Context: an optimization exercise on an open-source flow, tuned for small area and a short achievable clock period. The choices shown serve that exercise and are no tape-out recipe. Some runs may be left out. An edit can pass the tests and still lose a function that they never use. No functional check of the RTL was part of any run shown here. Power figures rest on the tool's default switching activity, not on a simulated workload.

==> design.v <==
module mod3_1(
  input clk,
  input reset_n,
  input signed [22:0] a,
  input signed [22:0] b,
  input signed [16:0] c,
  output signed [39:0] y
);
  reg [23:0] d1n, d2n;
  reg r1q, f1q;
  reg [8:0] one_q, two_q, neg_q, onen_q, twon_q;
  reg [11:0] ylo;
  reg [27:0] h0;
  reg [27:0] h1;
  wire kill = ~reset_n | f1q;
  wire [8:0] one_w, two_w, neg_w;
  wire [16:0] c1 = c;
  assign one_w[0] = c1[0] ^ 1'b0;
  assign two_w[0] = (c1[1] & ~c1[0] & ~1'b0) | (~c1[1] & c1[0] & 1'b0);
  assign neg_w[0] = c1[1];
  assign one_w[1] = c1[2] ^ c1[1];
  assign two_w[1] = (c1[3] & ~c1[2] & ~c1[1]) | (~c1[3] & c1[2] & c1[1]);
  assign neg_w[1] = c1[3];
  assign one_w[2] = c1[4] ^ c1[3];
  assign two_w[2] = (c1[5] & ~c1[4] & ~c1[3]) | (~c1[5] & c1[4] & c1[3]);
  assign neg_w[2] = c1[5];
  assign one_w[3] = c1[6] ^ c1[5];
  assign two_w[3] = (c1[7] & ~c1[6] & ~c1[5]) | (~c1[7] & c1[6] & c1[5]);
  assign neg_w[3] = c1[7];
  assign one_w[4] = c1[8] ^ c1[7];
  assign two_w[4] = (c1[9] & ~c1[8] & ~c1[7]) | (~c1[9] & c1[8] & c1[7]);
  assign neg_w[4] = c1[9];
  assign one_w[5] = c1[10] ^ c1[9];
  assign two_w[5] = (c1[11] & ~c1[10] & ~c1[9]) | (~c1[11] & c1[10] & c1[9]);
  assign neg_w[5] = c1[11];
  assign one_w[6] = c1[12] ^ c1[11];
  assign two_w[6] = (c1[13] & ~c1[12] & ~c1[11]) | (~c1[13] & c1[12] & c1[11]);
  assign neg_w[6] = c1[13];
  assign one_w[7] = c1[14] ^ c1[13];
  assign two_w[7] = (c1[15] & ~c1[14] & ~c1[13]) | (~c1[15] & c1[14] & c1[13]);
  assign neg_w[7] = c1[15];
  assign one_w[8] = c1[16] ^ c1[15];
  assign two_w[8] = (c1[16] & ~c1[16] & ~c1[15]) | (~c1[16] & c1[16] & c1[15]);
  assign neg_w[8] = c1[16];
  wire one0 = ~onen_q[0], two0 = ~twon_q[0], neg0 = neg_q[0];
  wire one1 = ~onen_q[1], two1 = ~twon_q[1], neg1 = neg_q[1];
  wire one2 = ~onen_q[2], two2 = ~twon_q[2], neg2 = neg_q[2];
  wire one3 = ~onen_q[3], two3 = ~twon_q[3], neg3 = neg_q[3];
  wire one4 = ~onen_q[4], two4 = ~twon_q[4], neg4 = neg_q[4];
  wire one5 = ~onen_q[5], two5 = ~twon_q[5], neg5 = neg_q[5];
  wire one6 = ~onen_q[6], two6 = ~twon_q[6], neg6 = neg_q[6];
  wire one7 = ~onen_q[7], two7 = ~twon_q[7], neg7 = neg_q[7];
  wire one8 = ~onen_q[8], two8 = ~twon_q[8], neg8 = neg_q[8];
  wire [23:0] dsub;
  wire pp1;
  wire pp2;
  wire pp3;
  wire pp4;
  wire pp5;
  wire pp6;
  wire pp7;
  wire pp8;
  wire pp9;
  wire pp10;
  wire pp11;
  wire pp12;
  wire pp13;
  wire pp14;
  wire pp15;
  wire pp16;
  wire pp17;
  wire pp18;
  wire pp19;
  wire pp20;
  wire pp21;
  wire pp22;
  wire pp23;
  wire pp24;
  wire pp25;
  wire pp26;
  wire pp27;
  wire pp28;
  wire pp29;
  wire pp30;
  wire pp31;
  wire pp32;
  wire pp33;
  wire pp34;
  wire pp35;
  wire pp36;
  wire pp37;
  wire pp38;
  wire pp39;
  wire pp40;
  wire pp41;
  wire pp42;
  wire pp43;
  wire pp44;
  wire pp45;
  wire pp46;
  wire pp47;
  wire pp48;
  wire pp49;
  wire pp50;
  wire pp51;
  wire pp52;
  wire pp53;
  wire pp54;
  wire pp55;
  wire pp56;
  wire pp57;
  wire pp58;
  wire pp59;
  wire pp60;
  wire pp61;
  wire pp62;
  wire pp63;
  wire pp64;
  wire pp65;
  wire pp66;
  wire pp67;
  wire pp68;
  wire pp69;
  wire pp70;
  wire pp71;
  wire pp72;
  wire pp73;
  wire pp74;
  wire pp75;
  wire pp76;
  wire pp77;
  wire pp78;
  wire pp79;
  wire pp80;
  wire pp81;
  wire pp82;
  wire pp83;
  wire pp84;
  wire pp85;
  wire pp86;
  wire pp87;
  wire pp88;
  wire pp89;
  wire pp90;
  wire pp91;
  wire pp92;
  wire pp93;
  wire pp94;
  wire pp95;
  wire pp96;
  wire pp97;
  wire pp98;
  wire pp99;
  wire pp100;
  wire pp101;
  wire pp102;
  wire pp103;
  wire pp104;
  wire pp105;
  wire pp106;
  wire pp107;
  wire pp108;
  wire pp109;
  wire pp110;
  wire pp111;
  wire pp112;
  wire pp113;
  wire pp114;
  wire pp115;
  wire pp116;
  wire pp117;
  wire pp118;
  wire pp119;
  wire pp120;
  wire pp121;
  wire pp122;
  wire pp123;
  wire pp124;
  wire pp125;
  wire pp126;
  wire pp127;
  wire pp128;
  wire pp129;
  wire pp130;
  wire pp131;
  wire pp132;
  wire pp133;
  wire pp134;
  wire pp135;
  wire pp136;
  wire pp137;
  wire pp138;
  wire pp139;
  wire pp140;
  wire pp141;
  wire pp142;
  wire pp143;
  wire pp144;
  wire pp145;
  wire pp146;
  wire pp147;
  wire pp148;
  wire pp149;
  wire pp150;
  wire pp151;
  wire pp152;
  wire pp153;
  wire pp154;
  wire pp155;
  wire pp156;
  wire pp157;
  wire pp158;
  wire pp159;
  wire pp160;
  wire pp161;
  wire pp162;
  wire pp163;
  wire pp164;
  wire pp165;
  wire pp166;
  wire pp167;
  wire pp168;
  wire pp169;
  wire pp170;
  wire pp171;
  wire pp172;
  wire pp173;
  wire pp174;
  wire pp175;
  wire pp176;
  wire pp177;
  wire pp178;
  wire pp179;
  wire pp180;
  wire pp181;
  wire pp182;
  wire pp183;
  wire pp184;
  wire pp185;
  wire pp186;
  wire pp187;
  wire pp188;
  wire pp189;
  wire pp190;
  wire pp191;
  wire pp192;
  wire pp193;
  wire pp194;
  wire pp195;
  wire pp196;
  wire pp197;
  wire pp198;
  wire pp199;
  wire pp200;
  wire pp201;
  wire pp202;
  wire pp203;
  wire pp204;
  wire pp205;
  wire pp206;
  wire pp207;
  wire pp208;
  wire pp209;
  wire pp210;
  wire pp211;
  wire pp212;
  wire pp213;
  wire pp214;
  wire pp215;
  wire pp216;
  wire pp217;
  wire pp218;
  wire pp219;
  wire pp220;
  wire pp221;
  wire pp222;
  wire pp223;
  wire pp224;
  wire ci225;
  wire ci226;
  wire ci227;
  wire ci228;
  wire ci229;
  wire ci230;
  wire ci231;
  wire ci232;
  wire ci233;
  wire s234;
  wire co235;
  wire s236;
  wire co237;
  wire s238;
  wire co239;
  wire s240;
  wire co241;
  wire s242;
  wire co243;
  wire s244;
  wire co245;
  wire s246;
  wire co247;
  wire s248;
  wire co249;
  wire s250;
  wire co251;
  wire s252;
  wire co253;
  wire s254;
  wire co255;
  wire s256;
  wire co257;
  wire s258;
  wire co259;
  wire s260;
  wire co261;
  wire s262;
  wire co263;
  wire s264;
  wire co265;
  wire s266;
  wire co267;
  wire s268;
  wire co269;
  wire s270;
  wire co271;
  wire s272;
  wire co273;
  wire s274;
  wire co275;
  wire s276;
  wire co277;
  wire s278;
  wire co279;
  wire s280;
  wire co281;
  wire s282;
  wire co283;
  wire s284;
  wire co285;
  wire s286;
  wire co287;
  wire s288;
  wire co289;
  wire s290;
  wire co291;
  wire s292;
  wire co293;
  wire fp294;
  wire fg295;
  wire fp296;
  wire fg297;
  wire fp298;
  wire fg299;
  wire fp300;
  wire fg301;
  wire fp302;
  wire fg303;
  wire fp304;
  wire fg305;
  wire fp306;
  wire fg307;
  wire fp308;
  wire fg309;
  wire fp310;
  wire fg311;
  wire fp312;
  wire fg313;
  wire fp314;
  wire fg315;
  wire fp316;
  wire fg317;
  wire pg318;
  wire pp319;
  wire pg320;
  wire pp321;
  wire pg322;
  wire pp323;
  wire pg324;
  wire pp325;
  wire pg326;
  wire pp327;
  wire pg328;
  wire pp329;
  wire pg330;
  wire pp331;
  wire pg332;
  wire pp333;
  wire pg334;
  wire pp335;
  wire pg336;
  wire pp337;
  wire pg338;
  wire pp339;
  wire pg340;
  wire pp341;
  wire pg342;
  wire pp343;
  wire pg344;
  wire pp345;
  wire pg346;
  wire pp347;
  wire pg348;
  wire pp349;
  wire pg350;
  wire pp351;
  wire pg352;
  wire pp353;
  wire pg354;
  wire pp355;
  wire pg356;
  wire pp357;
  wire lc358;
  wire s359;
  wire co360;
  wire s361;
  wire co362;
  wire s363;
  wire co364;
  wire s365;
  wire co366;
  wire s367;
  wire co368;
  wire s369;
  wire co370;
  wire s371;
  wire co372;
  wire s373;
  wire co374;
  wire s375;
  wire co376;
  wire s377;
  wire co378;
  wire s379;
  wire co380;
  wire s381;
  wire co382;
  wire s383;
  wire co384;
  wire s385;
  wire co386;
  wire s387;
  wire co388;
  wire s389;
  wire co390;
  wire s391;
  wire co392;
  wire s393;
  wire co394;
  wire s395;
  wire co396;
  wire s397;
  wire co398;
  wire s399;
  wire co400;
  wire s401;
  wire co402;
  wire s403;
  wire co404;
  wire s405;
  wire co406;
  wire s407;
  wire co408;
  wire s409;
  wire co410;
  wire s411;
  wire co412;
  wire s413;
  wire co414;
  wire s415;
  wire co416;
  wire s417;
  wire co418;
  wire s419;
  wire co420;
  wire s421;
  wire co422;
  wire s423;
  wire co424;
  wire s425;
  wire co426;
  wire s427;
  wire co428;
  wire s429;
  wire co430;
  wire s431;
  wire co432;
  wire s433;
  wire co434;
  wire s435;
  wire co436;
  wire s437;
  wire co438;
  wire s439;
  wire co440;
  wire s441;
  wire co442;
  wire s443;
  wire co444;
  wire s445;
  wire co446;
  wire s447;
  wire co448;
  wire s449;
  wire co450;
  wire s451;
  wire co452;
  wire s453;
  wire co454;
  wire s455;
  wire co456;
  wire s457;
  wire co458;
  wire s459;
  wire co460;
  wire s461;
  wire co462;
  wire s463;
  wire co464;
  wire s465;
  wire co466;
  wire s467;
  wire co468;
  wire s469;
  wire co470;
  wire s471;
  wire co472;
  wire s473;
  wire co474;
  wire s475;
  wire co476;
  wire s477;
  wire co478;
  wire s479;
  wire co480;
  wire s481;
  wire co482;
  wire s483;
  wire co484;
  wire s485;
  wire co486;
  wire s487;
  wire co488;
  wire s489;
  wire co490;
  wire s491;
  wire co492;
  wire s493;
  wire co494;
  wire s495;
  wire co496;
  wire s497;
  wire co498;
  wire s499;
  wire co500;
  wire s501;
  wire co502;
  wire s503;
  wire co504;
  wire s505;
  wire co506;
  wire s507;
  wire co508;
  wire s509;
  wire co510;
  wire s511;
  wire co512;
  wire s513;
  wire co514;
  wire s515;
  wire co516;
  wire s517;
  wire co518;
  wire s519;
  wire co520;
  wire s521;
  wire co522;
  wire s523;
  wire co524;
  wire s525;
  wire co526;
  wire s527;
  wire co528;
  wire s529;
  wire co530;
  wire s531;
  wire co532;
  wire s533;
  wire co534;
  wire s535;
  wire co536;
  wire s537;
  wire co538;
  wire s539;
  wire co540;
  wire s541;
  wire co542;
  wire s543;
  wire co544;
  wire s545;
  wire co546;
  wire s547;
  wire co548;
  wire s549;
  wire co550;
  wire s551;
  wire co552;
  wire s553;
  wire co554;
  wire s555;
  wire co556;
  wire s557;
  wire co558;
  wire s559;
  wire co560;
  wire s561;
  wire co562;
  wire s563;
  wire co564;
  wire s565;
  wire co566;
  wire s567;
  wire co568;
  wire s569;
  wire co570;
  wire s571;
  wire co572;
  wire s573;
  wire co574;
  wire s575;
  wire co576;
  wire s577;
  wire co578;
  wire s579;
  wire co580;
  wire s581;
  wire co582;
  wire s583;
  wire co584;
  wire s585;
  wire co586;
  wire s587;
  wire co588;
  wire s589;
  wire co590;
  wire s591;
  wire co592;
  wire s593;
  wire co594;
  wire s595;
  wire co596;
  wire s597;
  wire co598;
  wire s599;
  wire co600;
  wire s601;
  wire co602;
  wire s603;
  wire co604;
  wire s605;
  wire co606;
  wire s607;
  wire co608;
  wire s609;
  wire co610;
  wire s611;
  wire co612;
  wire s613;
  wire co614;
  wire s615;
  wire co616;
  wire s617;
  wire co618;
  wire s619;
  wire co620;
  wire s621;
  wire co622;
  wire s623;
  wire co624;
  wire s625;
  wire co626;
  wire s627;
  wire co628;
  wire s629;
  wire co630;
  wire s631;
  wire co632;
  wire s633;
  wire co634;
  wire s635;
  wire co636;
  wire s637;
  wire co638;
  wire s639;
  wire co640;
  wire s641;
  wire co642;
  wire s643;
  wire co644;
  wire s645;
  wire co646;
  wire s647;
  wire co648;
  wire s649;
  wire co650;
  wire s651;
  wire co652;
  wire s653;
  wire co654;
  wire s655;
  wire co656;
  wire s657;
  wire co658;
  wire s659;
  wire co660;
  wire s661;
  wire co662;
  wire s663;
  wire co664;
  wire s665;
  wire co666;
  wire s667;
  wire co668;
  wire s669;
  wire co670;
  wire s671;
  wire co672;
  wire s673;
  wire co674;
  wire s675;
  wire co676;
  wire s677;
  wire co678;
  wire s679;
  wire co680;
  wire s681;
  wire co682;
  wire s683;
  wire co684;
  wire s685;
  wire co686;
  wire s687;
  wire co688;
  wire s689;
  wire co690;
  wire s691;
  wire co692;
  wire s693;
  wire co694;
  wire s695;
  wire co696;
  wire sp700;
  wire sg701;
  wire sp702;
  wire sg703;
  wire sp704;
  wire sg705;
  wire sp706;
  wire sg707;
  wire sp708;
  wire sg709;
  wire sp710;
  wire sg711;
  wire sp712;
  wire sg713;
  wire sp714;
  wire sg715;
  wire sp716;
  wire sg717;
  wire sp718;
  wire sg719;
  wire sp720;
  wire sg721;
  wire sp722;
  wire sg723;
  wire sp724;
  wire sg725;
  wire sp726;
  wire sg727;
  wire sp728;
  wire sg729;
  wire sp730;
  wire sg731;
  wire sp732;
  wire sg733;
  wire sp734;
  wire sg735;
  wire sp736;
  wire sg737;
  wire sp738;
  wire sg739;
  wire sp740;
  wire sg741;
  wire sp742;
  wire sg743;
  wire sp744;
  wire sg745;
  wire sp746;
  wire sg747;
  wire pg748;
  wire pp749;
  wire pg750;
  wire pp751;
  wire pg752;
  wire pp753;
  wire pg754;
  wire pp755;
  wire pg756;
  wire pp757;
  wire pg758;
  wire pp759;
  wire pg760;
  wire pp761;
  wire pg762;
  wire pp763;
  wire pg764;
  wire pp765;
  wire pg766;
  wire pp767;
  wire pg768;
  wire pp769;
  wire pg770;
  wire pp771;
  wire pg772;
  wire pp773;
  wire pg774;
  wire pp775;
  wire pg776;
  wire pp777;
  wire pg778;
  wire pp779;
  wire pg780;
  wire pp781;
  wire pg782;
  wire pp783;
  wire pg784;
  wire pp785;
  wire pg786;
  wire pp787;
  wire pg788;
  wire pp789;
  wire pg790;
  wire pp791;
  wire pg792;
  wire pp793;
  wire pg794;
  wire pp795;
  wire pg796;
  wire pp797;
  wire pg798;
  wire pp799;
  wire pg800;
  wire pp801;
  wire pg802;
  wire pp803;
  wire pg804;
  wire pp805;
  wire pg806;
  wire pp807;
  wire pg808;
  wire pp809;
  wire pg810;
  wire pp811;
  wire pg812;
  wire pp813;
  wire pg814;
  wire pp815;
  wire pg816;
  wire pp817;
  wire pg818;
  wire pp819;
  wire pg820;
  wire pp821;
  assign pp1 = ((one0 & ~d2n[0])) ^ neg0;
  assign pp2 = ((one0 & ~d2n[1]) | (two0 & ~d2n[0])) ^ neg0;
  assign pp3 = ((one0 & ~d2n[2]) | (two0 & ~d2n[1])) ^ neg0;
  assign pp4 = ((one0 & ~d2n[3]) | (two0 & ~d2n[2])) ^ neg0;
  assign pp5 = ((one0 & ~d2n[4]) | (two0 & ~d2n[3])) ^ neg0;
  assign pp6 = ((one0 & ~d2n[5]) | (two0 & ~d2n[4])) ^ neg0;
  assign pp7 = ((one0 & ~d2n[6]) | (two0 & ~d2n[5])) ^ neg0;
  assign pp8 = ((one0 & ~d2n[7]) | (two0 & ~d2n[6])) ^ neg0;
  assign pp9 = ((one0 & ~d2n[8]) | (two0 & ~d2n[7])) ^ neg0;
  assign pp10 = ((one0 & ~d2n[9]) | (two0 & ~d2n[8])) ^ neg0;
  assign pp11 = ((one0 & ~d2n[10]) | (two0 & ~d2n[9])) ^ neg0;
  assign pp12 = ((one0 & ~d2n[11]) | (two0 & ~d2n[10])) ^ neg0;
  assign pp13 = ((one0 & ~d2n[12]) | (two0 & ~d2n[11])) ^ neg0;
  assign pp14 = ((one0 & ~d2n[13]) | (two0 & ~d2n[12])) ^ neg0;
  assign pp15 = ((one0 & ~d2n[14]) | (two0 & ~d2n[13])) ^ neg0;
  assign pp16 = ((one0 & ~d2n[15]) | (two0 & ~d2n[14])) ^ neg0;
  assign pp17 = ((one0 & ~d2n[16]) | (two0 & ~d2n[15])) ^ neg0;
  assign pp18 = ((one0 & ~d2n[17]) | (two0 & ~d2n[16])) ^ neg0;
  assign pp19 = ((one0 & ~d2n[18]) | (two0 & ~d2n[17])) ^ neg0;
  assign pp20 = ((one0 & ~d2n[19]) | (two0 & ~d2n[18])) ^ neg0;
  assign pp21 = ((one0 & ~d2n[20]) | (two0 & ~d2n[19])) ^ neg0;
  assign pp22 = ((one0 & ~d2n[21]) | (two0 & ~d2n[20])) ^ neg0;
  assign pp23 = ((one0 & ~d2n[22]) | (two0 & ~d2n[21])) ^ neg0;
  assign pp24 = ((one0 & ~d2n[23]) | (two0 & ~d2n[22])) ^ neg0;
  assign pp25 = ~(((one0 & ~d2n[23]) | (two0 & ~d2n[23])) ^ neg0);
  assign pp26 = ((one1 & ~d2n[0])) ^ neg1;
  assign pp27 = ((one1 & ~d2n[1]) | (two1 & ~d2n[0])) ^ neg1;
  assign pp28 = ((one1 & ~d2n[2]) | (two1 & ~d2n[1])) ^ neg1;
  assign pp29 = ((one1 & ~d2n[3]) | (two1 & ~d2n[2])) ^ neg1;
  assign pp30 = ((one1 & ~d2n[4]) | (two1 & ~d2n[3])) ^ neg1;
  assign pp31 = ((one1 & ~d2n[5]) | (two1 & ~d2n[4])) ^ neg1;
  assign pp32 = ((one1 & ~d2n[6]) | (two1 & ~d2n[5])) ^ neg1;
  assign pp33 = ((one1 & ~d2n[7]) | (two1 & ~d2n[6])) ^ neg1;
  assign pp34 = ((one1 & ~d2n[8]) | (two1 & ~d2n[7])) ^ neg1;
  assign pp35 = ((one1 & ~d2n[9]) | (two1 & ~d2n[8])) ^ neg1;
  assign pp36 = ((one1 & ~d2n[10]) | (two1 & ~d2n[9])) ^ neg1;
  assign pp37 = ((one1 & ~d2n[11]) | (two1 & ~d2n[10])) ^ neg1;
  assign pp38 = ((one1 & ~d2n[12]) | (two1 & ~d2n[11])) ^ neg1;
  assign pp39 = ((one1 & ~d2n[13]) | (two1 & ~d2n[12])) ^ neg1;
  assign pp40 = ((one1 & ~d2n[14]) | (two1 & ~d2n[13])) ^ neg1;
  assign pp41 = ((one1 & ~d2n[15]) | (two1 & ~d2n[14])) ^ neg1;
  assign pp42 = ((one1 & ~d2n[16]) | (two1 & ~d2n[15])) ^ neg1;
  assign pp43 = ((one1 & ~d2n[17]) | (two1 & ~d2n[16])) ^ neg1;
  assign pp44 = ((one1 & ~d2n[18]) | (two1 & ~d2n[17])) ^ neg1;
  assign pp45 = ((one1 & ~d2n[19]) | (two1 & ~d2n[18])) ^ neg1;
  assign pp46 = ((one1 & ~d2n[20]) | (two1 & ~d2n[19])) ^ neg1;
  assign pp47 = ((one1 & ~d2n[21]) | (two1 & ~d2n[20])) ^ neg1;
  assign pp48 = ((one1 & ~d2n[22]) | (two1 & ~d2n[21])) ^ neg1;
  assign pp49 = ((one1 & ~d2n[23]) | (two1 & ~d2n[22])) ^ neg1;
  assign pp50 = ~(((one1 & ~d2n[23]) | (two1 & ~d2n[23])) ^ neg1);
  assign pp51 = ((one2 & ~d2n[0])) ^ neg2;
  assign pp52 = ((one2 & ~d2n[1]) | (two2 & ~d2n[0])) ^ neg2;
  assign pp53 = ((one2 & ~d2n[2]) | (two2 & ~d2n[1])) ^ neg2;
  assign pp54 = ((one2 & ~d2n[3]) | (two2 & ~d2n[2])) ^ neg2;
  assign pp55 = ((one2 & ~d2n[4]) | (two2 & ~d2n[3])) ^ neg2;
  assign pp56 = ((one2 & ~d2n[5]) | (two2 & ~d2n[4])) ^ neg2;
  assign pp57 = ((one2 & ~d2n[6]) | (two2 & ~d2n[5])) ^ neg2;
  assign pp58 = ((one2 & ~d2n[7]) | (two2 & ~d2n[6])) ^ neg2;
  assign pp59 = ((one2 & ~d2n[8]) | (two2 & ~d2n[7])) ^ neg2;
  assign pp60 = ((one2 & ~d2n[9]) | (two2 & ~d2n[8])) ^ neg2;
  assign pp61 = ((one2 & ~d2n[10]) | (two2 & ~d2n[9])) ^ neg2;
  assign pp62 = ((one2 & ~d2n[11]) | (two2 & ~d2n[10])) ^ neg2;
  assign pp63 = ((one2 & ~d2n[12]) | (two2 & ~d2n[11])) ^ neg2;
  assign pp64 = ((one2 & ~d2n[13]) | (two2 & ~d2n[12])) ^ neg2;
  assign pp65 = ((one2 & ~d2n[14]) | (two2 & ~d2n[13])) ^ neg2;
  assign pp66 = ((one2 & ~d2n[15]) | (two2 & ~d2n[14])) ^ neg2;
  assign pp67 = ((one2 & ~d2n[16]) | (two2 & ~d2n[15])) ^ neg2;
  assign pp68 = ((one2 & ~d2n[17]) | (two2 & ~d2n[16])) ^ neg2;
  assign pp69 = ((one2 & ~d2n[18]) | (two2 & ~d2n[17])) ^ neg2;
  assign pp70 = ((one2 & ~d2n[19]) | (two2 & ~d2n[18])) ^ neg2;
  assign pp71 = ((one2 & ~d2n[20]) | (two2 & ~d2n[19])) ^ neg2;
  assign pp72 = ((one2 & ~d2n[21]) | (two2 & ~d2n[20])) ^ neg2;
  assign pp73 = ((one2 & ~d2n[22]) | (two2 & ~d2n[21])) ^ neg2;
  assign pp74 = ((one2 & ~d2n[23]) | (two2 & ~d2n[22])) ^ neg2;
  assign pp75 = ~(((one2 & ~d2n[23]) | (two2 & ~d2n[23])) ^ neg2);
  assign pp76 = ((one3 & ~d2n[0])) ^ neg3;
  assign pp77 = ((one3 & ~d2n[1]) | (two3 & ~d2n[0])) ^ neg3;
  assign pp78 = ((one3 & ~d2n[2]) | (two3 & ~d2n[1])) ^ neg3;
  assign pp79 = ((one3 & ~d2n[3]) | (two3 & ~d2n[2])) ^ neg3;
  assign pp80 = ((one3 & ~d2n[4]) | (two3 & ~d2n[3])) ^ neg3;
  assign pp81 = ((one3 & ~d2n[5]) | (two3 & ~d2n[4])) ^ neg3;
  assign pp82 = ((one3 & ~d2n[6]) | (two3 & ~d2n[5])) ^ neg3;
  assign pp83 = ((one3 & ~d2n[7]) | (two3 & ~d2n[6])) ^ neg3;
  assign pp84 = ((one3 & ~d2n[8]) | (two3 & ~d2n[7])) ^ neg3;
  assign pp85 = ((one3 & ~d2n[9]) | (two3 & ~d2n[8])) ^ neg3;
  assign pp86 = ((one3 & ~d2n[10]) | (two3 & ~d2n[9])) ^ neg3;
  assign pp87 = ((one3 & ~d2n[11]) | (two3 & ~d2n[10])) ^ neg3;
  assign pp88 = ((one3 & ~d2n[12]) | (two3 & ~d2n[11])) ^ neg3;
  assign pp89 = ((one3 & ~d2n[13]) | (two3 & ~d2n[12])) ^ neg3;
  assign pp90 = ((one3 & ~d2n[14]) | (two3 & ~d2n[13])) ^ neg3;
  assign pp91 = ((one3 & ~d2n[15]) | (two3 & ~d2n[14])) ^ neg3;
  assign pp92 = ((one3 & ~d2n[16]) | (two3 & ~d2n[15])) ^ neg3;
  assign pp93 = ((one3 & ~d2n[17]) | (two3 & ~d2n[16])) ^ neg3;
  assign pp94 = ((one3 & ~d2n[18]) | (two3 & ~d2n[17])) ^ neg3;
  assign pp95 = ((one3 & ~d2n[19]) | (two3 & ~d2n[18])) ^ neg3;
  assign pp96 = ((one3 & ~d2n[20]) | (two3 & ~d2n[19])) ^ neg3;
  assign pp97 = ((one3 & ~d2n[21]) | (two3 & ~d2n[20])) ^ neg3;
  assign pp98 = ((one3 & ~d2n[22]) | (two3 & ~d2n[21])) ^ neg3;
  assign pp99 = ((one3 & ~d2n[23]) | (two3 & ~d2n[22])) ^ neg3;
  assign pp100 = ~(((one3 & ~d2n[23]) | (two3 & ~d2n[23])) ^ neg3);
  assign pp101 = ((one4 & ~d2n[0])) ^ neg4;
  assign pp102 = ((one4 & ~d2n[1]) | (two4 & ~d2n[0])) ^ neg4;
  assign pp103 = ((one4 & ~d2n[2]) | (two4 & ~d2n[1])) ^ neg4;
  assign pp104 = ((one4 & ~d2n[3]) | (two4 & ~d2n[2])) ^ neg4;
  assign pp105 = ((one4 & ~d2n[4]) | (two4 & ~d2n[3])) ^ neg4;
  assign pp106 = ((one4 & ~d2n[5]) | (two4 & ~d2n[4])) ^ neg4;
  assign pp107 = ((one4 & ~d2n[6]) | (two4 & ~d2n[5])) ^ neg4;
  assign pp108 = ((one4 & ~d2n[7]) | (two4 & ~d2n[6])) ^ neg4;
  assign pp109 = ((one4 & ~d2n[8]) | (two4 & ~d2n[7])) ^ neg4;
  assign pp110 = ((one4 & ~d2n[9]) | (two4 & ~d2n[8])) ^ neg4;
  assign pp111 = ((one4 & ~d2n[10]) | (two4 & ~d2n[9])) ^ neg4;
  assign pp112 = ((one4 & ~d2n[11]) | (two4 & ~d2n[10])) ^ neg4;
  assign pp113 = ((one4 & ~d2n[12]) | (two4 & ~d2n[11])) ^ neg4;
  assign pp114 = ((one4 & ~d2n[13]) | (two4 & ~d2n[12])) ^ neg4;
  assign pp115 = ((one4 & ~d2n[14]) | (two4 & ~d2n[13])) ^ neg4;
  assign pp116 = ((one4 & ~d2n[15]) | (two4 & ~d2n[14])) ^ neg4;
  assign pp117 = ((one4 & ~d2n[16]) | (two4 & ~d2n[15])) ^ neg4;
  assign pp118 = ((one4 & ~d2n[17]) | (two4 & ~d2n[16])) ^ neg4;
  assign pp119 = ((one4 & ~d2n[18]) | (two4 & ~d2n[17])) ^ neg4;
  assign pp120 = ((one4 & ~d2n[19]) | (two4 & ~d2n[18])) ^ neg4;
  assign pp121 = ((one4 & ~d2n[20]) | (two4 & ~d2n[19])) ^ neg4;
  assign pp122 = ((one4 & ~d2n[21]) | (two4 & ~d2n[20])) ^ neg4;
  assign pp123 = ((one4 & ~d2n[22]) | (two4 & ~d2n[21])) ^ neg4;
  assign pp124 = ((one4 & ~d2n[23]) | (two4 & ~d2n[22])) ^ neg4;
  assign pp125 = ~(((one4 & ~d2n[23]) | (two4 & ~d2n[23])) ^ neg4);
  assign pp126 = ((one5 & ~d2n[0])) ^ neg5;
  assign pp127 = ((one5 & ~d2n[1]) | (two5 & ~d2n[0])) ^ neg5;
  assign pp128 = ((one5 & ~d2n[2]) | (two5 & ~d2n[1])) ^ neg5;
  assign pp129 = ((one5 & ~d2n[3]) | (two5 & ~d2n[2])) ^ neg5;
  assign pp130 = ((one5 & ~d2n[4]) | (two5 & ~d2n[3])) ^ neg5;
  assign pp131 = ((one5 & ~d2n[5]) | (two5 & ~d2n[4])) ^ neg5;
  assign pp132 = ((one5 & ~d2n[6]) | (two5 & ~d2n[5])) ^ neg5;
  assign pp133 = ((one5 & ~d2n[7]) | (two5 & ~d2n[6])) ^ neg5;
  assign pp134 = ((one5 & ~d2n[8]) | (two5 & ~d2n[7])) ^ neg5;
  assign pp135 = ((one5 & ~d2n[9]) | (two5 & ~d2n[8])) ^ neg5;
  assign pp136 = ((one5 & ~d2n[10]) | (two5 & ~d2n[9])) ^ neg5;
  assign pp137 = ((one5 & ~d2n[11]) | (two5 & ~d2n[10])) ^ neg5;
  assign pp138 = ((one5 & ~d2n[12]) | (two5 & ~d2n[11])) ^ neg5;
  assign pp139 = ((one5 & ~d2n[13]) | (two5 & ~d2n[12])) ^ neg5;
  assign pp140 = ((one5 & ~d2n[14]) | (two5 & ~d2n[13])) ^ neg5;
  assign pp141 = ((one5 & ~d2n[15]) | (two5 & ~d2n[14])) ^ neg5;
  assign pp142 = ((one5 & ~d2n[16]) | (two5 & ~d2n[15])) ^ neg5;
  assign pp143 = ((one5 & ~d2n[17]) | (two5 & ~d2n[16])) ^ neg5;
  assign pp144 = ((one5 & ~d2n[18]) | (two5 & ~d2n[17])) ^ neg5;
  assign pp145 = ((one5 & ~d2n[19]) | (two5 & ~d2n[18])) ^ neg5;
  assign pp146 = ((one5 & ~d2n[20]) | (two5 & ~d2n[19])) ^ neg5;
  assign pp147 = ((one5 & ~d2n[21]) | (two5 & ~d2n[20])) ^ neg5;
  assign pp148 = ((one5 & ~d2n[22]) | (two5 & ~d2n[21])) ^ neg5;
  assign pp149 = ((one5 & ~d2n[23]) | (two5 & ~d2n[22])) ^ neg5;
  assign pp150 = ~(((one5 & ~d2n[23]) | (two5 & ~d2n[23])) ^ neg5);
  assign pp151 = ((one6 & ~d2n[0])) ^ neg6;
  assign pp152 = ((one6 & ~d2n[1]) | (two6 & ~d2n[0])) ^ neg6;
  assign pp153 = ((one6 & ~d2n[2]) | (two6 & ~d2n[1])) ^ neg6;
  assign pp154 = ((one6 & ~d2n[3]) | (two6 & ~d2n[2])) ^ neg6;
  assign pp155 = ((one6 & ~d2n[4]) | (two6 & ~d2n[3])) ^ neg6;
  assign pp156 = ((one6 & ~d2n[5]) | (two6 & ~d2n[4])) ^ neg6;
  assign pp157 = ((one6 & ~d2n[6]) | (two6 & ~d2n[5])) ^ neg6;
  assign pp158 = ((one6 & ~d2n[7]) | (two6 & ~d2n[6])) ^ neg6;
  assign pp159 = ((one6 & ~d2n[8]) | (two6 & ~d2n[7])) ^ neg6;
  assign pp160 = ((one6 & ~d2n[9]) | (two6 & ~d2n[8])) ^ neg6;
  assign pp161 = ((one6 & ~d2n[10]) | (two6 & ~d2n[9])) ^ neg6;
  assign pp162 = ((one6 & ~d2n[11]) | (two6 & ~d2n[10])) ^ neg6;
  assign pp163 = ((one6 & ~d2n[12]) | (two6 & ~d2n[11])) ^ neg6;
  assign pp164 = ((one6 & ~d2n[13]) | (two6 & ~d2n[12])) ^ neg6;
  assign pp165 = ((one6 & ~d2n[14]) | (two6 & ~d2n[13])) ^ neg6;
  assign pp166 = ((one6 & ~d2n[15]) | (two6 & ~d2n[14])) ^ neg6;
  assign pp167 = ((one6 & ~d2n[16]) | (two6 & ~d2n[15])) ^ neg6;
  assign pp168 = ((one6 & ~d2n[17]) | (two6 & ~d2n[16])) ^ neg6;
  assign pp169 = ((one6 & ~d2n[18]) | (two6 & ~d2n[17])) ^ neg6;
  assign pp170 = ((one6 & ~d2n[19]) | (two6 & ~d2n[18])) ^ neg6;
  assign pp171 = ((one6 & ~d2n[20]) | (two6 & ~d2n[19])) ^ neg6;
  assign pp172 = ((one6 & ~d2n[21]) | (two6 & ~d2n[20])) ^ neg6;
  assign pp173 = ((one6 & ~d2n[22]) | (two6 & ~d2n[21])) ^ neg6;
  assign pp174 = ((one6 & ~d2n[23]) | (two6 & ~d2n[22])) ^ neg6;
  assign pp175 = ~(((one6 & ~d2n[23]) | (two6 & ~d2n[23])) ^ neg6);
  assign pp176 = ((one7 & ~d2n[0])) ^ neg7;
  assign pp177 = ((one7 & ~d2n[1]) | (two7 & ~d2n[0])) ^ neg7;
  assign pp178 = ((one7 & ~d2n[2]) | (two7 & ~d2n[1])) ^ neg7;
  assign pp179 = ((one7 & ~d2n[3]) | (two7 & ~d2n[2])) ^ neg7;
  assign pp180 = ((one7 & ~d2n[4]) | (two7 & ~d2n[3])) ^ neg7;
  assign pp181 = ((one7 & ~d2n[5]) | (two7 & ~d2n[4])) ^ neg7;
  assign pp182 = ((one7 & ~d2n[6]) | (two7 & ~d2n[5])) ^ neg7;
  assign pp183 = ((one7 & ~d2n[7]) | (two7 & ~d2n[6])) ^ neg7;
  assign pp184 = ((one7 & ~d2n[8]) | (two7 & ~d2n[7])) ^ neg7;
  assign pp185 = ((one7 & ~d2n[9]) | (two7 & ~d2n[8])) ^ neg7;
  assign pp186 = ((one7 & ~d2n[10]) | (two7 & ~d2n[9])) ^ neg7;
  assign pp187 = ((one7 & ~d2n[11]) | (two7 & ~d2n[10])) ^ neg7;
  assign pp188 = ((one7 & ~d2n[12]) | (two7 & ~d2n[11])) ^ neg7;
  assign pp189 = ((one7 & ~d2n[13]) | (two7 & ~d2n[12])) ^ neg7;
  assign pp190 = ((one7 & ~d2n[14]) | (two7 & ~d2n[13])) ^ neg7;
  assign pp191 = ((one7 & ~d2n[15]) | (two7 & ~d2n[14])) ^ neg7;
  assign pp192 = ((one7 & ~d2n[16]) | (two7 & ~d2n[15])) ^ neg7;
  assign pp193 = ((one7 & ~d2n[17]) | (two7 & ~d2n[16])) ^ neg7;
  assign pp194 = ((one7 & ~d2n[18]) | (two7 & ~d2n[17])) ^ neg7;
  assign pp195 = ((one7 & ~d2n[19]) | (two7 & ~d2n[18])) ^ neg7;
  assign pp196 = ((one7 & ~d2n[20]) | (two7 & ~d2n[19])) ^ neg7;
  assign pp197 = ((one7 & ~d2n[21]) | (two7 & ~d2n[20])) ^ neg7;
  assign pp198 = ((one7 & ~d2n[22]) | (two7 & ~d2n[21])) ^ neg7;
  assign pp199 = ((one7 & ~d2n[23]) | (two7 & ~d2n[22])) ^ neg7;
  assign pp200 = ~(((one7 & ~d2n[23]) | (two7 & ~d2n[23])) ^ neg7);
  assign pp201 = ((one8 & ~d2n[0])) ^ neg8;
  assign pp202 = ((one8 & ~d2n[1]) | (two8 & ~d2n[0])) ^ neg8;
  assign pp203 = ((one8 & ~d2n[2]) | (two8 & ~d2n[1])) ^ neg8;
  assign pp204 = ((one8 & ~d2n[3]) | (two8 & ~d2n[2])) ^ neg8;
  assign pp205 = ((one8 & ~d2n[4]) | (two8 & ~d2n[3])) ^ neg8;
  assign pp206 = ((one8 & ~d2n[5]) | (two8 & ~d2n[4])) ^ neg8;
  assign pp207 = ((one8 & ~d2n[6]) | (two8 & ~d2n[5])) ^ neg8;
  assign pp208 = ((one8 & ~d2n[7]) | (two8 & ~d2n[6])) ^ neg8;
  assign pp209 = ((one8 & ~d2n[8]) | (two8 & ~d2n[7])) ^ neg8;
  assign pp210 = ((one8 & ~d2n[9]) | (two8 & ~d2n[8])) ^ neg8;
  assign pp211 = ((one8 & ~d2n[10]) | (two8 & ~d2n[9])) ^ neg8;
  assign pp212 = ((one8 & ~d2n[11]) | (two8 & ~d2n[10])) ^ neg8;
  assign pp213 = ((one8 & ~d2n[12]) | (two8 & ~d2n[11])) ^ neg8;
  assign pp214 = ((one8 & ~d2n[13]) | (two8 & ~d2n[12])) ^ neg8;
  assign pp215 = ((one8 & ~d2n[14]) | (two8 & ~d2n[13])) ^ neg8;
  assign pp216 = ((one8 & ~d2n[15]) | (two8 & ~d2n[14])) ^ neg8;
  assign pp217 = ((one8 & ~d2n[16]) | (two8 & ~d2n[15])) ^ neg8;
  assign pp218 = ((one8 & ~d2n[17]) | (two8 & ~d2n[16])) ^ neg8;
  assign pp219 = ((one8 & ~d2n[18]) | (two8 & ~d2n[17])) ^ neg8;
  assign pp220 = ((one8 & ~d2n[19]) | (two8 & ~d2n[18])) ^ neg8;
  assign pp221 = ((one8 & ~d2n[20]) | (two8 & ~d2n[19])) ^ neg8;
  assign pp222 = ((one8 & ~d2n[21]) | (two8 & ~d2n[20])) ^ neg8;
  assign pp223 = ((one8 & ~d2n[22]) | (two8 & ~d2n[21])) ^ neg8;
  assign pp224 = ((one8 & ~d2n[23]) | (two8 & ~d2n[22])) ^ neg8;
  assign ci225 = ~pp25;
  assign ci226 = ~pp49;
  assign ci227 = ~pp74;
  assign ci228 = ~pp99;
  assign ci229 = ~pp124;
  assign ci230 = ~pp149;
  assign ci231 = ~pp174;
  assign ci232 = ~pp199;
  assign ci233 = ~pp224;
  assign s234 = neg1 ^ pp3;
  assign co235 = neg1 & pp3;
  assign s236 = pp4 ^ pp27;
  assign co237 = pp4 & pp27;
  assign s238 = neg2 ^ pp5 ^ pp28;
  assign co239 = (neg2 & pp5) | (neg2 & pp28) | (pp5 & pp28);
  assign s240 = pp51 ^ co237;
  assign co241 = pp51 & co237;
  assign s242 = pp6 ^ pp29 ^ pp52;
  assign co243 = (pp6 & pp29) | (pp6 & pp52) | (pp29 & pp52);
  assign s244 = co239 ^ co241;
  assign co245 = co239 & co241;
  assign s246 = neg3 ^ pp7 ^ pp30;
  assign co247 = (neg3 & pp7) | (neg3 & pp30) | (pp7 & pp30);
  assign s248 = pp53 ^ pp76 ^ co243;
  assign co249 = (pp53 & pp76) | (pp53 & co243) | (pp76 & co243);
  assign s250 = s246 ^ co245;
  assign co251 = s246 & co245;
  assign s252 = pp8 ^ pp31 ^ pp54;
  assign co253 = (pp8 & pp31) | (pp8 & pp54) | (pp31 & pp54);
  assign s254 = pp77 ^ co247 ^ s252;
  assign co255 = (pp77 & co247) | (pp77 & s252) | (co247 & s252);
  assign s256 = co249 ^ co251;
  assign co257 = co249 & co251;
  assign s258 = neg4 ^ pp9 ^ pp32;
  assign co259 = (neg4 & pp9) | (neg4 & pp32) | (pp9 & pp32);
  assign s260 = pp55 ^ pp78 ^ pp101;
  assign co261 = (pp55 & pp78) | (pp55 & pp101) | (pp78 & pp101);
  assign s262 = co253 ^ s258 ^ s260;
  assign co263 = (co253 & s258) | (co253 & s260) | (s258 & s260);
  assign s264 = co255 ^ s262;
  assign co265 = co255 & s262;
  assign s266 = pp10 ^ pp33 ^ pp56;
  assign co267 = (pp10 & pp33) | (pp10 & pp56) | (pp33 & pp56);
  assign s268 = pp79 ^ pp102 ^ co259;
  assign co269 = (pp79 & pp102) | (pp79 & co259) | (pp102 & co259);
  assign s270 = co261 ^ s266 ^ co263;
  assign co271 = (co261 & s266) | (co261 & co263) | (s266 & co263);
  assign s272 = s268 ^ co265;
  assign co273 = s268 & co265;
  assign s274 = neg5 ^ pp11 ^ pp34;
  assign co275 = (neg5 & pp11) | (neg5 & pp34) | (pp11 & pp34);
  assign s276 = pp57 ^ pp80 ^ pp103;
  assign co277 = (pp57 & pp80) | (pp57 & pp103) | (pp80 & pp103);
  assign s278 = pp126 ^ co267 ^ s274;
  assign co279 = (pp126 & co267) | (pp126 & s274) | (co267 & s274);
  assign s280 = s276 ^ co269 ^ s278;
  assign co281 = (s276 & co269) | (s276 & s278) | (co269 & s278);
  assign s282 = co271 ^ co273;
  assign co283 = co271 & co273;
  assign s284 = pp12 ^ pp35 ^ pp58;
  assign co285 = (pp12 & pp35) | (pp12 & pp58) | (pp35 & pp58);
  assign s286 = pp81 ^ pp104 ^ pp127;
  assign co287 = (pp81 & pp104) | (pp81 & pp127) | (pp104 & pp127);
  assign s288 = co275 ^ co277 ^ s284;
  assign co289 = (co275 & co277) | (co275 & s284) | (co277 & s284);
  assign s290 = s286 ^ co279 ^ s288;
  assign co291 = (s286 & co279) | (s286 & s288) | (co279 & s288);
  assign s292 = co281 ^ s290;
  assign co293 = co281 & s290;
  assign s359 = neg6 ^ pp13 ^ pp36;
  assign co360 = (neg6 & pp13) | (neg6 & pp36) | (pp13 & pp36);
  assign s361 = pp59 ^ pp82 ^ pp105;
  assign co362 = (pp59 & pp82) | (pp59 & pp105) | (pp82 & pp105);
  assign s363 = pp128 ^ pp151 ^ co285;
  assign co364 = (pp128 & pp151) | (pp128 & co285) | (pp151 & co285);
  assign s365 = co287 ^ s359 ^ s361;
  assign co366 = (co287 & s359) | (co287 & s361) | (s359 & s361);
  assign s367 = co289 ^ s363 ^ s365;
  assign co368 = (co289 & s363) | (co289 & s365) | (s363 & s365);
  assign s369 = co291 ^ s367 ^ co293;
  assign co370 = (co291 & s367) | (co291 & co293) | (s367 & co293);
  assign s371 = pp14 ^ pp37 ^ pp60;
  assign co372 = (pp14 & pp37) | (pp14 & pp60) | (pp37 & pp60);
  assign s373 = pp83 ^ pp106 ^ pp129;
  assign co374 = (pp83 & pp106) | (pp83 & pp129) | (pp106 & pp129);
  assign s375 = pp152 ^ co360 ^ co362;
  assign co376 = (pp152 & co360) | (pp152 & co362) | (co360 & co362);
  assign s377 = s371 ^ s373 ^ co364;
  assign co378 = (s371 & s373) | (s371 & co364) | (s373 & co364);
  assign s379 = co366 ^ s375 ^ s377;
  assign co380 = (co366 & s375) | (co366 & s377) | (s375 & s377);
  assign s381 = co368 ^ s379;
  assign co382 = co368 & s379;
  assign s383 = neg7 ^ pp15 ^ pp38;
  assign co384 = (neg7 & pp15) | (neg7 & pp38) | (pp15 & pp38);
  assign s385 = pp61 ^ pp84 ^ pp107;
  assign co386 = (pp61 & pp84) | (pp61 & pp107) | (pp84 & pp107);
  assign s387 = pp130 ^ pp153 ^ pp176;
  assign co388 = (pp130 & pp153) | (pp130 & pp176) | (pp153 & pp176);
  assign s389 = co372 ^ co374 ^ s383;
  assign co390 = (co372 & co374) | (co372 & s383) | (co374 & s383);
  assign s391 = s385 ^ s387 ^ co376;
  assign co392 = (s385 & s387) | (s385 & co376) | (s387 & co376);
  assign s393 = s389 ^ co378 ^ s391;
  assign co394 = (s389 & co378) | (s389 & s391) | (co378 & s391);
  assign s395 = co380 ^ s393;
  assign co396 = co380 & s393;
  assign s397 = pp16 ^ pp39 ^ pp62;
  assign co398 = (pp16 & pp39) | (pp16 & pp62) | (pp39 & pp62);
  assign s399 = pp85 ^ pp108 ^ pp131;
  assign co400 = (pp85 & pp108) | (pp85 & pp131) | (pp108 & pp131);
  assign s401 = pp154 ^ pp177 ^ co384;
  assign co402 = (pp154 & pp177) | (pp154 & co384) | (pp177 & co384);
  assign s403 = co386 ^ co388 ^ s397;
  assign co404 = (co386 & co388) | (co386 & s397) | (co388 & s397);
  assign s405 = s399 ^ co390 ^ s401;
  assign co406 = (s399 & co390) | (s399 & s401) | (co390 & s401);
  assign s407 = s403 ^ co392 ^ s405;
  assign co408 = (s403 & co392) | (s403 & s405) | (co392 & s405);
  assign s409 = co394 ^ s407;
  assign co410 = co394 & s407;
  assign s411 = neg8 ^ pp17 ^ pp40;
  assign co412 = (neg8 & pp17) | (neg8 & pp40) | (pp17 & pp40);
  assign s413 = pp63 ^ pp86 ^ pp109;
  assign co414 = (pp63 & pp86) | (pp63 & pp109) | (pp86 & pp109);
  assign s415 = pp132 ^ pp155 ^ pp178;
  assign co416 = (pp132 & pp155) | (pp132 & pp178) | (pp155 & pp178);
  assign s417 = pp201 ^ co398 ^ co400;
  assign co418 = (pp201 & co398) | (pp201 & co400) | (co398 & co400);
  assign s419 = s411 ^ s413 ^ s415;
  assign co420 = (s411 & s413) | (s411 & s415) | (s413 & s415);
  assign s421 = co402 ^ co404 ^ s417;
  assign co422 = (co402 & co404) | (co402 & s417) | (co404 & s417);
  assign s423 = s419 ^ co406 ^ s421;
  assign co424 = (s419 & co406) | (s419 & s421) | (co406 & s421);
  assign s425 = co408 ^ s423;
  assign co426 = co408 & s423;
  assign s427 = pp18 ^ pp41 ^ pp64;
  assign co428 = (pp18 & pp41) | (pp18 & pp64) | (pp41 & pp64);
  assign s429 = pp87 ^ pp110 ^ pp133;
  assign co430 = (pp87 & pp110) | (pp87 & pp133) | (pp110 & pp133);
  assign s431 = pp156 ^ pp179 ^ pp202;
  assign co432 = (pp156 & pp179) | (pp156 & pp202) | (pp179 & pp202);
  assign s433 = co412 ^ co414 ^ co416;
  assign co434 = (co412 & co414) | (co412 & co416) | (co414 & co416);
  assign s435 = s427 ^ s429 ^ s431;
  assign co436 = (s427 & s429) | (s427 & s431) | (s429 & s431);
  assign s437 = co418 ^ co420 ^ s433;
  assign co438 = (co418 & co420) | (co418 & s433) | (co420 & s433);
  assign s439 = s435 ^ co422 ^ s437;
  assign co440 = (s435 & co422) | (s435 & s437) | (co422 & s437);
  assign s441 = co424 ^ s439;
  assign co442 = co424 & s439;
  assign s443 = pp19 ^ pp42 ^ pp65;
  assign co444 = (pp19 & pp42) | (pp19 & pp65) | (pp42 & pp65);
  assign s445 = pp88 ^ pp111 ^ pp134;
  assign co446 = (pp88 & pp111) | (pp88 & pp134) | (pp111 & pp134);
  assign s447 = pp157 ^ pp180 ^ pp203;
  assign co448 = (pp157 & pp180) | (pp157 & pp203) | (pp180 & pp203);
  assign s449 = co428 ^ co430 ^ co432;
  assign co450 = (co428 & co430) | (co428 & co432) | (co430 & co432);
  assign s451 = s443 ^ s445 ^ s447;
  assign co452 = (s443 & s445) | (s443 & s447) | (s445 & s447);
  assign s453 = co434 ^ co436 ^ s449;
  assign co454 = (co434 & co436) | (co434 & s449) | (co436 & s449);
  assign s455 = s451 ^ co438 ^ s453;
  assign co456 = (s451 & co438) | (s451 & s453) | (co438 & s453);
  assign s457 = co440 ^ s455;
  assign co458 = co440 & s455;
  assign s459 = pp20 ^ pp43 ^ pp66;
  assign co460 = (pp20 & pp43) | (pp20 & pp66) | (pp43 & pp66);
  assign s461 = pp89 ^ pp112 ^ pp135;
  assign co462 = (pp89 & pp112) | (pp89 & pp135) | (pp112 & pp135);
  assign s463 = pp158 ^ pp181 ^ pp204;
  assign co464 = (pp158 & pp181) | (pp158 & pp204) | (pp181 & pp204);
  assign s465 = co444 ^ co446 ^ co448;
  assign co466 = (co444 & co446) | (co444 & co448) | (co446 & co448);
  assign s467 = s459 ^ s461 ^ s463;
  assign co468 = (s459 & s461) | (s459 & s463) | (s461 & s463);
  assign s469 = co450 ^ co452 ^ s465;
  assign co470 = (co450 & co452) | (co450 & s465) | (co452 & s465);
  assign s471 = s467 ^ co454 ^ s469;
  assign co472 = (s467 & co454) | (s467 & s469) | (co454 & s469);
  assign s473 = co456 ^ s471;
  assign co474 = co456 & s471;
  assign s475 = pp21 ^ pp44 ^ pp67;
  assign co476 = (pp21 & pp44) | (pp21 & pp67) | (pp44 & pp67);
  assign s477 = pp90 ^ pp113 ^ pp136;
  assign co478 = (pp90 & pp113) | (pp90 & pp136) | (pp113 & pp136);
  assign s479 = pp159 ^ pp182 ^ pp205;
  assign co480 = (pp159 & pp182) | (pp159 & pp205) | (pp182 & pp205);
  assign s481 = co460 ^ co462 ^ co464;
  assign co482 = (co460 & co462) | (co460 & co464) | (co462 & co464);
  assign s483 = s475 ^ s477 ^ s479;
  assign co484 = (s475 & s477) | (s475 & s479) | (s477 & s479);
  assign s485 = co466 ^ co468 ^ s481;
  assign co486 = (co466 & co468) | (co466 & s481) | (co468 & s481);
  assign s487 = s483 ^ co470 ^ s485;
  assign co488 = (s483 & co470) | (s483 & s485) | (co470 & s485);
  assign s489 = co472 ^ s487;
  assign co490 = co472 & s487;
  assign s491 = pp22 ^ pp45 ^ pp68;
  assign co492 = (pp22 & pp45) | (pp22 & pp68) | (pp45 & pp68);
  assign s493 = pp91 ^ pp114 ^ pp137;
  assign co494 = (pp91 & pp114) | (pp91 & pp137) | (pp114 & pp137);
  assign s495 = pp160 ^ pp183 ^ pp206;
  assign co496 = (pp160 & pp183) | (pp160 & pp206) | (pp183 & pp206);
  assign s497 = co476 ^ co478 ^ co480;
  assign co498 = (co476 & co478) | (co476 & co480) | (co478 & co480);
  assign s499 = s491 ^ s493 ^ s495;
  assign co500 = (s491 & s493) | (s491 & s495) | (s493 & s495);
  assign s501 = co482 ^ co484 ^ s497;
  assign co502 = (co482 & co484) | (co482 & s497) | (co484 & s497);
  assign s503 = s499 ^ co486 ^ s501;
  assign co504 = (s499 & co486) | (s499 & s501) | (co486 & s501);
  assign s505 = co488 ^ s503;
  assign co506 = co488 & s503;
  assign s507 = pp23 ^ pp46 ^ pp69;
  assign co508 = (pp23 & pp46) | (pp23 & pp69) | (pp46 & pp69);
  assign s509 = pp92 ^ pp115 ^ pp138;
  assign co510 = (pp92 & pp115) | (pp92 & pp138) | (pp115 & pp138);
  assign s511 = pp161 ^ pp184 ^ pp207;
  assign co512 = (pp161 & pp184) | (pp161 & pp207) | (pp184 & pp207);
  assign s513 = co492 ^ co494 ^ co496;
  assign co514 = (co492 & co494) | (co492 & co496) | (co494 & co496);
  assign s515 = s507 ^ s509 ^ s511;
  assign co516 = (s507 & s509) | (s507 & s511) | (s509 & s511);
  assign s517 = co498 ^ co500 ^ s513;
  assign co518 = (co498 & co500) | (co498 & s513) | (co500 & s513);
  assign s519 = s515 ^ co502 ^ s517;
  assign co520 = (s515 & co502) | (s515 & s517) | (co502 & s517);
  assign s521 = co504 ^ s519;
  assign co522 = co504 & s519;
  assign s523 = pp24 ^ pp47 ^ pp70;
  assign co524 = (pp24 & pp47) | (pp24 & pp70) | (pp47 & pp70);
  assign s525 = pp93 ^ pp116 ^ pp139;
  assign co526 = (pp93 & pp116) | (pp93 & pp139) | (pp116 & pp139);
  assign s527 = pp162 ^ pp185 ^ pp208;
  assign co528 = (pp162 & pp185) | (pp162 & pp208) | (pp185 & pp208);
  assign s529 = co508 ^ co510 ^ co512;
  assign co530 = (co508 & co510) | (co508 & co512) | (co510 & co512);
  assign s531 = s523 ^ s525 ^ s527;
  assign co532 = (s523 & s525) | (s523 & s527) | (s525 & s527);
  assign s533 = co514 ^ co516 ^ s529;
  assign co534 = (co514 & co516) | (co514 & s529) | (co516 & s529);
  assign s535 = s531 ^ co518 ^ s533;
  assign co536 = (s531 & co518) | (s531 & s533) | (co518 & s533);
  assign s537 = co520 ^ s535;
  assign co538 = co520 & s535;
  assign s539 = pp48 ^ pp71 ^ pp94;
  assign co540 = (pp48 & pp71) | (pp48 & pp94) | (pp71 & pp94);
  assign s541 = pp117 ^ pp140 ^ pp163;
  assign co542 = (pp117 & pp140) | (pp117 & pp163) | (pp140 & pp163);
  assign s543 = pp186 ^ pp209 ^ ci225;
  assign co544 = (pp186 & pp209) | (pp186 & ci225) | (pp209 & ci225);
  assign s545 = co524 ^ co526 ^ co528;
  assign co546 = (co524 & co526) | (co524 & co528) | (co526 & co528);
  assign s547 = s539 ^ s541 ^ s543;
  assign co548 = (s539 & s541) | (s539 & s543) | (s541 & s543);
  assign s549 = co530 ^ co532 ^ s545;
  assign co550 = (co530 & co532) | (co530 & s545) | (co532 & s545);
  assign s551 = s547 ^ co534 ^ s549;
  assign co552 = (s547 & co534) | (s547 & s549) | (co534 & s549);
  assign s553 = co536 ^ s551;
  assign co554 = co536 & s551;
  assign s555 = pp72 ^ pp95 ^ pp118;
  assign co556 = (pp72 & pp95) | (pp72 & pp118) | (pp95 & pp118);
  assign s557 = pp141 ^ pp164 ^ pp187;
  assign co558 = (pp141 & pp164) | (pp141 & pp187) | (pp164 & pp187);
  assign s559 = pp210 ^ pp25 ^ ci226;
  assign co560 = (pp210 & pp25) | (pp210 & ci226) | (pp25 & ci226);
  assign s561 = co540 ^ co542 ^ co544;
  assign co562 = (co540 & co542) | (co540 & co544) | (co542 & co544);
  assign s563 = s555 ^ s557 ^ s559;
  assign co564 = (s555 & s557) | (s555 & s559) | (s557 & s559);
  assign s565 = co546 ^ s561 ^ co548;
  assign co566 = (co546 & s561) | (co546 & co548) | (s561 & co548);
  assign s567 = s563 ^ co550 ^ s565;
  assign co568 = (s563 & co550) | (s563 & s565) | (co550 & s565);
  assign s569 = co552 ^ s567;
  assign co570 = co552 & s567;
  assign s571 = pp50 ^ pp73 ^ pp96;
  assign co572 = (pp50 & pp73) | (pp50 & pp96) | (pp73 & pp96);
  assign s573 = pp119 ^ pp142 ^ pp165;
  assign co574 = (pp119 & pp142) | (pp119 & pp165) | (pp142 & pp165);
  assign s575 = pp188 ^ pp211 ^ pp49;
  assign co576 = (pp188 & pp211) | (pp188 & pp49) | (pp211 & pp49);
  assign s577 = co556 ^ co558 ^ co560;
  assign co578 = (co556 & co558) | (co556 & co560) | (co558 & co560);
  assign s579 = s571 ^ s573 ^ s575;
  assign co580 = (s571 & s573) | (s571 & s575) | (s573 & s575);
  assign s581 = co562 ^ s577 ^ s579;
  assign co582 = (co562 & s577) | (co562 & s579) | (s577 & s579);
  assign s583 = co564 ^ co566 ^ s581;
  assign co584 = (co564 & co566) | (co564 & s581) | (co566 & s581);
  assign s585 = co568 ^ s583;
  assign co586 = co568 & s583;
  assign s587 = pp97 ^ pp120 ^ pp143;
  assign co588 = (pp97 & pp120) | (pp97 & pp143) | (pp120 & pp143);
  assign s589 = pp166 ^ pp189 ^ pp212;
  assign co590 = (pp166 & pp189) | (pp166 & pp212) | (pp189 & pp212);
  assign s591 = ci227 ^ co572 ^ co574;
  assign co592 = (ci227 & co572) | (ci227 & co574) | (co572 & co574);
  assign s593 = co576 ^ s587 ^ s589;
  assign co594 = (co576 & s587) | (co576 & s589) | (s587 & s589);
  assign s595 = co578 ^ co580 ^ s591;
  assign co596 = (co578 & co580) | (co578 & s591) | (co580 & s591);
  assign s597 = s593 ^ co582 ^ s595;
  assign co598 = (s593 & co582) | (s593 & s595) | (co582 & s595);
  assign s599 = co584 ^ s597;
  assign co600 = co584 & s597;
  assign s601 = pp75 ^ pp98 ^ pp121;
  assign co602 = (pp75 & pp98) | (pp75 & pp121) | (pp98 & pp121);
  assign s603 = pp144 ^ pp167 ^ pp190;
  assign co604 = (pp144 & pp167) | (pp144 & pp190) | (pp167 & pp190);
  assign s605 = pp213 ^ pp74 ^ co588;
  assign co606 = (pp213 & pp74) | (pp213 & co588) | (pp74 & co588);
  assign s607 = co590 ^ s601 ^ s603;
  assign co608 = (co590 & s601) | (co590 & s603) | (s601 & s603);
  assign s609 = co592 ^ co594 ^ s605;
  assign co610 = (co592 & co594) | (co592 & s605) | (co594 & s605);
  assign s611 = s607 ^ co596 ^ s609;
  assign co612 = (s607 & co596) | (s607 & s609) | (co596 & s609);
  assign s613 = co598 ^ s611;
  assign co614 = co598 & s611;
  assign s615 = pp122 ^ pp145 ^ pp168;
  assign co616 = (pp122 & pp145) | (pp122 & pp168) | (pp145 & pp168);
  assign s617 = pp191 ^ pp214 ^ ci228;
  assign co618 = (pp191 & pp214) | (pp191 & ci228) | (pp214 & ci228);
  assign s619 = co602 ^ co604 ^ s615;
  assign co620 = (co602 & co604) | (co602 & s615) | (co604 & s615);
  assign s621 = s617 ^ co606 ^ co608;
  assign co622 = (s617 & co606) | (s617 & co608) | (co606 & co608);
  assign s623 = s619 ^ co610 ^ s621;
  assign co624 = (s619 & co610) | (s619 & s621) | (co610 & s621);
  assign s625 = co612 ^ s623;
  assign co626 = co612 & s623;
  assign s627 = pp100 ^ pp123 ^ pp146;
  assign co628 = (pp100 & pp123) | (pp100 & pp146) | (pp123 & pp146);
  assign s629 = pp169 ^ pp192 ^ pp215;
  assign co630 = (pp169 & pp192) | (pp169 & pp215) | (pp192 & pp215);
  assign s631 = pp99 ^ co616 ^ co618;
  assign co632 = (pp99 & co616) | (pp99 & co618) | (co616 & co618);
  assign s633 = s627 ^ s629 ^ co620;
  assign co634 = (s627 & s629) | (s627 & co620) | (s629 & co620);
  assign s635 = s631 ^ co622 ^ s633;
  assign co636 = (s631 & co622) | (s631 & s633) | (co622 & s633);
  assign s637 = co624 ^ s635;
  assign co638 = co624 & s635;
  assign s639 = pp147 ^ pp170 ^ pp193;
  assign co640 = (pp147 & pp170) | (pp147 & pp193) | (pp170 & pp193);
  assign s641 = pp216 ^ ci229 ^ co628;
  assign co642 = (pp216 & ci229) | (pp216 & co628) | (ci229 & co628);
  assign s643 = co630 ^ s639 ^ co632;
  assign co644 = (co630 & s639) | (co630 & co632) | (s639 & co632);
  assign s645 = s641 ^ co634 ^ s643;
  assign co646 = (s641 & co634) | (s641 & s643) | (co634 & s643);
  assign s647 = co636 ^ s645;
  assign co648 = co636 & s645;
  assign s649 = pp125 ^ pp148 ^ pp171;
  assign co650 = (pp125 & pp148) | (pp125 & pp171) | (pp148 & pp171);
  assign s651 = pp194 ^ pp217 ^ pp124;
  assign co652 = (pp194 & pp217) | (pp194 & pp124) | (pp217 & pp124);
  assign s653 = co640 ^ s649 ^ s651;
  assign co654 = (co640 & s649) | (co640 & s651) | (s649 & s651);
  assign s655 = co642 ^ s653 ^ co644;
  assign co656 = (co642 & s653) | (co642 & co644) | (s653 & co644);
  assign s657 = co646 ^ s655;
  assign co658 = co646 & s655;
  assign s659 = pp172 ^ pp195 ^ pp218;
  assign co660 = (pp172 & pp195) | (pp172 & pp218) | (pp195 & pp218);
  assign s661 = ci230 ^ co650 ^ co652;
  assign co662 = (ci230 & co650) | (ci230 & co652) | (co650 & co652);
  assign s663 = s659 ^ co654 ^ s661;
  assign co664 = (s659 & co654) | (s659 & s661) | (co654 & s661);
  assign s665 = s663 ^ co656;
  assign co666 = s663 & co656;
  assign s667 = pp150 ^ pp173 ^ pp196;
  assign co668 = (pp150 & pp173) | (pp150 & pp196) | (pp173 & pp196);
  assign s669 = pp219 ^ pp149 ^ co660;
  assign co670 = (pp219 & pp149) | (pp219 & co660) | (pp149 & co660);
  assign s671 = s667 ^ co662 ^ s669;
  assign co672 = (s667 & co662) | (s667 & s669) | (co662 & s669);
  assign s673 = co664 ^ s671;
  assign co674 = co664 & s671;
  assign s675 = pp197 ^ pp220 ^ ci231;
  assign co676 = (pp197 & pp220) | (pp197 & ci231) | (pp220 & ci231);
  assign s677 = co668 ^ s675 ^ co670;
  assign co678 = (co668 & s675) | (co668 & co670) | (s675 & co670);
  assign s679 = co672 ^ s677;
  assign co680 = co672 & s677;
  assign s681 = pp175 ^ pp198 ^ pp221;
  assign co682 = (pp175 & pp198) | (pp175 & pp221) | (pp198 & pp221);
  assign s683 = pp174 ^ co676 ^ s681;
  assign co684 = (pp174 & co676) | (pp174 & s681) | (co676 & s681);
  assign s685 = s683 ^ co678;
  assign co686 = s683 & co678;
  assign s687 = pp222 ^ ci232 ^ co682;
  assign co688 = (pp222 & ci232) | (pp222 & co682) | (ci232 & co682);
  assign s689 = co684 ^ s687;
  assign co690 = co684 & s687;
  assign s691 = pp200 ^ pp223 ^ pp199;
  assign co692 = (pp200 & pp223) | (pp200 & pp199) | (pp223 & pp199);
  assign s693 = s691 ^ co688;
  assign co694 = s691 & co688;
  assign s695 = ci233 ^ co692;
  assign co696 = ci233 & co692;
  assign sp700 = ~(a[0] ^ b[0]);
  assign sg701 = a[0] | ~b[0];
  assign sp702 = ~(a[1] ^ b[1]);
  assign sg703 = a[1] & ~b[1];
  assign sp704 = ~(a[2] ^ b[2]);
  assign sg705 = a[2] & ~b[2];
  assign sp706 = ~(a[3] ^ b[3]);
  assign sg707 = a[3] & ~b[3];
  assign sp708 = ~(a[4] ^ b[4]);
  assign sg709 = a[4] & ~b[4];
  assign sp710 = ~(a[5] ^ b[5]);
  assign sg711 = a[5] & ~b[5];
  assign sp712 = ~(a[6] ^ b[6]);
  assign sg713 = a[6] & ~b[6];
  assign sp714 = ~(a[7] ^ b[7]);
  assign sg715 = a[7] & ~b[7];
  assign sp716 = ~(a[8] ^ b[8]);
  assign sg717 = a[8] & ~b[8];
  assign sp718 = ~(a[9] ^ b[9]);
  assign sg719 = a[9] & ~b[9];
  assign sp720 = ~(a[10] ^ b[10]);
  assign sg721 = a[10] & ~b[10];
  assign sp722 = ~(a[11] ^ b[11]);
  assign sg723 = a[11] & ~b[11];
  assign sp724 = ~(a[12] ^ b[12]);
  assign sg725 = a[12] & ~b[12];
  assign sp726 = ~(a[13] ^ b[13]);
  assign sg727 = a[13] & ~b[13];
  assign sp728 = ~(a[14] ^ b[14]);
  assign sg729 = a[14] & ~b[14];
  assign sp730 = ~(a[15] ^ b[15]);
  assign sg731 = a[15] & ~b[15];
  assign sp732 = ~(a[16] ^ b[16]);
  assign sg733 = a[16] & ~b[16];
  assign sp734 = ~(a[17] ^ b[17]);
  assign sg735 = a[17] & ~b[17];
  assign sp736 = ~(a[18] ^ b[18]);
  assign sg737 = a[18] & ~b[18];
  assign sp738 = ~(a[19] ^ b[19]);
  assign sg739 = a[19] & ~b[19];
  assign sp740 = ~(a[20] ^ b[20]);
  assign sg741 = a[20] & ~b[20];
  assign sp742 = ~(a[21] ^ b[21]);
  assign sg743 = a[21] & ~b[21];
  assign sp744 = ~(a[22] ^ b[22]);
  assign sg745 = a[22] & ~b[22];
  assign sp746 = ~(a[22] ^ b[22]);
  assign sg747 = a[22] & ~b[22];
  assign pg748 = sg703 | (sp702 & sg701);
  assign pp749 = sp702 & sp700;
  assign pg750 = sg707 | (sp706 & sg705);
  assign pp751 = sp706 & sp704;
  assign pg752 = sg711 | (sp710 & sg709);
  assign pp753 = sp710 & sp708;
  assign pg754 = sg715 | (sp714 & sg713);
  assign pp755 = sp714 & sp712;
  assign pg756 = sg719 | (sp718 & sg717);
  assign pp757 = sp718 & sp716;
  assign pg758 = sg723 | (sp722 & sg721);
  assign pp759 = sp722 & sp720;
  assign pg760 = sg727 | (sp726 & sg725);
  assign pp761 = sp726 & sp724;
  assign pg762 = sg731 | (sp730 & sg729);
  assign pp763 = sp730 & sp728;
  assign pg764 = sg735 | (sp734 & sg733);
  assign pp765 = sp734 & sp732;
  assign pg766 = sg739 | (sp738 & sg737);
  assign pp767 = sp738 & sp736;
  assign pg768 = sg743 | (sp742 & sg741);
  assign pp769 = sp742 & sp740;
  assign pg770 = pg750 | (pp751 & pg748);
  assign pp771 = pp751 & pp749;
  assign pg772 = pg754 | (pp755 & pg752);
  assign pp773 = pp755 & pp753;
  assign pg774 = pg758 | (pp759 & pg756);
  assign pp775 = pp759 & pp757;
  assign pg776 = pg762 | (pp763 & pg760);
  assign pp777 = pp763 & pp761;
  assign pg778 = pg766 | (pp767 & pg764);
  assign pp779 = pp767 & pp765;
  assign pg780 = pg772 | (pp773 & pg770);
  assign pp781 = pp773 & pp771;
  assign pg782 = pg776 | (pp777 & pg774);
  assign pp783 = pp777 & pp775;
  assign pg784 = pg782 | (pp783 & pg780);
  assign pp785 = pp783 & pp781;
  assign pg786 = pg774 | (pp775 & pg780);
  assign pp787 = pp775 & pp781;
  assign pg788 = pg778 | (pp779 & pg784);
  assign pp789 = pp779 & pp785;
  assign pg790 = pg752 | (pp753 & pg770);
  assign pp791 = pp753 & pp771;
  assign pg792 = pg756 | (pp757 & pg780);
  assign pp793 = pp757 & pp781;
  assign pg794 = pg760 | (pp761 & pg786);
  assign pp795 = pp761 & pp787;
  assign pg796 = pg764 | (pp765 & pg784);
  assign pp797 = pp765 & pp785;
  assign pg798 = pg768 | (pp769 & pg788);
  assign pp799 = pp769 & pp789;
  assign pg800 = sg705 | (sp704 & pg748);
  assign pp801 = sp704 & pp749;
  assign pg802 = sg709 | (sp708 & pg770);
  assign pp803 = sp708 & pp771;
  assign pg804 = sg713 | (sp712 & pg790);
  assign pp805 = sp712 & pp791;
  assign pg806 = sg717 | (sp716 & pg780);
  assign pp807 = sp716 & pp781;
  assign pg808 = sg721 | (sp720 & pg792);
  assign pp809 = sp720 & pp793;
  assign pg810 = sg725 | (sp724 & pg786);
  assign pp811 = sp724 & pp787;
  assign pg812 = sg729 | (sp728 & pg794);
  assign pp813 = sp728 & pp795;
  assign pg814 = sg733 | (sp732 & pg784);
  assign pp815 = sp732 & pp785;
  assign pg816 = sg737 | (sp736 & pg796);
  assign pp817 = sp736 & pp797;
  assign pg818 = sg741 | (sp740 & pg788);
  assign pp819 = sp740 & pp789;
  assign pg820 = sg745 | (sp744 & pg798);
  assign pp821 = sp744 & pp799;
  assign dsub[0] = ~sp700;
  assign dsub[1] = sp702 ^ sg701;
  assign dsub[2] = sp704 ^ pg748;
  assign dsub[3] = sp706 ^ pg800;
  assign dsub[4] = sp708 ^ pg770;
  assign dsub[5] = sp710 ^ pg802;
  assign dsub[6] = sp712 ^ pg790;
  assign dsub[7] = sp714 ^ pg804;
  assign dsub[8] = sp716 ^ pg780;
  assign dsub[9] = sp718 ^ pg806;
  assign dsub[10] = sp720 ^ pg792;
  assign dsub[11] = sp722 ^ pg808;
  assign dsub[12] = sp724 ^ pg786;
  assign dsub[13] = sp726 ^ pg810;
  assign dsub[14] = sp728 ^ pg794;
  assign dsub[15] = sp730 ^ pg812;
  assign dsub[16] = sp732 ^ pg784;
  assign dsub[17] = sp734 ^ pg814;
  assign dsub[18] = sp736 ^ pg796;
  assign dsub[19] = sp738 ^ pg816;
  assign dsub[20] = sp740 ^ pg788;
  assign dsub[21] = sp742 ^ pg818;
  assign dsub[22] = sp744 ^ pg798;
  assign dsub[23] = sp746 ^ pg820;
  assign fp294 = pp1 ^ neg0;
  assign fg295 = pp1 & neg0;
  assign fp296 = pp2;
  assign fg297 = 1'b0;
  assign fp298 = pp26 ^ s234;
  assign fg299 = pp26 & s234;
  assign fp300 = co235 ^ s236;
  assign fg301 = co235 & s236;
  assign fp302 = s238 ^ s240;
  assign fg303 = s238 & s240;
  assign fp304 = s242 ^ s244;
  assign fg305 = s242 & s244;
  assign fp306 = s248 ^ s250;
  assign fg307 = s248 & s250;
  assign fp308 = s254 ^ s256;
  assign fg309 = s254 & s256;
  assign fp310 = co257 ^ s264;
  assign fg311 = co257 & s264;
  assign fp312 = s270 ^ s272;
  assign fg313 = s270 & s272;
  assign fp314 = s280 ^ s282;
  assign fg315 = s280 & s282;
  assign fp316 = co283 ^ s292;
  assign fg317 = co283 & s292;
  assign pg318 = fg297 | (fp296 & fg295);
  assign pp319 = fp296 & fp294;
  assign pg320 = fg301 | (fp300 & fg299);
  assign pp321 = fp300 & fp298;
  assign pg322 = fg305 | (fp304 & fg303);
  assign pp323 = fp304 & fp302;
  assign pg324 = fg309 | (fp308 & fg307);
  assign pp325 = fp308 & fp306;
  assign pg326 = fg313 | (fp312 & fg311);
  assign pp327 = fp312 & fp310;
  assign pg328 = fg317 | (fp316 & fg315);
  assign pp329 = fp316 & fp314;
  assign pg330 = fg299 | (fp298 & pg318);
  assign pp331 = fp298 & pp319;
  assign pg332 = pg320 | (pp321 & pg318);
  assign pp333 = pp321 & pp319;
  assign pg334 = fg307 | (fp306 & pg322);
  assign pp335 = fp306 & pp323;
  assign pg336 = pg324 | (pp325 & pg322);
  assign pp337 = pp325 & pp323;
  assign pg338 = fg315 | (fp314 & pg326);
  assign pp339 = fp314 & pp327;
  assign pg340 = pg328 | (pp329 & pg326);
  assign pp341 = pp329 & pp327;
  assign pg342 = fg303 | (fp302 & pg332);
  assign pp343 = fp302 & pp333;
  assign pg344 = pg322 | (pp323 & pg332);
  assign pp345 = pp323 & pp333;
  assign pg346 = pg334 | (pp335 & pg332);
  assign pp347 = pp335 & pp333;
  assign pg348 = pg336 | (pp337 & pg332);
  assign pp349 = pp337 & pp333;
  assign pg350 = fg311 | (fp310 & pg348);
  assign pp351 = fp310 & pp349;
  assign pg352 = pg326 | (pp327 & pg348);
  assign pp353 = pp327 & pp349;
  assign pg354 = pg338 | (pp339 & pg348);
  assign pp355 = pp339 & pp349;
  assign pg356 = pg340 | (pp341 & pg348);
  assign pp357 = pp341 & pp349;
  assign lc358 = pg356;
  wire [11:0] ylo_d;
  assign ylo_d[0] = (fp294) & ~kill;
  assign ylo_d[1] = (fp296 ^ fg295) & ~kill;
  assign ylo_d[2] = (fp298 ^ pg318) & ~kill;
  assign ylo_d[3] = (fp300 ^ pg330) & ~kill;
  assign ylo_d[4] = (fp302 ^ pg332) & ~kill;
  assign ylo_d[5] = (fp304 ^ pg342) & ~kill;
  assign ylo_d[6] = (fp306 ^ pg344) & ~kill;
  assign ylo_d[7] = (fp308 ^ pg346) & ~kill;
  assign ylo_d[8] = (fp310 ^ pg348) & ~kill;
  assign ylo_d[9] = (fp312 ^ pg350) & ~kill;
  assign ylo_d[10] = (fp314 ^ pg352) & ~kill;
  assign ylo_d[11] = (fp316 ^ pg354) & ~kill;
  wire [27:0] h0_d, h1_d;
  assign h0_d[0] = (lc358) & ~kill;
  assign h1_d[0] = (s369) & ~kill;
  assign h0_d[1] = (co370) & ~kill;
  assign h1_d[1] = (s381) & ~kill;
  assign h0_d[2] = (co382) & ~kill;
  assign h1_d[2] = (s395) & ~kill;
  assign h0_d[3] = (co396) & ~kill;
  assign h1_d[3] = (s409) & ~kill;
  assign h0_d[4] = (co410) & ~kill;
  assign h1_d[4] = (s425) & ~kill;
  assign h0_d[5] = (co426) & ~kill;
  assign h1_d[5] = (s441) & ~kill;
  assign h0_d[6] = (co442) & ~kill;
  assign h1_d[6] = (s457) & ~kill;
  assign h0_d[7] = (co458) & ~kill;
  assign h1_d[7] = (s473) & ~kill;
  assign h0_d[8] = (co474) & ~kill;
  assign h1_d[8] = (s489) & ~kill;
  assign h0_d[9] = (co490) & ~kill;
  assign h1_d[9] = (s505) & ~kill;
  assign h0_d[10] = (co506) & ~kill;
  assign h1_d[10] = (s521) & ~kill;
  assign h0_d[11] = (co522) & ~kill;
  assign h1_d[11] = (s537) & ~kill;
  assign h0_d[12] = (co538) & ~kill;
  assign h1_d[12] = (s553) & ~kill;
  assign h0_d[13] = (co554) & ~kill;
  assign h1_d[13] = (s569) & ~kill;
  assign h0_d[14] = (co570) & ~kill;
  assign h1_d[14] = (s585) & ~kill;
  assign h0_d[15] = (co586) & ~kill;
  assign h1_d[15] = (s599) & ~kill;
  assign h0_d[16] = (co600) & ~kill;
  assign h1_d[16] = (s613) & ~kill;
  assign h0_d[17] = (co614) & ~kill;
  assign h1_d[17] = (s625) & ~kill;
  assign h0_d[18] = (co626) & ~kill;
  assign h1_d[18] = (s637) & ~kill;
  assign h0_d[19] = (co638) & ~kill;
  assign h1_d[19] = (s647) & ~kill;
  assign h0_d[20] = (co648) & ~kill;
  assign h1_d[20] = (s657) & ~kill;
  assign h0_d[21] = (co658) & ~kill;
  assign h1_d[21] = (s665) & ~kill;
  assign h0_d[22] = (co666) & ~kill;
  assign h1_d[22] = (s673) & ~kill;
  assign h0_d[23] = (co674) & ~kill;
  assign h1_d[23] = (s679) & ~kill;
  assign h0_d[24] = (co680) & ~kill;
  assign h1_d[24] = (s685) & ~kill;
  assign h0_d[25] = (co686) & ~kill;
  assign h1_d[25] = (s689) & ~kill;
  assign h0_d[26] = (co690) & ~kill;
  assign h1_d[26] = (s693) & ~kill;
  assign h0_d[27] = (co694) & ~kill;
  assign h1_d[27] = (s695) & ~kill;
  wire [28:0] ax697, bx698, sm699;
  assign ax697 = {1'b0, h0[27], h0[26], h0[25], h0[24], h0[23], h0[22], h0[21], h0[20], h0[19], h0[18], h0[17], h0[16], h0[15], h0[14], h0[13], h0[12], h0[11], h0[10], h0[9], h0[8], h0[7], h0[6], h0[5], h0[4], h0[3], h0[2], h0[1], h0[0]};
  assign bx698 = {1'b0, h1[27], h1[26], h1[25], h1[24], h1[23], h1[22], h1[21], h1[20], h1[19], h1[18], h1[17], h1[16], h1[15], h1[14], h1[13], h1[12], h1[11], h1[10], h1[9], h1[8], h1[7], h1[6], h1[5], h1[4], h1[3], h1[2], h1[1], h1[0]};
  assign sm699 = ax697 + bx698;
  wire [39:0] sum;
  assign sum[0] = ylo[0];
  assign sum[1] = ylo[1];
  assign sum[2] = ylo[2];
  assign sum[3] = ylo[3];
  assign sum[4] = ylo[4];
  assign sum[5] = ylo[5];
  assign sum[6] = ylo[6];
  assign sum[7] = ylo[7];
  assign sum[8] = ylo[8];
  assign sum[9] = ylo[9];
  assign sum[10] = ylo[10];
  assign sum[11] = ylo[11];
  assign sum[12] = sm699[0];
  assign sum[13] = sm699[1];
  assign sum[14] = sm699[2];
  assign sum[15] = sm699[3];
  assign sum[16] = sm699[4];
  assign sum[17] = sm699[5];
  assign sum[18] = sm699[6];
  assign sum[19] = sm699[7];
  assign sum[20] = sm699[8];
  assign sum[21] = sm699[9];
  assign sum[22] = sm699[10];
  assign sum[23] = sm699[11];
  assign sum[24] = sm699[12];
  assign sum[25] = sm699[13];
  assign sum[26] = sm699[14];
  assign sum[27] = sm699[15];
  assign sum[28] = sm699[16];
  assign sum[29] = sm699[17];
  assign sum[30] = sm699[18];
  assign sum[31] = sm699[19];
  assign sum[32] = sm699[20];
  assign sum[33] = sm699[21];
  assign sum[34] = sm699[22];
  assign sum[35] = sm699[23];
  assign sum[36] = sm699[24];
  assign sum[37] = sm699[25];
  assign sum[38] = sm699[26];
  assign sum[39] = sm699[27];
  assign y = sum;
  always @(posedge clk) begin
    d1n <= ~dsub;
    r1q <= ~reset_n;
    d2n <= d1n;
    f1q <= ~reset_n | r1q;
    onen_q <= ~one_w;
    twon_q <= ~two_w;
    neg_q <= neg_w;
    ylo <= ylo_d;
    h0 <= h0_d;
    h1 <= h1_d;
  end
endmodule
==> flow/run.sh <==
#!/bin/bash
# Layout flow: the standard layout (standard.sh) with two changes:
#  1. synthesis runs Yosys's synth with -noabc, so the generic "abc -fast" pass does not
#     restructure the design's adder cells before extract_fa; everything else in the
#     synthesis script (synth_recipe.tcl and ORFS synth.tcl) is unchanged.
#  2. the port buffers that place inserts are sky130_fd_sc_hd__buf_1 (buffer_ports
#     -buffer_cell) instead of the cell buffer_ports picks by default.
set -euo pipefail
work=$PWD
sed 's/synth -nofsm -noshare {\*}\$args/synth -nofsm -noshare -noabc {*}$args/' \
  synth_recipe.tcl > flow_synth.tcl
grep -q -- '-noabc' flow_synth.tcl
bash standard.sh "SYNTH_SCRIPT=$work/flow_synth.tcl" \
  "BUFFER_PORTS_ARGS=-buffer_cell ${PORT_BUF:-sky130_fd_sc_hd__buf_1}" finish \
  > flow_make.log 2>&1
==> standard.sh <==
#!/bin/bash
# synth_recipe.tcl (not shown) runs the flow's synth.tcl, then flattens the netlist and writes it again
# the make line also repeats each setting of config.mk as NAME=value (left out here)
make -C /OpenROAD-flow-scripts/flow DESIGN_CONFIG=/design/flow/config.mk WORK_HOME=/design/flow/orfs CLKGATE_MAP_FILE= SYNTH_SCRIPT=/design/flow/synth_recipe.tcl "${@:-finish}"
==> config.mk <==
export PLATFORM = sky130hd
export DESIGN_NAME = mod3_1
export DESIGN_NICKNAME = mod3_1
export VERILOG_FILES = /design/flow/design.v
export SDC_FILE = /design/flow/constraint.sdc
export NUM_CORES = 4
export LEC_CHECK = 0
export ABC_AREA = 1
export CAP_MARGIN = 20
export CORE_MARGIN = 2
export CORE_UTILIZATION = 40
export CTS_BUF_LIST = sky130_fd_sc_hd__clkbuf_8
export SLEW_MARGIN = 70
==> constraint.sdc <==
create_clock -name core_clock -period 7.0 [get_ports {clk}]
set_input_delay 1.4000 -clock core_clock [delete_from_list [all_inputs] [get_ports {clk}]]
set_output_delay 1.4000 -clock core_clock [all_outputs]
set_load 0.01 [all_outputs]
Run 1, placement view:
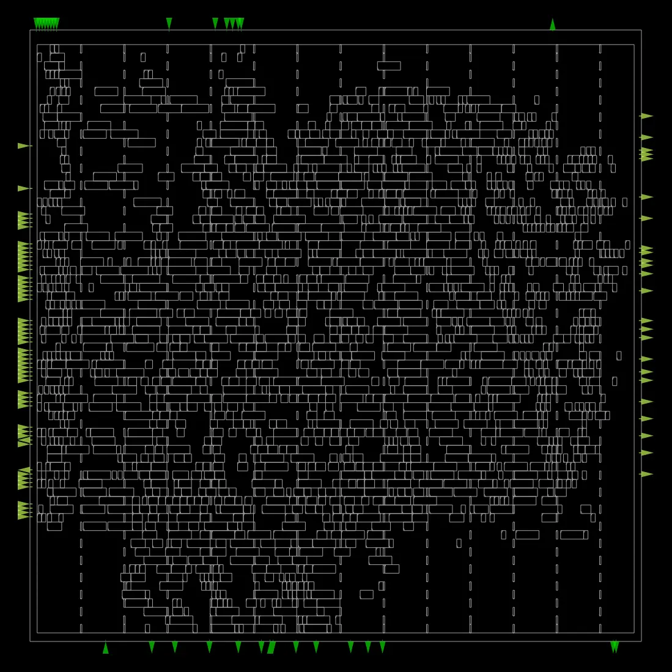
seq_cells: 144
non-filler instance count after layout: 2,179

Run 1, metal layers overlaid:
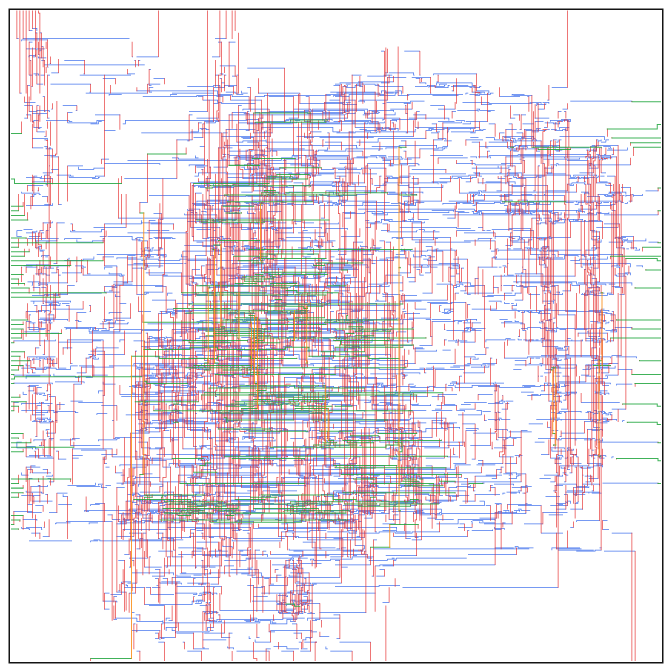
| color | layer | wire length |
|---|---|---|
| orange | met4 | 605 um |
| red | met2 | 16,100 um |
| green | met3 | 3,660 um |
| blue | met1 | 16,400 um |
final routed wirelength across all metal layers: 36,800 um
WL/cell: 16.9 um
routed via count: 11,200

Run 1, clock network drawn from the DEF:
Scale bar: 50 um.
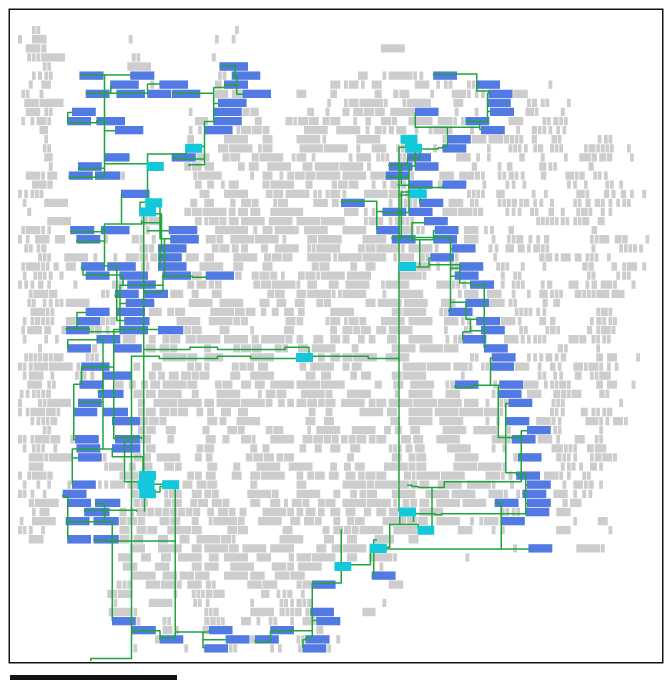
[cyan] cells driving clock nets | count: 17
[green] clock wires | length: 2,070 um
[blue] flip-flops | count: 144
flops lie: spread over the die
routed clock nets: 18
Clk network pwr share: 8.3%
insertion delay of the later-clocked pin in the worst-skew pair: 0.47 ns
worst setup skew after layout: 0.0163 ns
power dissipated in the clock network: 0.623 mW

Run 1, floorplan with the power grid:
Pins as bars on the die edge. Tap cells in gray.
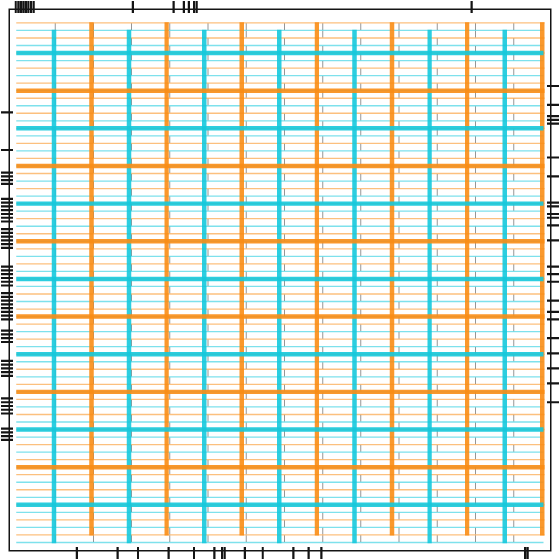
| color | net |
|---|---|
| orange | VDD |
| cyan | VSS |
tap cells: 461
rows: 69
Die W: 195 um
core area: 35,700 sq um
height of the chip: 195 um
worst voltage drop across the vdd grid: 0.246 mV

==> reports/results.md, run 1 <==
| Item | Reported | Unit |
|---|---|---|
| TNS Setup | 0 | ns |
| Final cell area excluding filler cells | 15,700 | sq um |
| Effective utilization at floorplan | 40.9 | % |
| Critical R2R Capture | h1[14] | - |
| Clock Sink Count | 144 | - |
| Average footprint of a synthesized cell | 8.62 | sq um |
| Met3 wirelength from detailed routing | 3660 | um |
| Portion of total power attributed to combinational logic | 74.8 | % |
| Met1 WL | 16,400 | um |
| Sequential fraction of total cell area | 19.2 | % |
| Run status | finished clean | - |
| IO buf count | 104 | - |
| Global router's overall resource usage | 19.9 | % |
| Multiplexer fraction of the synthesized cell area | 0.308 | % |
| Maximum buffer depth of the clock tree | 2 | - |
| Combinational Power | 5.64 | mW |
| Dominant delay contributor by cell family on the critical path | adder cells | - |
| Global-route track usage on met2 | 31.6 | % |
| Non-clock inverters | 226 | - |
| Largest area contributor in the netlist | sky130_fd_sc_hd__fa_1 | - |
| Endpoint of the worst hold-timing path | d2n[0] | - |
| Most frequent cells in the layout | 247 x sky130_fd_sc_hd__xor2_1, 220 x sky130_fd_sc_hd__inv_1, 211 x sky130_fd_sc_hd__nand2_1 | - |
| Worst Path Required | 5.60 | ns |
| Filler cell count | 3,617 | - |
| Worst Tran Pin Value | 0.443 | ns |
| Critical Path, Cell by Cell | ha_1 -> fa_1 -> nand2_1 -> nand3_1 -> nand3_2 -> nand2_2 -> nand3_1 -> nand4_1 -> nand2_1 -> buf_1 | - |
| Clock buffer count from CTS | 17 | - |
| Minimum setup slack after placement | 3.32 | ns |
| Top-area cell type share of the netlist area | 24.4 | % |
| Leading power group | combinational cells | - |
| Most instantiated flip-flop cell in the synthesis netlist | sky130_fd_sc_hd__dfxtp_1 | - |
Run 1, placement by cell class:
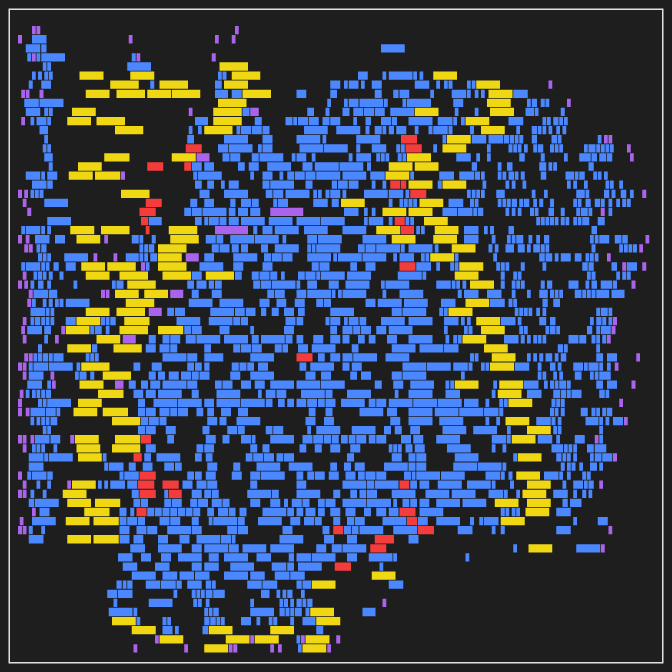

==> run 2: a larger rewrite; changed files in full <==
==> design.v <==
module mod3_1(
  input clk,
  input reset_n,
  input signed [22:0] a,
  input signed [22:0] b,
  input signed [16:0] c,
  output signed [39:0] y
);
  reg [23:0] d1n, d2n;
  reg r1q, f1q;
  reg [8:0] one_q, two_q, neg_q, onen_q, twon_q;
  reg [9:0] ylo;
  reg [29:0] h0;
  reg [29:0] h1;
  wire kill = ~reset_n | f1q;
  wire [8:0] one_w, two_w, neg_w;
  wire [16:0] c1 = c;
  assign one_w[0] = c1[0] ^ 1'b0;
  assign two_w[0] = (c1[1] & ~c1[0] & ~1'b0) | (~c1[1] & c1[0] & 1'b0);
  assign neg_w[0] = c1[1];
  assign one_w[1] = c1[2] ^ c1[1];
  assign two_w[1] = (c1[3] & ~c1[2] & ~c1[1]) | (~c1[3] & c1[2] & c1[1]);
  assign neg_w[1] = c1[3];
  assign one_w[2] = c1[4] ^ c1[3];
  assign two_w[2] = (c1[5] & ~c1[4] & ~c1[3]) | (~c1[5] & c1[4] & c1[3]);
  assign neg_w[2] = c1[5];
  assign one_w[3] = c1[6] ^ c1[5];
  assign two_w[3] = (c1[7] & ~c1[6] & ~c1[5]) | (~c1[7] & c1[6] & c1[5]);
  assign neg_w[3] = c1[7];
  assign one_w[4] = c1[8] ^ c1[7];
  assign two_w[4] = (c1[9] & ~c1[8] & ~c1[7]) | (~c1[9] & c1[8] & c1[7]);
  assign neg_w[4] = c1[9];
  assign one_w[5] = c1[10] ^ c1[9];
  assign two_w[5] = (c1[11] & ~c1[10] & ~c1[9]) | (~c1[11] & c1[10] & c1[9]);
  assign neg_w[5] = c1[11];
  assign one_w[6] = c1[12] ^ c1[11];
  assign two_w[6] = (c1[13] & ~c1[12] & ~c1[11]) | (~c1[13] & c1[12] & c1[11]);
  assign neg_w[6] = c1[13];
  assign one_w[7] = c1[14] ^ c1[13];
  assign two_w[7] = (c1[15] & ~c1[14] & ~c1[13]) | (~c1[15] & c1[14] & c1[13]);
  assign neg_w[7] = c1[15];
  assign one_w[8] = c1[16] ^ c1[15];
  assign two_w[8] = (c1[16] & ~c1[16] & ~c1[15]) | (~c1[16] & c1[16] & c1[15]);
  assign neg_w[8] = c1[16];
  wire one0 = ~onen_q[0], two0 = ~twon_q[0], neg0 = neg_q[0];
  wire one1 = ~onen_q[1], two1 = ~twon_q[1], neg1 = neg_q[1];
  wire one2 = ~onen_q[2], two2 = ~twon_q[2], neg2 = neg_q[2];
  wire one3 = ~onen_q[3], two3 = ~twon_q[3], neg3 = neg_q[3];
  wire one4 = ~onen_q[4], two4 = ~twon_q[4], neg4 = neg_q[4];
  wire one5 = ~onen_q[5], two5 = ~twon_q[5], neg5 = neg_q[5];
  wire one6 = ~onen_q[6], two6 = ~twon_q[6], neg6 = neg_q[6];
  wire one7 = ~onen_q[7], two7 = ~twon_q[7], neg7 = neg_q[7];
  wire one8 = ~onen_q[8], two8 = ~twon_q[8], neg8 = neg_q[8];
  wire [23:0] dsub;
  wire pp1;
  wire pp2;
  wire pp3;
  wire pp4;
  wire pp5;
  wire pp6;
  wire pp7;
  wire pp8;
  wire pp9;
  wire pp10;
  wire pp11;
  wire pp12;
  wire pp13;
  wire pp14;
  wire pp15;
  wire pp16;
  wire pp17;
  wire pp18;
  wire pp19;
  wire pp20;
  wire pp21;
  wire pp22;
  wire pp23;
  wire pp24;
  wire pp25;
  wire pp26;
  wire pp27;
  wire pp28;
  wire pp29;
  wire pp30;
  wire pp31;
  wire pp32;
  wire pp33;
  wire pp34;
  wire pp35;
  wire pp36;
  wire pp37;
  wire pp38;
  wire pp39;
  wire pp40;
  wire pp41;
  wire pp42;
  wire pp43;
  wire pp44;
  wire pp45;
  wire pp46;
  wire pp47;
  wire pp48;
  wire pp49;
  wire pp50;
  wire pp51;
  wire pp52;
  wire pp53;
  wire pp54;
  wire pp55;
  wire pp56;
  wire pp57;
  wire pp58;
  wire pp59;
  wire pp60;
  wire pp61;
  wire pp62;
  wire pp63;
  wire pp64;
  wire pp65;
  wire pp66;
  wire pp67;
  wire pp68;
  wire pp69;
  wire pp70;
  wire pp71;
  wire pp72;
  wire pp73;
  wire pp74;
  wire pp75;
  wire pp76;
  wire pp77;
  wire pp78;
  wire pp79;
  wire pp80;
  wire pp81;
  wire pp82;
  wire pp83;
  wire pp84;
  wire pp85;
  wire pp86;
  wire pp87;
  wire pp88;
  wire pp89;
  wire pp90;
  wire pp91;
  wire pp92;
  wire pp93;
  wire pp94;
  wire pp95;
  wire pp96;
  wire pp97;
  wire pp98;
  wire pp99;
  wire pp100;
  wire pp101;
  wire pp102;
  wire pp103;
  wire pp104;
  wire pp105;
  wire pp106;
  wire pp107;
  wire pp108;
  wire pp109;
  wire pp110;
  wire pp111;
  wire pp112;
  wire pp113;
  wire pp114;
  wire pp115;
  wire pp116;
  wire pp117;
  wire pp118;
  wire pp119;
  wire pp120;
  wire pp121;
  wire pp122;
  wire pp123;
  wire pp124;
  wire pp125;
  wire pp126;
  wire pp127;
  wire pp128;
  wire pp129;
  wire pp130;
  wire pp131;
  wire pp132;
  wire pp133;
  wire pp134;
  wire pp135;
  wire pp136;
  wire pp137;
  wire pp138;
  wire pp139;
  wire pp140;
  wire pp141;
  wire pp142;
  wire pp143;
  wire pp144;
  wire pp145;
  wire pp146;
  wire pp147;
  wire pp148;
  wire pp149;
  wire pp150;
  wire pp151;
  wire pp152;
  wire pp153;
  wire pp154;
  wire pp155;
  wire pp156;
  wire pp157;
  wire pp158;
  wire pp159;
  wire pp160;
  wire pp161;
  wire pp162;
  wire pp163;
  wire pp164;
  wire pp165;
  wire pp166;
  wire pp167;
  wire pp168;
  wire pp169;
  wire pp170;
  wire pp171;
  wire pp172;
  wire pp173;
  wire pp174;
  wire pp175;
  wire pp176;
  wire pp177;
  wire pp178;
  wire pp179;
  wire pp180;
  wire pp181;
  wire pp182;
  wire pp183;
  wire pp184;
  wire pp185;
  wire pp186;
  wire pp187;
  wire pp188;
  wire pp189;
  wire pp190;
  wire pp191;
  wire pp192;
  wire pp193;
  wire pp194;
  wire pp195;
  wire pp196;
  wire pp197;
  wire pp198;
  wire pp199;
  wire pp200;
  wire pp201;
  wire pp202;
  wire pp203;
  wire pp204;
  wire pp205;
  wire pp206;
  wire pp207;
  wire pp208;
  wire pp209;
  wire pp210;
  wire pp211;
  wire pp212;
  wire pp213;
  wire pp214;
  wire pp215;
  wire pp216;
  wire pp217;
  wire pp218;
  wire pp219;
  wire pp220;
  wire pp221;
  wire pp222;
  wire pp223;
  wire pp224;
  wire ci225;
  wire ci226;
  wire ci227;
  wire ci228;
  wire ci229;
  wire ci230;
  wire ci231;
  wire ci232;
  wire ci233;
  wire s234;
  wire co235;
  wire s236;
  wire co237;
  wire s238;
  wire co239;
  wire s240;
  wire co241;
  wire s242;
  wire co243;
  wire s244;
  wire co245;
  wire s246;
  wire co247;
  wire s248;
  wire co249;
  wire s250;
  wire co251;
  wire s252;
  wire co253;
  wire s254;
  wire co255;
  wire s256;
  wire co257;
  wire s258;
  wire co259;
  wire s260;
  wire co261;
  wire s262;
  wire co263;
  wire s264;
  wire co265;
  wire s266;
  wire co267;
  wire s268;
  wire co269;
  wire s270;
  wire co271;
  wire s272;
  wire co273;
  wire fp274;
  wire fg275;
  wire fp276;
  wire fg277;
  wire fp278;
  wire fg279;
  wire fp280;
  wire fg281;
  wire fp282;
  wire fg283;
  wire fp284;
  wire fg285;
  wire fp286;
  wire fg287;
  wire fp288;
  wire fg289;
  wire fp290;
  wire fg291;
  wire fp292;
  wire fg293;
  wire pg294;
  wire pp295;
  wire pg296;
  wire pp297;
  wire pg298;
  wire pp299;
  wire pg300;
  wire pp301;
  wire pg302;
  wire pp303;
  wire pg304;
  wire pp305;
  wire pg306;
  wire pp307;
  wire pg308;
  wire pp309;
  wire pg310;
  wire pp311;
  wire pg312;
  wire pp313;
  wire pg314;
  wire pp315;
  wire pg316;
  wire pp317;
  wire pg318;
  wire pp319;
  wire pg320;
  wire pp321;
  wire pg322;
  wire pp323;
  wire lc324;
  wire s325;
  wire co326;
  wire s327;
  wire co328;
  wire s329;
  wire co330;
  wire s331;
  wire co332;
  wire s333;
  wire co334;
  wire s335;
  wire co336;
  wire s337;
  wire co338;
  wire s339;
  wire co340;
  wire s341;
  wire co342;
  wire s343;
  wire co344;
  wire s345;
  wire co346;
  wire s347;
  wire co348;
  wire s349;
  wire co350;
  wire s351;
  wire co352;
  wire s353;
  wire co354;
  wire s355;
  wire co356;
  wire s357;
  wire co358;
  wire s359;
  wire co360;
  wire s361;
  wire co362;
  wire s363;
  wire co364;
  wire s365;
  wire co366;
  wire s367;
  wire co368;
  wire s369;
  wire co370;
  wire s371;
  wire co372;
  wire s373;
  wire co374;
  wire s375;
  wire co376;
  wire s377;
  wire co378;
  wire s379;
  wire co380;
  wire s381;
  wire co382;
  wire s383;
  wire co384;
  wire s385;
  wire co386;
  wire s387;
  wire co388;
  wire s389;
  wire co390;
  wire s391;
  wire co392;
  wire s393;
  wire co394;
  wire s395;
  wire co396;
  wire s397;
  wire co398;
  wire s399;
  wire co400;
  wire s401;
  wire co402;
  wire s403;
  wire co404;
  wire s405;
  wire co406;
  wire s407;
  wire co408;
  wire s409;
  wire co410;
  wire s411;
  wire co412;
  wire s413;
  wire co414;
  wire s415;
  wire co416;
  wire s417;
  wire co418;
  wire s419;
  wire co420;
  wire s421;
  wire co422;
  wire s423;
  wire co424;
  wire s425;
  wire co426;
  wire s427;
  wire co428;
  wire s429;
  wire co430;
  wire s431;
  wire co432;
  wire s433;
  wire co434;
  wire s435;
  wire co436;
  wire s437;
  wire co438;
  wire s439;
  wire co440;
  wire s441;
  wire co442;
  wire s443;
  wire co444;
  wire s445;
  wire co446;
  wire s447;
  wire co448;
  wire s449;
  wire co450;
  wire s451;
  wire co452;
  wire s453;
  wire co454;
  wire s455;
  wire co456;
  wire s457;
  wire co458;
  wire s459;
  wire co460;
  wire s461;
  wire co462;
  wire s463;
  wire co464;
  wire s465;
  wire co466;
  wire s467;
  wire co468;
  wire s469;
  wire co470;
  wire s471;
  wire co472;
  wire s473;
  wire co474;
  wire s475;
  wire co476;
  wire s477;
  wire co478;
  wire s479;
  wire co480;
  wire s481;
  wire co482;
  wire s483;
  wire co484;
  wire s485;
  wire co486;
  wire s487;
  wire co488;
  wire s489;
  wire co490;
  wire s491;
  wire co492;
  wire s493;
  wire co494;
  wire s495;
  wire co496;
  wire s497;
  wire co498;
  wire s499;
  wire co500;
  wire s501;
  wire co502;
  wire s503;
  wire co504;
  wire s505;
  wire co506;
  wire s507;
  wire co508;
  wire s509;
  wire co510;
  wire s511;
  wire co512;
  wire s513;
  wire co514;
  wire s515;
  wire co516;
  wire s517;
  wire co518;
  wire s519;
  wire co520;
  wire s521;
  wire co522;
  wire s523;
  wire co524;
  wire s525;
  wire co526;
  wire s527;
  wire co528;
  wire s529;
  wire co530;
  wire s531;
  wire co532;
  wire s533;
  wire co534;
  wire s535;
  wire co536;
  wire s537;
  wire co538;
  wire s539;
  wire co540;
  wire s541;
  wire co542;
  wire s543;
  wire co544;
  wire s545;
  wire co546;
  wire s547;
  wire co548;
  wire s549;
  wire co550;
  wire s551;
  wire co552;
  wire s553;
  wire co554;
  wire s555;
  wire co556;
  wire s557;
  wire co558;
  wire s559;
  wire co560;
  wire s561;
  wire co562;
  wire s563;
  wire co564;
  wire s565;
  wire co566;
  wire s567;
  wire co568;
  wire s569;
  wire co570;
  wire s571;
  wire co572;
  wire s573;
  wire co574;
  wire s575;
  wire co576;
  wire s577;
  wire co578;
  wire s579;
  wire co580;
  wire s581;
  wire co582;
  wire s583;
  wire co584;
  wire s585;
  wire co586;
  wire s587;
  wire co588;
  wire s589;
  wire co590;
  wire s591;
  wire co592;
  wire s593;
  wire co594;
  wire s595;
  wire co596;
  wire s597;
  wire co598;
  wire s599;
  wire co600;
  wire s601;
  wire co602;
  wire s603;
  wire co604;
  wire s605;
  wire co606;
  wire s607;
  wire co608;
  wire s609;
  wire co610;
  wire s611;
  wire co612;
  wire s613;
  wire co614;
  wire s615;
  wire co616;
  wire s617;
  wire co618;
  wire s619;
  wire co620;
  wire s621;
  wire co622;
  wire s623;
  wire co624;
  wire s625;
  wire co626;
  wire s627;
  wire co628;
  wire s629;
  wire co630;
  wire s631;
  wire co632;
  wire s633;
  wire co634;
  wire s635;
  wire co636;
  wire s637;
  wire co638;
  wire s639;
  wire co640;
  wire s641;
  wire co642;
  wire s643;
  wire co644;
  wire s645;
  wire co646;
  wire s647;
  wire co648;
  wire s649;
  wire co650;
  wire s651;
  wire co652;
  wire s653;
  wire co654;
  wire s655;
  wire co656;
  wire s657;
  wire co658;
  wire s659;
  wire co660;
  wire s661;
  wire co662;
  wire s663;
  wire co664;
  wire s665;
  wire co666;
  wire s667;
  wire co668;
  wire s669;
  wire co670;
  wire s671;
  wire co672;
  wire s673;
  wire co674;
  wire s675;
  wire co676;
  wire s677;
  wire co678;
  wire s679;
  wire co680;
  wire s681;
  wire co682;
  wire sp686;
  wire sg687;
  wire sp688;
  wire sg689;
  wire sp690;
  wire sg691;
  wire sp692;
  wire sg693;
  wire sp694;
  wire sg695;
  wire sp696;
  wire sg697;
  wire sp698;
  wire sg699;
  wire sp700;
  wire sg701;
  wire sp702;
  wire sg703;
  wire sp704;
  wire sg705;
  wire sp706;
  wire sg707;
  wire sp708;
  wire sg709;
  wire sp710;
  wire sg711;
  wire sp712;
  wire sg713;
  wire sp714;
  wire sg715;
  wire sp716;
  wire sg717;
  wire sp718;
  wire sg719;
  wire sp720;
  wire sg721;
  wire sp722;
  wire sg723;
  wire sp724;
  wire sg725;
  wire sp726;
  wire sg727;
  wire sp728;
  wire sg729;
  wire sp730;
  wire sg731;
  wire sp732;
  wire sg733;
  wire pg734;
  wire pp735;
  wire pg736;
  wire pp737;
  wire pg738;
  wire pp739;
  wire pg740;
  wire pp741;
  wire pg742;
  wire pp743;
  wire pg744;
  wire pp745;
  wire pg746;
  wire pp747;
  wire pg748;
  wire pp749;
  wire pg750;
  wire pp751;
  wire pg752;
  wire pp753;
  wire pg754;
  wire pp755;
  wire pg756;
  wire pp757;
  wire pg758;
  wire pp759;
  wire pg760;
  wire pp761;
  wire pg762;
  wire pp763;
  wire pg764;
  wire pp765;
  wire pg766;
  wire pp767;
  wire pg768;
  wire pp769;
  wire pg770;
  wire pp771;
  wire pg772;
  wire pp773;
  wire pg774;
  wire pp775;
  wire pg776;
  wire pp777;
  wire pg778;
  wire pp779;
  wire pg780;
  wire pp781;
  wire pg782;
  wire pp783;
  wire pg784;
  wire pp785;
  wire pg786;
  wire pp787;
  wire pg788;
  wire pp789;
  wire pg790;
  wire pp791;
  wire pg792;
  wire pp793;
  wire pg794;
  wire pp795;
  wire pg796;
  wire pp797;
  wire pg798;
  wire pp799;
  wire pg800;
  wire pp801;
  wire pg802;
  wire pp803;
  wire pg804;
  wire pp805;
  wire pg806;
  wire pp807;
  assign pp1 = ((one0 & ~d2n[0])) ^ neg0;
  assign pp2 = ((one0 & ~d2n[1]) | (two0 & ~d2n[0])) ^ neg0;
  assign pp3 = ((one0 & ~d2n[2]) | (two0 & ~d2n[1])) ^ neg0;
  assign pp4 = ((one0 & ~d2n[3]) | (two0 & ~d2n[2])) ^ neg0;
  assign pp5 = ((one0 & ~d2n[4]) | (two0 & ~d2n[3])) ^ neg0;
  assign pp6 = ((one0 & ~d2n[5]) | (two0 & ~d2n[4])) ^ neg0;
  assign pp7 = ((one0 & ~d2n[6]) | (two0 & ~d2n[5])) ^ neg0;
  assign pp8 = ((one0 & ~d2n[7]) | (two0 & ~d2n[6])) ^ neg0;
  assign pp9 = ((one0 & ~d2n[8]) | (two0 & ~d2n[7])) ^ neg0;
  assign pp10 = ((one0 & ~d2n[9]) | (two0 & ~d2n[8])) ^ neg0;
  assign pp11 = ((one0 & ~d2n[10]) | (two0 & ~d2n[9])) ^ neg0;
  assign pp12 = ((one0 & ~d2n[11]) | (two0 & ~d2n[10])) ^ neg0;
  assign pp13 = ((one0 & ~d2n[12]) | (two0 & ~d2n[11])) ^ neg0;
  assign pp14 = ((one0 & ~d2n[13]) | (two0 & ~d2n[12])) ^ neg0;
  assign pp15 = ((one0 & ~d2n[14]) | (two0 & ~d2n[13])) ^ neg0;
  assign pp16 = ((one0 & ~d2n[15]) | (two0 & ~d2n[14])) ^ neg0;
  assign pp17 = ((one0 & ~d2n[16]) | (two0 & ~d2n[15])) ^ neg0;
  assign pp18 = ((one0 & ~d2n[17]) | (two0 & ~d2n[16])) ^ neg0;
  assign pp19 = ((one0 & ~d2n[18]) | (two0 & ~d2n[17])) ^ neg0;
  assign pp20 = ((one0 & ~d2n[19]) | (two0 & ~d2n[18])) ^ neg0;
  assign pp21 = ((one0 & ~d2n[20]) | (two0 & ~d2n[19])) ^ neg0;
  assign pp22 = ((one0 & ~d2n[21]) | (two0 & ~d2n[20])) ^ neg0;
  assign pp23 = ((one0 & ~d2n[22]) | (two0 & ~d2n[21])) ^ neg0;
  assign pp24 = ((one0 & ~d2n[23]) | (two0 & ~d2n[22])) ^ neg0;
  assign pp25 = ~(((one0 & ~d2n[23]) | (two0 & ~d2n[23])) ^ neg0);
  assign pp26 = ((one1 & ~d2n[0])) ^ neg1;
  assign pp27 = ((one1 & ~d2n[1]) | (two1 & ~d2n[0])) ^ neg1;
  assign pp28 = ((one1 & ~d2n[2]) | (two1 & ~d2n[1])) ^ neg1;
  assign pp29 = ((one1 & ~d2n[3]) | (two1 & ~d2n[2])) ^ neg1;
  assign pp30 = ((one1 & ~d2n[4]) | (two1 & ~d2n[3])) ^ neg1;
  assign pp31 = ((one1 & ~d2n[5]) | (two1 & ~d2n[4])) ^ neg1;
  assign pp32 = ((one1 & ~d2n[6]) | (two1 & ~d2n[5])) ^ neg1;
  assign pp33 = ((one1 & ~d2n[7]) | (two1 & ~d2n[6])) ^ neg1;
  assign pp34 = ((one1 & ~d2n[8]) | (two1 & ~d2n[7])) ^ neg1;
  assign pp35 = ((one1 & ~d2n[9]) | (two1 & ~d2n[8])) ^ neg1;
  assign pp36 = ((one1 & ~d2n[10]) | (two1 & ~d2n[9])) ^ neg1;
  assign pp37 = ((one1 & ~d2n[11]) | (two1 & ~d2n[10])) ^ neg1;
  assign pp38 = ((one1 & ~d2n[12]) | (two1 & ~d2n[11])) ^ neg1;
  assign pp39 = ((one1 & ~d2n[13]) | (two1 & ~d2n[12])) ^ neg1;
  assign pp40 = ((one1 & ~d2n[14]) | (two1 & ~d2n[13])) ^ neg1;
  assign pp41 = ((one1 & ~d2n[15]) | (two1 & ~d2n[14])) ^ neg1;
  assign pp42 = ((one1 & ~d2n[16]) | (two1 & ~d2n[15])) ^ neg1;
  assign pp43 = ((one1 & ~d2n[17]) | (two1 & ~d2n[16])) ^ neg1;
  assign pp44 = ((one1 & ~d2n[18]) | (two1 & ~d2n[17])) ^ neg1;
  assign pp45 = ((one1 & ~d2n[19]) | (two1 & ~d2n[18])) ^ neg1;
  assign pp46 = ((one1 & ~d2n[20]) | (two1 & ~d2n[19])) ^ neg1;
  assign pp47 = ((one1 & ~d2n[21]) | (two1 & ~d2n[20])) ^ neg1;
  assign pp48 = ((one1 & ~d2n[22]) | (two1 & ~d2n[21])) ^ neg1;
  assign pp49 = ((one1 & ~d2n[23]) | (two1 & ~d2n[22])) ^ neg1;
  assign pp50 = ~(((one1 & ~d2n[23]) | (two1 & ~d2n[23])) ^ neg1);
  assign pp51 = ((one2 & ~d2n[0])) ^ neg2;
  assign pp52 = ((one2 & ~d2n[1]) | (two2 & ~d2n[0])) ^ neg2;
  assign pp53 = ((one2 & ~d2n[2]) | (two2 & ~d2n[1])) ^ neg2;
  assign pp54 = ((one2 & ~d2n[3]) | (two2 & ~d2n[2])) ^ neg2;
  assign pp55 = ((one2 & ~d2n[4]) | (two2 & ~d2n[3])) ^ neg2;
  assign pp56 = ((one2 & ~d2n[5]) | (two2 & ~d2n[4])) ^ neg2;
  assign pp57 = ((one2 & ~d2n[6]) | (two2 & ~d2n[5])) ^ neg2;
  assign pp58 = ((one2 & ~d2n[7]) | (two2 & ~d2n[6])) ^ neg2;
  assign pp59 = ((one2 & ~d2n[8]) | (two2 & ~d2n[7])) ^ neg2;
  assign pp60 = ((one2 & ~d2n[9]) | (two2 & ~d2n[8])) ^ neg2;
  assign pp61 = ((one2 & ~d2n[10]) | (two2 & ~d2n[9])) ^ neg2;
  assign pp62 = ((one2 & ~d2n[11]) | (two2 & ~d2n[10])) ^ neg2;
  assign pp63 = ((one2 & ~d2n[12]) | (two2 & ~d2n[11])) ^ neg2;
  assign pp64 = ((one2 & ~d2n[13]) | (two2 & ~d2n[12])) ^ neg2;
  assign pp65 = ((one2 & ~d2n[14]) | (two2 & ~d2n[13])) ^ neg2;
  assign pp66 = ((one2 & ~d2n[15]) | (two2 & ~d2n[14])) ^ neg2;
  assign pp67 = ((one2 & ~d2n[16]) | (two2 & ~d2n[15])) ^ neg2;
  assign pp68 = ((one2 & ~d2n[17]) | (two2 & ~d2n[16])) ^ neg2;
  assign pp69 = ((one2 & ~d2n[18]) | (two2 & ~d2n[17])) ^ neg2;
  assign pp70 = ((one2 & ~d2n[19]) | (two2 & ~d2n[18])) ^ neg2;
  assign pp71 = ((one2 & ~d2n[20]) | (two2 & ~d2n[19])) ^ neg2;
  assign pp72 = ((one2 & ~d2n[21]) | (two2 & ~d2n[20])) ^ neg2;
  assign pp73 = ((one2 & ~d2n[22]) | (two2 & ~d2n[21])) ^ neg2;
  assign pp74 = ((one2 & ~d2n[23]) | (two2 & ~d2n[22])) ^ neg2;
  assign pp75 = ~(((one2 & ~d2n[23]) | (two2 & ~d2n[23])) ^ neg2);
  assign pp76 = ((one3 & ~d2n[0])) ^ neg3;
  assign pp77 = ((one3 & ~d2n[1]) | (two3 & ~d2n[0])) ^ neg3;
  assign pp78 = ((one3 & ~d2n[2]) | (two3 & ~d2n[1])) ^ neg3;
  assign pp79 = ((one3 & ~d2n[3]) | (two3 & ~d2n[2])) ^ neg3;
  assign pp80 = ((one3 & ~d2n[4]) | (two3 & ~d2n[3])) ^ neg3;
  assign pp81 = ((one3 & ~d2n[5]) | (two3 & ~d2n[4])) ^ neg3;
  assign pp82 = ((one3 & ~d2n[6]) | (two3 & ~d2n[5])) ^ neg3;
  assign pp83 = ((one3 & ~d2n[7]) | (two3 & ~d2n[6])) ^ neg3;
  assign pp84 = ((one3 & ~d2n[8]) | (two3 & ~d2n[7])) ^ neg3;
  assign pp85 = ((one3 & ~d2n[9]) | (two3 & ~d2n[8])) ^ neg3;
  assign pp86 = ((one3 & ~d2n[10]) | (two3 & ~d2n[9])) ^ neg3;
  assign pp87 = ((one3 & ~d2n[11]) | (two3 & ~d2n[10])) ^ neg3;
  assign pp88 = ((one3 & ~d2n[12]) | (two3 & ~d2n[11])) ^ neg3;
  assign pp89 = ((one3 & ~d2n[13]) | (two3 & ~d2n[12])) ^ neg3;
  assign pp90 = ((one3 & ~d2n[14]) | (two3 & ~d2n[13])) ^ neg3;
  assign pp91 = ((one3 & ~d2n[15]) | (two3 & ~d2n[14])) ^ neg3;
  assign pp92 = ((one3 & ~d2n[16]) | (two3 & ~d2n[15])) ^ neg3;
  assign pp93 = ((one3 & ~d2n[17]) | (two3 & ~d2n[16])) ^ neg3;
  assign pp94 = ((one3 & ~d2n[18]) | (two3 & ~d2n[17])) ^ neg3;
  assign pp95 = ((one3 & ~d2n[19]) | (two3 & ~d2n[18])) ^ neg3;
  assign pp96 = ((one3 & ~d2n[20]) | (two3 & ~d2n[19])) ^ neg3;
  assign pp97 = ((one3 & ~d2n[21]) | (two3 & ~d2n[20])) ^ neg3;
  assign pp98 = ((one3 & ~d2n[22]) | (two3 & ~d2n[21])) ^ neg3;
  assign pp99 = ((one3 & ~d2n[23]) | (two3 & ~d2n[22])) ^ neg3;
  assign pp100 = ~(((one3 & ~d2n[23]) | (two3 & ~d2n[23])) ^ neg3);
  assign pp101 = ((one4 & ~d2n[0])) ^ neg4;
  assign pp102 = ((one4 & ~d2n[1]) | (two4 & ~d2n[0])) ^ neg4;
  assign pp103 = ((one4 & ~d2n[2]) | (two4 & ~d2n[1])) ^ neg4;
  assign pp104 = ((one4 & ~d2n[3]) | (two4 & ~d2n[2])) ^ neg4;
  assign pp105 = ((one4 & ~d2n[4]) | (two4 & ~d2n[3])) ^ neg4;
  assign pp106 = ((one4 & ~d2n[5]) | (two4 & ~d2n[4])) ^ neg4;
  assign pp107 = ((one4 & ~d2n[6]) | (two4 & ~d2n[5])) ^ neg4;
  assign pp108 = ((one4 & ~d2n[7]) | (two4 & ~d2n[6])) ^ neg4;
  assign pp109 = ((one4 & ~d2n[8]) | (two4 & ~d2n[7])) ^ neg4;
  assign pp110 = ((one4 & ~d2n[9]) | (two4 & ~d2n[8])) ^ neg4;
  assign pp111 = ((one4 & ~d2n[10]) | (two4 & ~d2n[9])) ^ neg4;
  assign pp112 = ((one4 & ~d2n[11]) | (two4 & ~d2n[10])) ^ neg4;
  assign pp113 = ((one4 & ~d2n[12]) | (two4 & ~d2n[11])) ^ neg4;
  assign pp114 = ((one4 & ~d2n[13]) | (two4 & ~d2n[12])) ^ neg4;
  assign pp115 = ((one4 & ~d2n[14]) | (two4 & ~d2n[13])) ^ neg4;
  assign pp116 = ((one4 & ~d2n[15]) | (two4 & ~d2n[14])) ^ neg4;
  assign pp117 = ((one4 & ~d2n[16]) | (two4 & ~d2n[15])) ^ neg4;
  assign pp118 = ((one4 & ~d2n[17]) | (two4 & ~d2n[16])) ^ neg4;
  assign pp119 = ((one4 & ~d2n[18]) | (two4 & ~d2n[17])) ^ neg4;
  assign pp120 = ((one4 & ~d2n[19]) | (two4 & ~d2n[18])) ^ neg4;
  assign pp121 = ((one4 & ~d2n[20]) | (two4 & ~d2n[19])) ^ neg4;
  assign pp122 = ((one4 & ~d2n[21]) | (two4 & ~d2n[20])) ^ neg4;
  assign pp123 = ((one4 & ~d2n[22]) | (two4 & ~d2n[21])) ^ neg4;
  assign pp124 = ((one4 & ~d2n[23]) | (two4 & ~d2n[22])) ^ neg4;
  assign pp125 = ~(((one4 & ~d2n[23]) | (two4 & ~d2n[23])) ^ neg4);
  assign pp126 = ((one5 & ~d2n[0])) ^ neg5;
  assign pp127 = ((one5 & ~d2n[1]) | (two5 & ~d2n[0])) ^ neg5;
  assign pp128 = ((one5 & ~d2n[2]) | (two5 & ~d2n[1])) ^ neg5;
  assign pp129 = ((one5 & ~d2n[3]) | (two5 & ~d2n[2])) ^ neg5;
  assign pp130 = ((one5 & ~d2n[4]) | (two5 & ~d2n[3])) ^ neg5;
  assign pp131 = ((one5 & ~d2n[5]) | (two5 & ~d2n[4])) ^ neg5;
  assign pp132 = ((one5 & ~d2n[6]) | (two5 & ~d2n[5])) ^ neg5;
  assign pp133 = ((one5 & ~d2n[7]) | (two5 & ~d2n[6])) ^ neg5;
  assign pp134 = ((one5 & ~d2n[8]) | (two5 & ~d2n[7])) ^ neg5;
  assign pp135 = ((one5 & ~d2n[9]) | (two5 & ~d2n[8])) ^ neg5;
  assign pp136 = ((one5 & ~d2n[10]) | (two5 & ~d2n[9])) ^ neg5;
  assign pp137 = ((one5 & ~d2n[11]) | (two5 & ~d2n[10])) ^ neg5;
  assign pp138 = ((one5 & ~d2n[12]) | (two5 & ~d2n[11])) ^ neg5;
  assign pp139 = ((one5 & ~d2n[13]) | (two5 & ~d2n[12])) ^ neg5;
  assign pp140 = ((one5 & ~d2n[14]) | (two5 & ~d2n[13])) ^ neg5;
  assign pp141 = ((one5 & ~d2n[15]) | (two5 & ~d2n[14])) ^ neg5;
  assign pp142 = ((one5 & ~d2n[16]) | (two5 & ~d2n[15])) ^ neg5;
  assign pp143 = ((one5 & ~d2n[17]) | (two5 & ~d2n[16])) ^ neg5;
  assign pp144 = ((one5 & ~d2n[18]) | (two5 & ~d2n[17])) ^ neg5;
  assign pp145 = ((one5 & ~d2n[19]) | (two5 & ~d2n[18])) ^ neg5;
  assign pp146 = ((one5 & ~d2n[20]) | (two5 & ~d2n[19])) ^ neg5;
  assign pp147 = ((one5 & ~d2n[21]) | (two5 & ~d2n[20])) ^ neg5;
  assign pp148 = ((one5 & ~d2n[22]) | (two5 & ~d2n[21])) ^ neg5;
  assign pp149 = ((one5 & ~d2n[23]) | (two5 & ~d2n[22])) ^ neg5;
  assign pp150 = ~(((one5 & ~d2n[23]) | (two5 & ~d2n[23])) ^ neg5);
  assign pp151 = ((one6 & ~d2n[0])) ^ neg6;
  assign pp152 = ((one6 & ~d2n[1]) | (two6 & ~d2n[0])) ^ neg6;
  assign pp153 = ((one6 & ~d2n[2]) | (two6 & ~d2n[1])) ^ neg6;
  assign pp154 = ((one6 & ~d2n[3]) | (two6 & ~d2n[2])) ^ neg6;
  assign pp155 = ((one6 & ~d2n[4]) | (two6 & ~d2n[3])) ^ neg6;
  assign pp156 = ((one6 & ~d2n[5]) | (two6 & ~d2n[4])) ^ neg6;
  assign pp157 = ((one6 & ~d2n[6]) | (two6 & ~d2n[5])) ^ neg6;
  assign pp158 = ((one6 & ~d2n[7]) | (two6 & ~d2n[6])) ^ neg6;
  assign pp159 = ((one6 & ~d2n[8]) | (two6 & ~d2n[7])) ^ neg6;
  assign pp160 = ((one6 & ~d2n[9]) | (two6 & ~d2n[8])) ^ neg6;
  assign pp161 = ((one6 & ~d2n[10]) | (two6 & ~d2n[9])) ^ neg6;
  assign pp162 = ((one6 & ~d2n[11]) | (two6 & ~d2n[10])) ^ neg6;
  assign pp163 = ((one6 & ~d2n[12]) | (two6 & ~d2n[11])) ^ neg6;
  assign pp164 = ((one6 & ~d2n[13]) | (two6 & ~d2n[12])) ^ neg6;
  assign pp165 = ((one6 & ~d2n[14]) | (two6 & ~d2n[13])) ^ neg6;
  assign pp166 = ((one6 & ~d2n[15]) | (two6 & ~d2n[14])) ^ neg6;
  assign pp167 = ((one6 & ~d2n[16]) | (two6 & ~d2n[15])) ^ neg6;
  assign pp168 = ((one6 & ~d2n[17]) | (two6 & ~d2n[16])) ^ neg6;
  assign pp169 = ((one6 & ~d2n[18]) | (two6 & ~d2n[17])) ^ neg6;
  assign pp170 = ((one6 & ~d2n[19]) | (two6 & ~d2n[18])) ^ neg6;
  assign pp171 = ((one6 & ~d2n[20]) | (two6 & ~d2n[19])) ^ neg6;
  assign pp172 = ((one6 & ~d2n[21]) | (two6 & ~d2n[20])) ^ neg6;
  assign pp173 = ((one6 & ~d2n[22]) | (two6 & ~d2n[21])) ^ neg6;
  assign pp174 = ((one6 & ~d2n[23]) | (two6 & ~d2n[22])) ^ neg6;
  assign pp175 = ~(((one6 & ~d2n[23]) | (two6 & ~d2n[23])) ^ neg6);
  assign pp176 = ((one7 & ~d2n[0])) ^ neg7;
  assign pp177 = ((one7 & ~d2n[1]) | (two7 & ~d2n[0])) ^ neg7;
  assign pp178 = ((one7 & ~d2n[2]) | (two7 & ~d2n[1])) ^ neg7;
  assign pp179 = ((one7 & ~d2n[3]) | (two7 & ~d2n[2])) ^ neg7;
  assign pp180 = ((one7 & ~d2n[4]) | (two7 & ~d2n[3])) ^ neg7;
  assign pp181 = ((one7 & ~d2n[5]) | (two7 & ~d2n[4])) ^ neg7;
  assign pp182 = ((one7 & ~d2n[6]) | (two7 & ~d2n[5])) ^ neg7;
  assign pp183 = ((one7 & ~d2n[7]) | (two7 & ~d2n[6])) ^ neg7;
  assign pp184 = ((one7 & ~d2n[8]) | (two7 & ~d2n[7])) ^ neg7;
  assign pp185 = ((one7 & ~d2n[9]) | (two7 & ~d2n[8])) ^ neg7;
  assign pp186 = ((one7 & ~d2n[10]) | (two7 & ~d2n[9])) ^ neg7;
  assign pp187 = ((one7 & ~d2n[11]) | (two7 & ~d2n[10])) ^ neg7;
  assign pp188 = ((one7 & ~d2n[12]) | (two7 & ~d2n[11])) ^ neg7;
  assign pp189 = ((one7 & ~d2n[13]) | (two7 & ~d2n[12])) ^ neg7;
  assign pp190 = ((one7 & ~d2n[14]) | (two7 & ~d2n[13])) ^ neg7;
  assign pp191 = ((one7 & ~d2n[15]) | (two7 & ~d2n[14])) ^ neg7;
  assign pp192 = ((one7 & ~d2n[16]) | (two7 & ~d2n[15])) ^ neg7;
  assign pp193 = ((one7 & ~d2n[17]) | (two7 & ~d2n[16])) ^ neg7;
  assign pp194 = ((one7 & ~d2n[18]) | (two7 & ~d2n[17])) ^ neg7;
  assign pp195 = ((one7 & ~d2n[19]) | (two7 & ~d2n[18])) ^ neg7;
  assign pp196 = ((one7 & ~d2n[20]) | (two7 & ~d2n[19])) ^ neg7;
  assign pp197 = ((one7 & ~d2n[21]) | (two7 & ~d2n[20])) ^ neg7;
  assign pp198 = ((one7 & ~d2n[22]) | (two7 & ~d2n[21])) ^ neg7;
  assign pp199 = ((one7 & ~d2n[23]) | (two7 & ~d2n[22])) ^ neg7;
  assign pp200 = ~(((one7 & ~d2n[23]) | (two7 & ~d2n[23])) ^ neg7);
  assign pp201 = ((one8 & ~d2n[0])) ^ neg8;
  assign pp202 = ((one8 & ~d2n[1]) | (two8 & ~d2n[0])) ^ neg8;
  assign pp203 = ((one8 & ~d2n[2]) | (two8 & ~d2n[1])) ^ neg8;
  assign pp204 = ((one8 & ~d2n[3]) | (two8 & ~d2n[2])) ^ neg8;
  assign pp205 = ((one8 & ~d2n[4]) | (two8 & ~d2n[3])) ^ neg8;
  assign pp206 = ((one8 & ~d2n[5]) | (two8 & ~d2n[4])) ^ neg8;
  assign pp207 = ((one8 & ~d2n[6]) | (two8 & ~d2n[5])) ^ neg8;
  assign pp208 = ((one8 & ~d2n[7]) | (two8 & ~d2n[6])) ^ neg8;
  assign pp209 = ((one8 & ~d2n[8]) | (two8 & ~d2n[7])) ^ neg8;
  assign pp210 = ((one8 & ~d2n[9]) | (two8 & ~d2n[8])) ^ neg8;
  assign pp211 = ((one8 & ~d2n[10]) | (two8 & ~d2n[9])) ^ neg8;
  assign pp212 = ((one8 & ~d2n[11]) | (two8 & ~d2n[10])) ^ neg8;
  assign pp213 = ((one8 & ~d2n[12]) | (two8 & ~d2n[11])) ^ neg8;
  assign pp214 = ((one8 & ~d2n[13]) | (two8 & ~d2n[12])) ^ neg8;
  assign pp215 = ((one8 & ~d2n[14]) | (two8 & ~d2n[13])) ^ neg8;
  assign pp216 = ((one8 & ~d2n[15]) | (two8 & ~d2n[14])) ^ neg8;
  assign pp217 = ((one8 & ~d2n[16]) | (two8 & ~d2n[15])) ^ neg8;
  assign pp218 = ((one8 & ~d2n[17]) | (two8 & ~d2n[16])) ^ neg8;
  assign pp219 = ((one8 & ~d2n[18]) | (two8 & ~d2n[17])) ^ neg8;
  assign pp220 = ((one8 & ~d2n[19]) | (two8 & ~d2n[18])) ^ neg8;
  assign pp221 = ((one8 & ~d2n[20]) | (two8 & ~d2n[19])) ^ neg8;
  assign pp222 = ((one8 & ~d2n[21]) | (two8 & ~d2n[20])) ^ neg8;
  assign pp223 = ((one8 & ~d2n[22]) | (two8 & ~d2n[21])) ^ neg8;
  assign pp224 = ((one8 & ~d2n[23]) | (two8 & ~d2n[22])) ^ neg8;
  assign ci225 = ~pp25;
  assign ci226 = ~pp49;
  assign ci227 = ~pp74;
  assign ci228 = ~pp99;
  assign ci229 = ~pp124;
  assign ci230 = ~pp149;
  assign ci231 = ~pp174;
  assign ci232 = ~pp199;
  assign ci233 = ~pp224;
  assign s234 = neg1 ^ pp3;
  assign co235 = neg1 & pp3;
  assign s236 = pp4 ^ pp27;
  assign co237 = pp4 & pp27;
  assign s238 = neg2 ^ pp5 ^ pp28;
  assign co239 = (neg2 & pp5) | (neg2 & pp28) | (pp5 & pp28);
  assign s240 = pp51 ^ co237;
  assign co241 = pp51 & co237;
  assign s242 = pp6 ^ pp29 ^ pp52;
  assign co243 = (pp6 & pp29) | (pp6 & pp52) | (pp29 & pp52);
  assign s244 = co239 ^ co241;
  assign co245 = co239 & co241;
  assign s246 = neg3 ^ pp7 ^ pp30;
  assign co247 = (neg3 & pp7) | (neg3 & pp30) | (pp7 & pp30);
  assign s248 = pp53 ^ pp76 ^ co243;
  assign co249 = (pp53 & pp76) | (pp53 & co243) | (pp76 & co243);
  assign s250 = s246 ^ co245;
  assign co251 = s246 & co245;
  assign s252 = pp8 ^ pp31 ^ pp54;
  assign co253 = (pp8 & pp31) | (pp8 & pp54) | (pp31 & pp54);
  assign s254 = pp77 ^ co247 ^ s252;
  assign co255 = (pp77 & co247) | (pp77 & s252) | (co247 & s252);
  assign s256 = co249 ^ co251;
  assign co257 = co249 & co251;
  assign s258 = neg4 ^ pp9 ^ pp32;
  assign co259 = (neg4 & pp9) | (neg4 & pp32) | (pp9 & pp32);
  assign s260 = pp55 ^ pp78 ^ pp101;
  assign co261 = (pp55 & pp78) | (pp55 & pp101) | (pp78 & pp101);
  assign s262 = co253 ^ s258 ^ s260;
  assign co263 = (co253 & s258) | (co253 & s260) | (s258 & s260);
  assign s264 = co255 ^ s262;
  assign co265 = co255 & s262;
  assign s266 = pp10 ^ pp33 ^ pp56;
  assign co267 = (pp10 & pp33) | (pp10 & pp56) | (pp33 & pp56);
  assign s268 = pp79 ^ pp102 ^ co259;
  assign co269 = (pp79 & pp102) | (pp79 & co259) | (pp102 & co259);
  assign s270 = co261 ^ s266 ^ co263;
  assign co271 = (co261 & s266) | (co261 & co263) | (s266 & co263);
  assign s272 = s268 ^ co265;
  assign co273 = s268 & co265;
  assign s325 = neg5 ^ pp11 ^ pp34;
  assign co326 = (neg5 & pp11) | (neg5 & pp34) | (pp11 & pp34);
  assign s327 = pp57 ^ pp80 ^ pp103;
  assign co328 = (pp57 & pp80) | (pp57 & pp103) | (pp80 & pp103);
  assign s329 = pp126 ^ co267 ^ s325;
  assign co330 = (pp126 & co267) | (pp126 & s325) | (co267 & s325);
  assign s331 = s327 ^ co269 ^ s329;
  assign co332 = (s327 & co269) | (s327 & s329) | (co269 & s329);
  assign s333 = co271 ^ co273 ^ s331;
  assign co334 = (co271 & co273) | (co271 & s331) | (co273 & s331);
  assign s335 = pp12 ^ pp35 ^ pp58;
  assign co336 = (pp12 & pp35) | (pp12 & pp58) | (pp35 & pp58);
  assign s337 = pp81 ^ pp104 ^ pp127;
  assign co338 = (pp81 & pp104) | (pp81 & pp127) | (pp104 & pp127);
  assign s339 = co326 ^ co328 ^ s335;
  assign co340 = (co326 & co328) | (co326 & s335) | (co328 & s335);
  assign s341 = s337 ^ co330 ^ s339;
  assign co342 = (s337 & co330) | (s337 & s339) | (co330 & s339);
  assign s343 = co332 ^ s341;
  assign co344 = co332 & s341;
  assign s345 = neg6 ^ pp13 ^ pp36;
  assign co346 = (neg6 & pp13) | (neg6 & pp36) | (pp13 & pp36);
  assign s347 = pp59 ^ pp82 ^ pp105;
  assign co348 = (pp59 & pp82) | (pp59 & pp105) | (pp82 & pp105);
  assign s349 = pp128 ^ pp151 ^ co336;
  assign co350 = (pp128 & pp151) | (pp128 & co336) | (pp151 & co336);
  assign s351 = co338 ^ s345 ^ s347;
  assign co352 = (co338 & s345) | (co338 & s347) | (s345 & s347);
  assign s353 = co340 ^ s349 ^ s351;
  assign co354 = (co340 & s349) | (co340 & s351) | (s349 & s351);
  assign s355 = co342 ^ s353;
  assign co356 = co342 & s353;
  assign s357 = pp14 ^ pp37 ^ pp60;
  assign co358 = (pp14 & pp37) | (pp14 & pp60) | (pp37 & pp60);
  assign s359 = pp83 ^ pp106 ^ pp129;
  assign co360 = (pp83 & pp106) | (pp83 & pp129) | (pp106 & pp129);
  assign s361 = pp152 ^ co346 ^ co348;
  assign co362 = (pp152 & co346) | (pp152 & co348) | (co346 & co348);
  assign s363 = s357 ^ s359 ^ co350;
  assign co364 = (s357 & s359) | (s357 & co350) | (s359 & co350);
  assign s365 = co352 ^ s361 ^ s363;
  assign co366 = (co352 & s361) | (co352 & s363) | (s361 & s363);
  assign s367 = co354 ^ co356;
  assign co368 = co354 & co356;
  assign s369 = neg7 ^ pp15 ^ pp38;
  assign co370 = (neg7 & pp15) | (neg7 & pp38) | (pp15 & pp38);
  assign s371 = pp61 ^ pp84 ^ pp107;
  assign co372 = (pp61 & pp84) | (pp61 & pp107) | (pp84 & pp107);
  assign s373 = pp130 ^ pp153 ^ pp176;
  assign co374 = (pp130 & pp153) | (pp130 & pp176) | (pp153 & pp176);
  assign s375 = co358 ^ co360 ^ s369;
  assign co376 = (co358 & co360) | (co358 & s369) | (co360 & s369);
  assign s377 = s371 ^ s373 ^ co362;
  assign co378 = (s371 & s373) | (s371 & co362) | (s373 & co362);
  assign s379 = s375 ^ co364 ^ s377;
  assign co380 = (s375 & co364) | (s375 & s377) | (co364 & s377);
  assign s381 = co366 ^ s379;
  assign co382 = co366 & s379;
  assign s383 = pp16 ^ pp39 ^ pp62;
  assign co384 = (pp16 & pp39) | (pp16 & pp62) | (pp39 & pp62);
  assign s385 = pp85 ^ pp108 ^ pp131;
  assign co386 = (pp85 & pp108) | (pp85 & pp131) | (pp108 & pp131);
  assign s387 = pp154 ^ pp177 ^ co370;
  assign co388 = (pp154 & pp177) | (pp154 & co370) | (pp177 & co370);
  assign s389 = co372 ^ co374 ^ s383;
  assign co390 = (co372 & co374) | (co372 & s383) | (co374 & s383);
  assign s391 = s385 ^ co376 ^ s387;
  assign co392 = (s385 & co376) | (s385 & s387) | (co376 & s387);
  assign s393 = s389 ^ co378 ^ s391;
  assign co394 = (s389 & co378) | (s389 & s391) | (co378 & s391);
  assign s395 = co380 ^ s393;
  assign co396 = co380 & s393;
  assign s397 = neg8 ^ pp17 ^ pp40;
  assign co398 = (neg8 & pp17) | (neg8 & pp40) | (pp17 & pp40);
  assign s399 = pp63 ^ pp86 ^ pp109;
  assign co400 = (pp63 & pp86) | (pp63 & pp109) | (pp86 & pp109);
  assign s401 = pp132 ^ pp155 ^ pp178;
  assign co402 = (pp132 & pp155) | (pp132 & pp178) | (pp155 & pp178);
  assign s403 = pp201 ^ co384 ^ co386;
  assign co404 = (pp201 & co384) | (pp201 & co386) | (co384 & co386);
  assign s405 = s397 ^ s399 ^ s401;
  assign co406 = (s397 & s399) | (s397 & s401) | (s399 & s401);
  assign s407 = co388 ^ co390 ^ s403;
  assign co408 = (co388 & co390) | (co388 & s403) | (co390 & s403);
  assign s409 = s405 ^ co392 ^ s407;
  assign co410 = (s405 & co392) | (s405 & s407) | (co392 & s407);
  assign s411 = co394 ^ s409;
  assign co412 = co394 & s409;
  assign s413 = pp18 ^ pp41 ^ pp64;
  assign co414 = (pp18 & pp41) | (pp18 & pp64) | (pp41 & pp64);
  assign s415 = pp87 ^ pp110 ^ pp133;
  assign co416 = (pp87 & pp110) | (pp87 & pp133) | (pp110 & pp133);
  assign s417 = pp156 ^ pp179 ^ pp202;
  assign co418 = (pp156 & pp179) | (pp156 & pp202) | (pp179 & pp202);
  assign s419 = co398 ^ co400 ^ co402;
  assign co420 = (co398 & co400) | (co398 & co402) | (co400 & co402);
  assign s421 = s413 ^ s415 ^ s417;
  assign co422 = (s413 & s415) | (s413 & s417) | (s415 & s417);
  assign s423 = co404 ^ co406 ^ s419;
  assign co424 = (co404 & co406) | (co404 & s419) | (co406 & s419);
  assign s425 = s421 ^ co408 ^ s423;
  assign co426 = (s421 & co408) | (s421 & s423) | (co408 & s423);
  assign s427 = co410 ^ s425;
  assign co428 = co410 & s425;
  assign s429 = pp19 ^ pp42 ^ pp65;
  assign co430 = (pp19 & pp42) | (pp19 & pp65) | (pp42 & pp65);
  assign s431 = pp88 ^ pp111 ^ pp134;
  assign co432 = (pp88 & pp111) | (pp88 & pp134) | (pp111 & pp134);
  assign s433 = pp157 ^ pp180 ^ pp203;
  assign co434 = (pp157 & pp180) | (pp157 & pp203) | (pp180 & pp203);
  assign s435 = co414 ^ co416 ^ co418;
  assign co436 = (co414 & co416) | (co414 & co418) | (co416 & co418);
  assign s437 = s429 ^ s431 ^ s433;
  assign co438 = (s429 & s431) | (s429 & s433) | (s431 & s433);
  assign s439 = co420 ^ co422 ^ s435;
  assign co440 = (co420 & co422) | (co420 & s435) | (co422 & s435);
  assign s441 = s437 ^ co424 ^ s439;
  assign co442 = (s437 & co424) | (s437 & s439) | (co424 & s439);
  assign s443 = co426 ^ s441;
  assign co444 = co426 & s441;
  assign s445 = pp20 ^ pp43 ^ pp66;
  assign co446 = (pp20 & pp43) | (pp20 & pp66) | (pp43 & pp66);
  assign s447 = pp89 ^ pp112 ^ pp135;
  assign co448 = (pp89 & pp112) | (pp89 & pp135) | (pp112 & pp135);
  assign s449 = pp158 ^ pp181 ^ pp204;
  assign co450 = (pp158 & pp181) | (pp158 & pp204) | (pp181 & pp204);
  assign s451 = co430 ^ co432 ^ co434;
  assign co452 = (co430 & co432) | (co430 & co434) | (co432 & co434);
  assign s453 = s445 ^ s447 ^ s449;
  assign co454 = (s445 & s447) | (s445 & s449) | (s447 & s449);
  assign s455 = co436 ^ co438 ^ s451;
  assign co456 = (co436 & co438) | (co436 & s451) | (co438 & s451);
  assign s457 = s453 ^ co440 ^ s455;
  assign co458 = (s453 & co440) | (s453 & s455) | (co440 & s455);
  assign s459 = co442 ^ s457;
  assign co460 = co442 & s457;
  assign s461 = pp21 ^ pp44 ^ pp67;
  assign co462 = (pp21 & pp44) | (pp21 & pp67) | (pp44 & pp67);
  assign s463 = pp90 ^ pp113 ^ pp136;
  assign co464 = (pp90 & pp113) | (pp90 & pp136) | (pp113 & pp136);
  assign s465 = pp159 ^ pp182 ^ pp205;
  assign co466 = (pp159 & pp182) | (pp159 & pp205) | (pp182 & pp205);
  assign s467 = co446 ^ co448 ^ co450;
  assign co468 = (co446 & co448) | (co446 & co450) | (co448 & co450);
  assign s469 = s461 ^ s463 ^ s465;
  assign co470 = (s461 & s463) | (s461 & s465) | (s463 & s465);
  assign s471 = co452 ^ co454 ^ s467;
  assign co472 = (co452 & co454) | (co452 & s467) | (co454 & s467);
  assign s473 = s469 ^ co456 ^ s471;
  assign co474 = (s469 & co456) | (s469 & s471) | (co456 & s471);
  assign s475 = co458 ^ s473;
  assign co476 = co458 & s473;
  assign s477 = pp22 ^ pp45 ^ pp68;
  assign co478 = (pp22 & pp45) | (pp22 & pp68) | (pp45 & pp68);
  assign s479 = pp91 ^ pp114 ^ pp137;
  assign co480 = (pp91 & pp114) | (pp91 & pp137) | (pp114 & pp137);
  assign s481 = pp160 ^ pp183 ^ pp206;
  assign co482 = (pp160 & pp183) | (pp160 & pp206) | (pp183 & pp206);
  assign s483 = co462 ^ co464 ^ co466;
  assign co484 = (co462 & co464) | (co462 & co466) | (co464 & co466);
  assign s485 = s477 ^ s479 ^ s481;
  assign co486 = (s477 & s479) | (s477 & s481) | (s479 & s481);
  assign s487 = co468 ^ co470 ^ s483;
  assign co488 = (co468 & co470) | (co468 & s483) | (co470 & s483);
  assign s489 = s485 ^ co472 ^ s487;
  assign co490 = (s485 & co472) | (s485 & s487) | (co472 & s487);
  assign s491 = co474 ^ s489;
  assign co492 = co474 & s489;
  assign s493 = pp23 ^ pp46 ^ pp69;
  assign co494 = (pp23 & pp46) | (pp23 & pp69) | (pp46 & pp69);
  assign s495 = pp92 ^ pp115 ^ pp138;
  assign co496 = (pp92 & pp115) | (pp92 & pp138) | (pp115 & pp138);
  assign s497 = pp161 ^ pp184 ^ pp207;
  assign co498 = (pp161 & pp184) | (pp161 & pp207) | (pp184 & pp207);
  assign s499 = co478 ^ co480 ^ co482;
  assign co500 = (co478 & co480) | (co478 & co482) | (co480 & co482);
  assign s501 = s493 ^ s495 ^ s497;
  assign co502 = (s493 & s495) | (s493 & s497) | (s495 & s497);
  assign s503 = co484 ^ co486 ^ s499;
  assign co504 = (co484 & co486) | (co484 & s499) | (co486 & s499);
  assign s505 = s501 ^ co488 ^ s503;
  assign co506 = (s501 & co488) | (s501 & s503) | (co488 & s503);
  assign s507 = co490 ^ s505;
  assign co508 = co490 & s505;
  assign s509 = pp24 ^ pp47 ^ pp70;
  assign co510 = (pp24 & pp47) | (pp24 & pp70) | (pp47 & pp70);
  assign s511 = pp93 ^ pp116 ^ pp139;
  assign co512 = (pp93 & pp116) | (pp93 & pp139) | (pp116 & pp139);
  assign s513 = pp162 ^ pp185 ^ pp208;
  assign co514 = (pp162 & pp185) | (pp162 & pp208) | (pp185 & pp208);
  assign s515 = co494 ^ co496 ^ co498;
  assign co516 = (co494 & co496) | (co494 & co498) | (co496 & co498);
  assign s517 = s509 ^ s511 ^ s513;
  assign co518 = (s509 & s511) | (s509 & s513) | (s511 & s513);
  assign s519 = co500 ^ co502 ^ s515;
  assign co520 = (co500 & co502) | (co500 & s515) | (co502 & s515);
  assign s521 = s517 ^ co504 ^ s519;
  assign co522 = (s517 & co504) | (s517 & s519) | (co504 & s519);
  assign s523 = co506 ^ s521;
  assign co524 = co506 & s521;
  assign s525 = pp48 ^ pp71 ^ pp94;
  assign co526 = (pp48 & pp71) | (pp48 & pp94) | (pp71 & pp94);
  assign s527 = pp117 ^ pp140 ^ pp163;
  assign co528 = (pp117 & pp140) | (pp117 & pp163) | (pp140 & pp163);
  assign s529 = pp186 ^ pp209 ^ ci225;
  assign co530 = (pp186 & pp209) | (pp186 & ci225) | (pp209 & ci225);
  assign s531 = co510 ^ co512 ^ co514;
  assign co532 = (co510 & co512) | (co510 & co514) | (co512 & co514);
  assign s533 = s525 ^ s527 ^ s529;
  assign co534 = (s525 & s527) | (s525 & s529) | (s527 & s529);
  assign s535 = co516 ^ co518 ^ s531;
  assign co536 = (co516 & co518) | (co516 & s531) | (co518 & s531);
  assign s537 = s533 ^ co520 ^ s535;
  assign co538 = (s533 & co520) | (s533 & s535) | (co520 & s535);
  assign s539 = co522 ^ s537;
  assign co540 = co522 & s537;
  assign s541 = pp72 ^ pp95 ^ pp118;
  assign co542 = (pp72 & pp95) | (pp72 & pp118) | (pp95 & pp118);
  assign s543 = pp141 ^ pp164 ^ pp187;
  assign co544 = (pp141 & pp164) | (pp141 & pp187) | (pp164 & pp187);
  assign s545 = pp210 ^ pp25 ^ ci226;
  assign co546 = (pp210 & pp25) | (pp210 & ci226) | (pp25 & ci226);
  assign s547 = co526 ^ co528 ^ co530;
  assign co548 = (co526 & co528) | (co526 & co530) | (co528 & co530);
  assign s549 = s541 ^ s543 ^ s545;
  assign co550 = (s541 & s543) | (s541 & s545) | (s543 & s545);
  assign s551 = co532 ^ s547 ^ co534;
  assign co552 = (co532 & s547) | (co532 & co534) | (s547 & co534);
  assign s553 = s549 ^ co536 ^ s551;
  assign co554 = (s549 & co536) | (s549 & s551) | (co536 & s551);
  assign s555 = co538 ^ s553;
  assign co556 = co538 & s553;
  assign s557 = pp50 ^ pp73 ^ pp96;
  assign co558 = (pp50 & pp73) | (pp50 & pp96) | (pp73 & pp96);
  assign s559 = pp119 ^ pp142 ^ pp165;
  assign co560 = (pp119 & pp142) | (pp119 & pp165) | (pp142 & pp165);
  assign s561 = pp188 ^ pp211 ^ pp49;
  assign co562 = (pp188 & pp211) | (pp188 & pp49) | (pp211 & pp49);
  assign s563 = co542 ^ co544 ^ co546;
  assign co564 = (co542 & co544) | (co542 & co546) | (co544 & co546);
  assign s565 = s557 ^ s559 ^ s561;
  assign co566 = (s557 & s559) | (s557 & s561) | (s559 & s561);
  assign s567 = co548 ^ s563 ^ s565;
  assign co568 = (co548 & s563) | (co548 & s565) | (s563 & s565);
  assign s569 = co550 ^ co552 ^ s567;
  assign co570 = (co550 & co552) | (co550 & s567) | (co552 & s567);
  assign s571 = co554 ^ s569;
  assign co572 = co554 & s569;
  assign s573 = pp97 ^ pp120 ^ pp143;
  assign co574 = (pp97 & pp120) | (pp97 & pp143) | (pp120 & pp143);
  assign s575 = pp166 ^ pp189 ^ pp212;
  assign co576 = (pp166 & pp189) | (pp166 & pp212) | (pp189 & pp212);
  assign s577 = ci227 ^ co558 ^ co560;
  assign co578 = (ci227 & co558) | (ci227 & co560) | (co558 & co560);
  assign s579 = co562 ^ s573 ^ s575;
  assign co580 = (co562 & s573) | (co562 & s575) | (s573 & s575);
  assign s581 = co564 ^ co566 ^ s577;
  assign co582 = (co564 & co566) | (co564 & s577) | (co566 & s577);
  assign s583 = s579 ^ co568 ^ s581;
  assign co584 = (s579 & co568) | (s579 & s581) | (co568 & s581);
  assign s585 = co570 ^ s583;
  assign co586 = co570 & s583;
  assign s587 = pp75 ^ pp98 ^ pp121;
  assign co588 = (pp75 & pp98) | (pp75 & pp121) | (pp98 & pp121);
  assign s589 = pp144 ^ pp167 ^ pp190;
  assign co590 = (pp144 & pp167) | (pp144 & pp190) | (pp167 & pp190);
  assign s591 = pp213 ^ pp74 ^ co574;
  assign co592 = (pp213 & pp74) | (pp213 & co574) | (pp74 & co574);
  assign s593 = co576 ^ s587 ^ s589;
  assign co594 = (co576 & s587) | (co576 & s589) | (s587 & s589);
  assign s595 = co578 ^ co580 ^ s591;
  assign co596 = (co578 & co580) | (co578 & s591) | (co580 & s591);
  assign s597 = s593 ^ co582 ^ s595;
  assign co598 = (s593 & co582) | (s593 & s595) | (co582 & s595);
  assign s599 = co584 ^ s597;
  assign co600 = co584 & s597;
  assign s601 = pp122 ^ pp145 ^ pp168;
  assign co602 = (pp122 & pp145) | (pp122 & pp168) | (pp145 & pp168);
  assign s603 = pp191 ^ pp214 ^ ci228;
  assign co604 = (pp191 & pp214) | (pp191 & ci228) | (pp214 & ci228);
  assign s605 = co588 ^ co590 ^ s601;
  assign co606 = (co588 & co590) | (co588 & s601) | (co590 & s601);
  assign s607 = s603 ^ co592 ^ co594;
  assign co608 = (s603 & co592) | (s603 & co594) | (co592 & co594);
  assign s609 = s605 ^ co596 ^ s607;
  assign co610 = (s605 & co596) | (s605 & s607) | (co596 & s607);
  assign s611 = co598 ^ s609;
  assign co612 = co598 & s609;
  assign s613 = pp100 ^ pp123 ^ pp146;
  assign co614 = (pp100 & pp123) | (pp100 & pp146) | (pp123 & pp146);
  assign s615 = pp169 ^ pp192 ^ pp215;
  assign co616 = (pp169 & pp192) | (pp169 & pp215) | (pp192 & pp215);
  assign s617 = pp99 ^ co602 ^ co604;
  assign co618 = (pp99 & co602) | (pp99 & co604) | (co602 & co604);
  assign s619 = s613 ^ s615 ^ co606;
  assign co620 = (s613 & s615) | (s613 & co606) | (s615 & co606);
  assign s621 = s617 ^ co608 ^ s619;
  assign co622 = (s617 & co608) | (s617 & s619) | (co608 & s619);
  assign s623 = co610 ^ s621;
  assign co624 = co610 & s621;
  assign s625 = pp147 ^ pp170 ^ pp193;
  assign co626 = (pp147 & pp170) | (pp147 & pp193) | (pp170 & pp193);
  assign s627 = pp216 ^ ci229 ^ co614;
  assign co628 = (pp216 & ci229) | (pp216 & co614) | (ci229 & co614);
  assign s629 = co616 ^ s625 ^ co618;
  assign co630 = (co616 & s625) | (co616 & co618) | (s625 & co618);
  assign s631 = s627 ^ co620 ^ s629;
  assign co632 = (s627 & co620) | (s627 & s629) | (co620 & s629);
  assign s633 = co622 ^ s631;
  assign co634 = co622 & s631;
  assign s635 = pp125 ^ pp148 ^ pp171;
  assign co636 = (pp125 & pp148) | (pp125 & pp171) | (pp148 & pp171);
  assign s637 = pp194 ^ pp217 ^ pp124;
  assign co638 = (pp194 & pp217) | (pp194 & pp124) | (pp217 & pp124);
  assign s639 = co626 ^ s635 ^ s637;
  assign co640 = (co626 & s635) | (co626 & s637) | (s635 & s637);
  assign s641 = co628 ^ s639 ^ co630;
  assign co642 = (co628 & s639) | (co628 & co630) | (s639 & co630);
  assign s643 = co632 ^ s641;
  assign co644 = co632 & s641;
  assign s645 = pp172 ^ pp195 ^ pp218;
  assign co646 = (pp172 & pp195) | (pp172 & pp218) | (pp195 & pp218);
  assign s647 = ci230 ^ co636 ^ co638;
  assign co648 = (ci230 & co636) | (ci230 & co638) | (co636 & co638);
  assign s649 = s645 ^ co640 ^ s647;
  assign co650 = (s645 & co640) | (s645 & s647) | (co640 & s647);
  assign s651 = s649 ^ co642;
  assign co652 = s649 & co642;
  assign s653 = pp150 ^ pp173 ^ pp196;
  assign co654 = (pp150 & pp173) | (pp150 & pp196) | (pp173 & pp196);
  assign s655 = pp219 ^ pp149 ^ co646;
  assign co656 = (pp219 & pp149) | (pp219 & co646) | (pp149 & co646);
  assign s657 = s653 ^ co648 ^ s655;
  assign co658 = (s653 & co648) | (s653 & s655) | (co648 & s655);
  assign s659 = co650 ^ s657;
  assign co660 = co650 & s657;
  assign s661 = pp197 ^ pp220 ^ ci231;
  assign co662 = (pp197 & pp220) | (pp197 & ci231) | (pp220 & ci231);
  assign s663 = co654 ^ s661 ^ co656;
  assign co664 = (co654 & s661) | (co654 & co656) | (s661 & co656);
  assign s665 = co658 ^ s663;
  assign co666 = co658 & s663;
  assign s667 = pp175 ^ pp198 ^ pp221;
  assign co668 = (pp175 & pp198) | (pp175 & pp221) | (pp198 & pp221);
  assign s669 = pp174 ^ co662 ^ s667;
  assign co670 = (pp174 & co662) | (pp174 & s667) | (co662 & s667);
  assign s671 = s669 ^ co664;
  assign co672 = s669 & co664;
  assign s673 = pp222 ^ ci232 ^ co668;
  assign co674 = (pp222 & ci232) | (pp222 & co668) | (ci232 & co668);
  assign s675 = co670 ^ s673;
  assign co676 = co670 & s673;
  assign s677 = pp200 ^ pp223 ^ pp199;
  assign co678 = (pp200 & pp223) | (pp200 & pp199) | (pp223 & pp199);
  assign s679 = s677 ^ co674;
  assign co680 = s677 & co674;
  assign s681 = ci233 ^ co678;
  assign co682 = ci233 & co678;
  assign sp686 = ~(a[0] ^ b[0]);
  assign sg687 = a[0] | ~b[0];
  assign sp688 = ~(a[1] ^ b[1]);
  assign sg689 = a[1] & ~b[1];
  assign sp690 = ~(a[2] ^ b[2]);
  assign sg691 = a[2] & ~b[2];
  assign sp692 = ~(a[3] ^ b[3]);
  assign sg693 = a[3] & ~b[3];
  assign sp694 = ~(a[4] ^ b[4]);
  assign sg695 = a[4] & ~b[4];
  assign sp696 = ~(a[5] ^ b[5]);
  assign sg697 = a[5] & ~b[5];
  assign sp698 = ~(a[6] ^ b[6]);
  assign sg699 = a[6] & ~b[6];
  assign sp700 = ~(a[7] ^ b[7]);
  assign sg701 = a[7] & ~b[7];
  assign sp702 = ~(a[8] ^ b[8]);
  assign sg703 = a[8] & ~b[8];
  assign sp704 = ~(a[9] ^ b[9]);
  assign sg705 = a[9] & ~b[9];
  assign sp706 = ~(a[10] ^ b[10]);
  assign sg707 = a[10] & ~b[10];
  assign sp708 = ~(a[11] ^ b[11]);
  assign sg709 = a[11] & ~b[11];
  assign sp710 = ~(a[12] ^ b[12]);
  assign sg711 = a[12] & ~b[12];
  assign sp712 = ~(a[13] ^ b[13]);
  assign sg713 = a[13] & ~b[13];
  assign sp714 = ~(a[14] ^ b[14]);
  assign sg715 = a[14] & ~b[14];
  assign sp716 = ~(a[15] ^ b[15]);
  assign sg717 = a[15] & ~b[15];
  assign sp718 = ~(a[16] ^ b[16]);
  assign sg719 = a[16] & ~b[16];
  assign sp720 = ~(a[17] ^ b[17]);
  assign sg721 = a[17] & ~b[17];
  assign sp722 = ~(a[18] ^ b[18]);
  assign sg723 = a[18] & ~b[18];
  assign sp724 = ~(a[19] ^ b[19]);
  assign sg725 = a[19] & ~b[19];
  assign sp726 = ~(a[20] ^ b[20]);
  assign sg727 = a[20] & ~b[20];
  assign sp728 = ~(a[21] ^ b[21]);
  assign sg729 = a[21] & ~b[21];
  assign sp730 = ~(a[22] ^ b[22]);
  assign sg731 = a[22] & ~b[22];
  assign sp732 = ~(a[22] ^ b[22]);
  assign sg733 = a[22] & ~b[22];
  assign pg734 = sg689 | (sp688 & sg687);
  assign pp735 = sp688 & sp686;
  assign pg736 = sg693 | (sp692 & sg691);
  assign pp737 = sp692 & sp690;
  assign pg738 = sg697 | (sp696 & sg695);
  assign pp739 = sp696 & sp694;
  assign pg740 = sg701 | (sp700 & sg699);
  assign pp741 = sp700 & sp698;
  assign pg742 = sg705 | (sp704 & sg703);
  assign pp743 = sp704 & sp702;
  assign pg744 = sg709 | (sp708 & sg707);
  assign pp745 = sp708 & sp706;
  assign pg746 = sg713 | (sp712 & sg711);
  assign pp747 = sp712 & sp710;
  assign pg748 = sg717 | (sp716 & sg715);
  assign pp749 = sp716 & sp714;
  assign pg750 = sg721 | (sp720 & sg719);
  assign pp751 = sp720 & sp718;
  assign pg752 = sg725 | (sp724 & sg723);
  assign pp753 = sp724 & sp722;
  assign pg754 = sg729 | (sp728 & sg727);
  assign pp755 = sp728 & sp726;
  assign pg756 = pg736 | (pp737 & pg734);
  assign pp757 = pp737 & pp735;
  assign pg758 = pg740 | (pp741 & pg738);
  assign pp759 = pp741 & pp739;
  assign pg760 = pg744 | (pp745 & pg742);
  assign pp761 = pp745 & pp743;
  assign pg762 = pg748 | (pp749 & pg746);
  assign pp763 = pp749 & pp747;
  assign pg764 = pg752 | (pp753 & pg750);
  assign pp765 = pp753 & pp751;
  assign pg766 = pg758 | (pp759 & pg756);
  assign pp767 = pp759 & pp757;
  assign pg768 = pg762 | (pp763 & pg760);
  assign pp769 = pp763 & pp761;
  assign pg770 = pg768 | (pp769 & pg766);
  assign pp771 = pp769 & pp767;
  assign pg772 = pg760 | (pp761 & pg766);
  assign pp773 = pp761 & pp767;
  assign pg774 = pg764 | (pp765 & pg770);
  assign pp775 = pp765 & pp771;
  assign pg776 = pg738 | (pp739 & pg756);
  assign pp777 = pp739 & pp757;
  assign pg778 = pg742 | (pp743 & pg766);
  assign pp779 = pp743 & pp767;
  assign pg780 = pg746 | (pp747 & pg772);
  assign pp781 = pp747 & pp773;
  assign pg782 = pg750 | (pp751 & pg770);
  assign pp783 = pp751 & pp771;
  assign pg784 = pg754 | (pp755 & pg774);
  assign pp785 = pp755 & pp775;
  assign pg786 = sg691 | (sp690 & pg734);
  assign pp787 = sp690 & pp735;
  assign pg788 = sg695 | (sp694 & pg756);
  assign pp789 = sp694 & pp757;
  assign pg790 = sg699 | (sp698 & pg776);
  assign pp791 = sp698 & pp777;
  assign pg792 = sg703 | (sp702 & pg766);
  assign pp793 = sp702 & pp767;
  assign pg794 = sg707 | (sp706 & pg778);
  assign pp795 = sp706 & pp779;
  assign pg796 = sg711 | (sp710 & pg772);
  assign pp797 = sp710 & pp773;
  assign pg798 = sg715 | (sp714 & pg780);
  assign pp799 = sp714 & pp781;
  assign pg800 = sg719 | (sp718 & pg770);
  assign pp801 = sp718 & pp771;
  assign pg802 = sg723 | (sp722 & pg782);
  assign pp803 = sp722 & pp783;
  assign pg804 = sg727 | (sp726 & pg774);
  assign pp805 = sp726 & pp775;
  assign pg806 = sg731 | (sp730 & pg784);
  assign pp807 = sp730 & pp785;
  assign dsub[0] = ~sp686;
  assign dsub[1] = sp688 ^ sg687;
  assign dsub[2] = sp690 ^ pg734;
  assign dsub[3] = sp692 ^ pg786;
  assign dsub[4] = sp694 ^ pg756;
  assign dsub[5] = sp696 ^ pg788;
  assign dsub[6] = sp698 ^ pg776;
  assign dsub[7] = sp700 ^ pg790;
  assign dsub[8] = sp702 ^ pg766;
  assign dsub[9] = sp704 ^ pg792;
  assign dsub[10] = sp706 ^ pg778;
  assign dsub[11] = sp708 ^ pg794;
  assign dsub[12] = sp710 ^ pg772;
  assign dsub[13] = sp712 ^ pg796;
  assign dsub[14] = sp714 ^ pg780;
  assign dsub[15] = sp716 ^ pg798;
  assign dsub[16] = sp718 ^ pg770;
  assign dsub[17] = sp720 ^ pg800;
  assign dsub[18] = sp722 ^ pg782;
  assign dsub[19] = sp724 ^ pg802;
  assign dsub[20] = sp726 ^ pg774;
  assign dsub[21] = sp728 ^ pg804;
  assign dsub[22] = sp730 ^ pg784;
  assign dsub[23] = sp732 ^ pg806;
  assign fp274 = pp1 ^ neg0;
  assign fg275 = pp1 & neg0;
  assign fp276 = pp2;
  assign fg277 = 1'b0;
  assign fp278 = pp26 ^ s234;
  assign fg279 = pp26 & s234;
  assign fp280 = co235 ^ s236;
  assign fg281 = co235 & s236;
  assign fp282 = s238 ^ s240;
  assign fg283 = s238 & s240;
  assign fp284 = s242 ^ s244;
  assign fg285 = s242 & s244;
  assign fp286 = s248 ^ s250;
  assign fg287 = s248 & s250;
  assign fp288 = s254 ^ s256;
  assign fg289 = s254 & s256;
  assign fp290 = co257 ^ s264;
  assign fg291 = co257 & s264;
  assign fp292 = s270 ^ s272;
  assign fg293 = s270 & s272;
  assign pg294 = fg277 | (fp276 & fg275);
  assign pp295 = fp276 & fp274;
  assign pg296 = fg281 | (fp280 & fg279);
  assign pp297 = fp280 & fp278;
  assign pg298 = fg285 | (fp284 & fg283);
  assign pp299 = fp284 & fp282;
  assign pg300 = fg289 | (fp288 & fg287);
  assign pp301 = fp288 & fp286;
  assign pg302 = fg293 | (fp292 & fg291);
  assign pp303 = fp292 & fp290;
  assign pg304 = fg279 | (fp278 & pg294);
  assign pp305 = fp278 & pp295;
  assign pg306 = pg296 | (pp297 & pg294);
  assign pp307 = pp297 & pp295;
  assign pg308 = fg287 | (fp286 & pg298);
  assign pp309 = fp286 & pp299;
  assign pg310 = pg300 | (pp301 & pg298);
  assign pp311 = pp301 & pp299;
  assign pg312 = fg283 | (fp282 & pg306);
  assign pp313 = fp282 & pp307;
  assign pg314 = pg298 | (pp299 & pg306);
  assign pp315 = pp299 & pp307;
  assign pg316 = pg308 | (pp309 & pg306);
  assign pp317 = pp309 & pp307;
  assign pg318 = pg310 | (pp311 & pg306);
  assign pp319 = pp311 & pp307;
  assign pg320 = fg291 | (fp290 & pg318);
  assign pp321 = fp290 & pp319;
  assign pg322 = pg302 | (pp303 & pg318);
  assign pp323 = pp303 & pp319;
  assign lc324 = pg322;
  wire [9:0] ylo_d;
  assign ylo_d[0] = (fp274) & ~kill;
  assign ylo_d[1] = (fp276 ^ fg275) & ~kill;
  assign ylo_d[2] = (fp278 ^ pg294) & ~kill;
  assign ylo_d[3] = (fp280 ^ pg304) & ~kill;
  assign ylo_d[4] = (fp282 ^ pg306) & ~kill;
  assign ylo_d[5] = (fp284 ^ pg312) & ~kill;
  assign ylo_d[6] = (fp286 ^ pg314) & ~kill;
  assign ylo_d[7] = (fp288 ^ pg316) & ~kill;
  assign ylo_d[8] = (fp290 ^ pg318) & ~kill;
  assign ylo_d[9] = (fp292 ^ pg320) & ~kill;
  wire [29:0] h0_d, h1_d;
  assign h0_d[0] = (lc324) & ~kill;
  assign h1_d[0] = (s333) & ~kill;
  assign h0_d[1] = (co334) & ~kill;
  assign h1_d[1] = (s343) & ~kill;
  assign h0_d[2] = (co344) & ~kill;
  assign h1_d[2] = (s355) & ~kill;
  assign h0_d[3] = (s365) & ~kill;
  assign h1_d[3] = (s367) & ~kill;
  assign h0_d[4] = (co368) & ~kill;
  assign h1_d[4] = (s381) & ~kill;
  assign h0_d[5] = (co382) & ~kill;
  assign h1_d[5] = (s395) & ~kill;
  assign h0_d[6] = (co396) & ~kill;
  assign h1_d[6] = (s411) & ~kill;
  assign h0_d[7] = (co412) & ~kill;
  assign h1_d[7] = (s427) & ~kill;
  assign h0_d[8] = (co428) & ~kill;
  assign h1_d[8] = (s443) & ~kill;
  assign h0_d[9] = (co444) & ~kill;
  assign h1_d[9] = (s459) & ~kill;
  assign h0_d[10] = (co460) & ~kill;
  assign h1_d[10] = (s475) & ~kill;
  assign h0_d[11] = (co476) & ~kill;
  assign h1_d[11] = (s491) & ~kill;
  assign h0_d[12] = (co492) & ~kill;
  assign h1_d[12] = (s507) & ~kill;
  assign h0_d[13] = (co508) & ~kill;
  assign h1_d[13] = (s523) & ~kill;
  assign h0_d[14] = (co524) & ~kill;
  assign h1_d[14] = (s539) & ~kill;
  assign h0_d[15] = (co540) & ~kill;
  assign h1_d[15] = (s555) & ~kill;
  assign h0_d[16] = (co556) & ~kill;
  assign h1_d[16] = (s571) & ~kill;
  assign h0_d[17] = (co572) & ~kill;
  assign h1_d[17] = (s585) & ~kill;
  assign h0_d[18] = (co586) & ~kill;
  assign h1_d[18] = (s599) & ~kill;
  assign h0_d[19] = (co600) & ~kill;
  assign h1_d[19] = (s611) & ~kill;
  assign h0_d[20] = (co612) & ~kill;
  assign h1_d[20] = (s623) & ~kill;
  assign h0_d[21] = (co624) & ~kill;
  assign h1_d[21] = (s633) & ~kill;
  assign h0_d[22] = (co634) & ~kill;
  assign h1_d[22] = (s643) & ~kill;
  assign h0_d[23] = (co644) & ~kill;
  assign h1_d[23] = (s651) & ~kill;
  assign h0_d[24] = (co652) & ~kill;
  assign h1_d[24] = (s659) & ~kill;
  assign h0_d[25] = (co660) & ~kill;
  assign h1_d[25] = (s665) & ~kill;
  assign h0_d[26] = (co666) & ~kill;
  assign h1_d[26] = (s671) & ~kill;
  assign h0_d[27] = (co672) & ~kill;
  assign h1_d[27] = (s675) & ~kill;
  assign h0_d[28] = (co676) & ~kill;
  assign h1_d[28] = (s679) & ~kill;
  assign h0_d[29] = (co680) & ~kill;
  assign h1_d[29] = (s681) & ~kill;
  wire [30:0] ax683, bx684, sm685;
  assign ax683 = {1'b0, h0[29], h0[28], h0[27], h0[26], h0[25], h0[24], h0[23], h0[22], h0[21], h0[20], h0[19], h0[18], h0[17], h0[16], h0[15], h0[14], h0[13], h0[12], h0[11], h0[10], h0[9], h0[8], h0[7], h0[6], h0[5], h0[4], h0[3], h0[2], h0[1], h0[0]};
  assign bx684 = {1'b0, h1[29], h1[28], h1[27], h1[26], h1[25], h1[24], h1[23], h1[22], h1[21], h1[20], h1[19], h1[18], h1[17], h1[16], h1[15], h1[14], h1[13], h1[12], h1[11], h1[10], h1[9], h1[8], h1[7], h1[6], h1[5], h1[4], h1[3], h1[2], h1[1], h1[0]};
  assign sm685 = ax683 + bx684;
  wire [39:0] sum;
  assign sum[0] = ylo[0];
  assign sum[1] = ylo[1];
  assign sum[2] = ylo[2];
  assign sum[3] = ylo[3];
  assign sum[4] = ylo[4];
  assign sum[5] = ylo[5];
  assign sum[6] = ylo[6];
  assign sum[7] = ylo[7];
  assign sum[8] = ylo[8];
  assign sum[9] = ylo[9];
  assign sum[10] = sm685[0];
  assign sum[11] = sm685[1];
  assign sum[12] = sm685[2];
  assign sum[13] = sm685[3];
  assign sum[14] = sm685[4];
  assign sum[15] = sm685[5];
  assign sum[16] = sm685[6];
  assign sum[17] = sm685[7];
  assign sum[18] = sm685[8];
  assign sum[19] = sm685[9];
  assign sum[20] = sm685[10];
  assign sum[21] = sm685[11];
  assign sum[22] = sm685[12];
  assign sum[23] = sm685[13];
  assign sum[24] = sm685[14];
  assign sum[25] = sm685[15];
  assign sum[26] = sm685[16];
  assign sum[27] = sm685[17];
  assign sum[28] = sm685[18];
  assign sum[29] = sm685[19];
  assign sum[30] = sm685[20];
  assign sum[31] = sm685[21];
  assign sum[32] = sm685[22];
  assign sum[33] = sm685[23];
  assign sum[34] = sm685[24];
  assign sum[35] = sm685[25];
  assign sum[36] = sm685[26];
  assign sum[37] = sm685[27];
  assign sum[38] = sm685[28];
  assign sum[39] = sm685[29];
  assign y = sum;
  always @(posedge clk) begin
    d1n <= ~dsub;
    r1q <= ~reset_n;
    d2n <= d1n;
    f1q <= ~reset_n | r1q;
    onen_q <= ~one_w;
    twon_q <= ~two_w;
    neg_q <= neg_w;
    ylo <= ylo_d;
    h0 <= h0_d;
    h1 <= h1_d;
  end
endmodule
Run 2, placement by cell class:
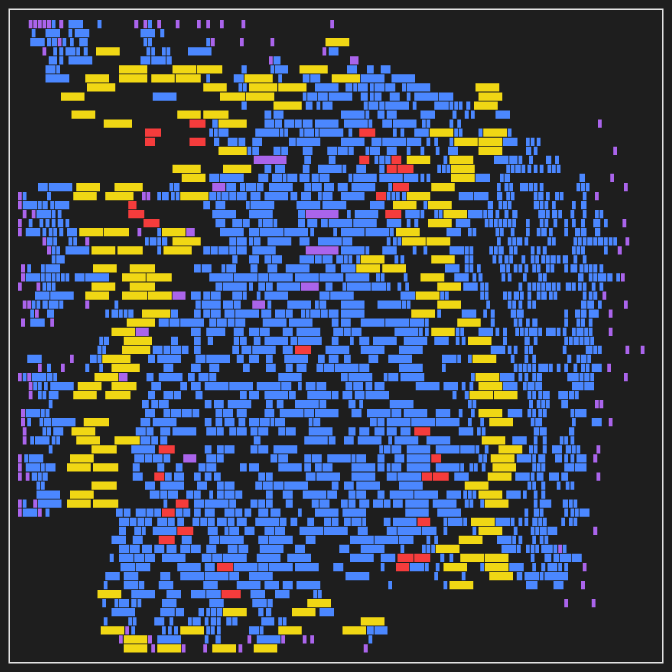
| color | class | cells | share of their area |
|---|---|---|---|
| yellow | flip-flops | 146 | 20% |
| red | clock drivers and dummy loads | 32 | 2.5% |
| purple | other buffers and delay cells | 116 | 3.7% |
| blue | all other logic | 1,472 | 74% |
utilization after layout: 43.6%
sequential fraction of total cell area: 19.1%
core area: 36,400 sq um
final cell area excluding filler cells: 15,900 sq um
FP Rows: 70

==> run 2 against run 1 <==
Still clean. Via count up 0.97%. Non-clock buffer count is 3 higher. Fmax shrank 0.69%. First-iteration DRC count is 2.3% higher. Critical endpoint is now y[38]. Largest cell class unchanged.
==> reports/results.md, run 2 <==
| Item | Reported | Unit | vs previous |
|---|---|---|---|
| Detailed route wirelength on metal2 | 16,400 | um |  |
| Data buffer area share | 3.57 | % |  |
| Worst hold margin | 0.324 | ns |  |
| Critical Path, Cell by Cell | ha_1 -> fa_1 -> nand3_1 -> nand3_2 -> nand3_1 -> nand3_2 -> nand2_1 -> nand3_1 -> nand2_1 -> buf_1 | - |  |
| Minimum setup slack after placement | 3.25 | ns | -0.0611 ns |
| Height of the chip | 196 | um | +0.49% |
| Die W | 196 | um | +0.49% |
| Cell variety after synth | 34 | - |  |
| Portion of total power attributed to combinational logic | 74.3 | % | -0.5 points |
| Multiplexer fraction of the synthesized cell area | 0.0764 | % | -0.23 points |
| Most frequent cells in the layout | 246 x sky130_fd_sc_hd__xor2_1, 243 x sky130_fd_sc_hd__inv_1, 235 x sky130_fd_sc_hd__nand2_1 | - |  |
| Insertion delay of the later-clocked pin in the worst-skew pair | 0.48 | ns | about the same |
| Critical R2R Capture | h1[17] | - |  |
| Headroom to the max-slew limit | 70.2 | % |  |
| Dominant delay contributor by cell family on the critical path | adder cells | - |  |
| Maximum buffer depth of the clock tree | 2 | - | unchanged |
| Worst setup skew after layout | 0.0137 | ns | -0.00264 ns |
| Hold-fix buffers, CTS | 0 | - |  |
| Routed via count | 11,300 | - | +0.97% |
| Crit path largest cell delay | 0.47 | ns |  |
| Combinational Power | 5.62 | mW | about the same |
| Power dissipated in the clock network | 0.649 | mW | +4.2% |
| Worst setup endpoint | y[38] | - |  |
| Global router's overall resource usage | 19.2 | % | -0.69 points |
| Non-filler instance count after layout | 2,234 | - | +2.5% |
| Post-synthesis instance area | 14,700 | sq um |  |
| WL/cell | 16.2 | um | -3.9% |
| Met3 wirelength from detailed routing | 2710 | um | -26% |
| Leading power group | combinational cells | - |  |
| Worst Path Required | 5.60 | ns | about the same |
| Met1 WL | 16,600 | um | +1.3% |
| Fraction of the mapped netlist area in adder cells | 32.4 | % |  |
| Clk network pwr share | 8.6 | % | +0.3 points |
| Clock Sink Count | 146 | - | +1.4% |
| Most instantiated flip-flop cell in the synthesis netlist | sky130_fd_sc_hd__dfxtp_1 | - |  |
| Non-clock inverters | 246 | - | +8.8% |
| Post-layout total power | 7.57 | mW |  |
| Area taken by multi-input logic gates | 10,400 | sq um |  |
| Effective utilization at floorplan | 40.5 | % | -0.38 points |
| Endpoint of the worst hold-timing path | d2n[21] | - |  |
| Top-area cell type share of the netlist area | 24.2 | % | -0.24 points |
| Sequential Power | 1.30 | mW |  |
| TNS Setup | 0 | ns | unchanged |
| Worst endpoint data arrival time | 2.43 | ns |  |
| Switching share of power | 49.7 | % |  |
| # H-tree levels | 4 | - |  |
| Crit-path slowest cell | sky130_fd_sc_hd__fa_1 | - |  |
| Count of maximum capacitance violations | 0 | - |  |
| Global-route track usage on met2 | 30.2 | % | -1.4 points |
| Seq_cells | 146 | - | +1.4% |
| Largest area contributor in the netlist | sky130_fd_sc_hd__fa_1 | - |  |
| Worst Tran Pin Value | 0.447 | ns | +0.00431 ns |
| Clock buffer count from CTS | 17 | - | unchanged |
| IO buf count | 104 | - | unchanged |
| Average footprint of a synthesized cell | 8.47 | sq um | -1.7% |
| Worst voltage drop across the vdd grid | 0.253 | mV | +3.0% |
| Run status | finished clean | - |  |
| Final routed wirelength across all metal layers | 36,200 | um | -1.5% |
| Max Used Layer | met4 | - |  |
Run 2, placement view:
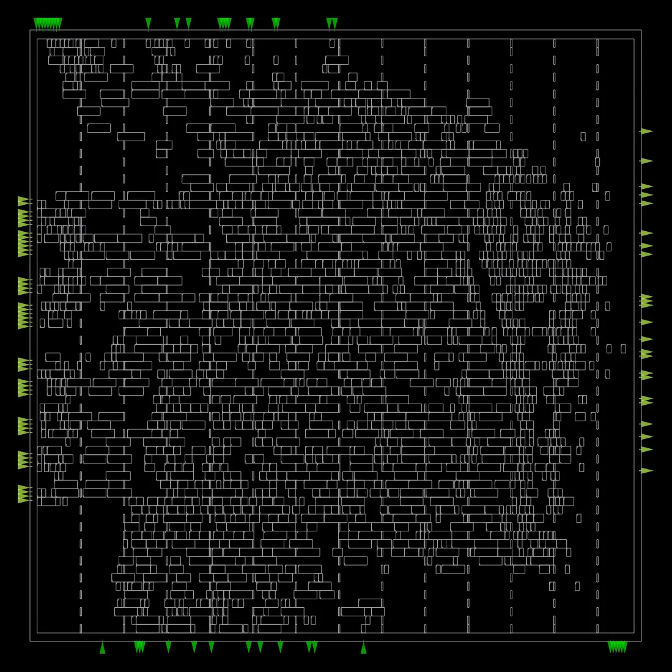
Tapcell Cnt: 468
filler cell count: 3,593

Run 2, clock network drawn from the DEF:
Scale bar: 50 um.
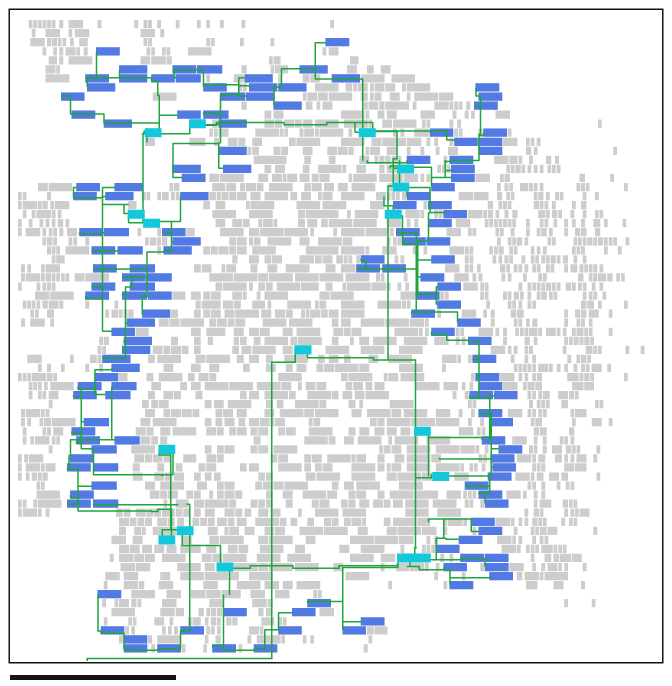

## Run 3: large edit since run 2, in outline
design.v: 1817 -> 1834 lines; modules unchanged: 0
  mod3_1: edited, 1817 -> 1834 lines
--- a/config.mk
+++ b/config.mk
@@ -9,5 +9,6 @@
 export CAP_MARGIN = 20
 export CORE_MARGIN = 2
-export CORE_UTILIZATION = 40
+export CORE_UTILIZATION = 65
 export CTS_BUF_LIST = sky130_fd_sc_hd__clkbuf_8
+export SETUP_SLACK_MARGIN = 3.4
 export SLEW_MARGIN = 70
Run 3, clock network drawn from the DEF:
Scale bar: 50 um.
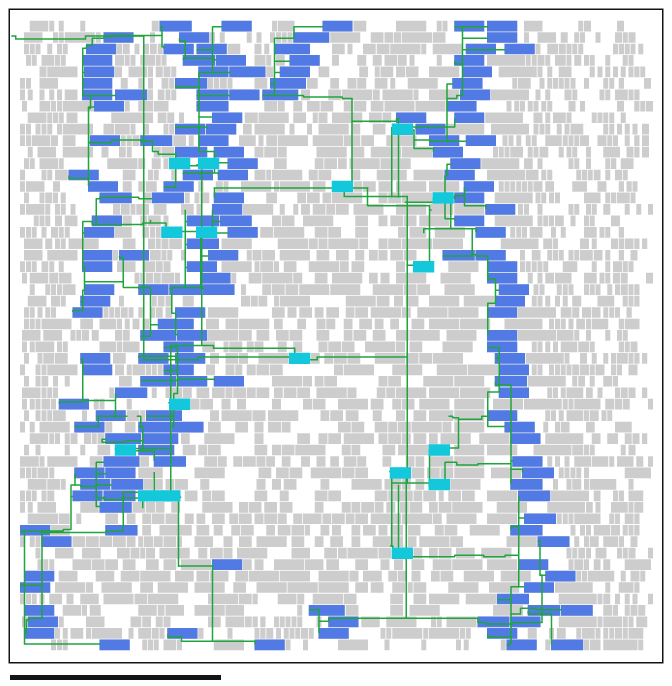
[blue] flip-flops | count: 168
[cyan] cells driving clock nets | count: 17
[green] clock wires | length: 2,010 um
routed clock nets: 18
power dissipated in the clock network: 0.701 mW
insertion delay of the later-clocked pin in the worst-skew pair: 0.48 ns

Run 3, metal layers overlaid:
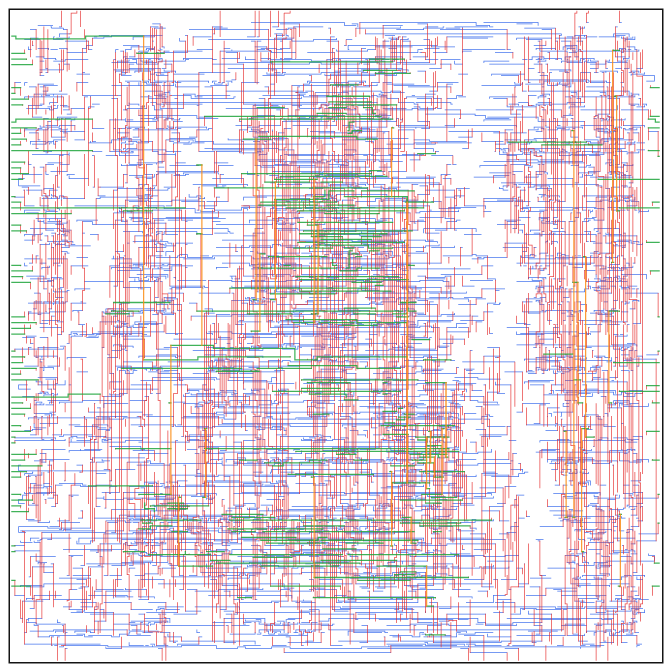
| color | layer | wire length |
|---|---|---|
| green | met3 | 2,710 um |
| red | met2 | 16,400 um |
| orange | met4 | 854 um |
| blue | met1 | 15,200 um |
final routed wirelength across all metal layers: 35,100 um
routed via count: 11,700
global router's overall resource usage: 29.6%

==> run 3 against run 2 <==
Utilization up 29 points. Design area rose by 3.1%. Worst setup slack improved by 0.32 ns. Sequential cell count increased by 22.
==> reports/results.md, run 3 <==
| Item | Reported | Unit | vs previous |
|---|---|---|---|
| Run status | finished clean | - |  |
| Fraction of the mapped netlist area in adder cells | 30.3 | % | -2.1 points |
| Leading power group | combinational cells | - |  |
| Worst setup endpoint | y[25] | - |  |
| Post-synthesis instance area | 14,800 | sq um | +0.20% |
| Portion of total power attributed to combinational logic | 70.3 | % | -4.0 points |
| FP Rows | 55 | - | -21% |
| Non-clock inverters | 206 | - | -16% |
| Endpoint of the worst hold-timing path | d2n[22] | - |  |
| Non-filler instance count after layout | 2,051 | - | -8.2% |
| Switching share of power | 49.6 | % | about the same |
| Worst endpoint data arrival time | 2.12 | ns | -0.31 ns |
| Headroom to the max-slew limit | 70.7 | % | +0.48 points |
| Worst Tran Pin Value | 0.440 | ns | -0.00715 ns |
| Crit path largest cell delay | 0.39 | ns | -0.08 ns |
| Tapcell Cnt | 285 | - | -39% |
| Effective utilization at floorplan | 65.7 | % | +25 points |
| Count of maximum capacitance violations | 0 | - | unchanged |
| Maximum buffer depth of the clock tree | 2 | - | unchanged |
| Clk network pwr share | 8.3 | % | -0.3 points |
| Minimum setup slack after placement | 3.33 | ns | +0.0781 ns |
| Post-layout total power | 8.45 | mW | +12% |
| Met1 WL | 15,200 | um | -8.8% |
| Clock buffer count from CTS | 17 | - | unchanged |
| Data buffer area share | 3.38 | % | -0.18 points |
| Clock Sink Count | 168 | - | +15% |
| Critical Path, Cell by Cell | fa_2 -> nand3_2 -> nand3_4 -> nand2_2 -> nand2_4 -> inv_1 -> o21bai_1 -> and2_1 -> nor2_2 -> buf_2 | - |  |
| Top-area cell type share of the netlist area | 24.0 | % | -0.18 points |
| Largest area contributor in the netlist | sky130_fd_sc_hd__fa_1 | - |  |
| Cell variety after synth | 37 | - | +8.8% |
| Sequential Power | 1.81 | mW | +39% |
| Crit-path slowest cell | sky130_fd_sc_hd__dfxtp_4 | - |  |
| Worst setup skew after layout | 0.0214 | ns | +0.00772 ns |
| Detailed route wirelength on metal2 | 16,400 | um | about the same |
| Critical R2R Capture | ylo[9] | - |  |
| WL/cell | 17.1 | um | +5.4% |
| Seq_cells | 168 | - | +15% |
| Final cell area excluding filler cells | 16,400 | sq um | +3.1% |
| Global-route track usage on met2 | 48.8 | % | +19 points |
| Dominant delay contributor by cell family on the critical path | simple AND/OR/NAND/NOR gates | - |  |
| Hold-fix buffers, CTS | 0 | - | unchanged |
| Multiplexer fraction of the synthesized cell area | 0.0762 | % | -0.00015 points |
Run 3, floorplan with the power grid:
Pins as bars on the die edge. Tap cells in gray.
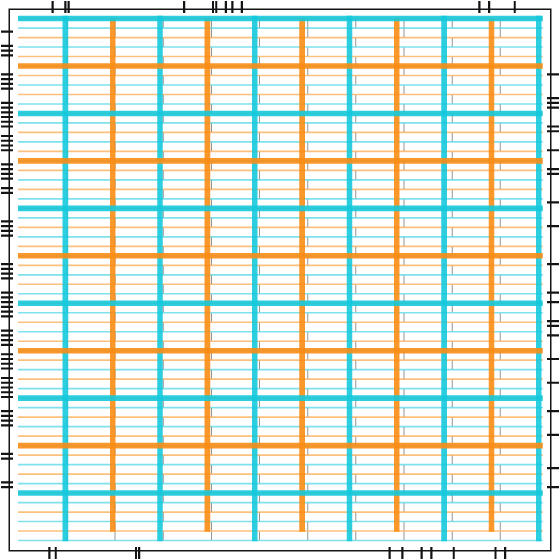

==> run 4, diff against run 3 <==
--- a/design.v
+++ b/design.v
@@ -14,5 +14,4 @@
   reg [27:0] h0;
   reg [27:0] h1;
-  reg kq;
   wire kill = ~reset_n | f1q;
   wire [8:0] one_w, two_w, neg_w;
@@ -1702,73 +1701,73 @@
   assign pp675 = pp659 & pp667;
   wire [11:0] ylo_d;
-  assign ylo_d[0] = fp612;
-  assign ylo_d[1] = fp614 ^ fg613;
-  assign ylo_d[2] = fp616 ^ pg636;
-  assign ylo_d[3] = fp618 ^ pg648;
-  assign ylo_d[4] = fp620 ^ pg650;
-  assign ylo_d[5] = fp622 ^ pg660;
-  assign ylo_d[6] = fp624 ^ pg662;
-  assign ylo_d[7] = fp626 ^ pg664;
-  assign ylo_d[8] = fp628 ^ pg666;
-  assign ylo_d[9] = fp630 ^ pg668;
-  assign ylo_d[10] = fp632 ^ pg670;
-  assign ylo_d[11] = fp634 ^ pg672;
+  assign ylo_d[0] = (fp612) & ~kill;
+  assign ylo_d[1] = (fp614 ^ fg613) & ~kill;
+  assign ylo_d[2] = (fp616 ^ pg636) & ~kill;
+  assign ylo_d[3] = (fp618 ^ pg648) & ~kill;
+  assign ylo_d[4] = (fp620 ^ pg650) & ~kill;
+  assign ylo_d[5] = (fp622 ^ pg660) & ~kill;
+  assign ylo_d[6] = (fp624 ^ pg662) & ~kill;
+  assign ylo_d[7] = (fp626 ^ pg664) & ~kill;
+  assign ylo_d[8] = (fp628 ^ pg666) & ~kill;
+  assign ylo_d[9] = (fp630 ^ pg668) & ~kill;
+  assign ylo_d[10] = (fp632 ^ pg670) & ~kill;
+  assign ylo_d[11] = (fp634 ^ pg672) & ~kill;
   wire [27:0] h0_d, h1_d;
-  assign h0_d[0] = co557;
-  assign h1_d[0] = s558;
-  assign h0_d[1] = co559;
-  assign h1_d[1] = s560;
-  assign h0_d[2] = co561;
-  assign h1_d[2] = s562;
-  assign h0_d[3] = co563;
-  assign h1_d[3] = s564;
-  assign h0_d[4] = co565;
-  assign h1_d[4] = s566;
-  assign h0_d[5] = co567;
-  assign h1_d[5] = s568;
-  assign h0_d[6] = co569;
-  assign h1_d[6] = s570;
-  assign h0_d[7] = co571;
-  assign h1_d[7] = s572;
-  assign h0_d[8] = co573;
-  assign h1_d[8] = s574;
-  assign h0_d[9] = co575;
-  assign h1_d[9] = s576;
-  assign h0_d[10] = co577;
-  assign h1_d[10] = s578;
-  assign h0_d[11] = co579;
-  assign h1_d[11] = s580;
-  assign h0_d[12] = co581;
-  assign h1_d[12] = s582;
-  assign h0_d[13] = co583;
-  assign h1_d[13] = s584;
-  assign h0_d[14] = co585;
-  assign h1_d[14] = s586;
-  assign h0_d[15] = co587;
-  assign h1_d[15] = s588;
-  assign h0_d[16] = co589;
-  assign h1_d[16] = s590;
-  assign h0_d[17] = co591;
-  assign h1_d[17] = s592;
-  assign h0_d[18] = co593;
-  assign h1_d[18] = s594;
-  assign h0_d[19] = co595;
-  assign h1_d[19] = s596;
-  assign h0_d[20] = co597;
-  assign h1_d[20] = s598;
-  assign h0_d[21] = co599;
-  assign h1_d[21] = s600;
-  assign h0_d[22] = co601;
-  assign h1_d[22] = s602;
-  assign h0_d[23] = co603;
-  assign h1_d[23] = s604;
-  assign h0_d[24] = co605;
-  assign h1_d[24] = s606;
-  assign h0_d[25] = co607;
-  assign h1_d[25] = s608;
-  assign h0_d[26] = co609;
-  assign h1_d[26] = s610;
-  assign h0_d[27] = co611;
-  assign h1_d[27] = ci261;
+  assign h0_d[0] = (co557) & ~kill;
+  assign h1_d[0] = (s558) & ~kill;
+  assign h0_d[1] = (co559) & ~kill;
+  assign h1_d[1] = (s560) & ~kill;
+  assign h0_d[2] = (co561) & ~kill;
+  assign h1_d[2] = (s562) & ~kill;
+  assign h0_d[3] = (co563) & ~kill;
+  assign h1_d[3] = (s564) & ~kill;
+  assign h0_d[4] = (co565) & ~kill;
+  assign h1_d[4] = (s566) & ~kill;
+  assign h0_d[5] = (co567) & ~kill;
+  assign h1_d[5] = (s568) & ~kill;
+  assign h0_d[6] = (co569) & ~kill;
+  assign h1_d[6] = (s570) & ~kill;
+  assign h0_d[7] = (co571) & ~kill;
+  assign h1_d[7] = (s572) & ~kill;
+  assign h0_d[8] = (co573) & ~kill;
+  assign h1_d[8] = (s574) & ~kill;
+  assign h0_d[9] = (co575) & ~kill;
+  assign h1_d[9] = (s576) & ~kill;
+  assign h0_d[10] = (co577) & ~kill;
+  assign h1_d[10] = (s578) & ~kill;
+  assign h0_d[11] = (co579) & ~kill;
+  assign h1_d[11] = (s580) & ~kill;
+  assign h0_d[12] = (co581) & ~kill;
+  assign h1_d[12] = (s582) & ~kill;
+  assign h0_d[13] = (co583) & ~kill;
+  assign h1_d[13] = (s584) & ~kill;
+  assign h0_d[14] = (co585) & ~kill;
+  assign h1_d[14] = (s586) & ~kill;
+  assign h0_d[15] = (co587) & ~kill;
+  assign h1_d[15] = (s588) & ~kill;
+  assign h0_d[16] = (co589) & ~kill;
+  assign h1_d[16] = (s590) & ~kill;
+  assign h0_d[17] = (co591) & ~kill;
+  assign h1_d[17] = (s592) & ~kill;
+  assign h0_d[18] = (co593) & ~kill;
+  assign h1_d[18] = (s594) & ~kill;
+  assign h0_d[19] = (co595) & ~kill;
+  assign h1_d[19] = (s596) & ~kill;
+  assign h0_d[20] = (co597) & ~kill;
+  assign h1_d[20] = (s598) & ~kill;
+  assign h0_d[21] = (co599) & ~kill;
+  assign h1_d[21] = (s600) & ~kill;
+  assign h0_d[22] = (co601) & ~kill;
+  assign h1_d[22] = (s602) & ~kill;
+  assign h0_d[23] = (co603) & ~kill;
+  assign h1_d[23] = (s604) & ~kill;
+  assign h0_d[24] = (co605) & ~kill;
+  assign h1_d[24] = (s606) & ~kill;
+  assign h0_d[25] = (co607) & ~kill;
+  assign h1_d[25] = (s608) & ~kill;
+  assign h0_d[26] = (co609) & ~kill;
+  assign h1_d[26] = (s610) & ~kill;
+  assign h0_d[27] = (co611) & ~kill;
+  assign h1_d[27] = (ci261) & ~kill;
   wire [29:0] ax676, bx677, sm678;
   assign ax676 = {1'b0, h0[27], h0[26], h0[25], h0[24], h0[23], h0[22], h0[21], h0[20], h0[19], h0[18], h0[17], h0[16], h0[15], h0[14], h0[13], h0[12], h0[11], h0[10], h0[9], h0[8], h0[7], h0[6], h0[5], h0[4], h0[3], h0[2], h0[1], h0[0], 1'b1};
@@ -1816,5 +1815,5 @@
   assign sum[38] = sm678[27];
   assign sum[39] = sm678[28];
-  assign y = sum & {40{~kq}};
+  assign y = sum;
   always @(posedge clk) begin
     d1n <= ~dsub;
@@ -1827,8 +1826,7 @@
     r8q <= r8_d;
     ylo <= ylo_d;
-    cyq <= pg674;
+    cyq <= (pg674) & ~kill;
     h0 <= h0_d;
     h1 <= h1_d;
-    kq <= kill;
   end
 endmodule
Run 4, floorplan with the power grid:
Pins as bars on the die edge. Tap cells in gray.
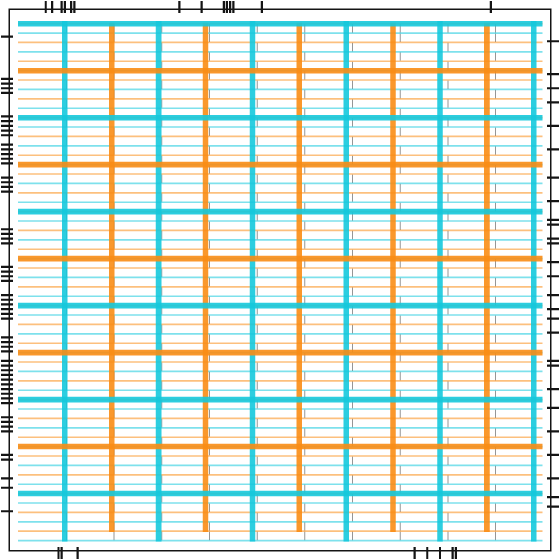
| color | net |
|---|---|
| cyan | VSS |
| orange | VDD |
tap cells: 285
met5 straps: 11
worst voltage drop across the vdd grid: 0.314 mV
core area: 22,700 sq um
height of the chip: 156 um

Run 4, placement by cell class:
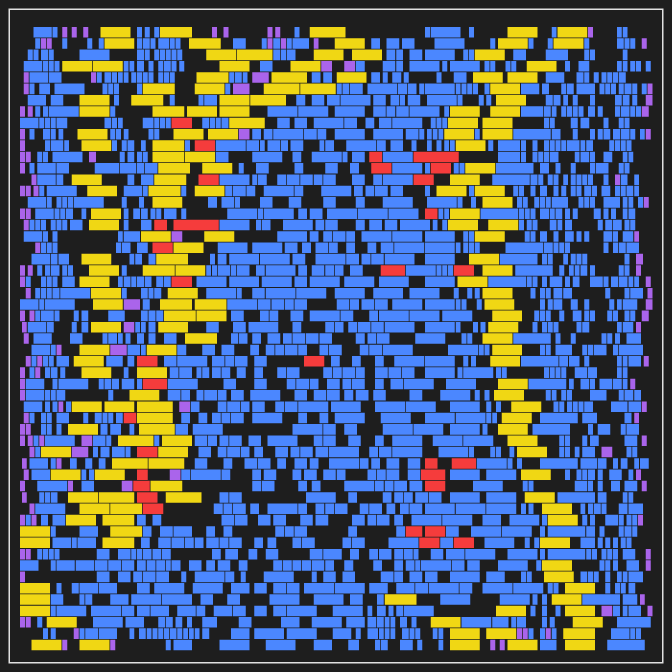
| color | class | cells | share of their area |
|---|---|---|---|
| purple | other buffers and delay cells | 120 | 3.3% |
| red | clock drivers and dummy loads | 32 | 2.8% |
| blue | all other logic | 1,516 | 73% |
| yellow | flip-flops | 167 | 21% |
FP Rows: 55
sequential fraction of total cell area: 20.9%

==> run 4 against run 3 <==
Utilization shrank 0.50 points. Combinational power shrank 19%. Clock skew shrank 0.0039 ns. Register-to-register slack lost 0.12 ns. Critical path type unchanged. Largest cell class unchanged.
==> reports/results.md, run 4 <==
| Item | Reported | Unit | vs previous |
|---|---|---|---|
| Run status | finished clean | - |  |
| Clk network pwr share | 10.7 | % | +2.4 points |
| Worst endpoint data arrival time | 2.12 | ns | about the same |
| Final routed wirelength across all metal layers | 35,600 | um | +1.4% |
| Post-synthesis instance area | 15,100 | sq um | +2.0% |
| Seq_cells | 167 | - | -0.60% |
| Post-layout total power | 7.03 | mW | -17% |
| WL/cell | 16.8 | um | -1.9% |
| Final cell area excluding filler cells | 16,400 | sq um | +0.23% |
| Global router's overall resource usage | 29.5 | % | -0.14 points |
| Clock Sink Count | 167 | - | -0.60% |
| Fraction of the mapped netlist area in adder cells | 29.7 | % | -0.59 points |
| Leading power group | combinational cells | - |  |
| Critical R2R Capture | ylo[11] | - |  |
| Top-area cell type share of the netlist area | 23.5 | % | -0.47 points |
| Crit-path slowest cell | sky130_fd_sc_hd__fa_2 | - |  |
| Maximum buffer depth of the clock tree | 2 | - | unchanged |
| Multiplexer fraction of the synthesized cell area | 0.0747 | % | -0.0015 points |
| Non-filler instance count after layout | 2,120 | - | +3.4% |
| Tapcell Cnt | 285 | - | unchanged |
| Sequential Power | 1.48 | mW | -18% |
| Endpoint of the worst hold-timing path | d2n[23] | - |  |
| Met1 WL | 15,800 | um | +4.1% |
| Dominant delay contributor by cell family on the critical path | simple AND/OR/NAND/NOR gates | - |  |
| Effective utilization at floorplan | 66.4 | % | +0.70 points |
| Worst Tran Pin Value | 0.441 | ns | +0.00111 ns |
Run 4, clock network drawn from the DEF:
Scale bar: 50 um.
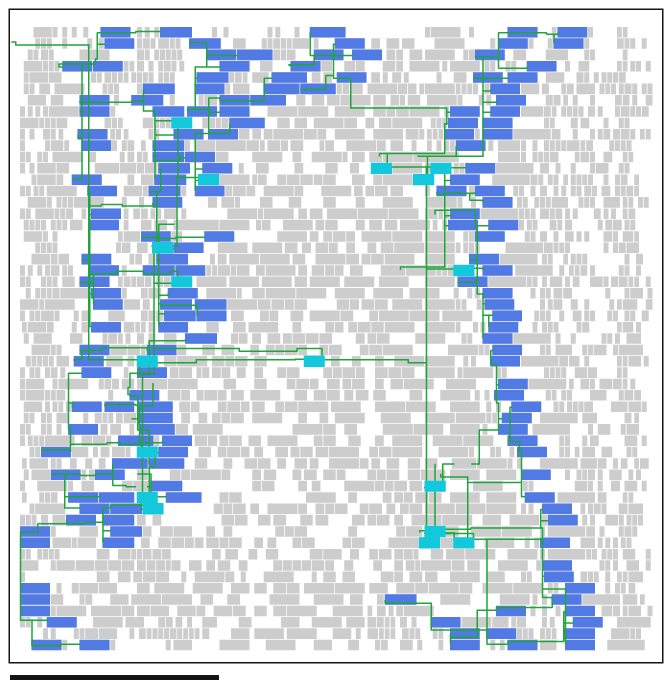

==> run 5: too many edits to list; what changed since run 4 <==
design.v: 1832 -> 2322 lines; modules unchanged: 0
  mod3_1: edited, 1832 -> 2322 lines
Run 5, clock network drawn from the DEF:
Scale bar: 50 um.
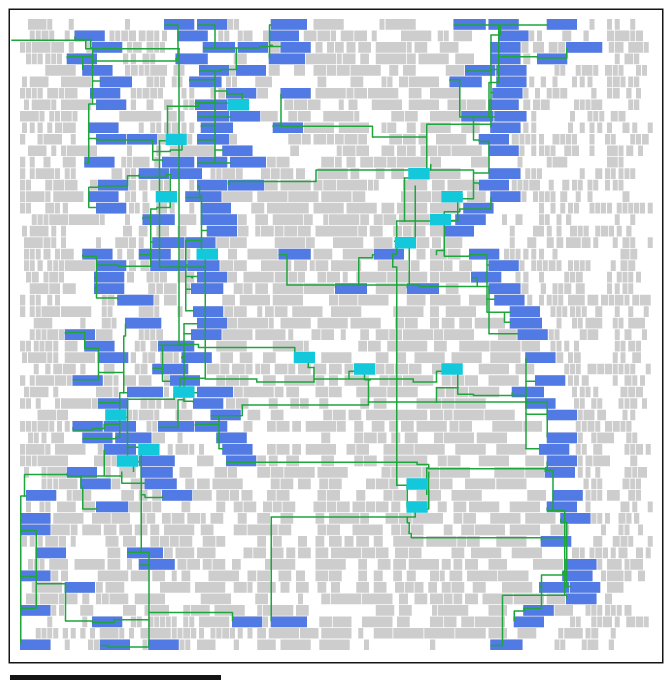
[green] clock wires | length: 2,230 um
[blue] flip-flops | count: 167
[cyan] cells driving clock nets | count: 17
flops lie: spread over the die
routed clock nets: 18
power dissipated in the clock network: 0.752 mW
Clk network pwr share: 9.4%

Run 5, placement view:
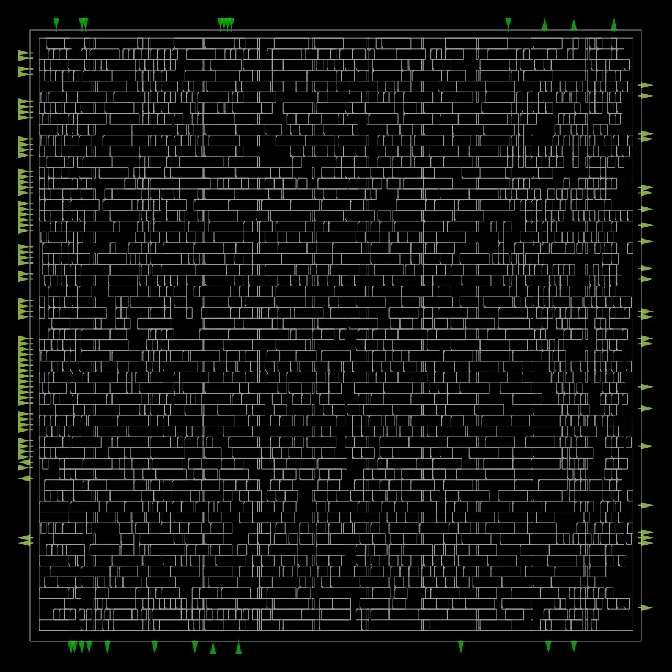
non-filler instance count after layout: 2,006
seq_cells: 167
Tapcell Cnt: 285
utilization after layout: 70.0%

==> run 5 against run 4 <==
Sequential power is 27% higher. Synthesized cell count fell by 6.4%. Critical path depth unchanged. Total power rose by 13%. Register-to-register slack got worse by 0.04 ns. Highest routed layer unchanged.
==> reports/results.md, run 5 <==
| Item | Reported | Unit | vs previous |
|---|---|---|---|
| Vias per std cell | 5.79 | - |  |
| Detailed route wirelength on metal2 | 16,300 | um |  |
| Endpoint of the worst hold-timing path | d2n[11] | - |  |
| Final cell area excluding filler cells | 15,700 | sq um | -4.4% |
| Count of maximum capacitance violations | 0 | - |  |
| Post-synthesis instance area | 14,700 | sq um | -2.5% |
| Met3 demand-to-capacity share in global routing | 6.86 | % |  |
| Met1 WL | 15,100 | um | -4.3% |
| Leading power group | combinational cells | - |  |
| Sequential fraction of total cell area | 22.0 | % | +1.2 points |
| Sequential Power | 1.88 | mW | +27% |
| Worst Tran Pin Value | 0.446 | ns | +0.00466 ns |
| Largest register by flop count | h0 | - |  |
| Worst endpoint data arrival time | 2.08 | ns | -0.04 ns |
| Crit-path slowest cell | sky130_fd_sc_hd__dfxtp_1 | - |  |
| FP Rows | 55 | - | unchanged |
| Critical R2R Capture | h0[14] | - |  |
| Core area | 22,400 | sq um | -1.2% |
| Fraction of the mapped netlist area in adder cells | 30.4 | % | +0.71 points |
| Multiplexer fraction of the synthesized cell area | 0.307 | % | +0.23 points |
| Path depth of the worst reg2reg path | 9 | - |  |
| Maximum buffer depth of the clock tree | 2 | - | unchanged |
| Most frequent cells in the layout | 228 x sky130_fd_sc_hd__nand2_1, 219 x sky130_fd_sc_hd__xor2_1, 184 x sky130_fd_sc_hd__o22ai_1 | - |  |
| Dominant delay contributor by cell family on the critical path | simple AND/OR/NAND/NOR gates | - |  |
| Worst setup endpoint | y[38] | - |  |
| Worst voltage drop across the vdd grid | 0.380 | mV | +21% |
| Number of gates resized after CTS | 2 | - |  |
| WL/cell | 18.0 | um | +7.1% |
| Clock Sink Count | 167 | - | unchanged |
| Height of the chip | 154 | um | -1.2% |
| Global router's overall resource usage | 31.6 | % | +2.1 points |
| Final estimated routing congestion in global placement | 0.910 | - |  |
| Top-area cell type share of the netlist area | 24.0 | % | +0.47 points |
| Die W | 154 | um |  |
| Minimum setup slack after placement | 3.30 | ns |  |
| Post-layout total power | 7.97 | mW | +13% |
| Non-clock inverters | 187 | - |  |
| Hold-fix buffers, CTS | 0 | - |  |
| Run status | finished clean | - |  |
| Final routed wirelength across all metal layers | 36,000 | um | +1.3% |
| Synth async-reset ratio | 0 | % |  |
| Filler cell count | 1,873 | - |  |
| Critical Path, Cell by Cell | nand2_1 -> nor2_1 -> nand2_1 -> nor2_4 -> nand3_1 -> nand4_1 -> nand2_1 -> nor2_1 -> buf_1 | - |  |
| Headroom to the max-slew limit | 70.3 | % |  |
| Effective utilization at floorplan | 65.5 | % | -0.86 points |
Run 5, floorplan with the power grid:
Pins as bars on the die edge. Tap cells in gray.
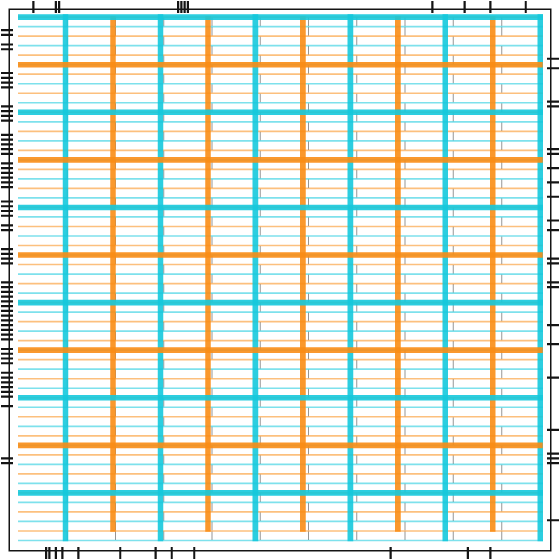

==> run 6, diff against run 5 <==
--- a/config.mk
+++ b/config.mk
@@ -11,4 +11,4 @@
 export CORE_UTILIZATION = 65
 export CTS_BUF_LIST = sky130_fd_sc_hd__clkbuf_8
-export SETUP_SLACK_MARGIN = 3.4
+export SETUP_SLACK_MARGIN = 3.6
 export SLEW_MARGIN = 70
Run 6, floorplan with the power grid:
Pins as bars on the die edge. Tap cells in gray.
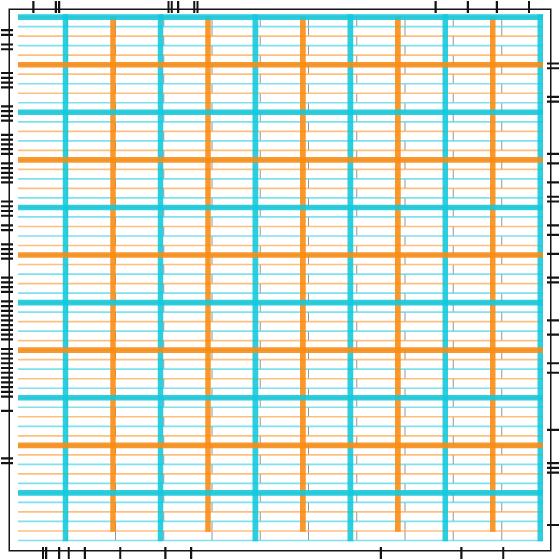
| color | net |
|---|---|
| cyan | VSS |
| orange | VDD |
met1 rails: 56
met4 straps: 11
tap cells: 285
signal pins: 105
Die W: 154 um
worst voltage drop across the vdd grid: 0.347 mV
core area: 22,400 sq um

==> run 6 against run 5 <==
Still clean. Clock-buffer cell count unchanged. Fmax up 3.0%. Clock skew increased by 0.0014 ns. Total power is 2.3% higher. Sequential cell count unchanged. First-iteration DRC count down 4.4%. Utilization grew 1.9 points. Largest cell class unchanged.
==> reports/results.md, run 6 <==
| Item | Reported | Unit | vs previous |
|---|---|---|---|
| Detailed route wirelength on metal2 | 16,500 | um | +0.91% |
| Filler cell count | 1,770 | - | -5.5% |
| Synth async-reset ratio | 0 | % | unchanged |
| Post-layout total power | 8.16 | mW | +2.3% |
| Sequential Power | 1.94 | mW | +3% |
| Minimum setup slack after placement | 3.33 | ns | +0.0373 ns |
| Hold-fix buffers, CTS | 0 | - | unchanged |
| Launching point of the worst reg2reg path | d2n[10] | - |  |
| Non-clock inverters | 187 | - | unchanged |
| Top-area cell type share of the netlist area | 24.0 | % | unchanged |
| Maximum buffer depth of the clock tree | 2 | - | unchanged |
| Post-synthesis instance area | 14,700 | sq um | unchanged |
| Headroom to the max-slew limit | 70.5 | % | +0.19 points |
| Most frequent cells in the layout | 220 x sky130_fd_sc_hd__xor2_1, 203 x sky130_fd_sc_hd__nand2_1, 184 x sky130_fd_sc_hd__o22ai_1 | - |  |
| Met1 WL | 15,700 | um | +3.8% |
| Non-filler instance count after layout | 2,021 | - | +0.75% |
| Half-perimeter wire length of the detailed placement result | 26,800 | um |  |
| Leading power group | combinational cells | - |  |
| Path depth of the worst reg2reg path | 7 | - | -2 |
| Fraction of the mapped netlist area in adder cells | 30.4 | % | unchanged |
| Number of warnings issued by yosys | 1 | - |  |
| Final estimated routing congestion in global placement | 0.927 | - | +1.9% |
| Met3 demand-to-capacity share in global routing | 7.03 | % | +0.17 points |
| Share of the cycle needed by the critical path after routing | 48.3 | % |  |
| Multiplexer fraction of the synthesized cell area | 0.307 | % | unchanged |
| Count of maximum capacitance violations | 0 | - | unchanged |
| Seq_cells | 167 | - | unchanged |
| Vias per std cell | 5.79 | - | +0.16% |
| Final cell area excluding filler cells | 16,100 | sq um | +2.7% |
| Largest register by flop count | h0 | - |  |
| Switching share of power | 47.7 | % |  |
| Critical Path, Cell by Cell | o22ai_1 -> xor2_1 -> fa_1 -> fa_1 -> fa_1 -> fa_1 -> ha_1 | - |  |
| Clk network pwr share | 9.4 | % | about the same |
| Power dissipated in the clock network | 0.763 | mW | +1% |
| Remaining number of nets flagged by the antenna check after routing | 0 | - |  |
| Via count of the first global-routing pass | 11,500 | - |  |
| Worst Tran Pin Value | 0.443 | ns | -0.00279 ns |
| Critical R2R Capture | h0[1] | - |  |
| Effective utilization at floorplan | 65.5 | % | unchanged |
| Number of gates resized after CTS | 36 | - | +34 |
| Sequential area share after synthesis | 22.8 | % |  |
| FP Rows | 55 | - | unchanged |
| Worst setup endpoint | h0[1] | - |  |
| Crit path capture type | register | - |  |
| Worst endpoint data arrival time | 3.76 | ns | +1.68 ns |
| Clock buf count | 17 | - |  |
| Data buffer area share | 4.15 | % |  |
| Count of placed standard cells including taps | 1,969 | - |  |
| Utilization after layout | 71.9 | % | +1.9 points |
| Total number of cells along the worst setup path | 7 | - |  |
| Endpoint of the worst hold-timing path | d2n[11] | - |  |
| Sequential fraction of total cell area | 22.1 | % | +0.072 points |
| DRT iter0 DRCs | 1,033 | - |  |
| Crit-path slowest cell | sky130_fd_sc_hd__dfxtp_2 | - |  |
| Dominant delay contributor by cell family on the critical path | adder cells | - |  |
| Run status | finished clean | - |  |
| Tapcell Cnt | 285 | - | unchanged |
Run 6, metal layers overlaid:
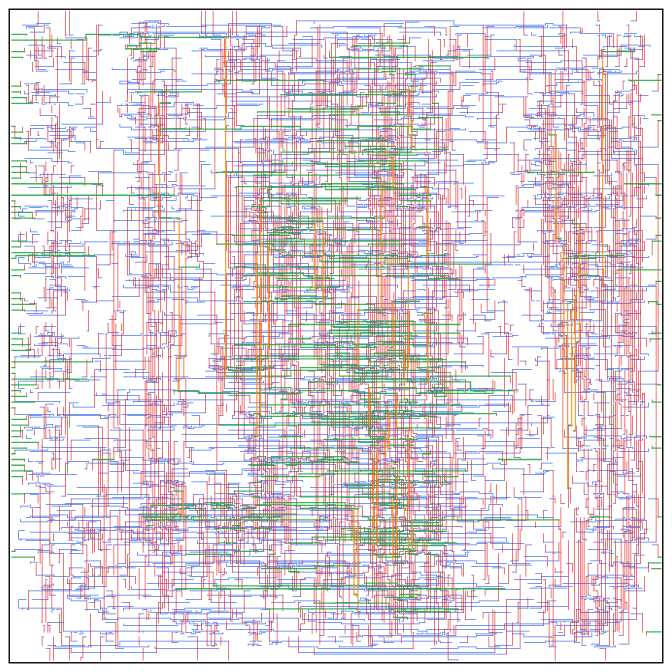
| color | layer | wire length |
|---|---|---|
| orange | met4 | 896 um |
| blue | met1 | 15,700 um |
| green | met3 | 3,540 um |
| red | met2 | 16,500 um |
WL/cell: 18.1 um
global router's overall resource usage: 31.4%
final routed wirelength across all metal layers: 36,600 um

Run 6, placement view:
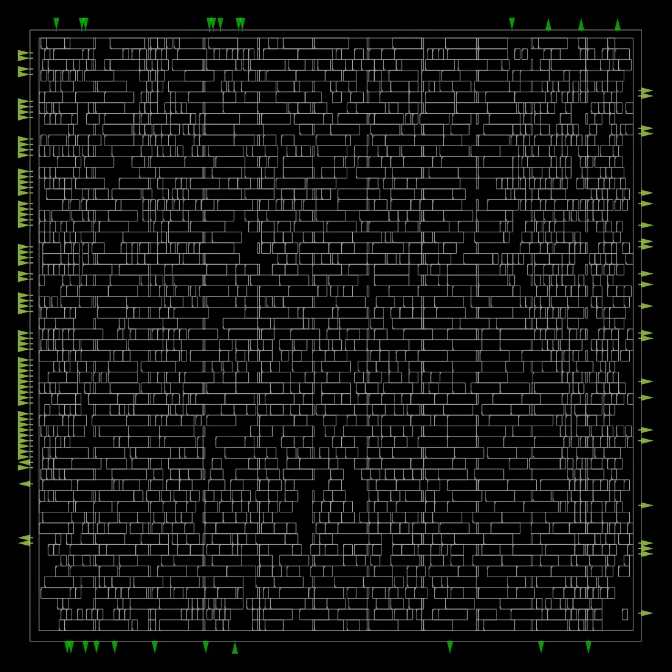

--- run 7: outline of the changes from run 6 ---
design.v: 2322 -> 1681 lines; modules unchanged: 0
  mod3_1: edited, 2322 -> 1681 lines
--- a/config.mk
+++ b/config.mk
@@ -9,6 +9,4 @@
 export CAP_MARGIN = 20
 export CORE_MARGIN = 2
-export CORE_UTILIZATION = 65
-export CTS_BUF_LIST = sky130_fd_sc_hd__clkbuf_8
-export SETUP_SLACK_MARGIN = 3.6
-export SLEW_MARGIN = 70
+export CORE_UTILIZATION = 40
+export SLEW_MARGIN = 20
Run 7, placement view:
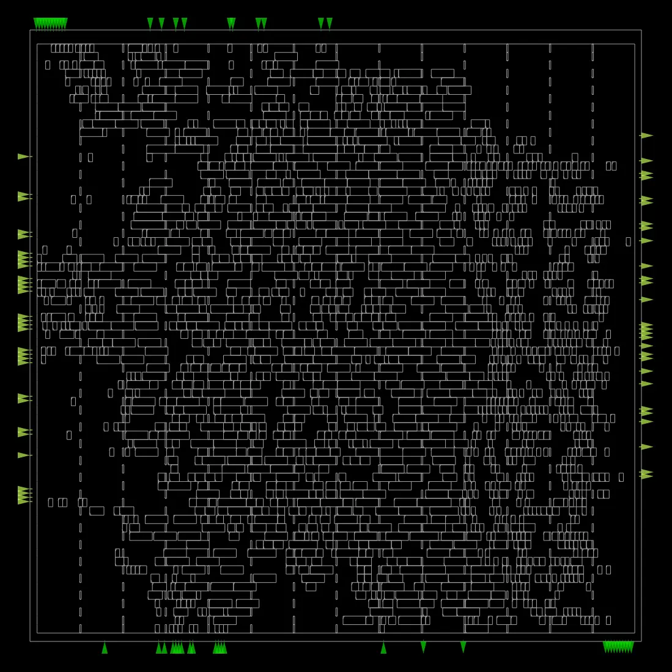
FP Rows: 70
non-filler instance count after layout: 2,277

==> run 7 against run 6 <==
Non-clock buffer count down 20. Clock power up 22%. Hold slack worse by 0.031 ns. Largest cell class unchanged.
==> reports/results.md, run 7 <==
| Item | Reported | Unit | vs previous |
|---|---|---|---|
| Top-area cell type share of the netlist area | 23.1 | % | -0.89 points |
| Worst Tran Pin Value | 1.17 | ns | +0.723 ns |
| Net count after synthesis | 2,124 | - |  |
| Power dissipated in the clock network | 0.929 | mW | +22% |
| Clk network pwr share | 11.0 | % | +1.6 points |
| Hold-fix buffers, CTS | 0 | - | unchanged |
| Most frequent cells in the layout | 273 x sky130_fd_sc_hd__nand2_1, 229 x sky130_fd_sc_hd__xor2_1, 222 x sky130_fd_sc_hd__inv_1 | - |  |
| Path depth of the worst reg2reg path | 7 | - | unchanged |
| Run status | finished clean | - |  |
| Final estimated routing congestion in global placement | 0.905 | - | -2.4% |
| Via count of the first global-routing pass | 12,000 | - | +4.3% |
| Dominant delay contributor by cell family on the critical path | simple AND/OR/NAND/NOR gates | - |  |
| Headroom to the max-slew limit | 22.1 | % | -48 points |
| Crit-path slowest cell | sky130_fd_sc_hd__ha_1 | - |  |
| Critical Path, Cell by Cell | ha_1 -> nand2_1 -> nor2_2 -> nor3b_1 -> nand4_1 -> nand4_1 -> nand2_1 -> nor2_1 -> buf_1 | - |  |
| Maximum buffer depth of the clock tree | 2 | - | unchanged |
| Tapcell Cnt | 468 | - | +64% |
| Top-count cell post-synth | sky130_fd_sc_hd__nand2_1 | - |  |
| Multiplexer fraction of the synthesized cell area | 0.150 | % | -0.16 points |
| Number of gates resized after CTS | 0 | - | -100% |
| Leading power group | combinational cells | - |  |
| Post-synthesis instance area | 15,000 | sq um | +2.1% |
| Vias per std cell | 5.23 | - | -9.8% |
| Crit path capture type | output pin | - |  |
| Largest register by flop count | r0 | - |  |
| Count of maximum capacitance violations | 0 | - | unchanged |
| Clock buf count | 19 | - | +2 |
| Synth async-reset ratio | 0 | % | unchanged |
| Critical R2R Capture | r1[19] | - |  |
| Sequential area share after synthesis | 20.8 | % | -1.9 points |
| Count of placed standard cells including taps | 2,248 | - | +14% |
| Endpoint of the worst hold-timing path | d2n[7] | - |  |
| Global router's overall resource usage | 20.9 | % | -10 points |
| Final cell area excluding filler cells | 16,100 | sq um | about the same |
| Utilization after layout | 43.9 | % | -28 points |
| Worst endpoint data arrival time | 2.54 | ns | -1.22 ns |
| Remaining number of nets flagged by the antenna check after routing | 0 | - | unchanged |
| Sequential fraction of total cell area | 19.3 | % | -2.8 points |
| Half-perimeter wire length of the detailed placement result | 30,000 | um | +12% |
| Worst setup endpoint | y[33] | - |  |
| Minimum setup slack after placement | 3.21 | ns | -0.128 ns |
| Met1 WL | 18,000 | um | +15% |
| DRT iter0 DRCs | 1,061 | - | +2.7% |
| Sequential Power | 1.65 | mW | -15% |
| Total number of cells along the worst setup path | 9 | - | +2 |
| Top fanout value on the critical path | 5 | - |  |
| Share of the cycle needed by the critical path after routing | 56.2 | % | +7.9 points |
| Non-clock inverters | 222 | - | +19% |
| Effective utilization at floorplan | 40.8 | % | -25 points |
| Met3 demand-to-capacity share in global routing | 5.14 | % | -1.9 points |
| Number of warnings issued by yosys | 1 | - | unchanged |
| Final routed wirelength across all metal layers | 39,900 | um | +9.1% |
| Switching share of power | 49.7 | % | +2.0 points |
| Launching point of the worst reg2reg path | twon_q[1] | - |  |
| Filler cell count | 3,664 | - | +110% |
| Detailed route wirelength on metal2 | 17,400 | um | +5.3% |
| WL/cell | 17.5 | um | -3.2% |
| Data buffer area share | 2.84 | % | -1.3 points |
Run 7, floorplan with the power grid:
Pins as bars on the die edge. Tap cells in gray.
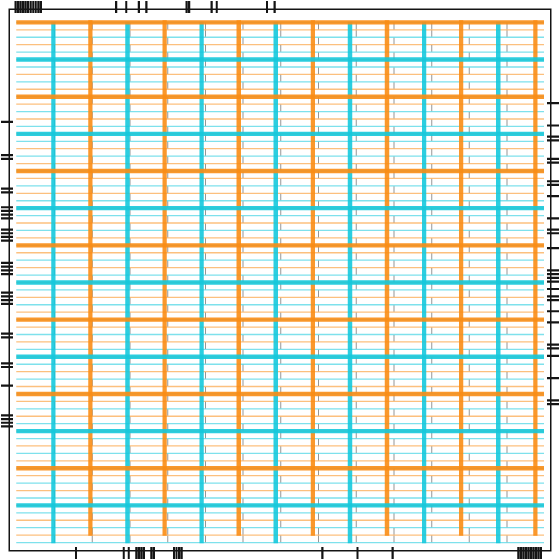
| color | net |
|---|---|
| cyan | VSS |
| orange | VDD |
tap cells: 468
met5 straps: 14
signal pins: 105
height of the chip: 198 um
Die W: 198 um
core area: 36,800 sq um
worst voltage drop across the vdd grid: 0.194 mV


==> screenshots <==
Placement by cell class.
image #1
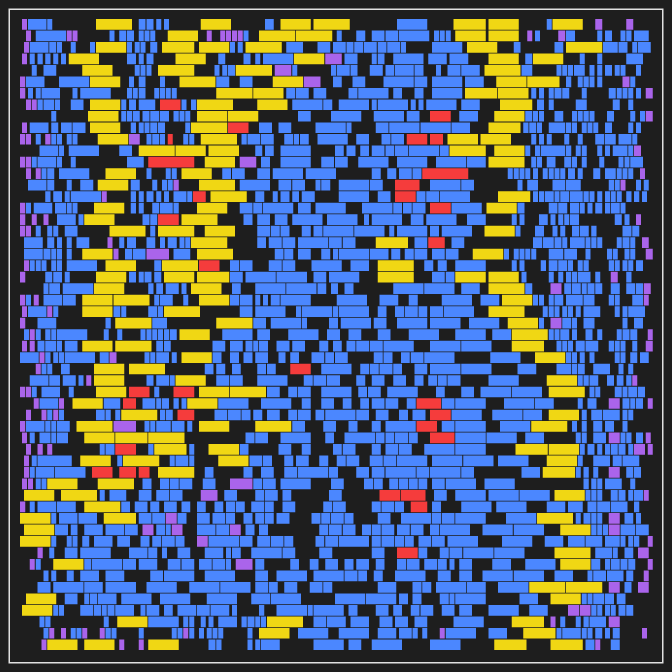
image #2
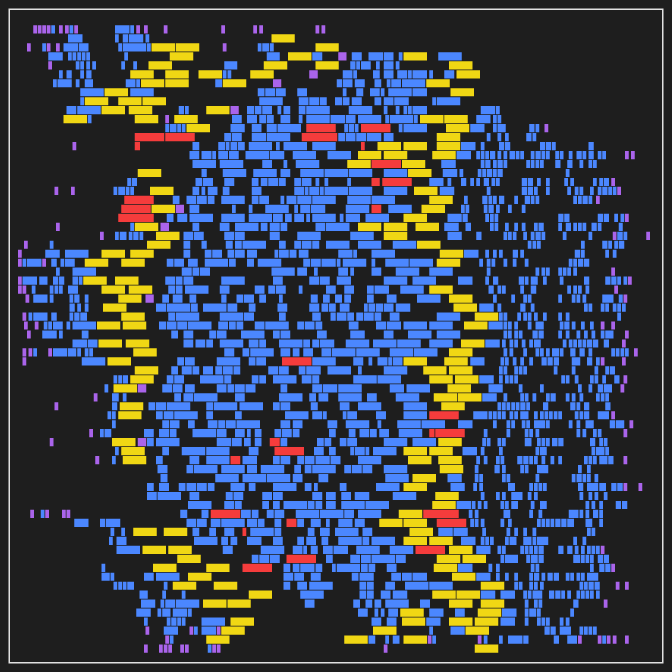
- highest utilization: image #1
Image #2 comes from run 7.
Image #1 comes from run 6.


==> layout pictures side by side <==
Metal layers overlaid.
panel A
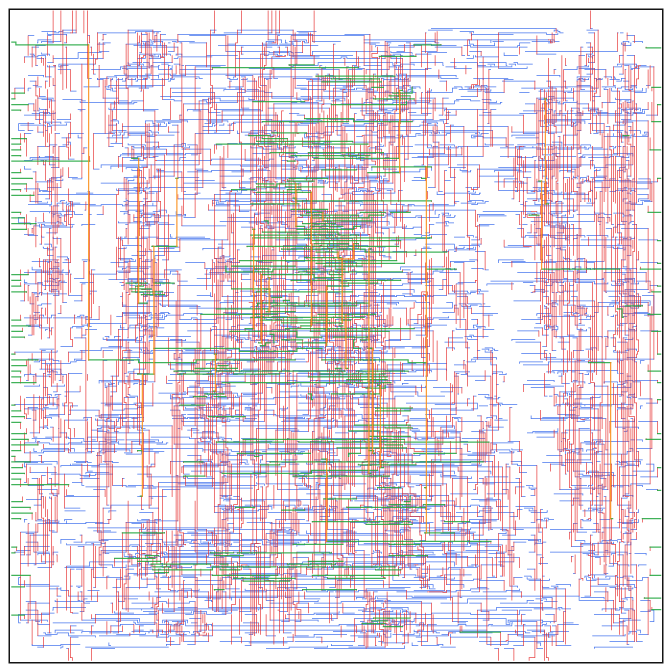
panel B
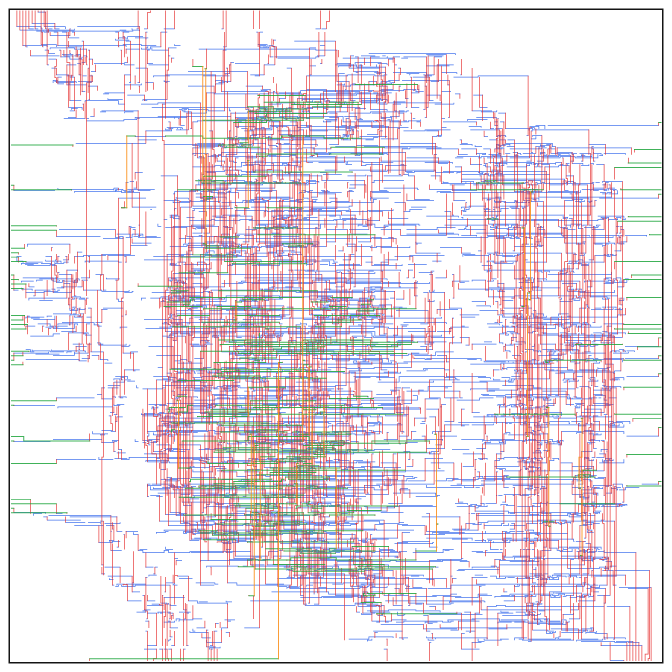
panel C
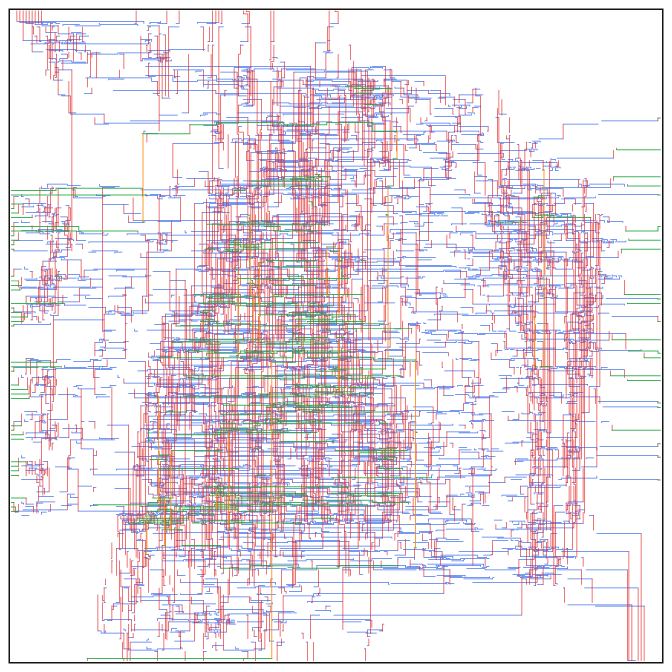
panel D
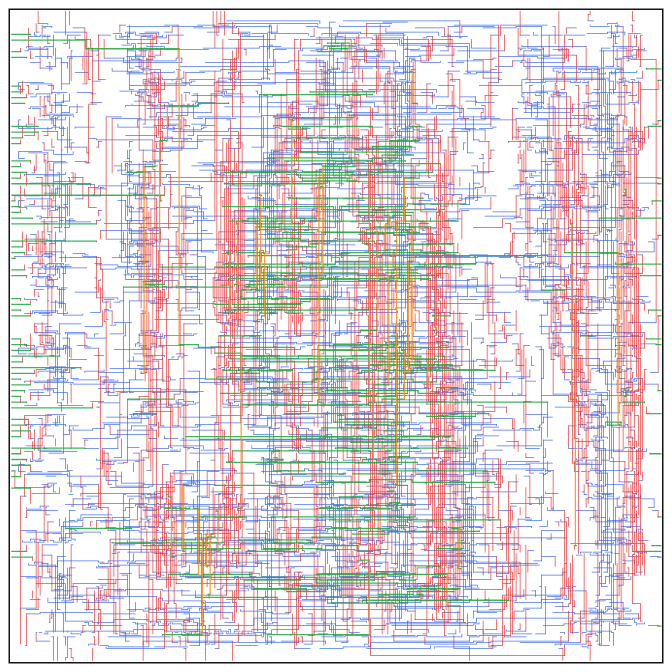
panel B -> run 7
panel D -> run 5
panel A -> run 4
panel C -> run 2

Key to panel B:
| color | layer | wire length |
|---|---|---|
| green | met3 | 3,790 um |
| orange | met4 | 760 um |
| blue | met1 | 18,000 um |
| red | met2 | 17,400 um |

## what the ideal ports hide
The flow's constraints put no driver on any port. The routed layouts listed below were extracted and timed again, unchanged, in two steps. Step 1 sets driving cells, clkbuf_16 on the clock port and buf_2 on the other inputs (assumed; they add their load-dependent delay and slew). Step 2, shift: input delay + t, output delay - t, t = (earliest + latest rising clock arrival at the registers) / 2. This alone moves slack from input paths to output paths. a / b / c = ideal / step 1 / step 2; a / b = the first two.
run	t (ns)	setup WS [ns]	hold slack, ns	worst slew at a driven data input, ns
run 1	0.509	3.193 / 3.147 / 3.319	0.325 / 0.325 / 0.325	0.07
run 2	0.517	3.166 / 3.122 / 3.224	0.324 / 0.324 / 0.324	0.06
run 3	0.513	3.484 / 3.437 / 3.349	0.355 / 0.355 / 0.355	0.05
run 4	0.501	3.476 / 3.433 / 3.419	0.367 / 0.367 / 0.367	0.03
run 5	0.506	3.515 / 3.474 / 3.315	0.355 / 0.355 / 0.355	0.05
run 6	0.520	3.617 / 3.617 / 3.362	0.351 / 0.351 / 0.351	0.05
run 7	0.477	3.063 / 3.017 / 3.234	0.320 / 0.320 / 0.320	0.04
After both steps every run listed still meets setup and hold. For run 6, which loses most, drivers alone change the setup slack by 0.000 ns; drivers and shift together by -0.255 ns.
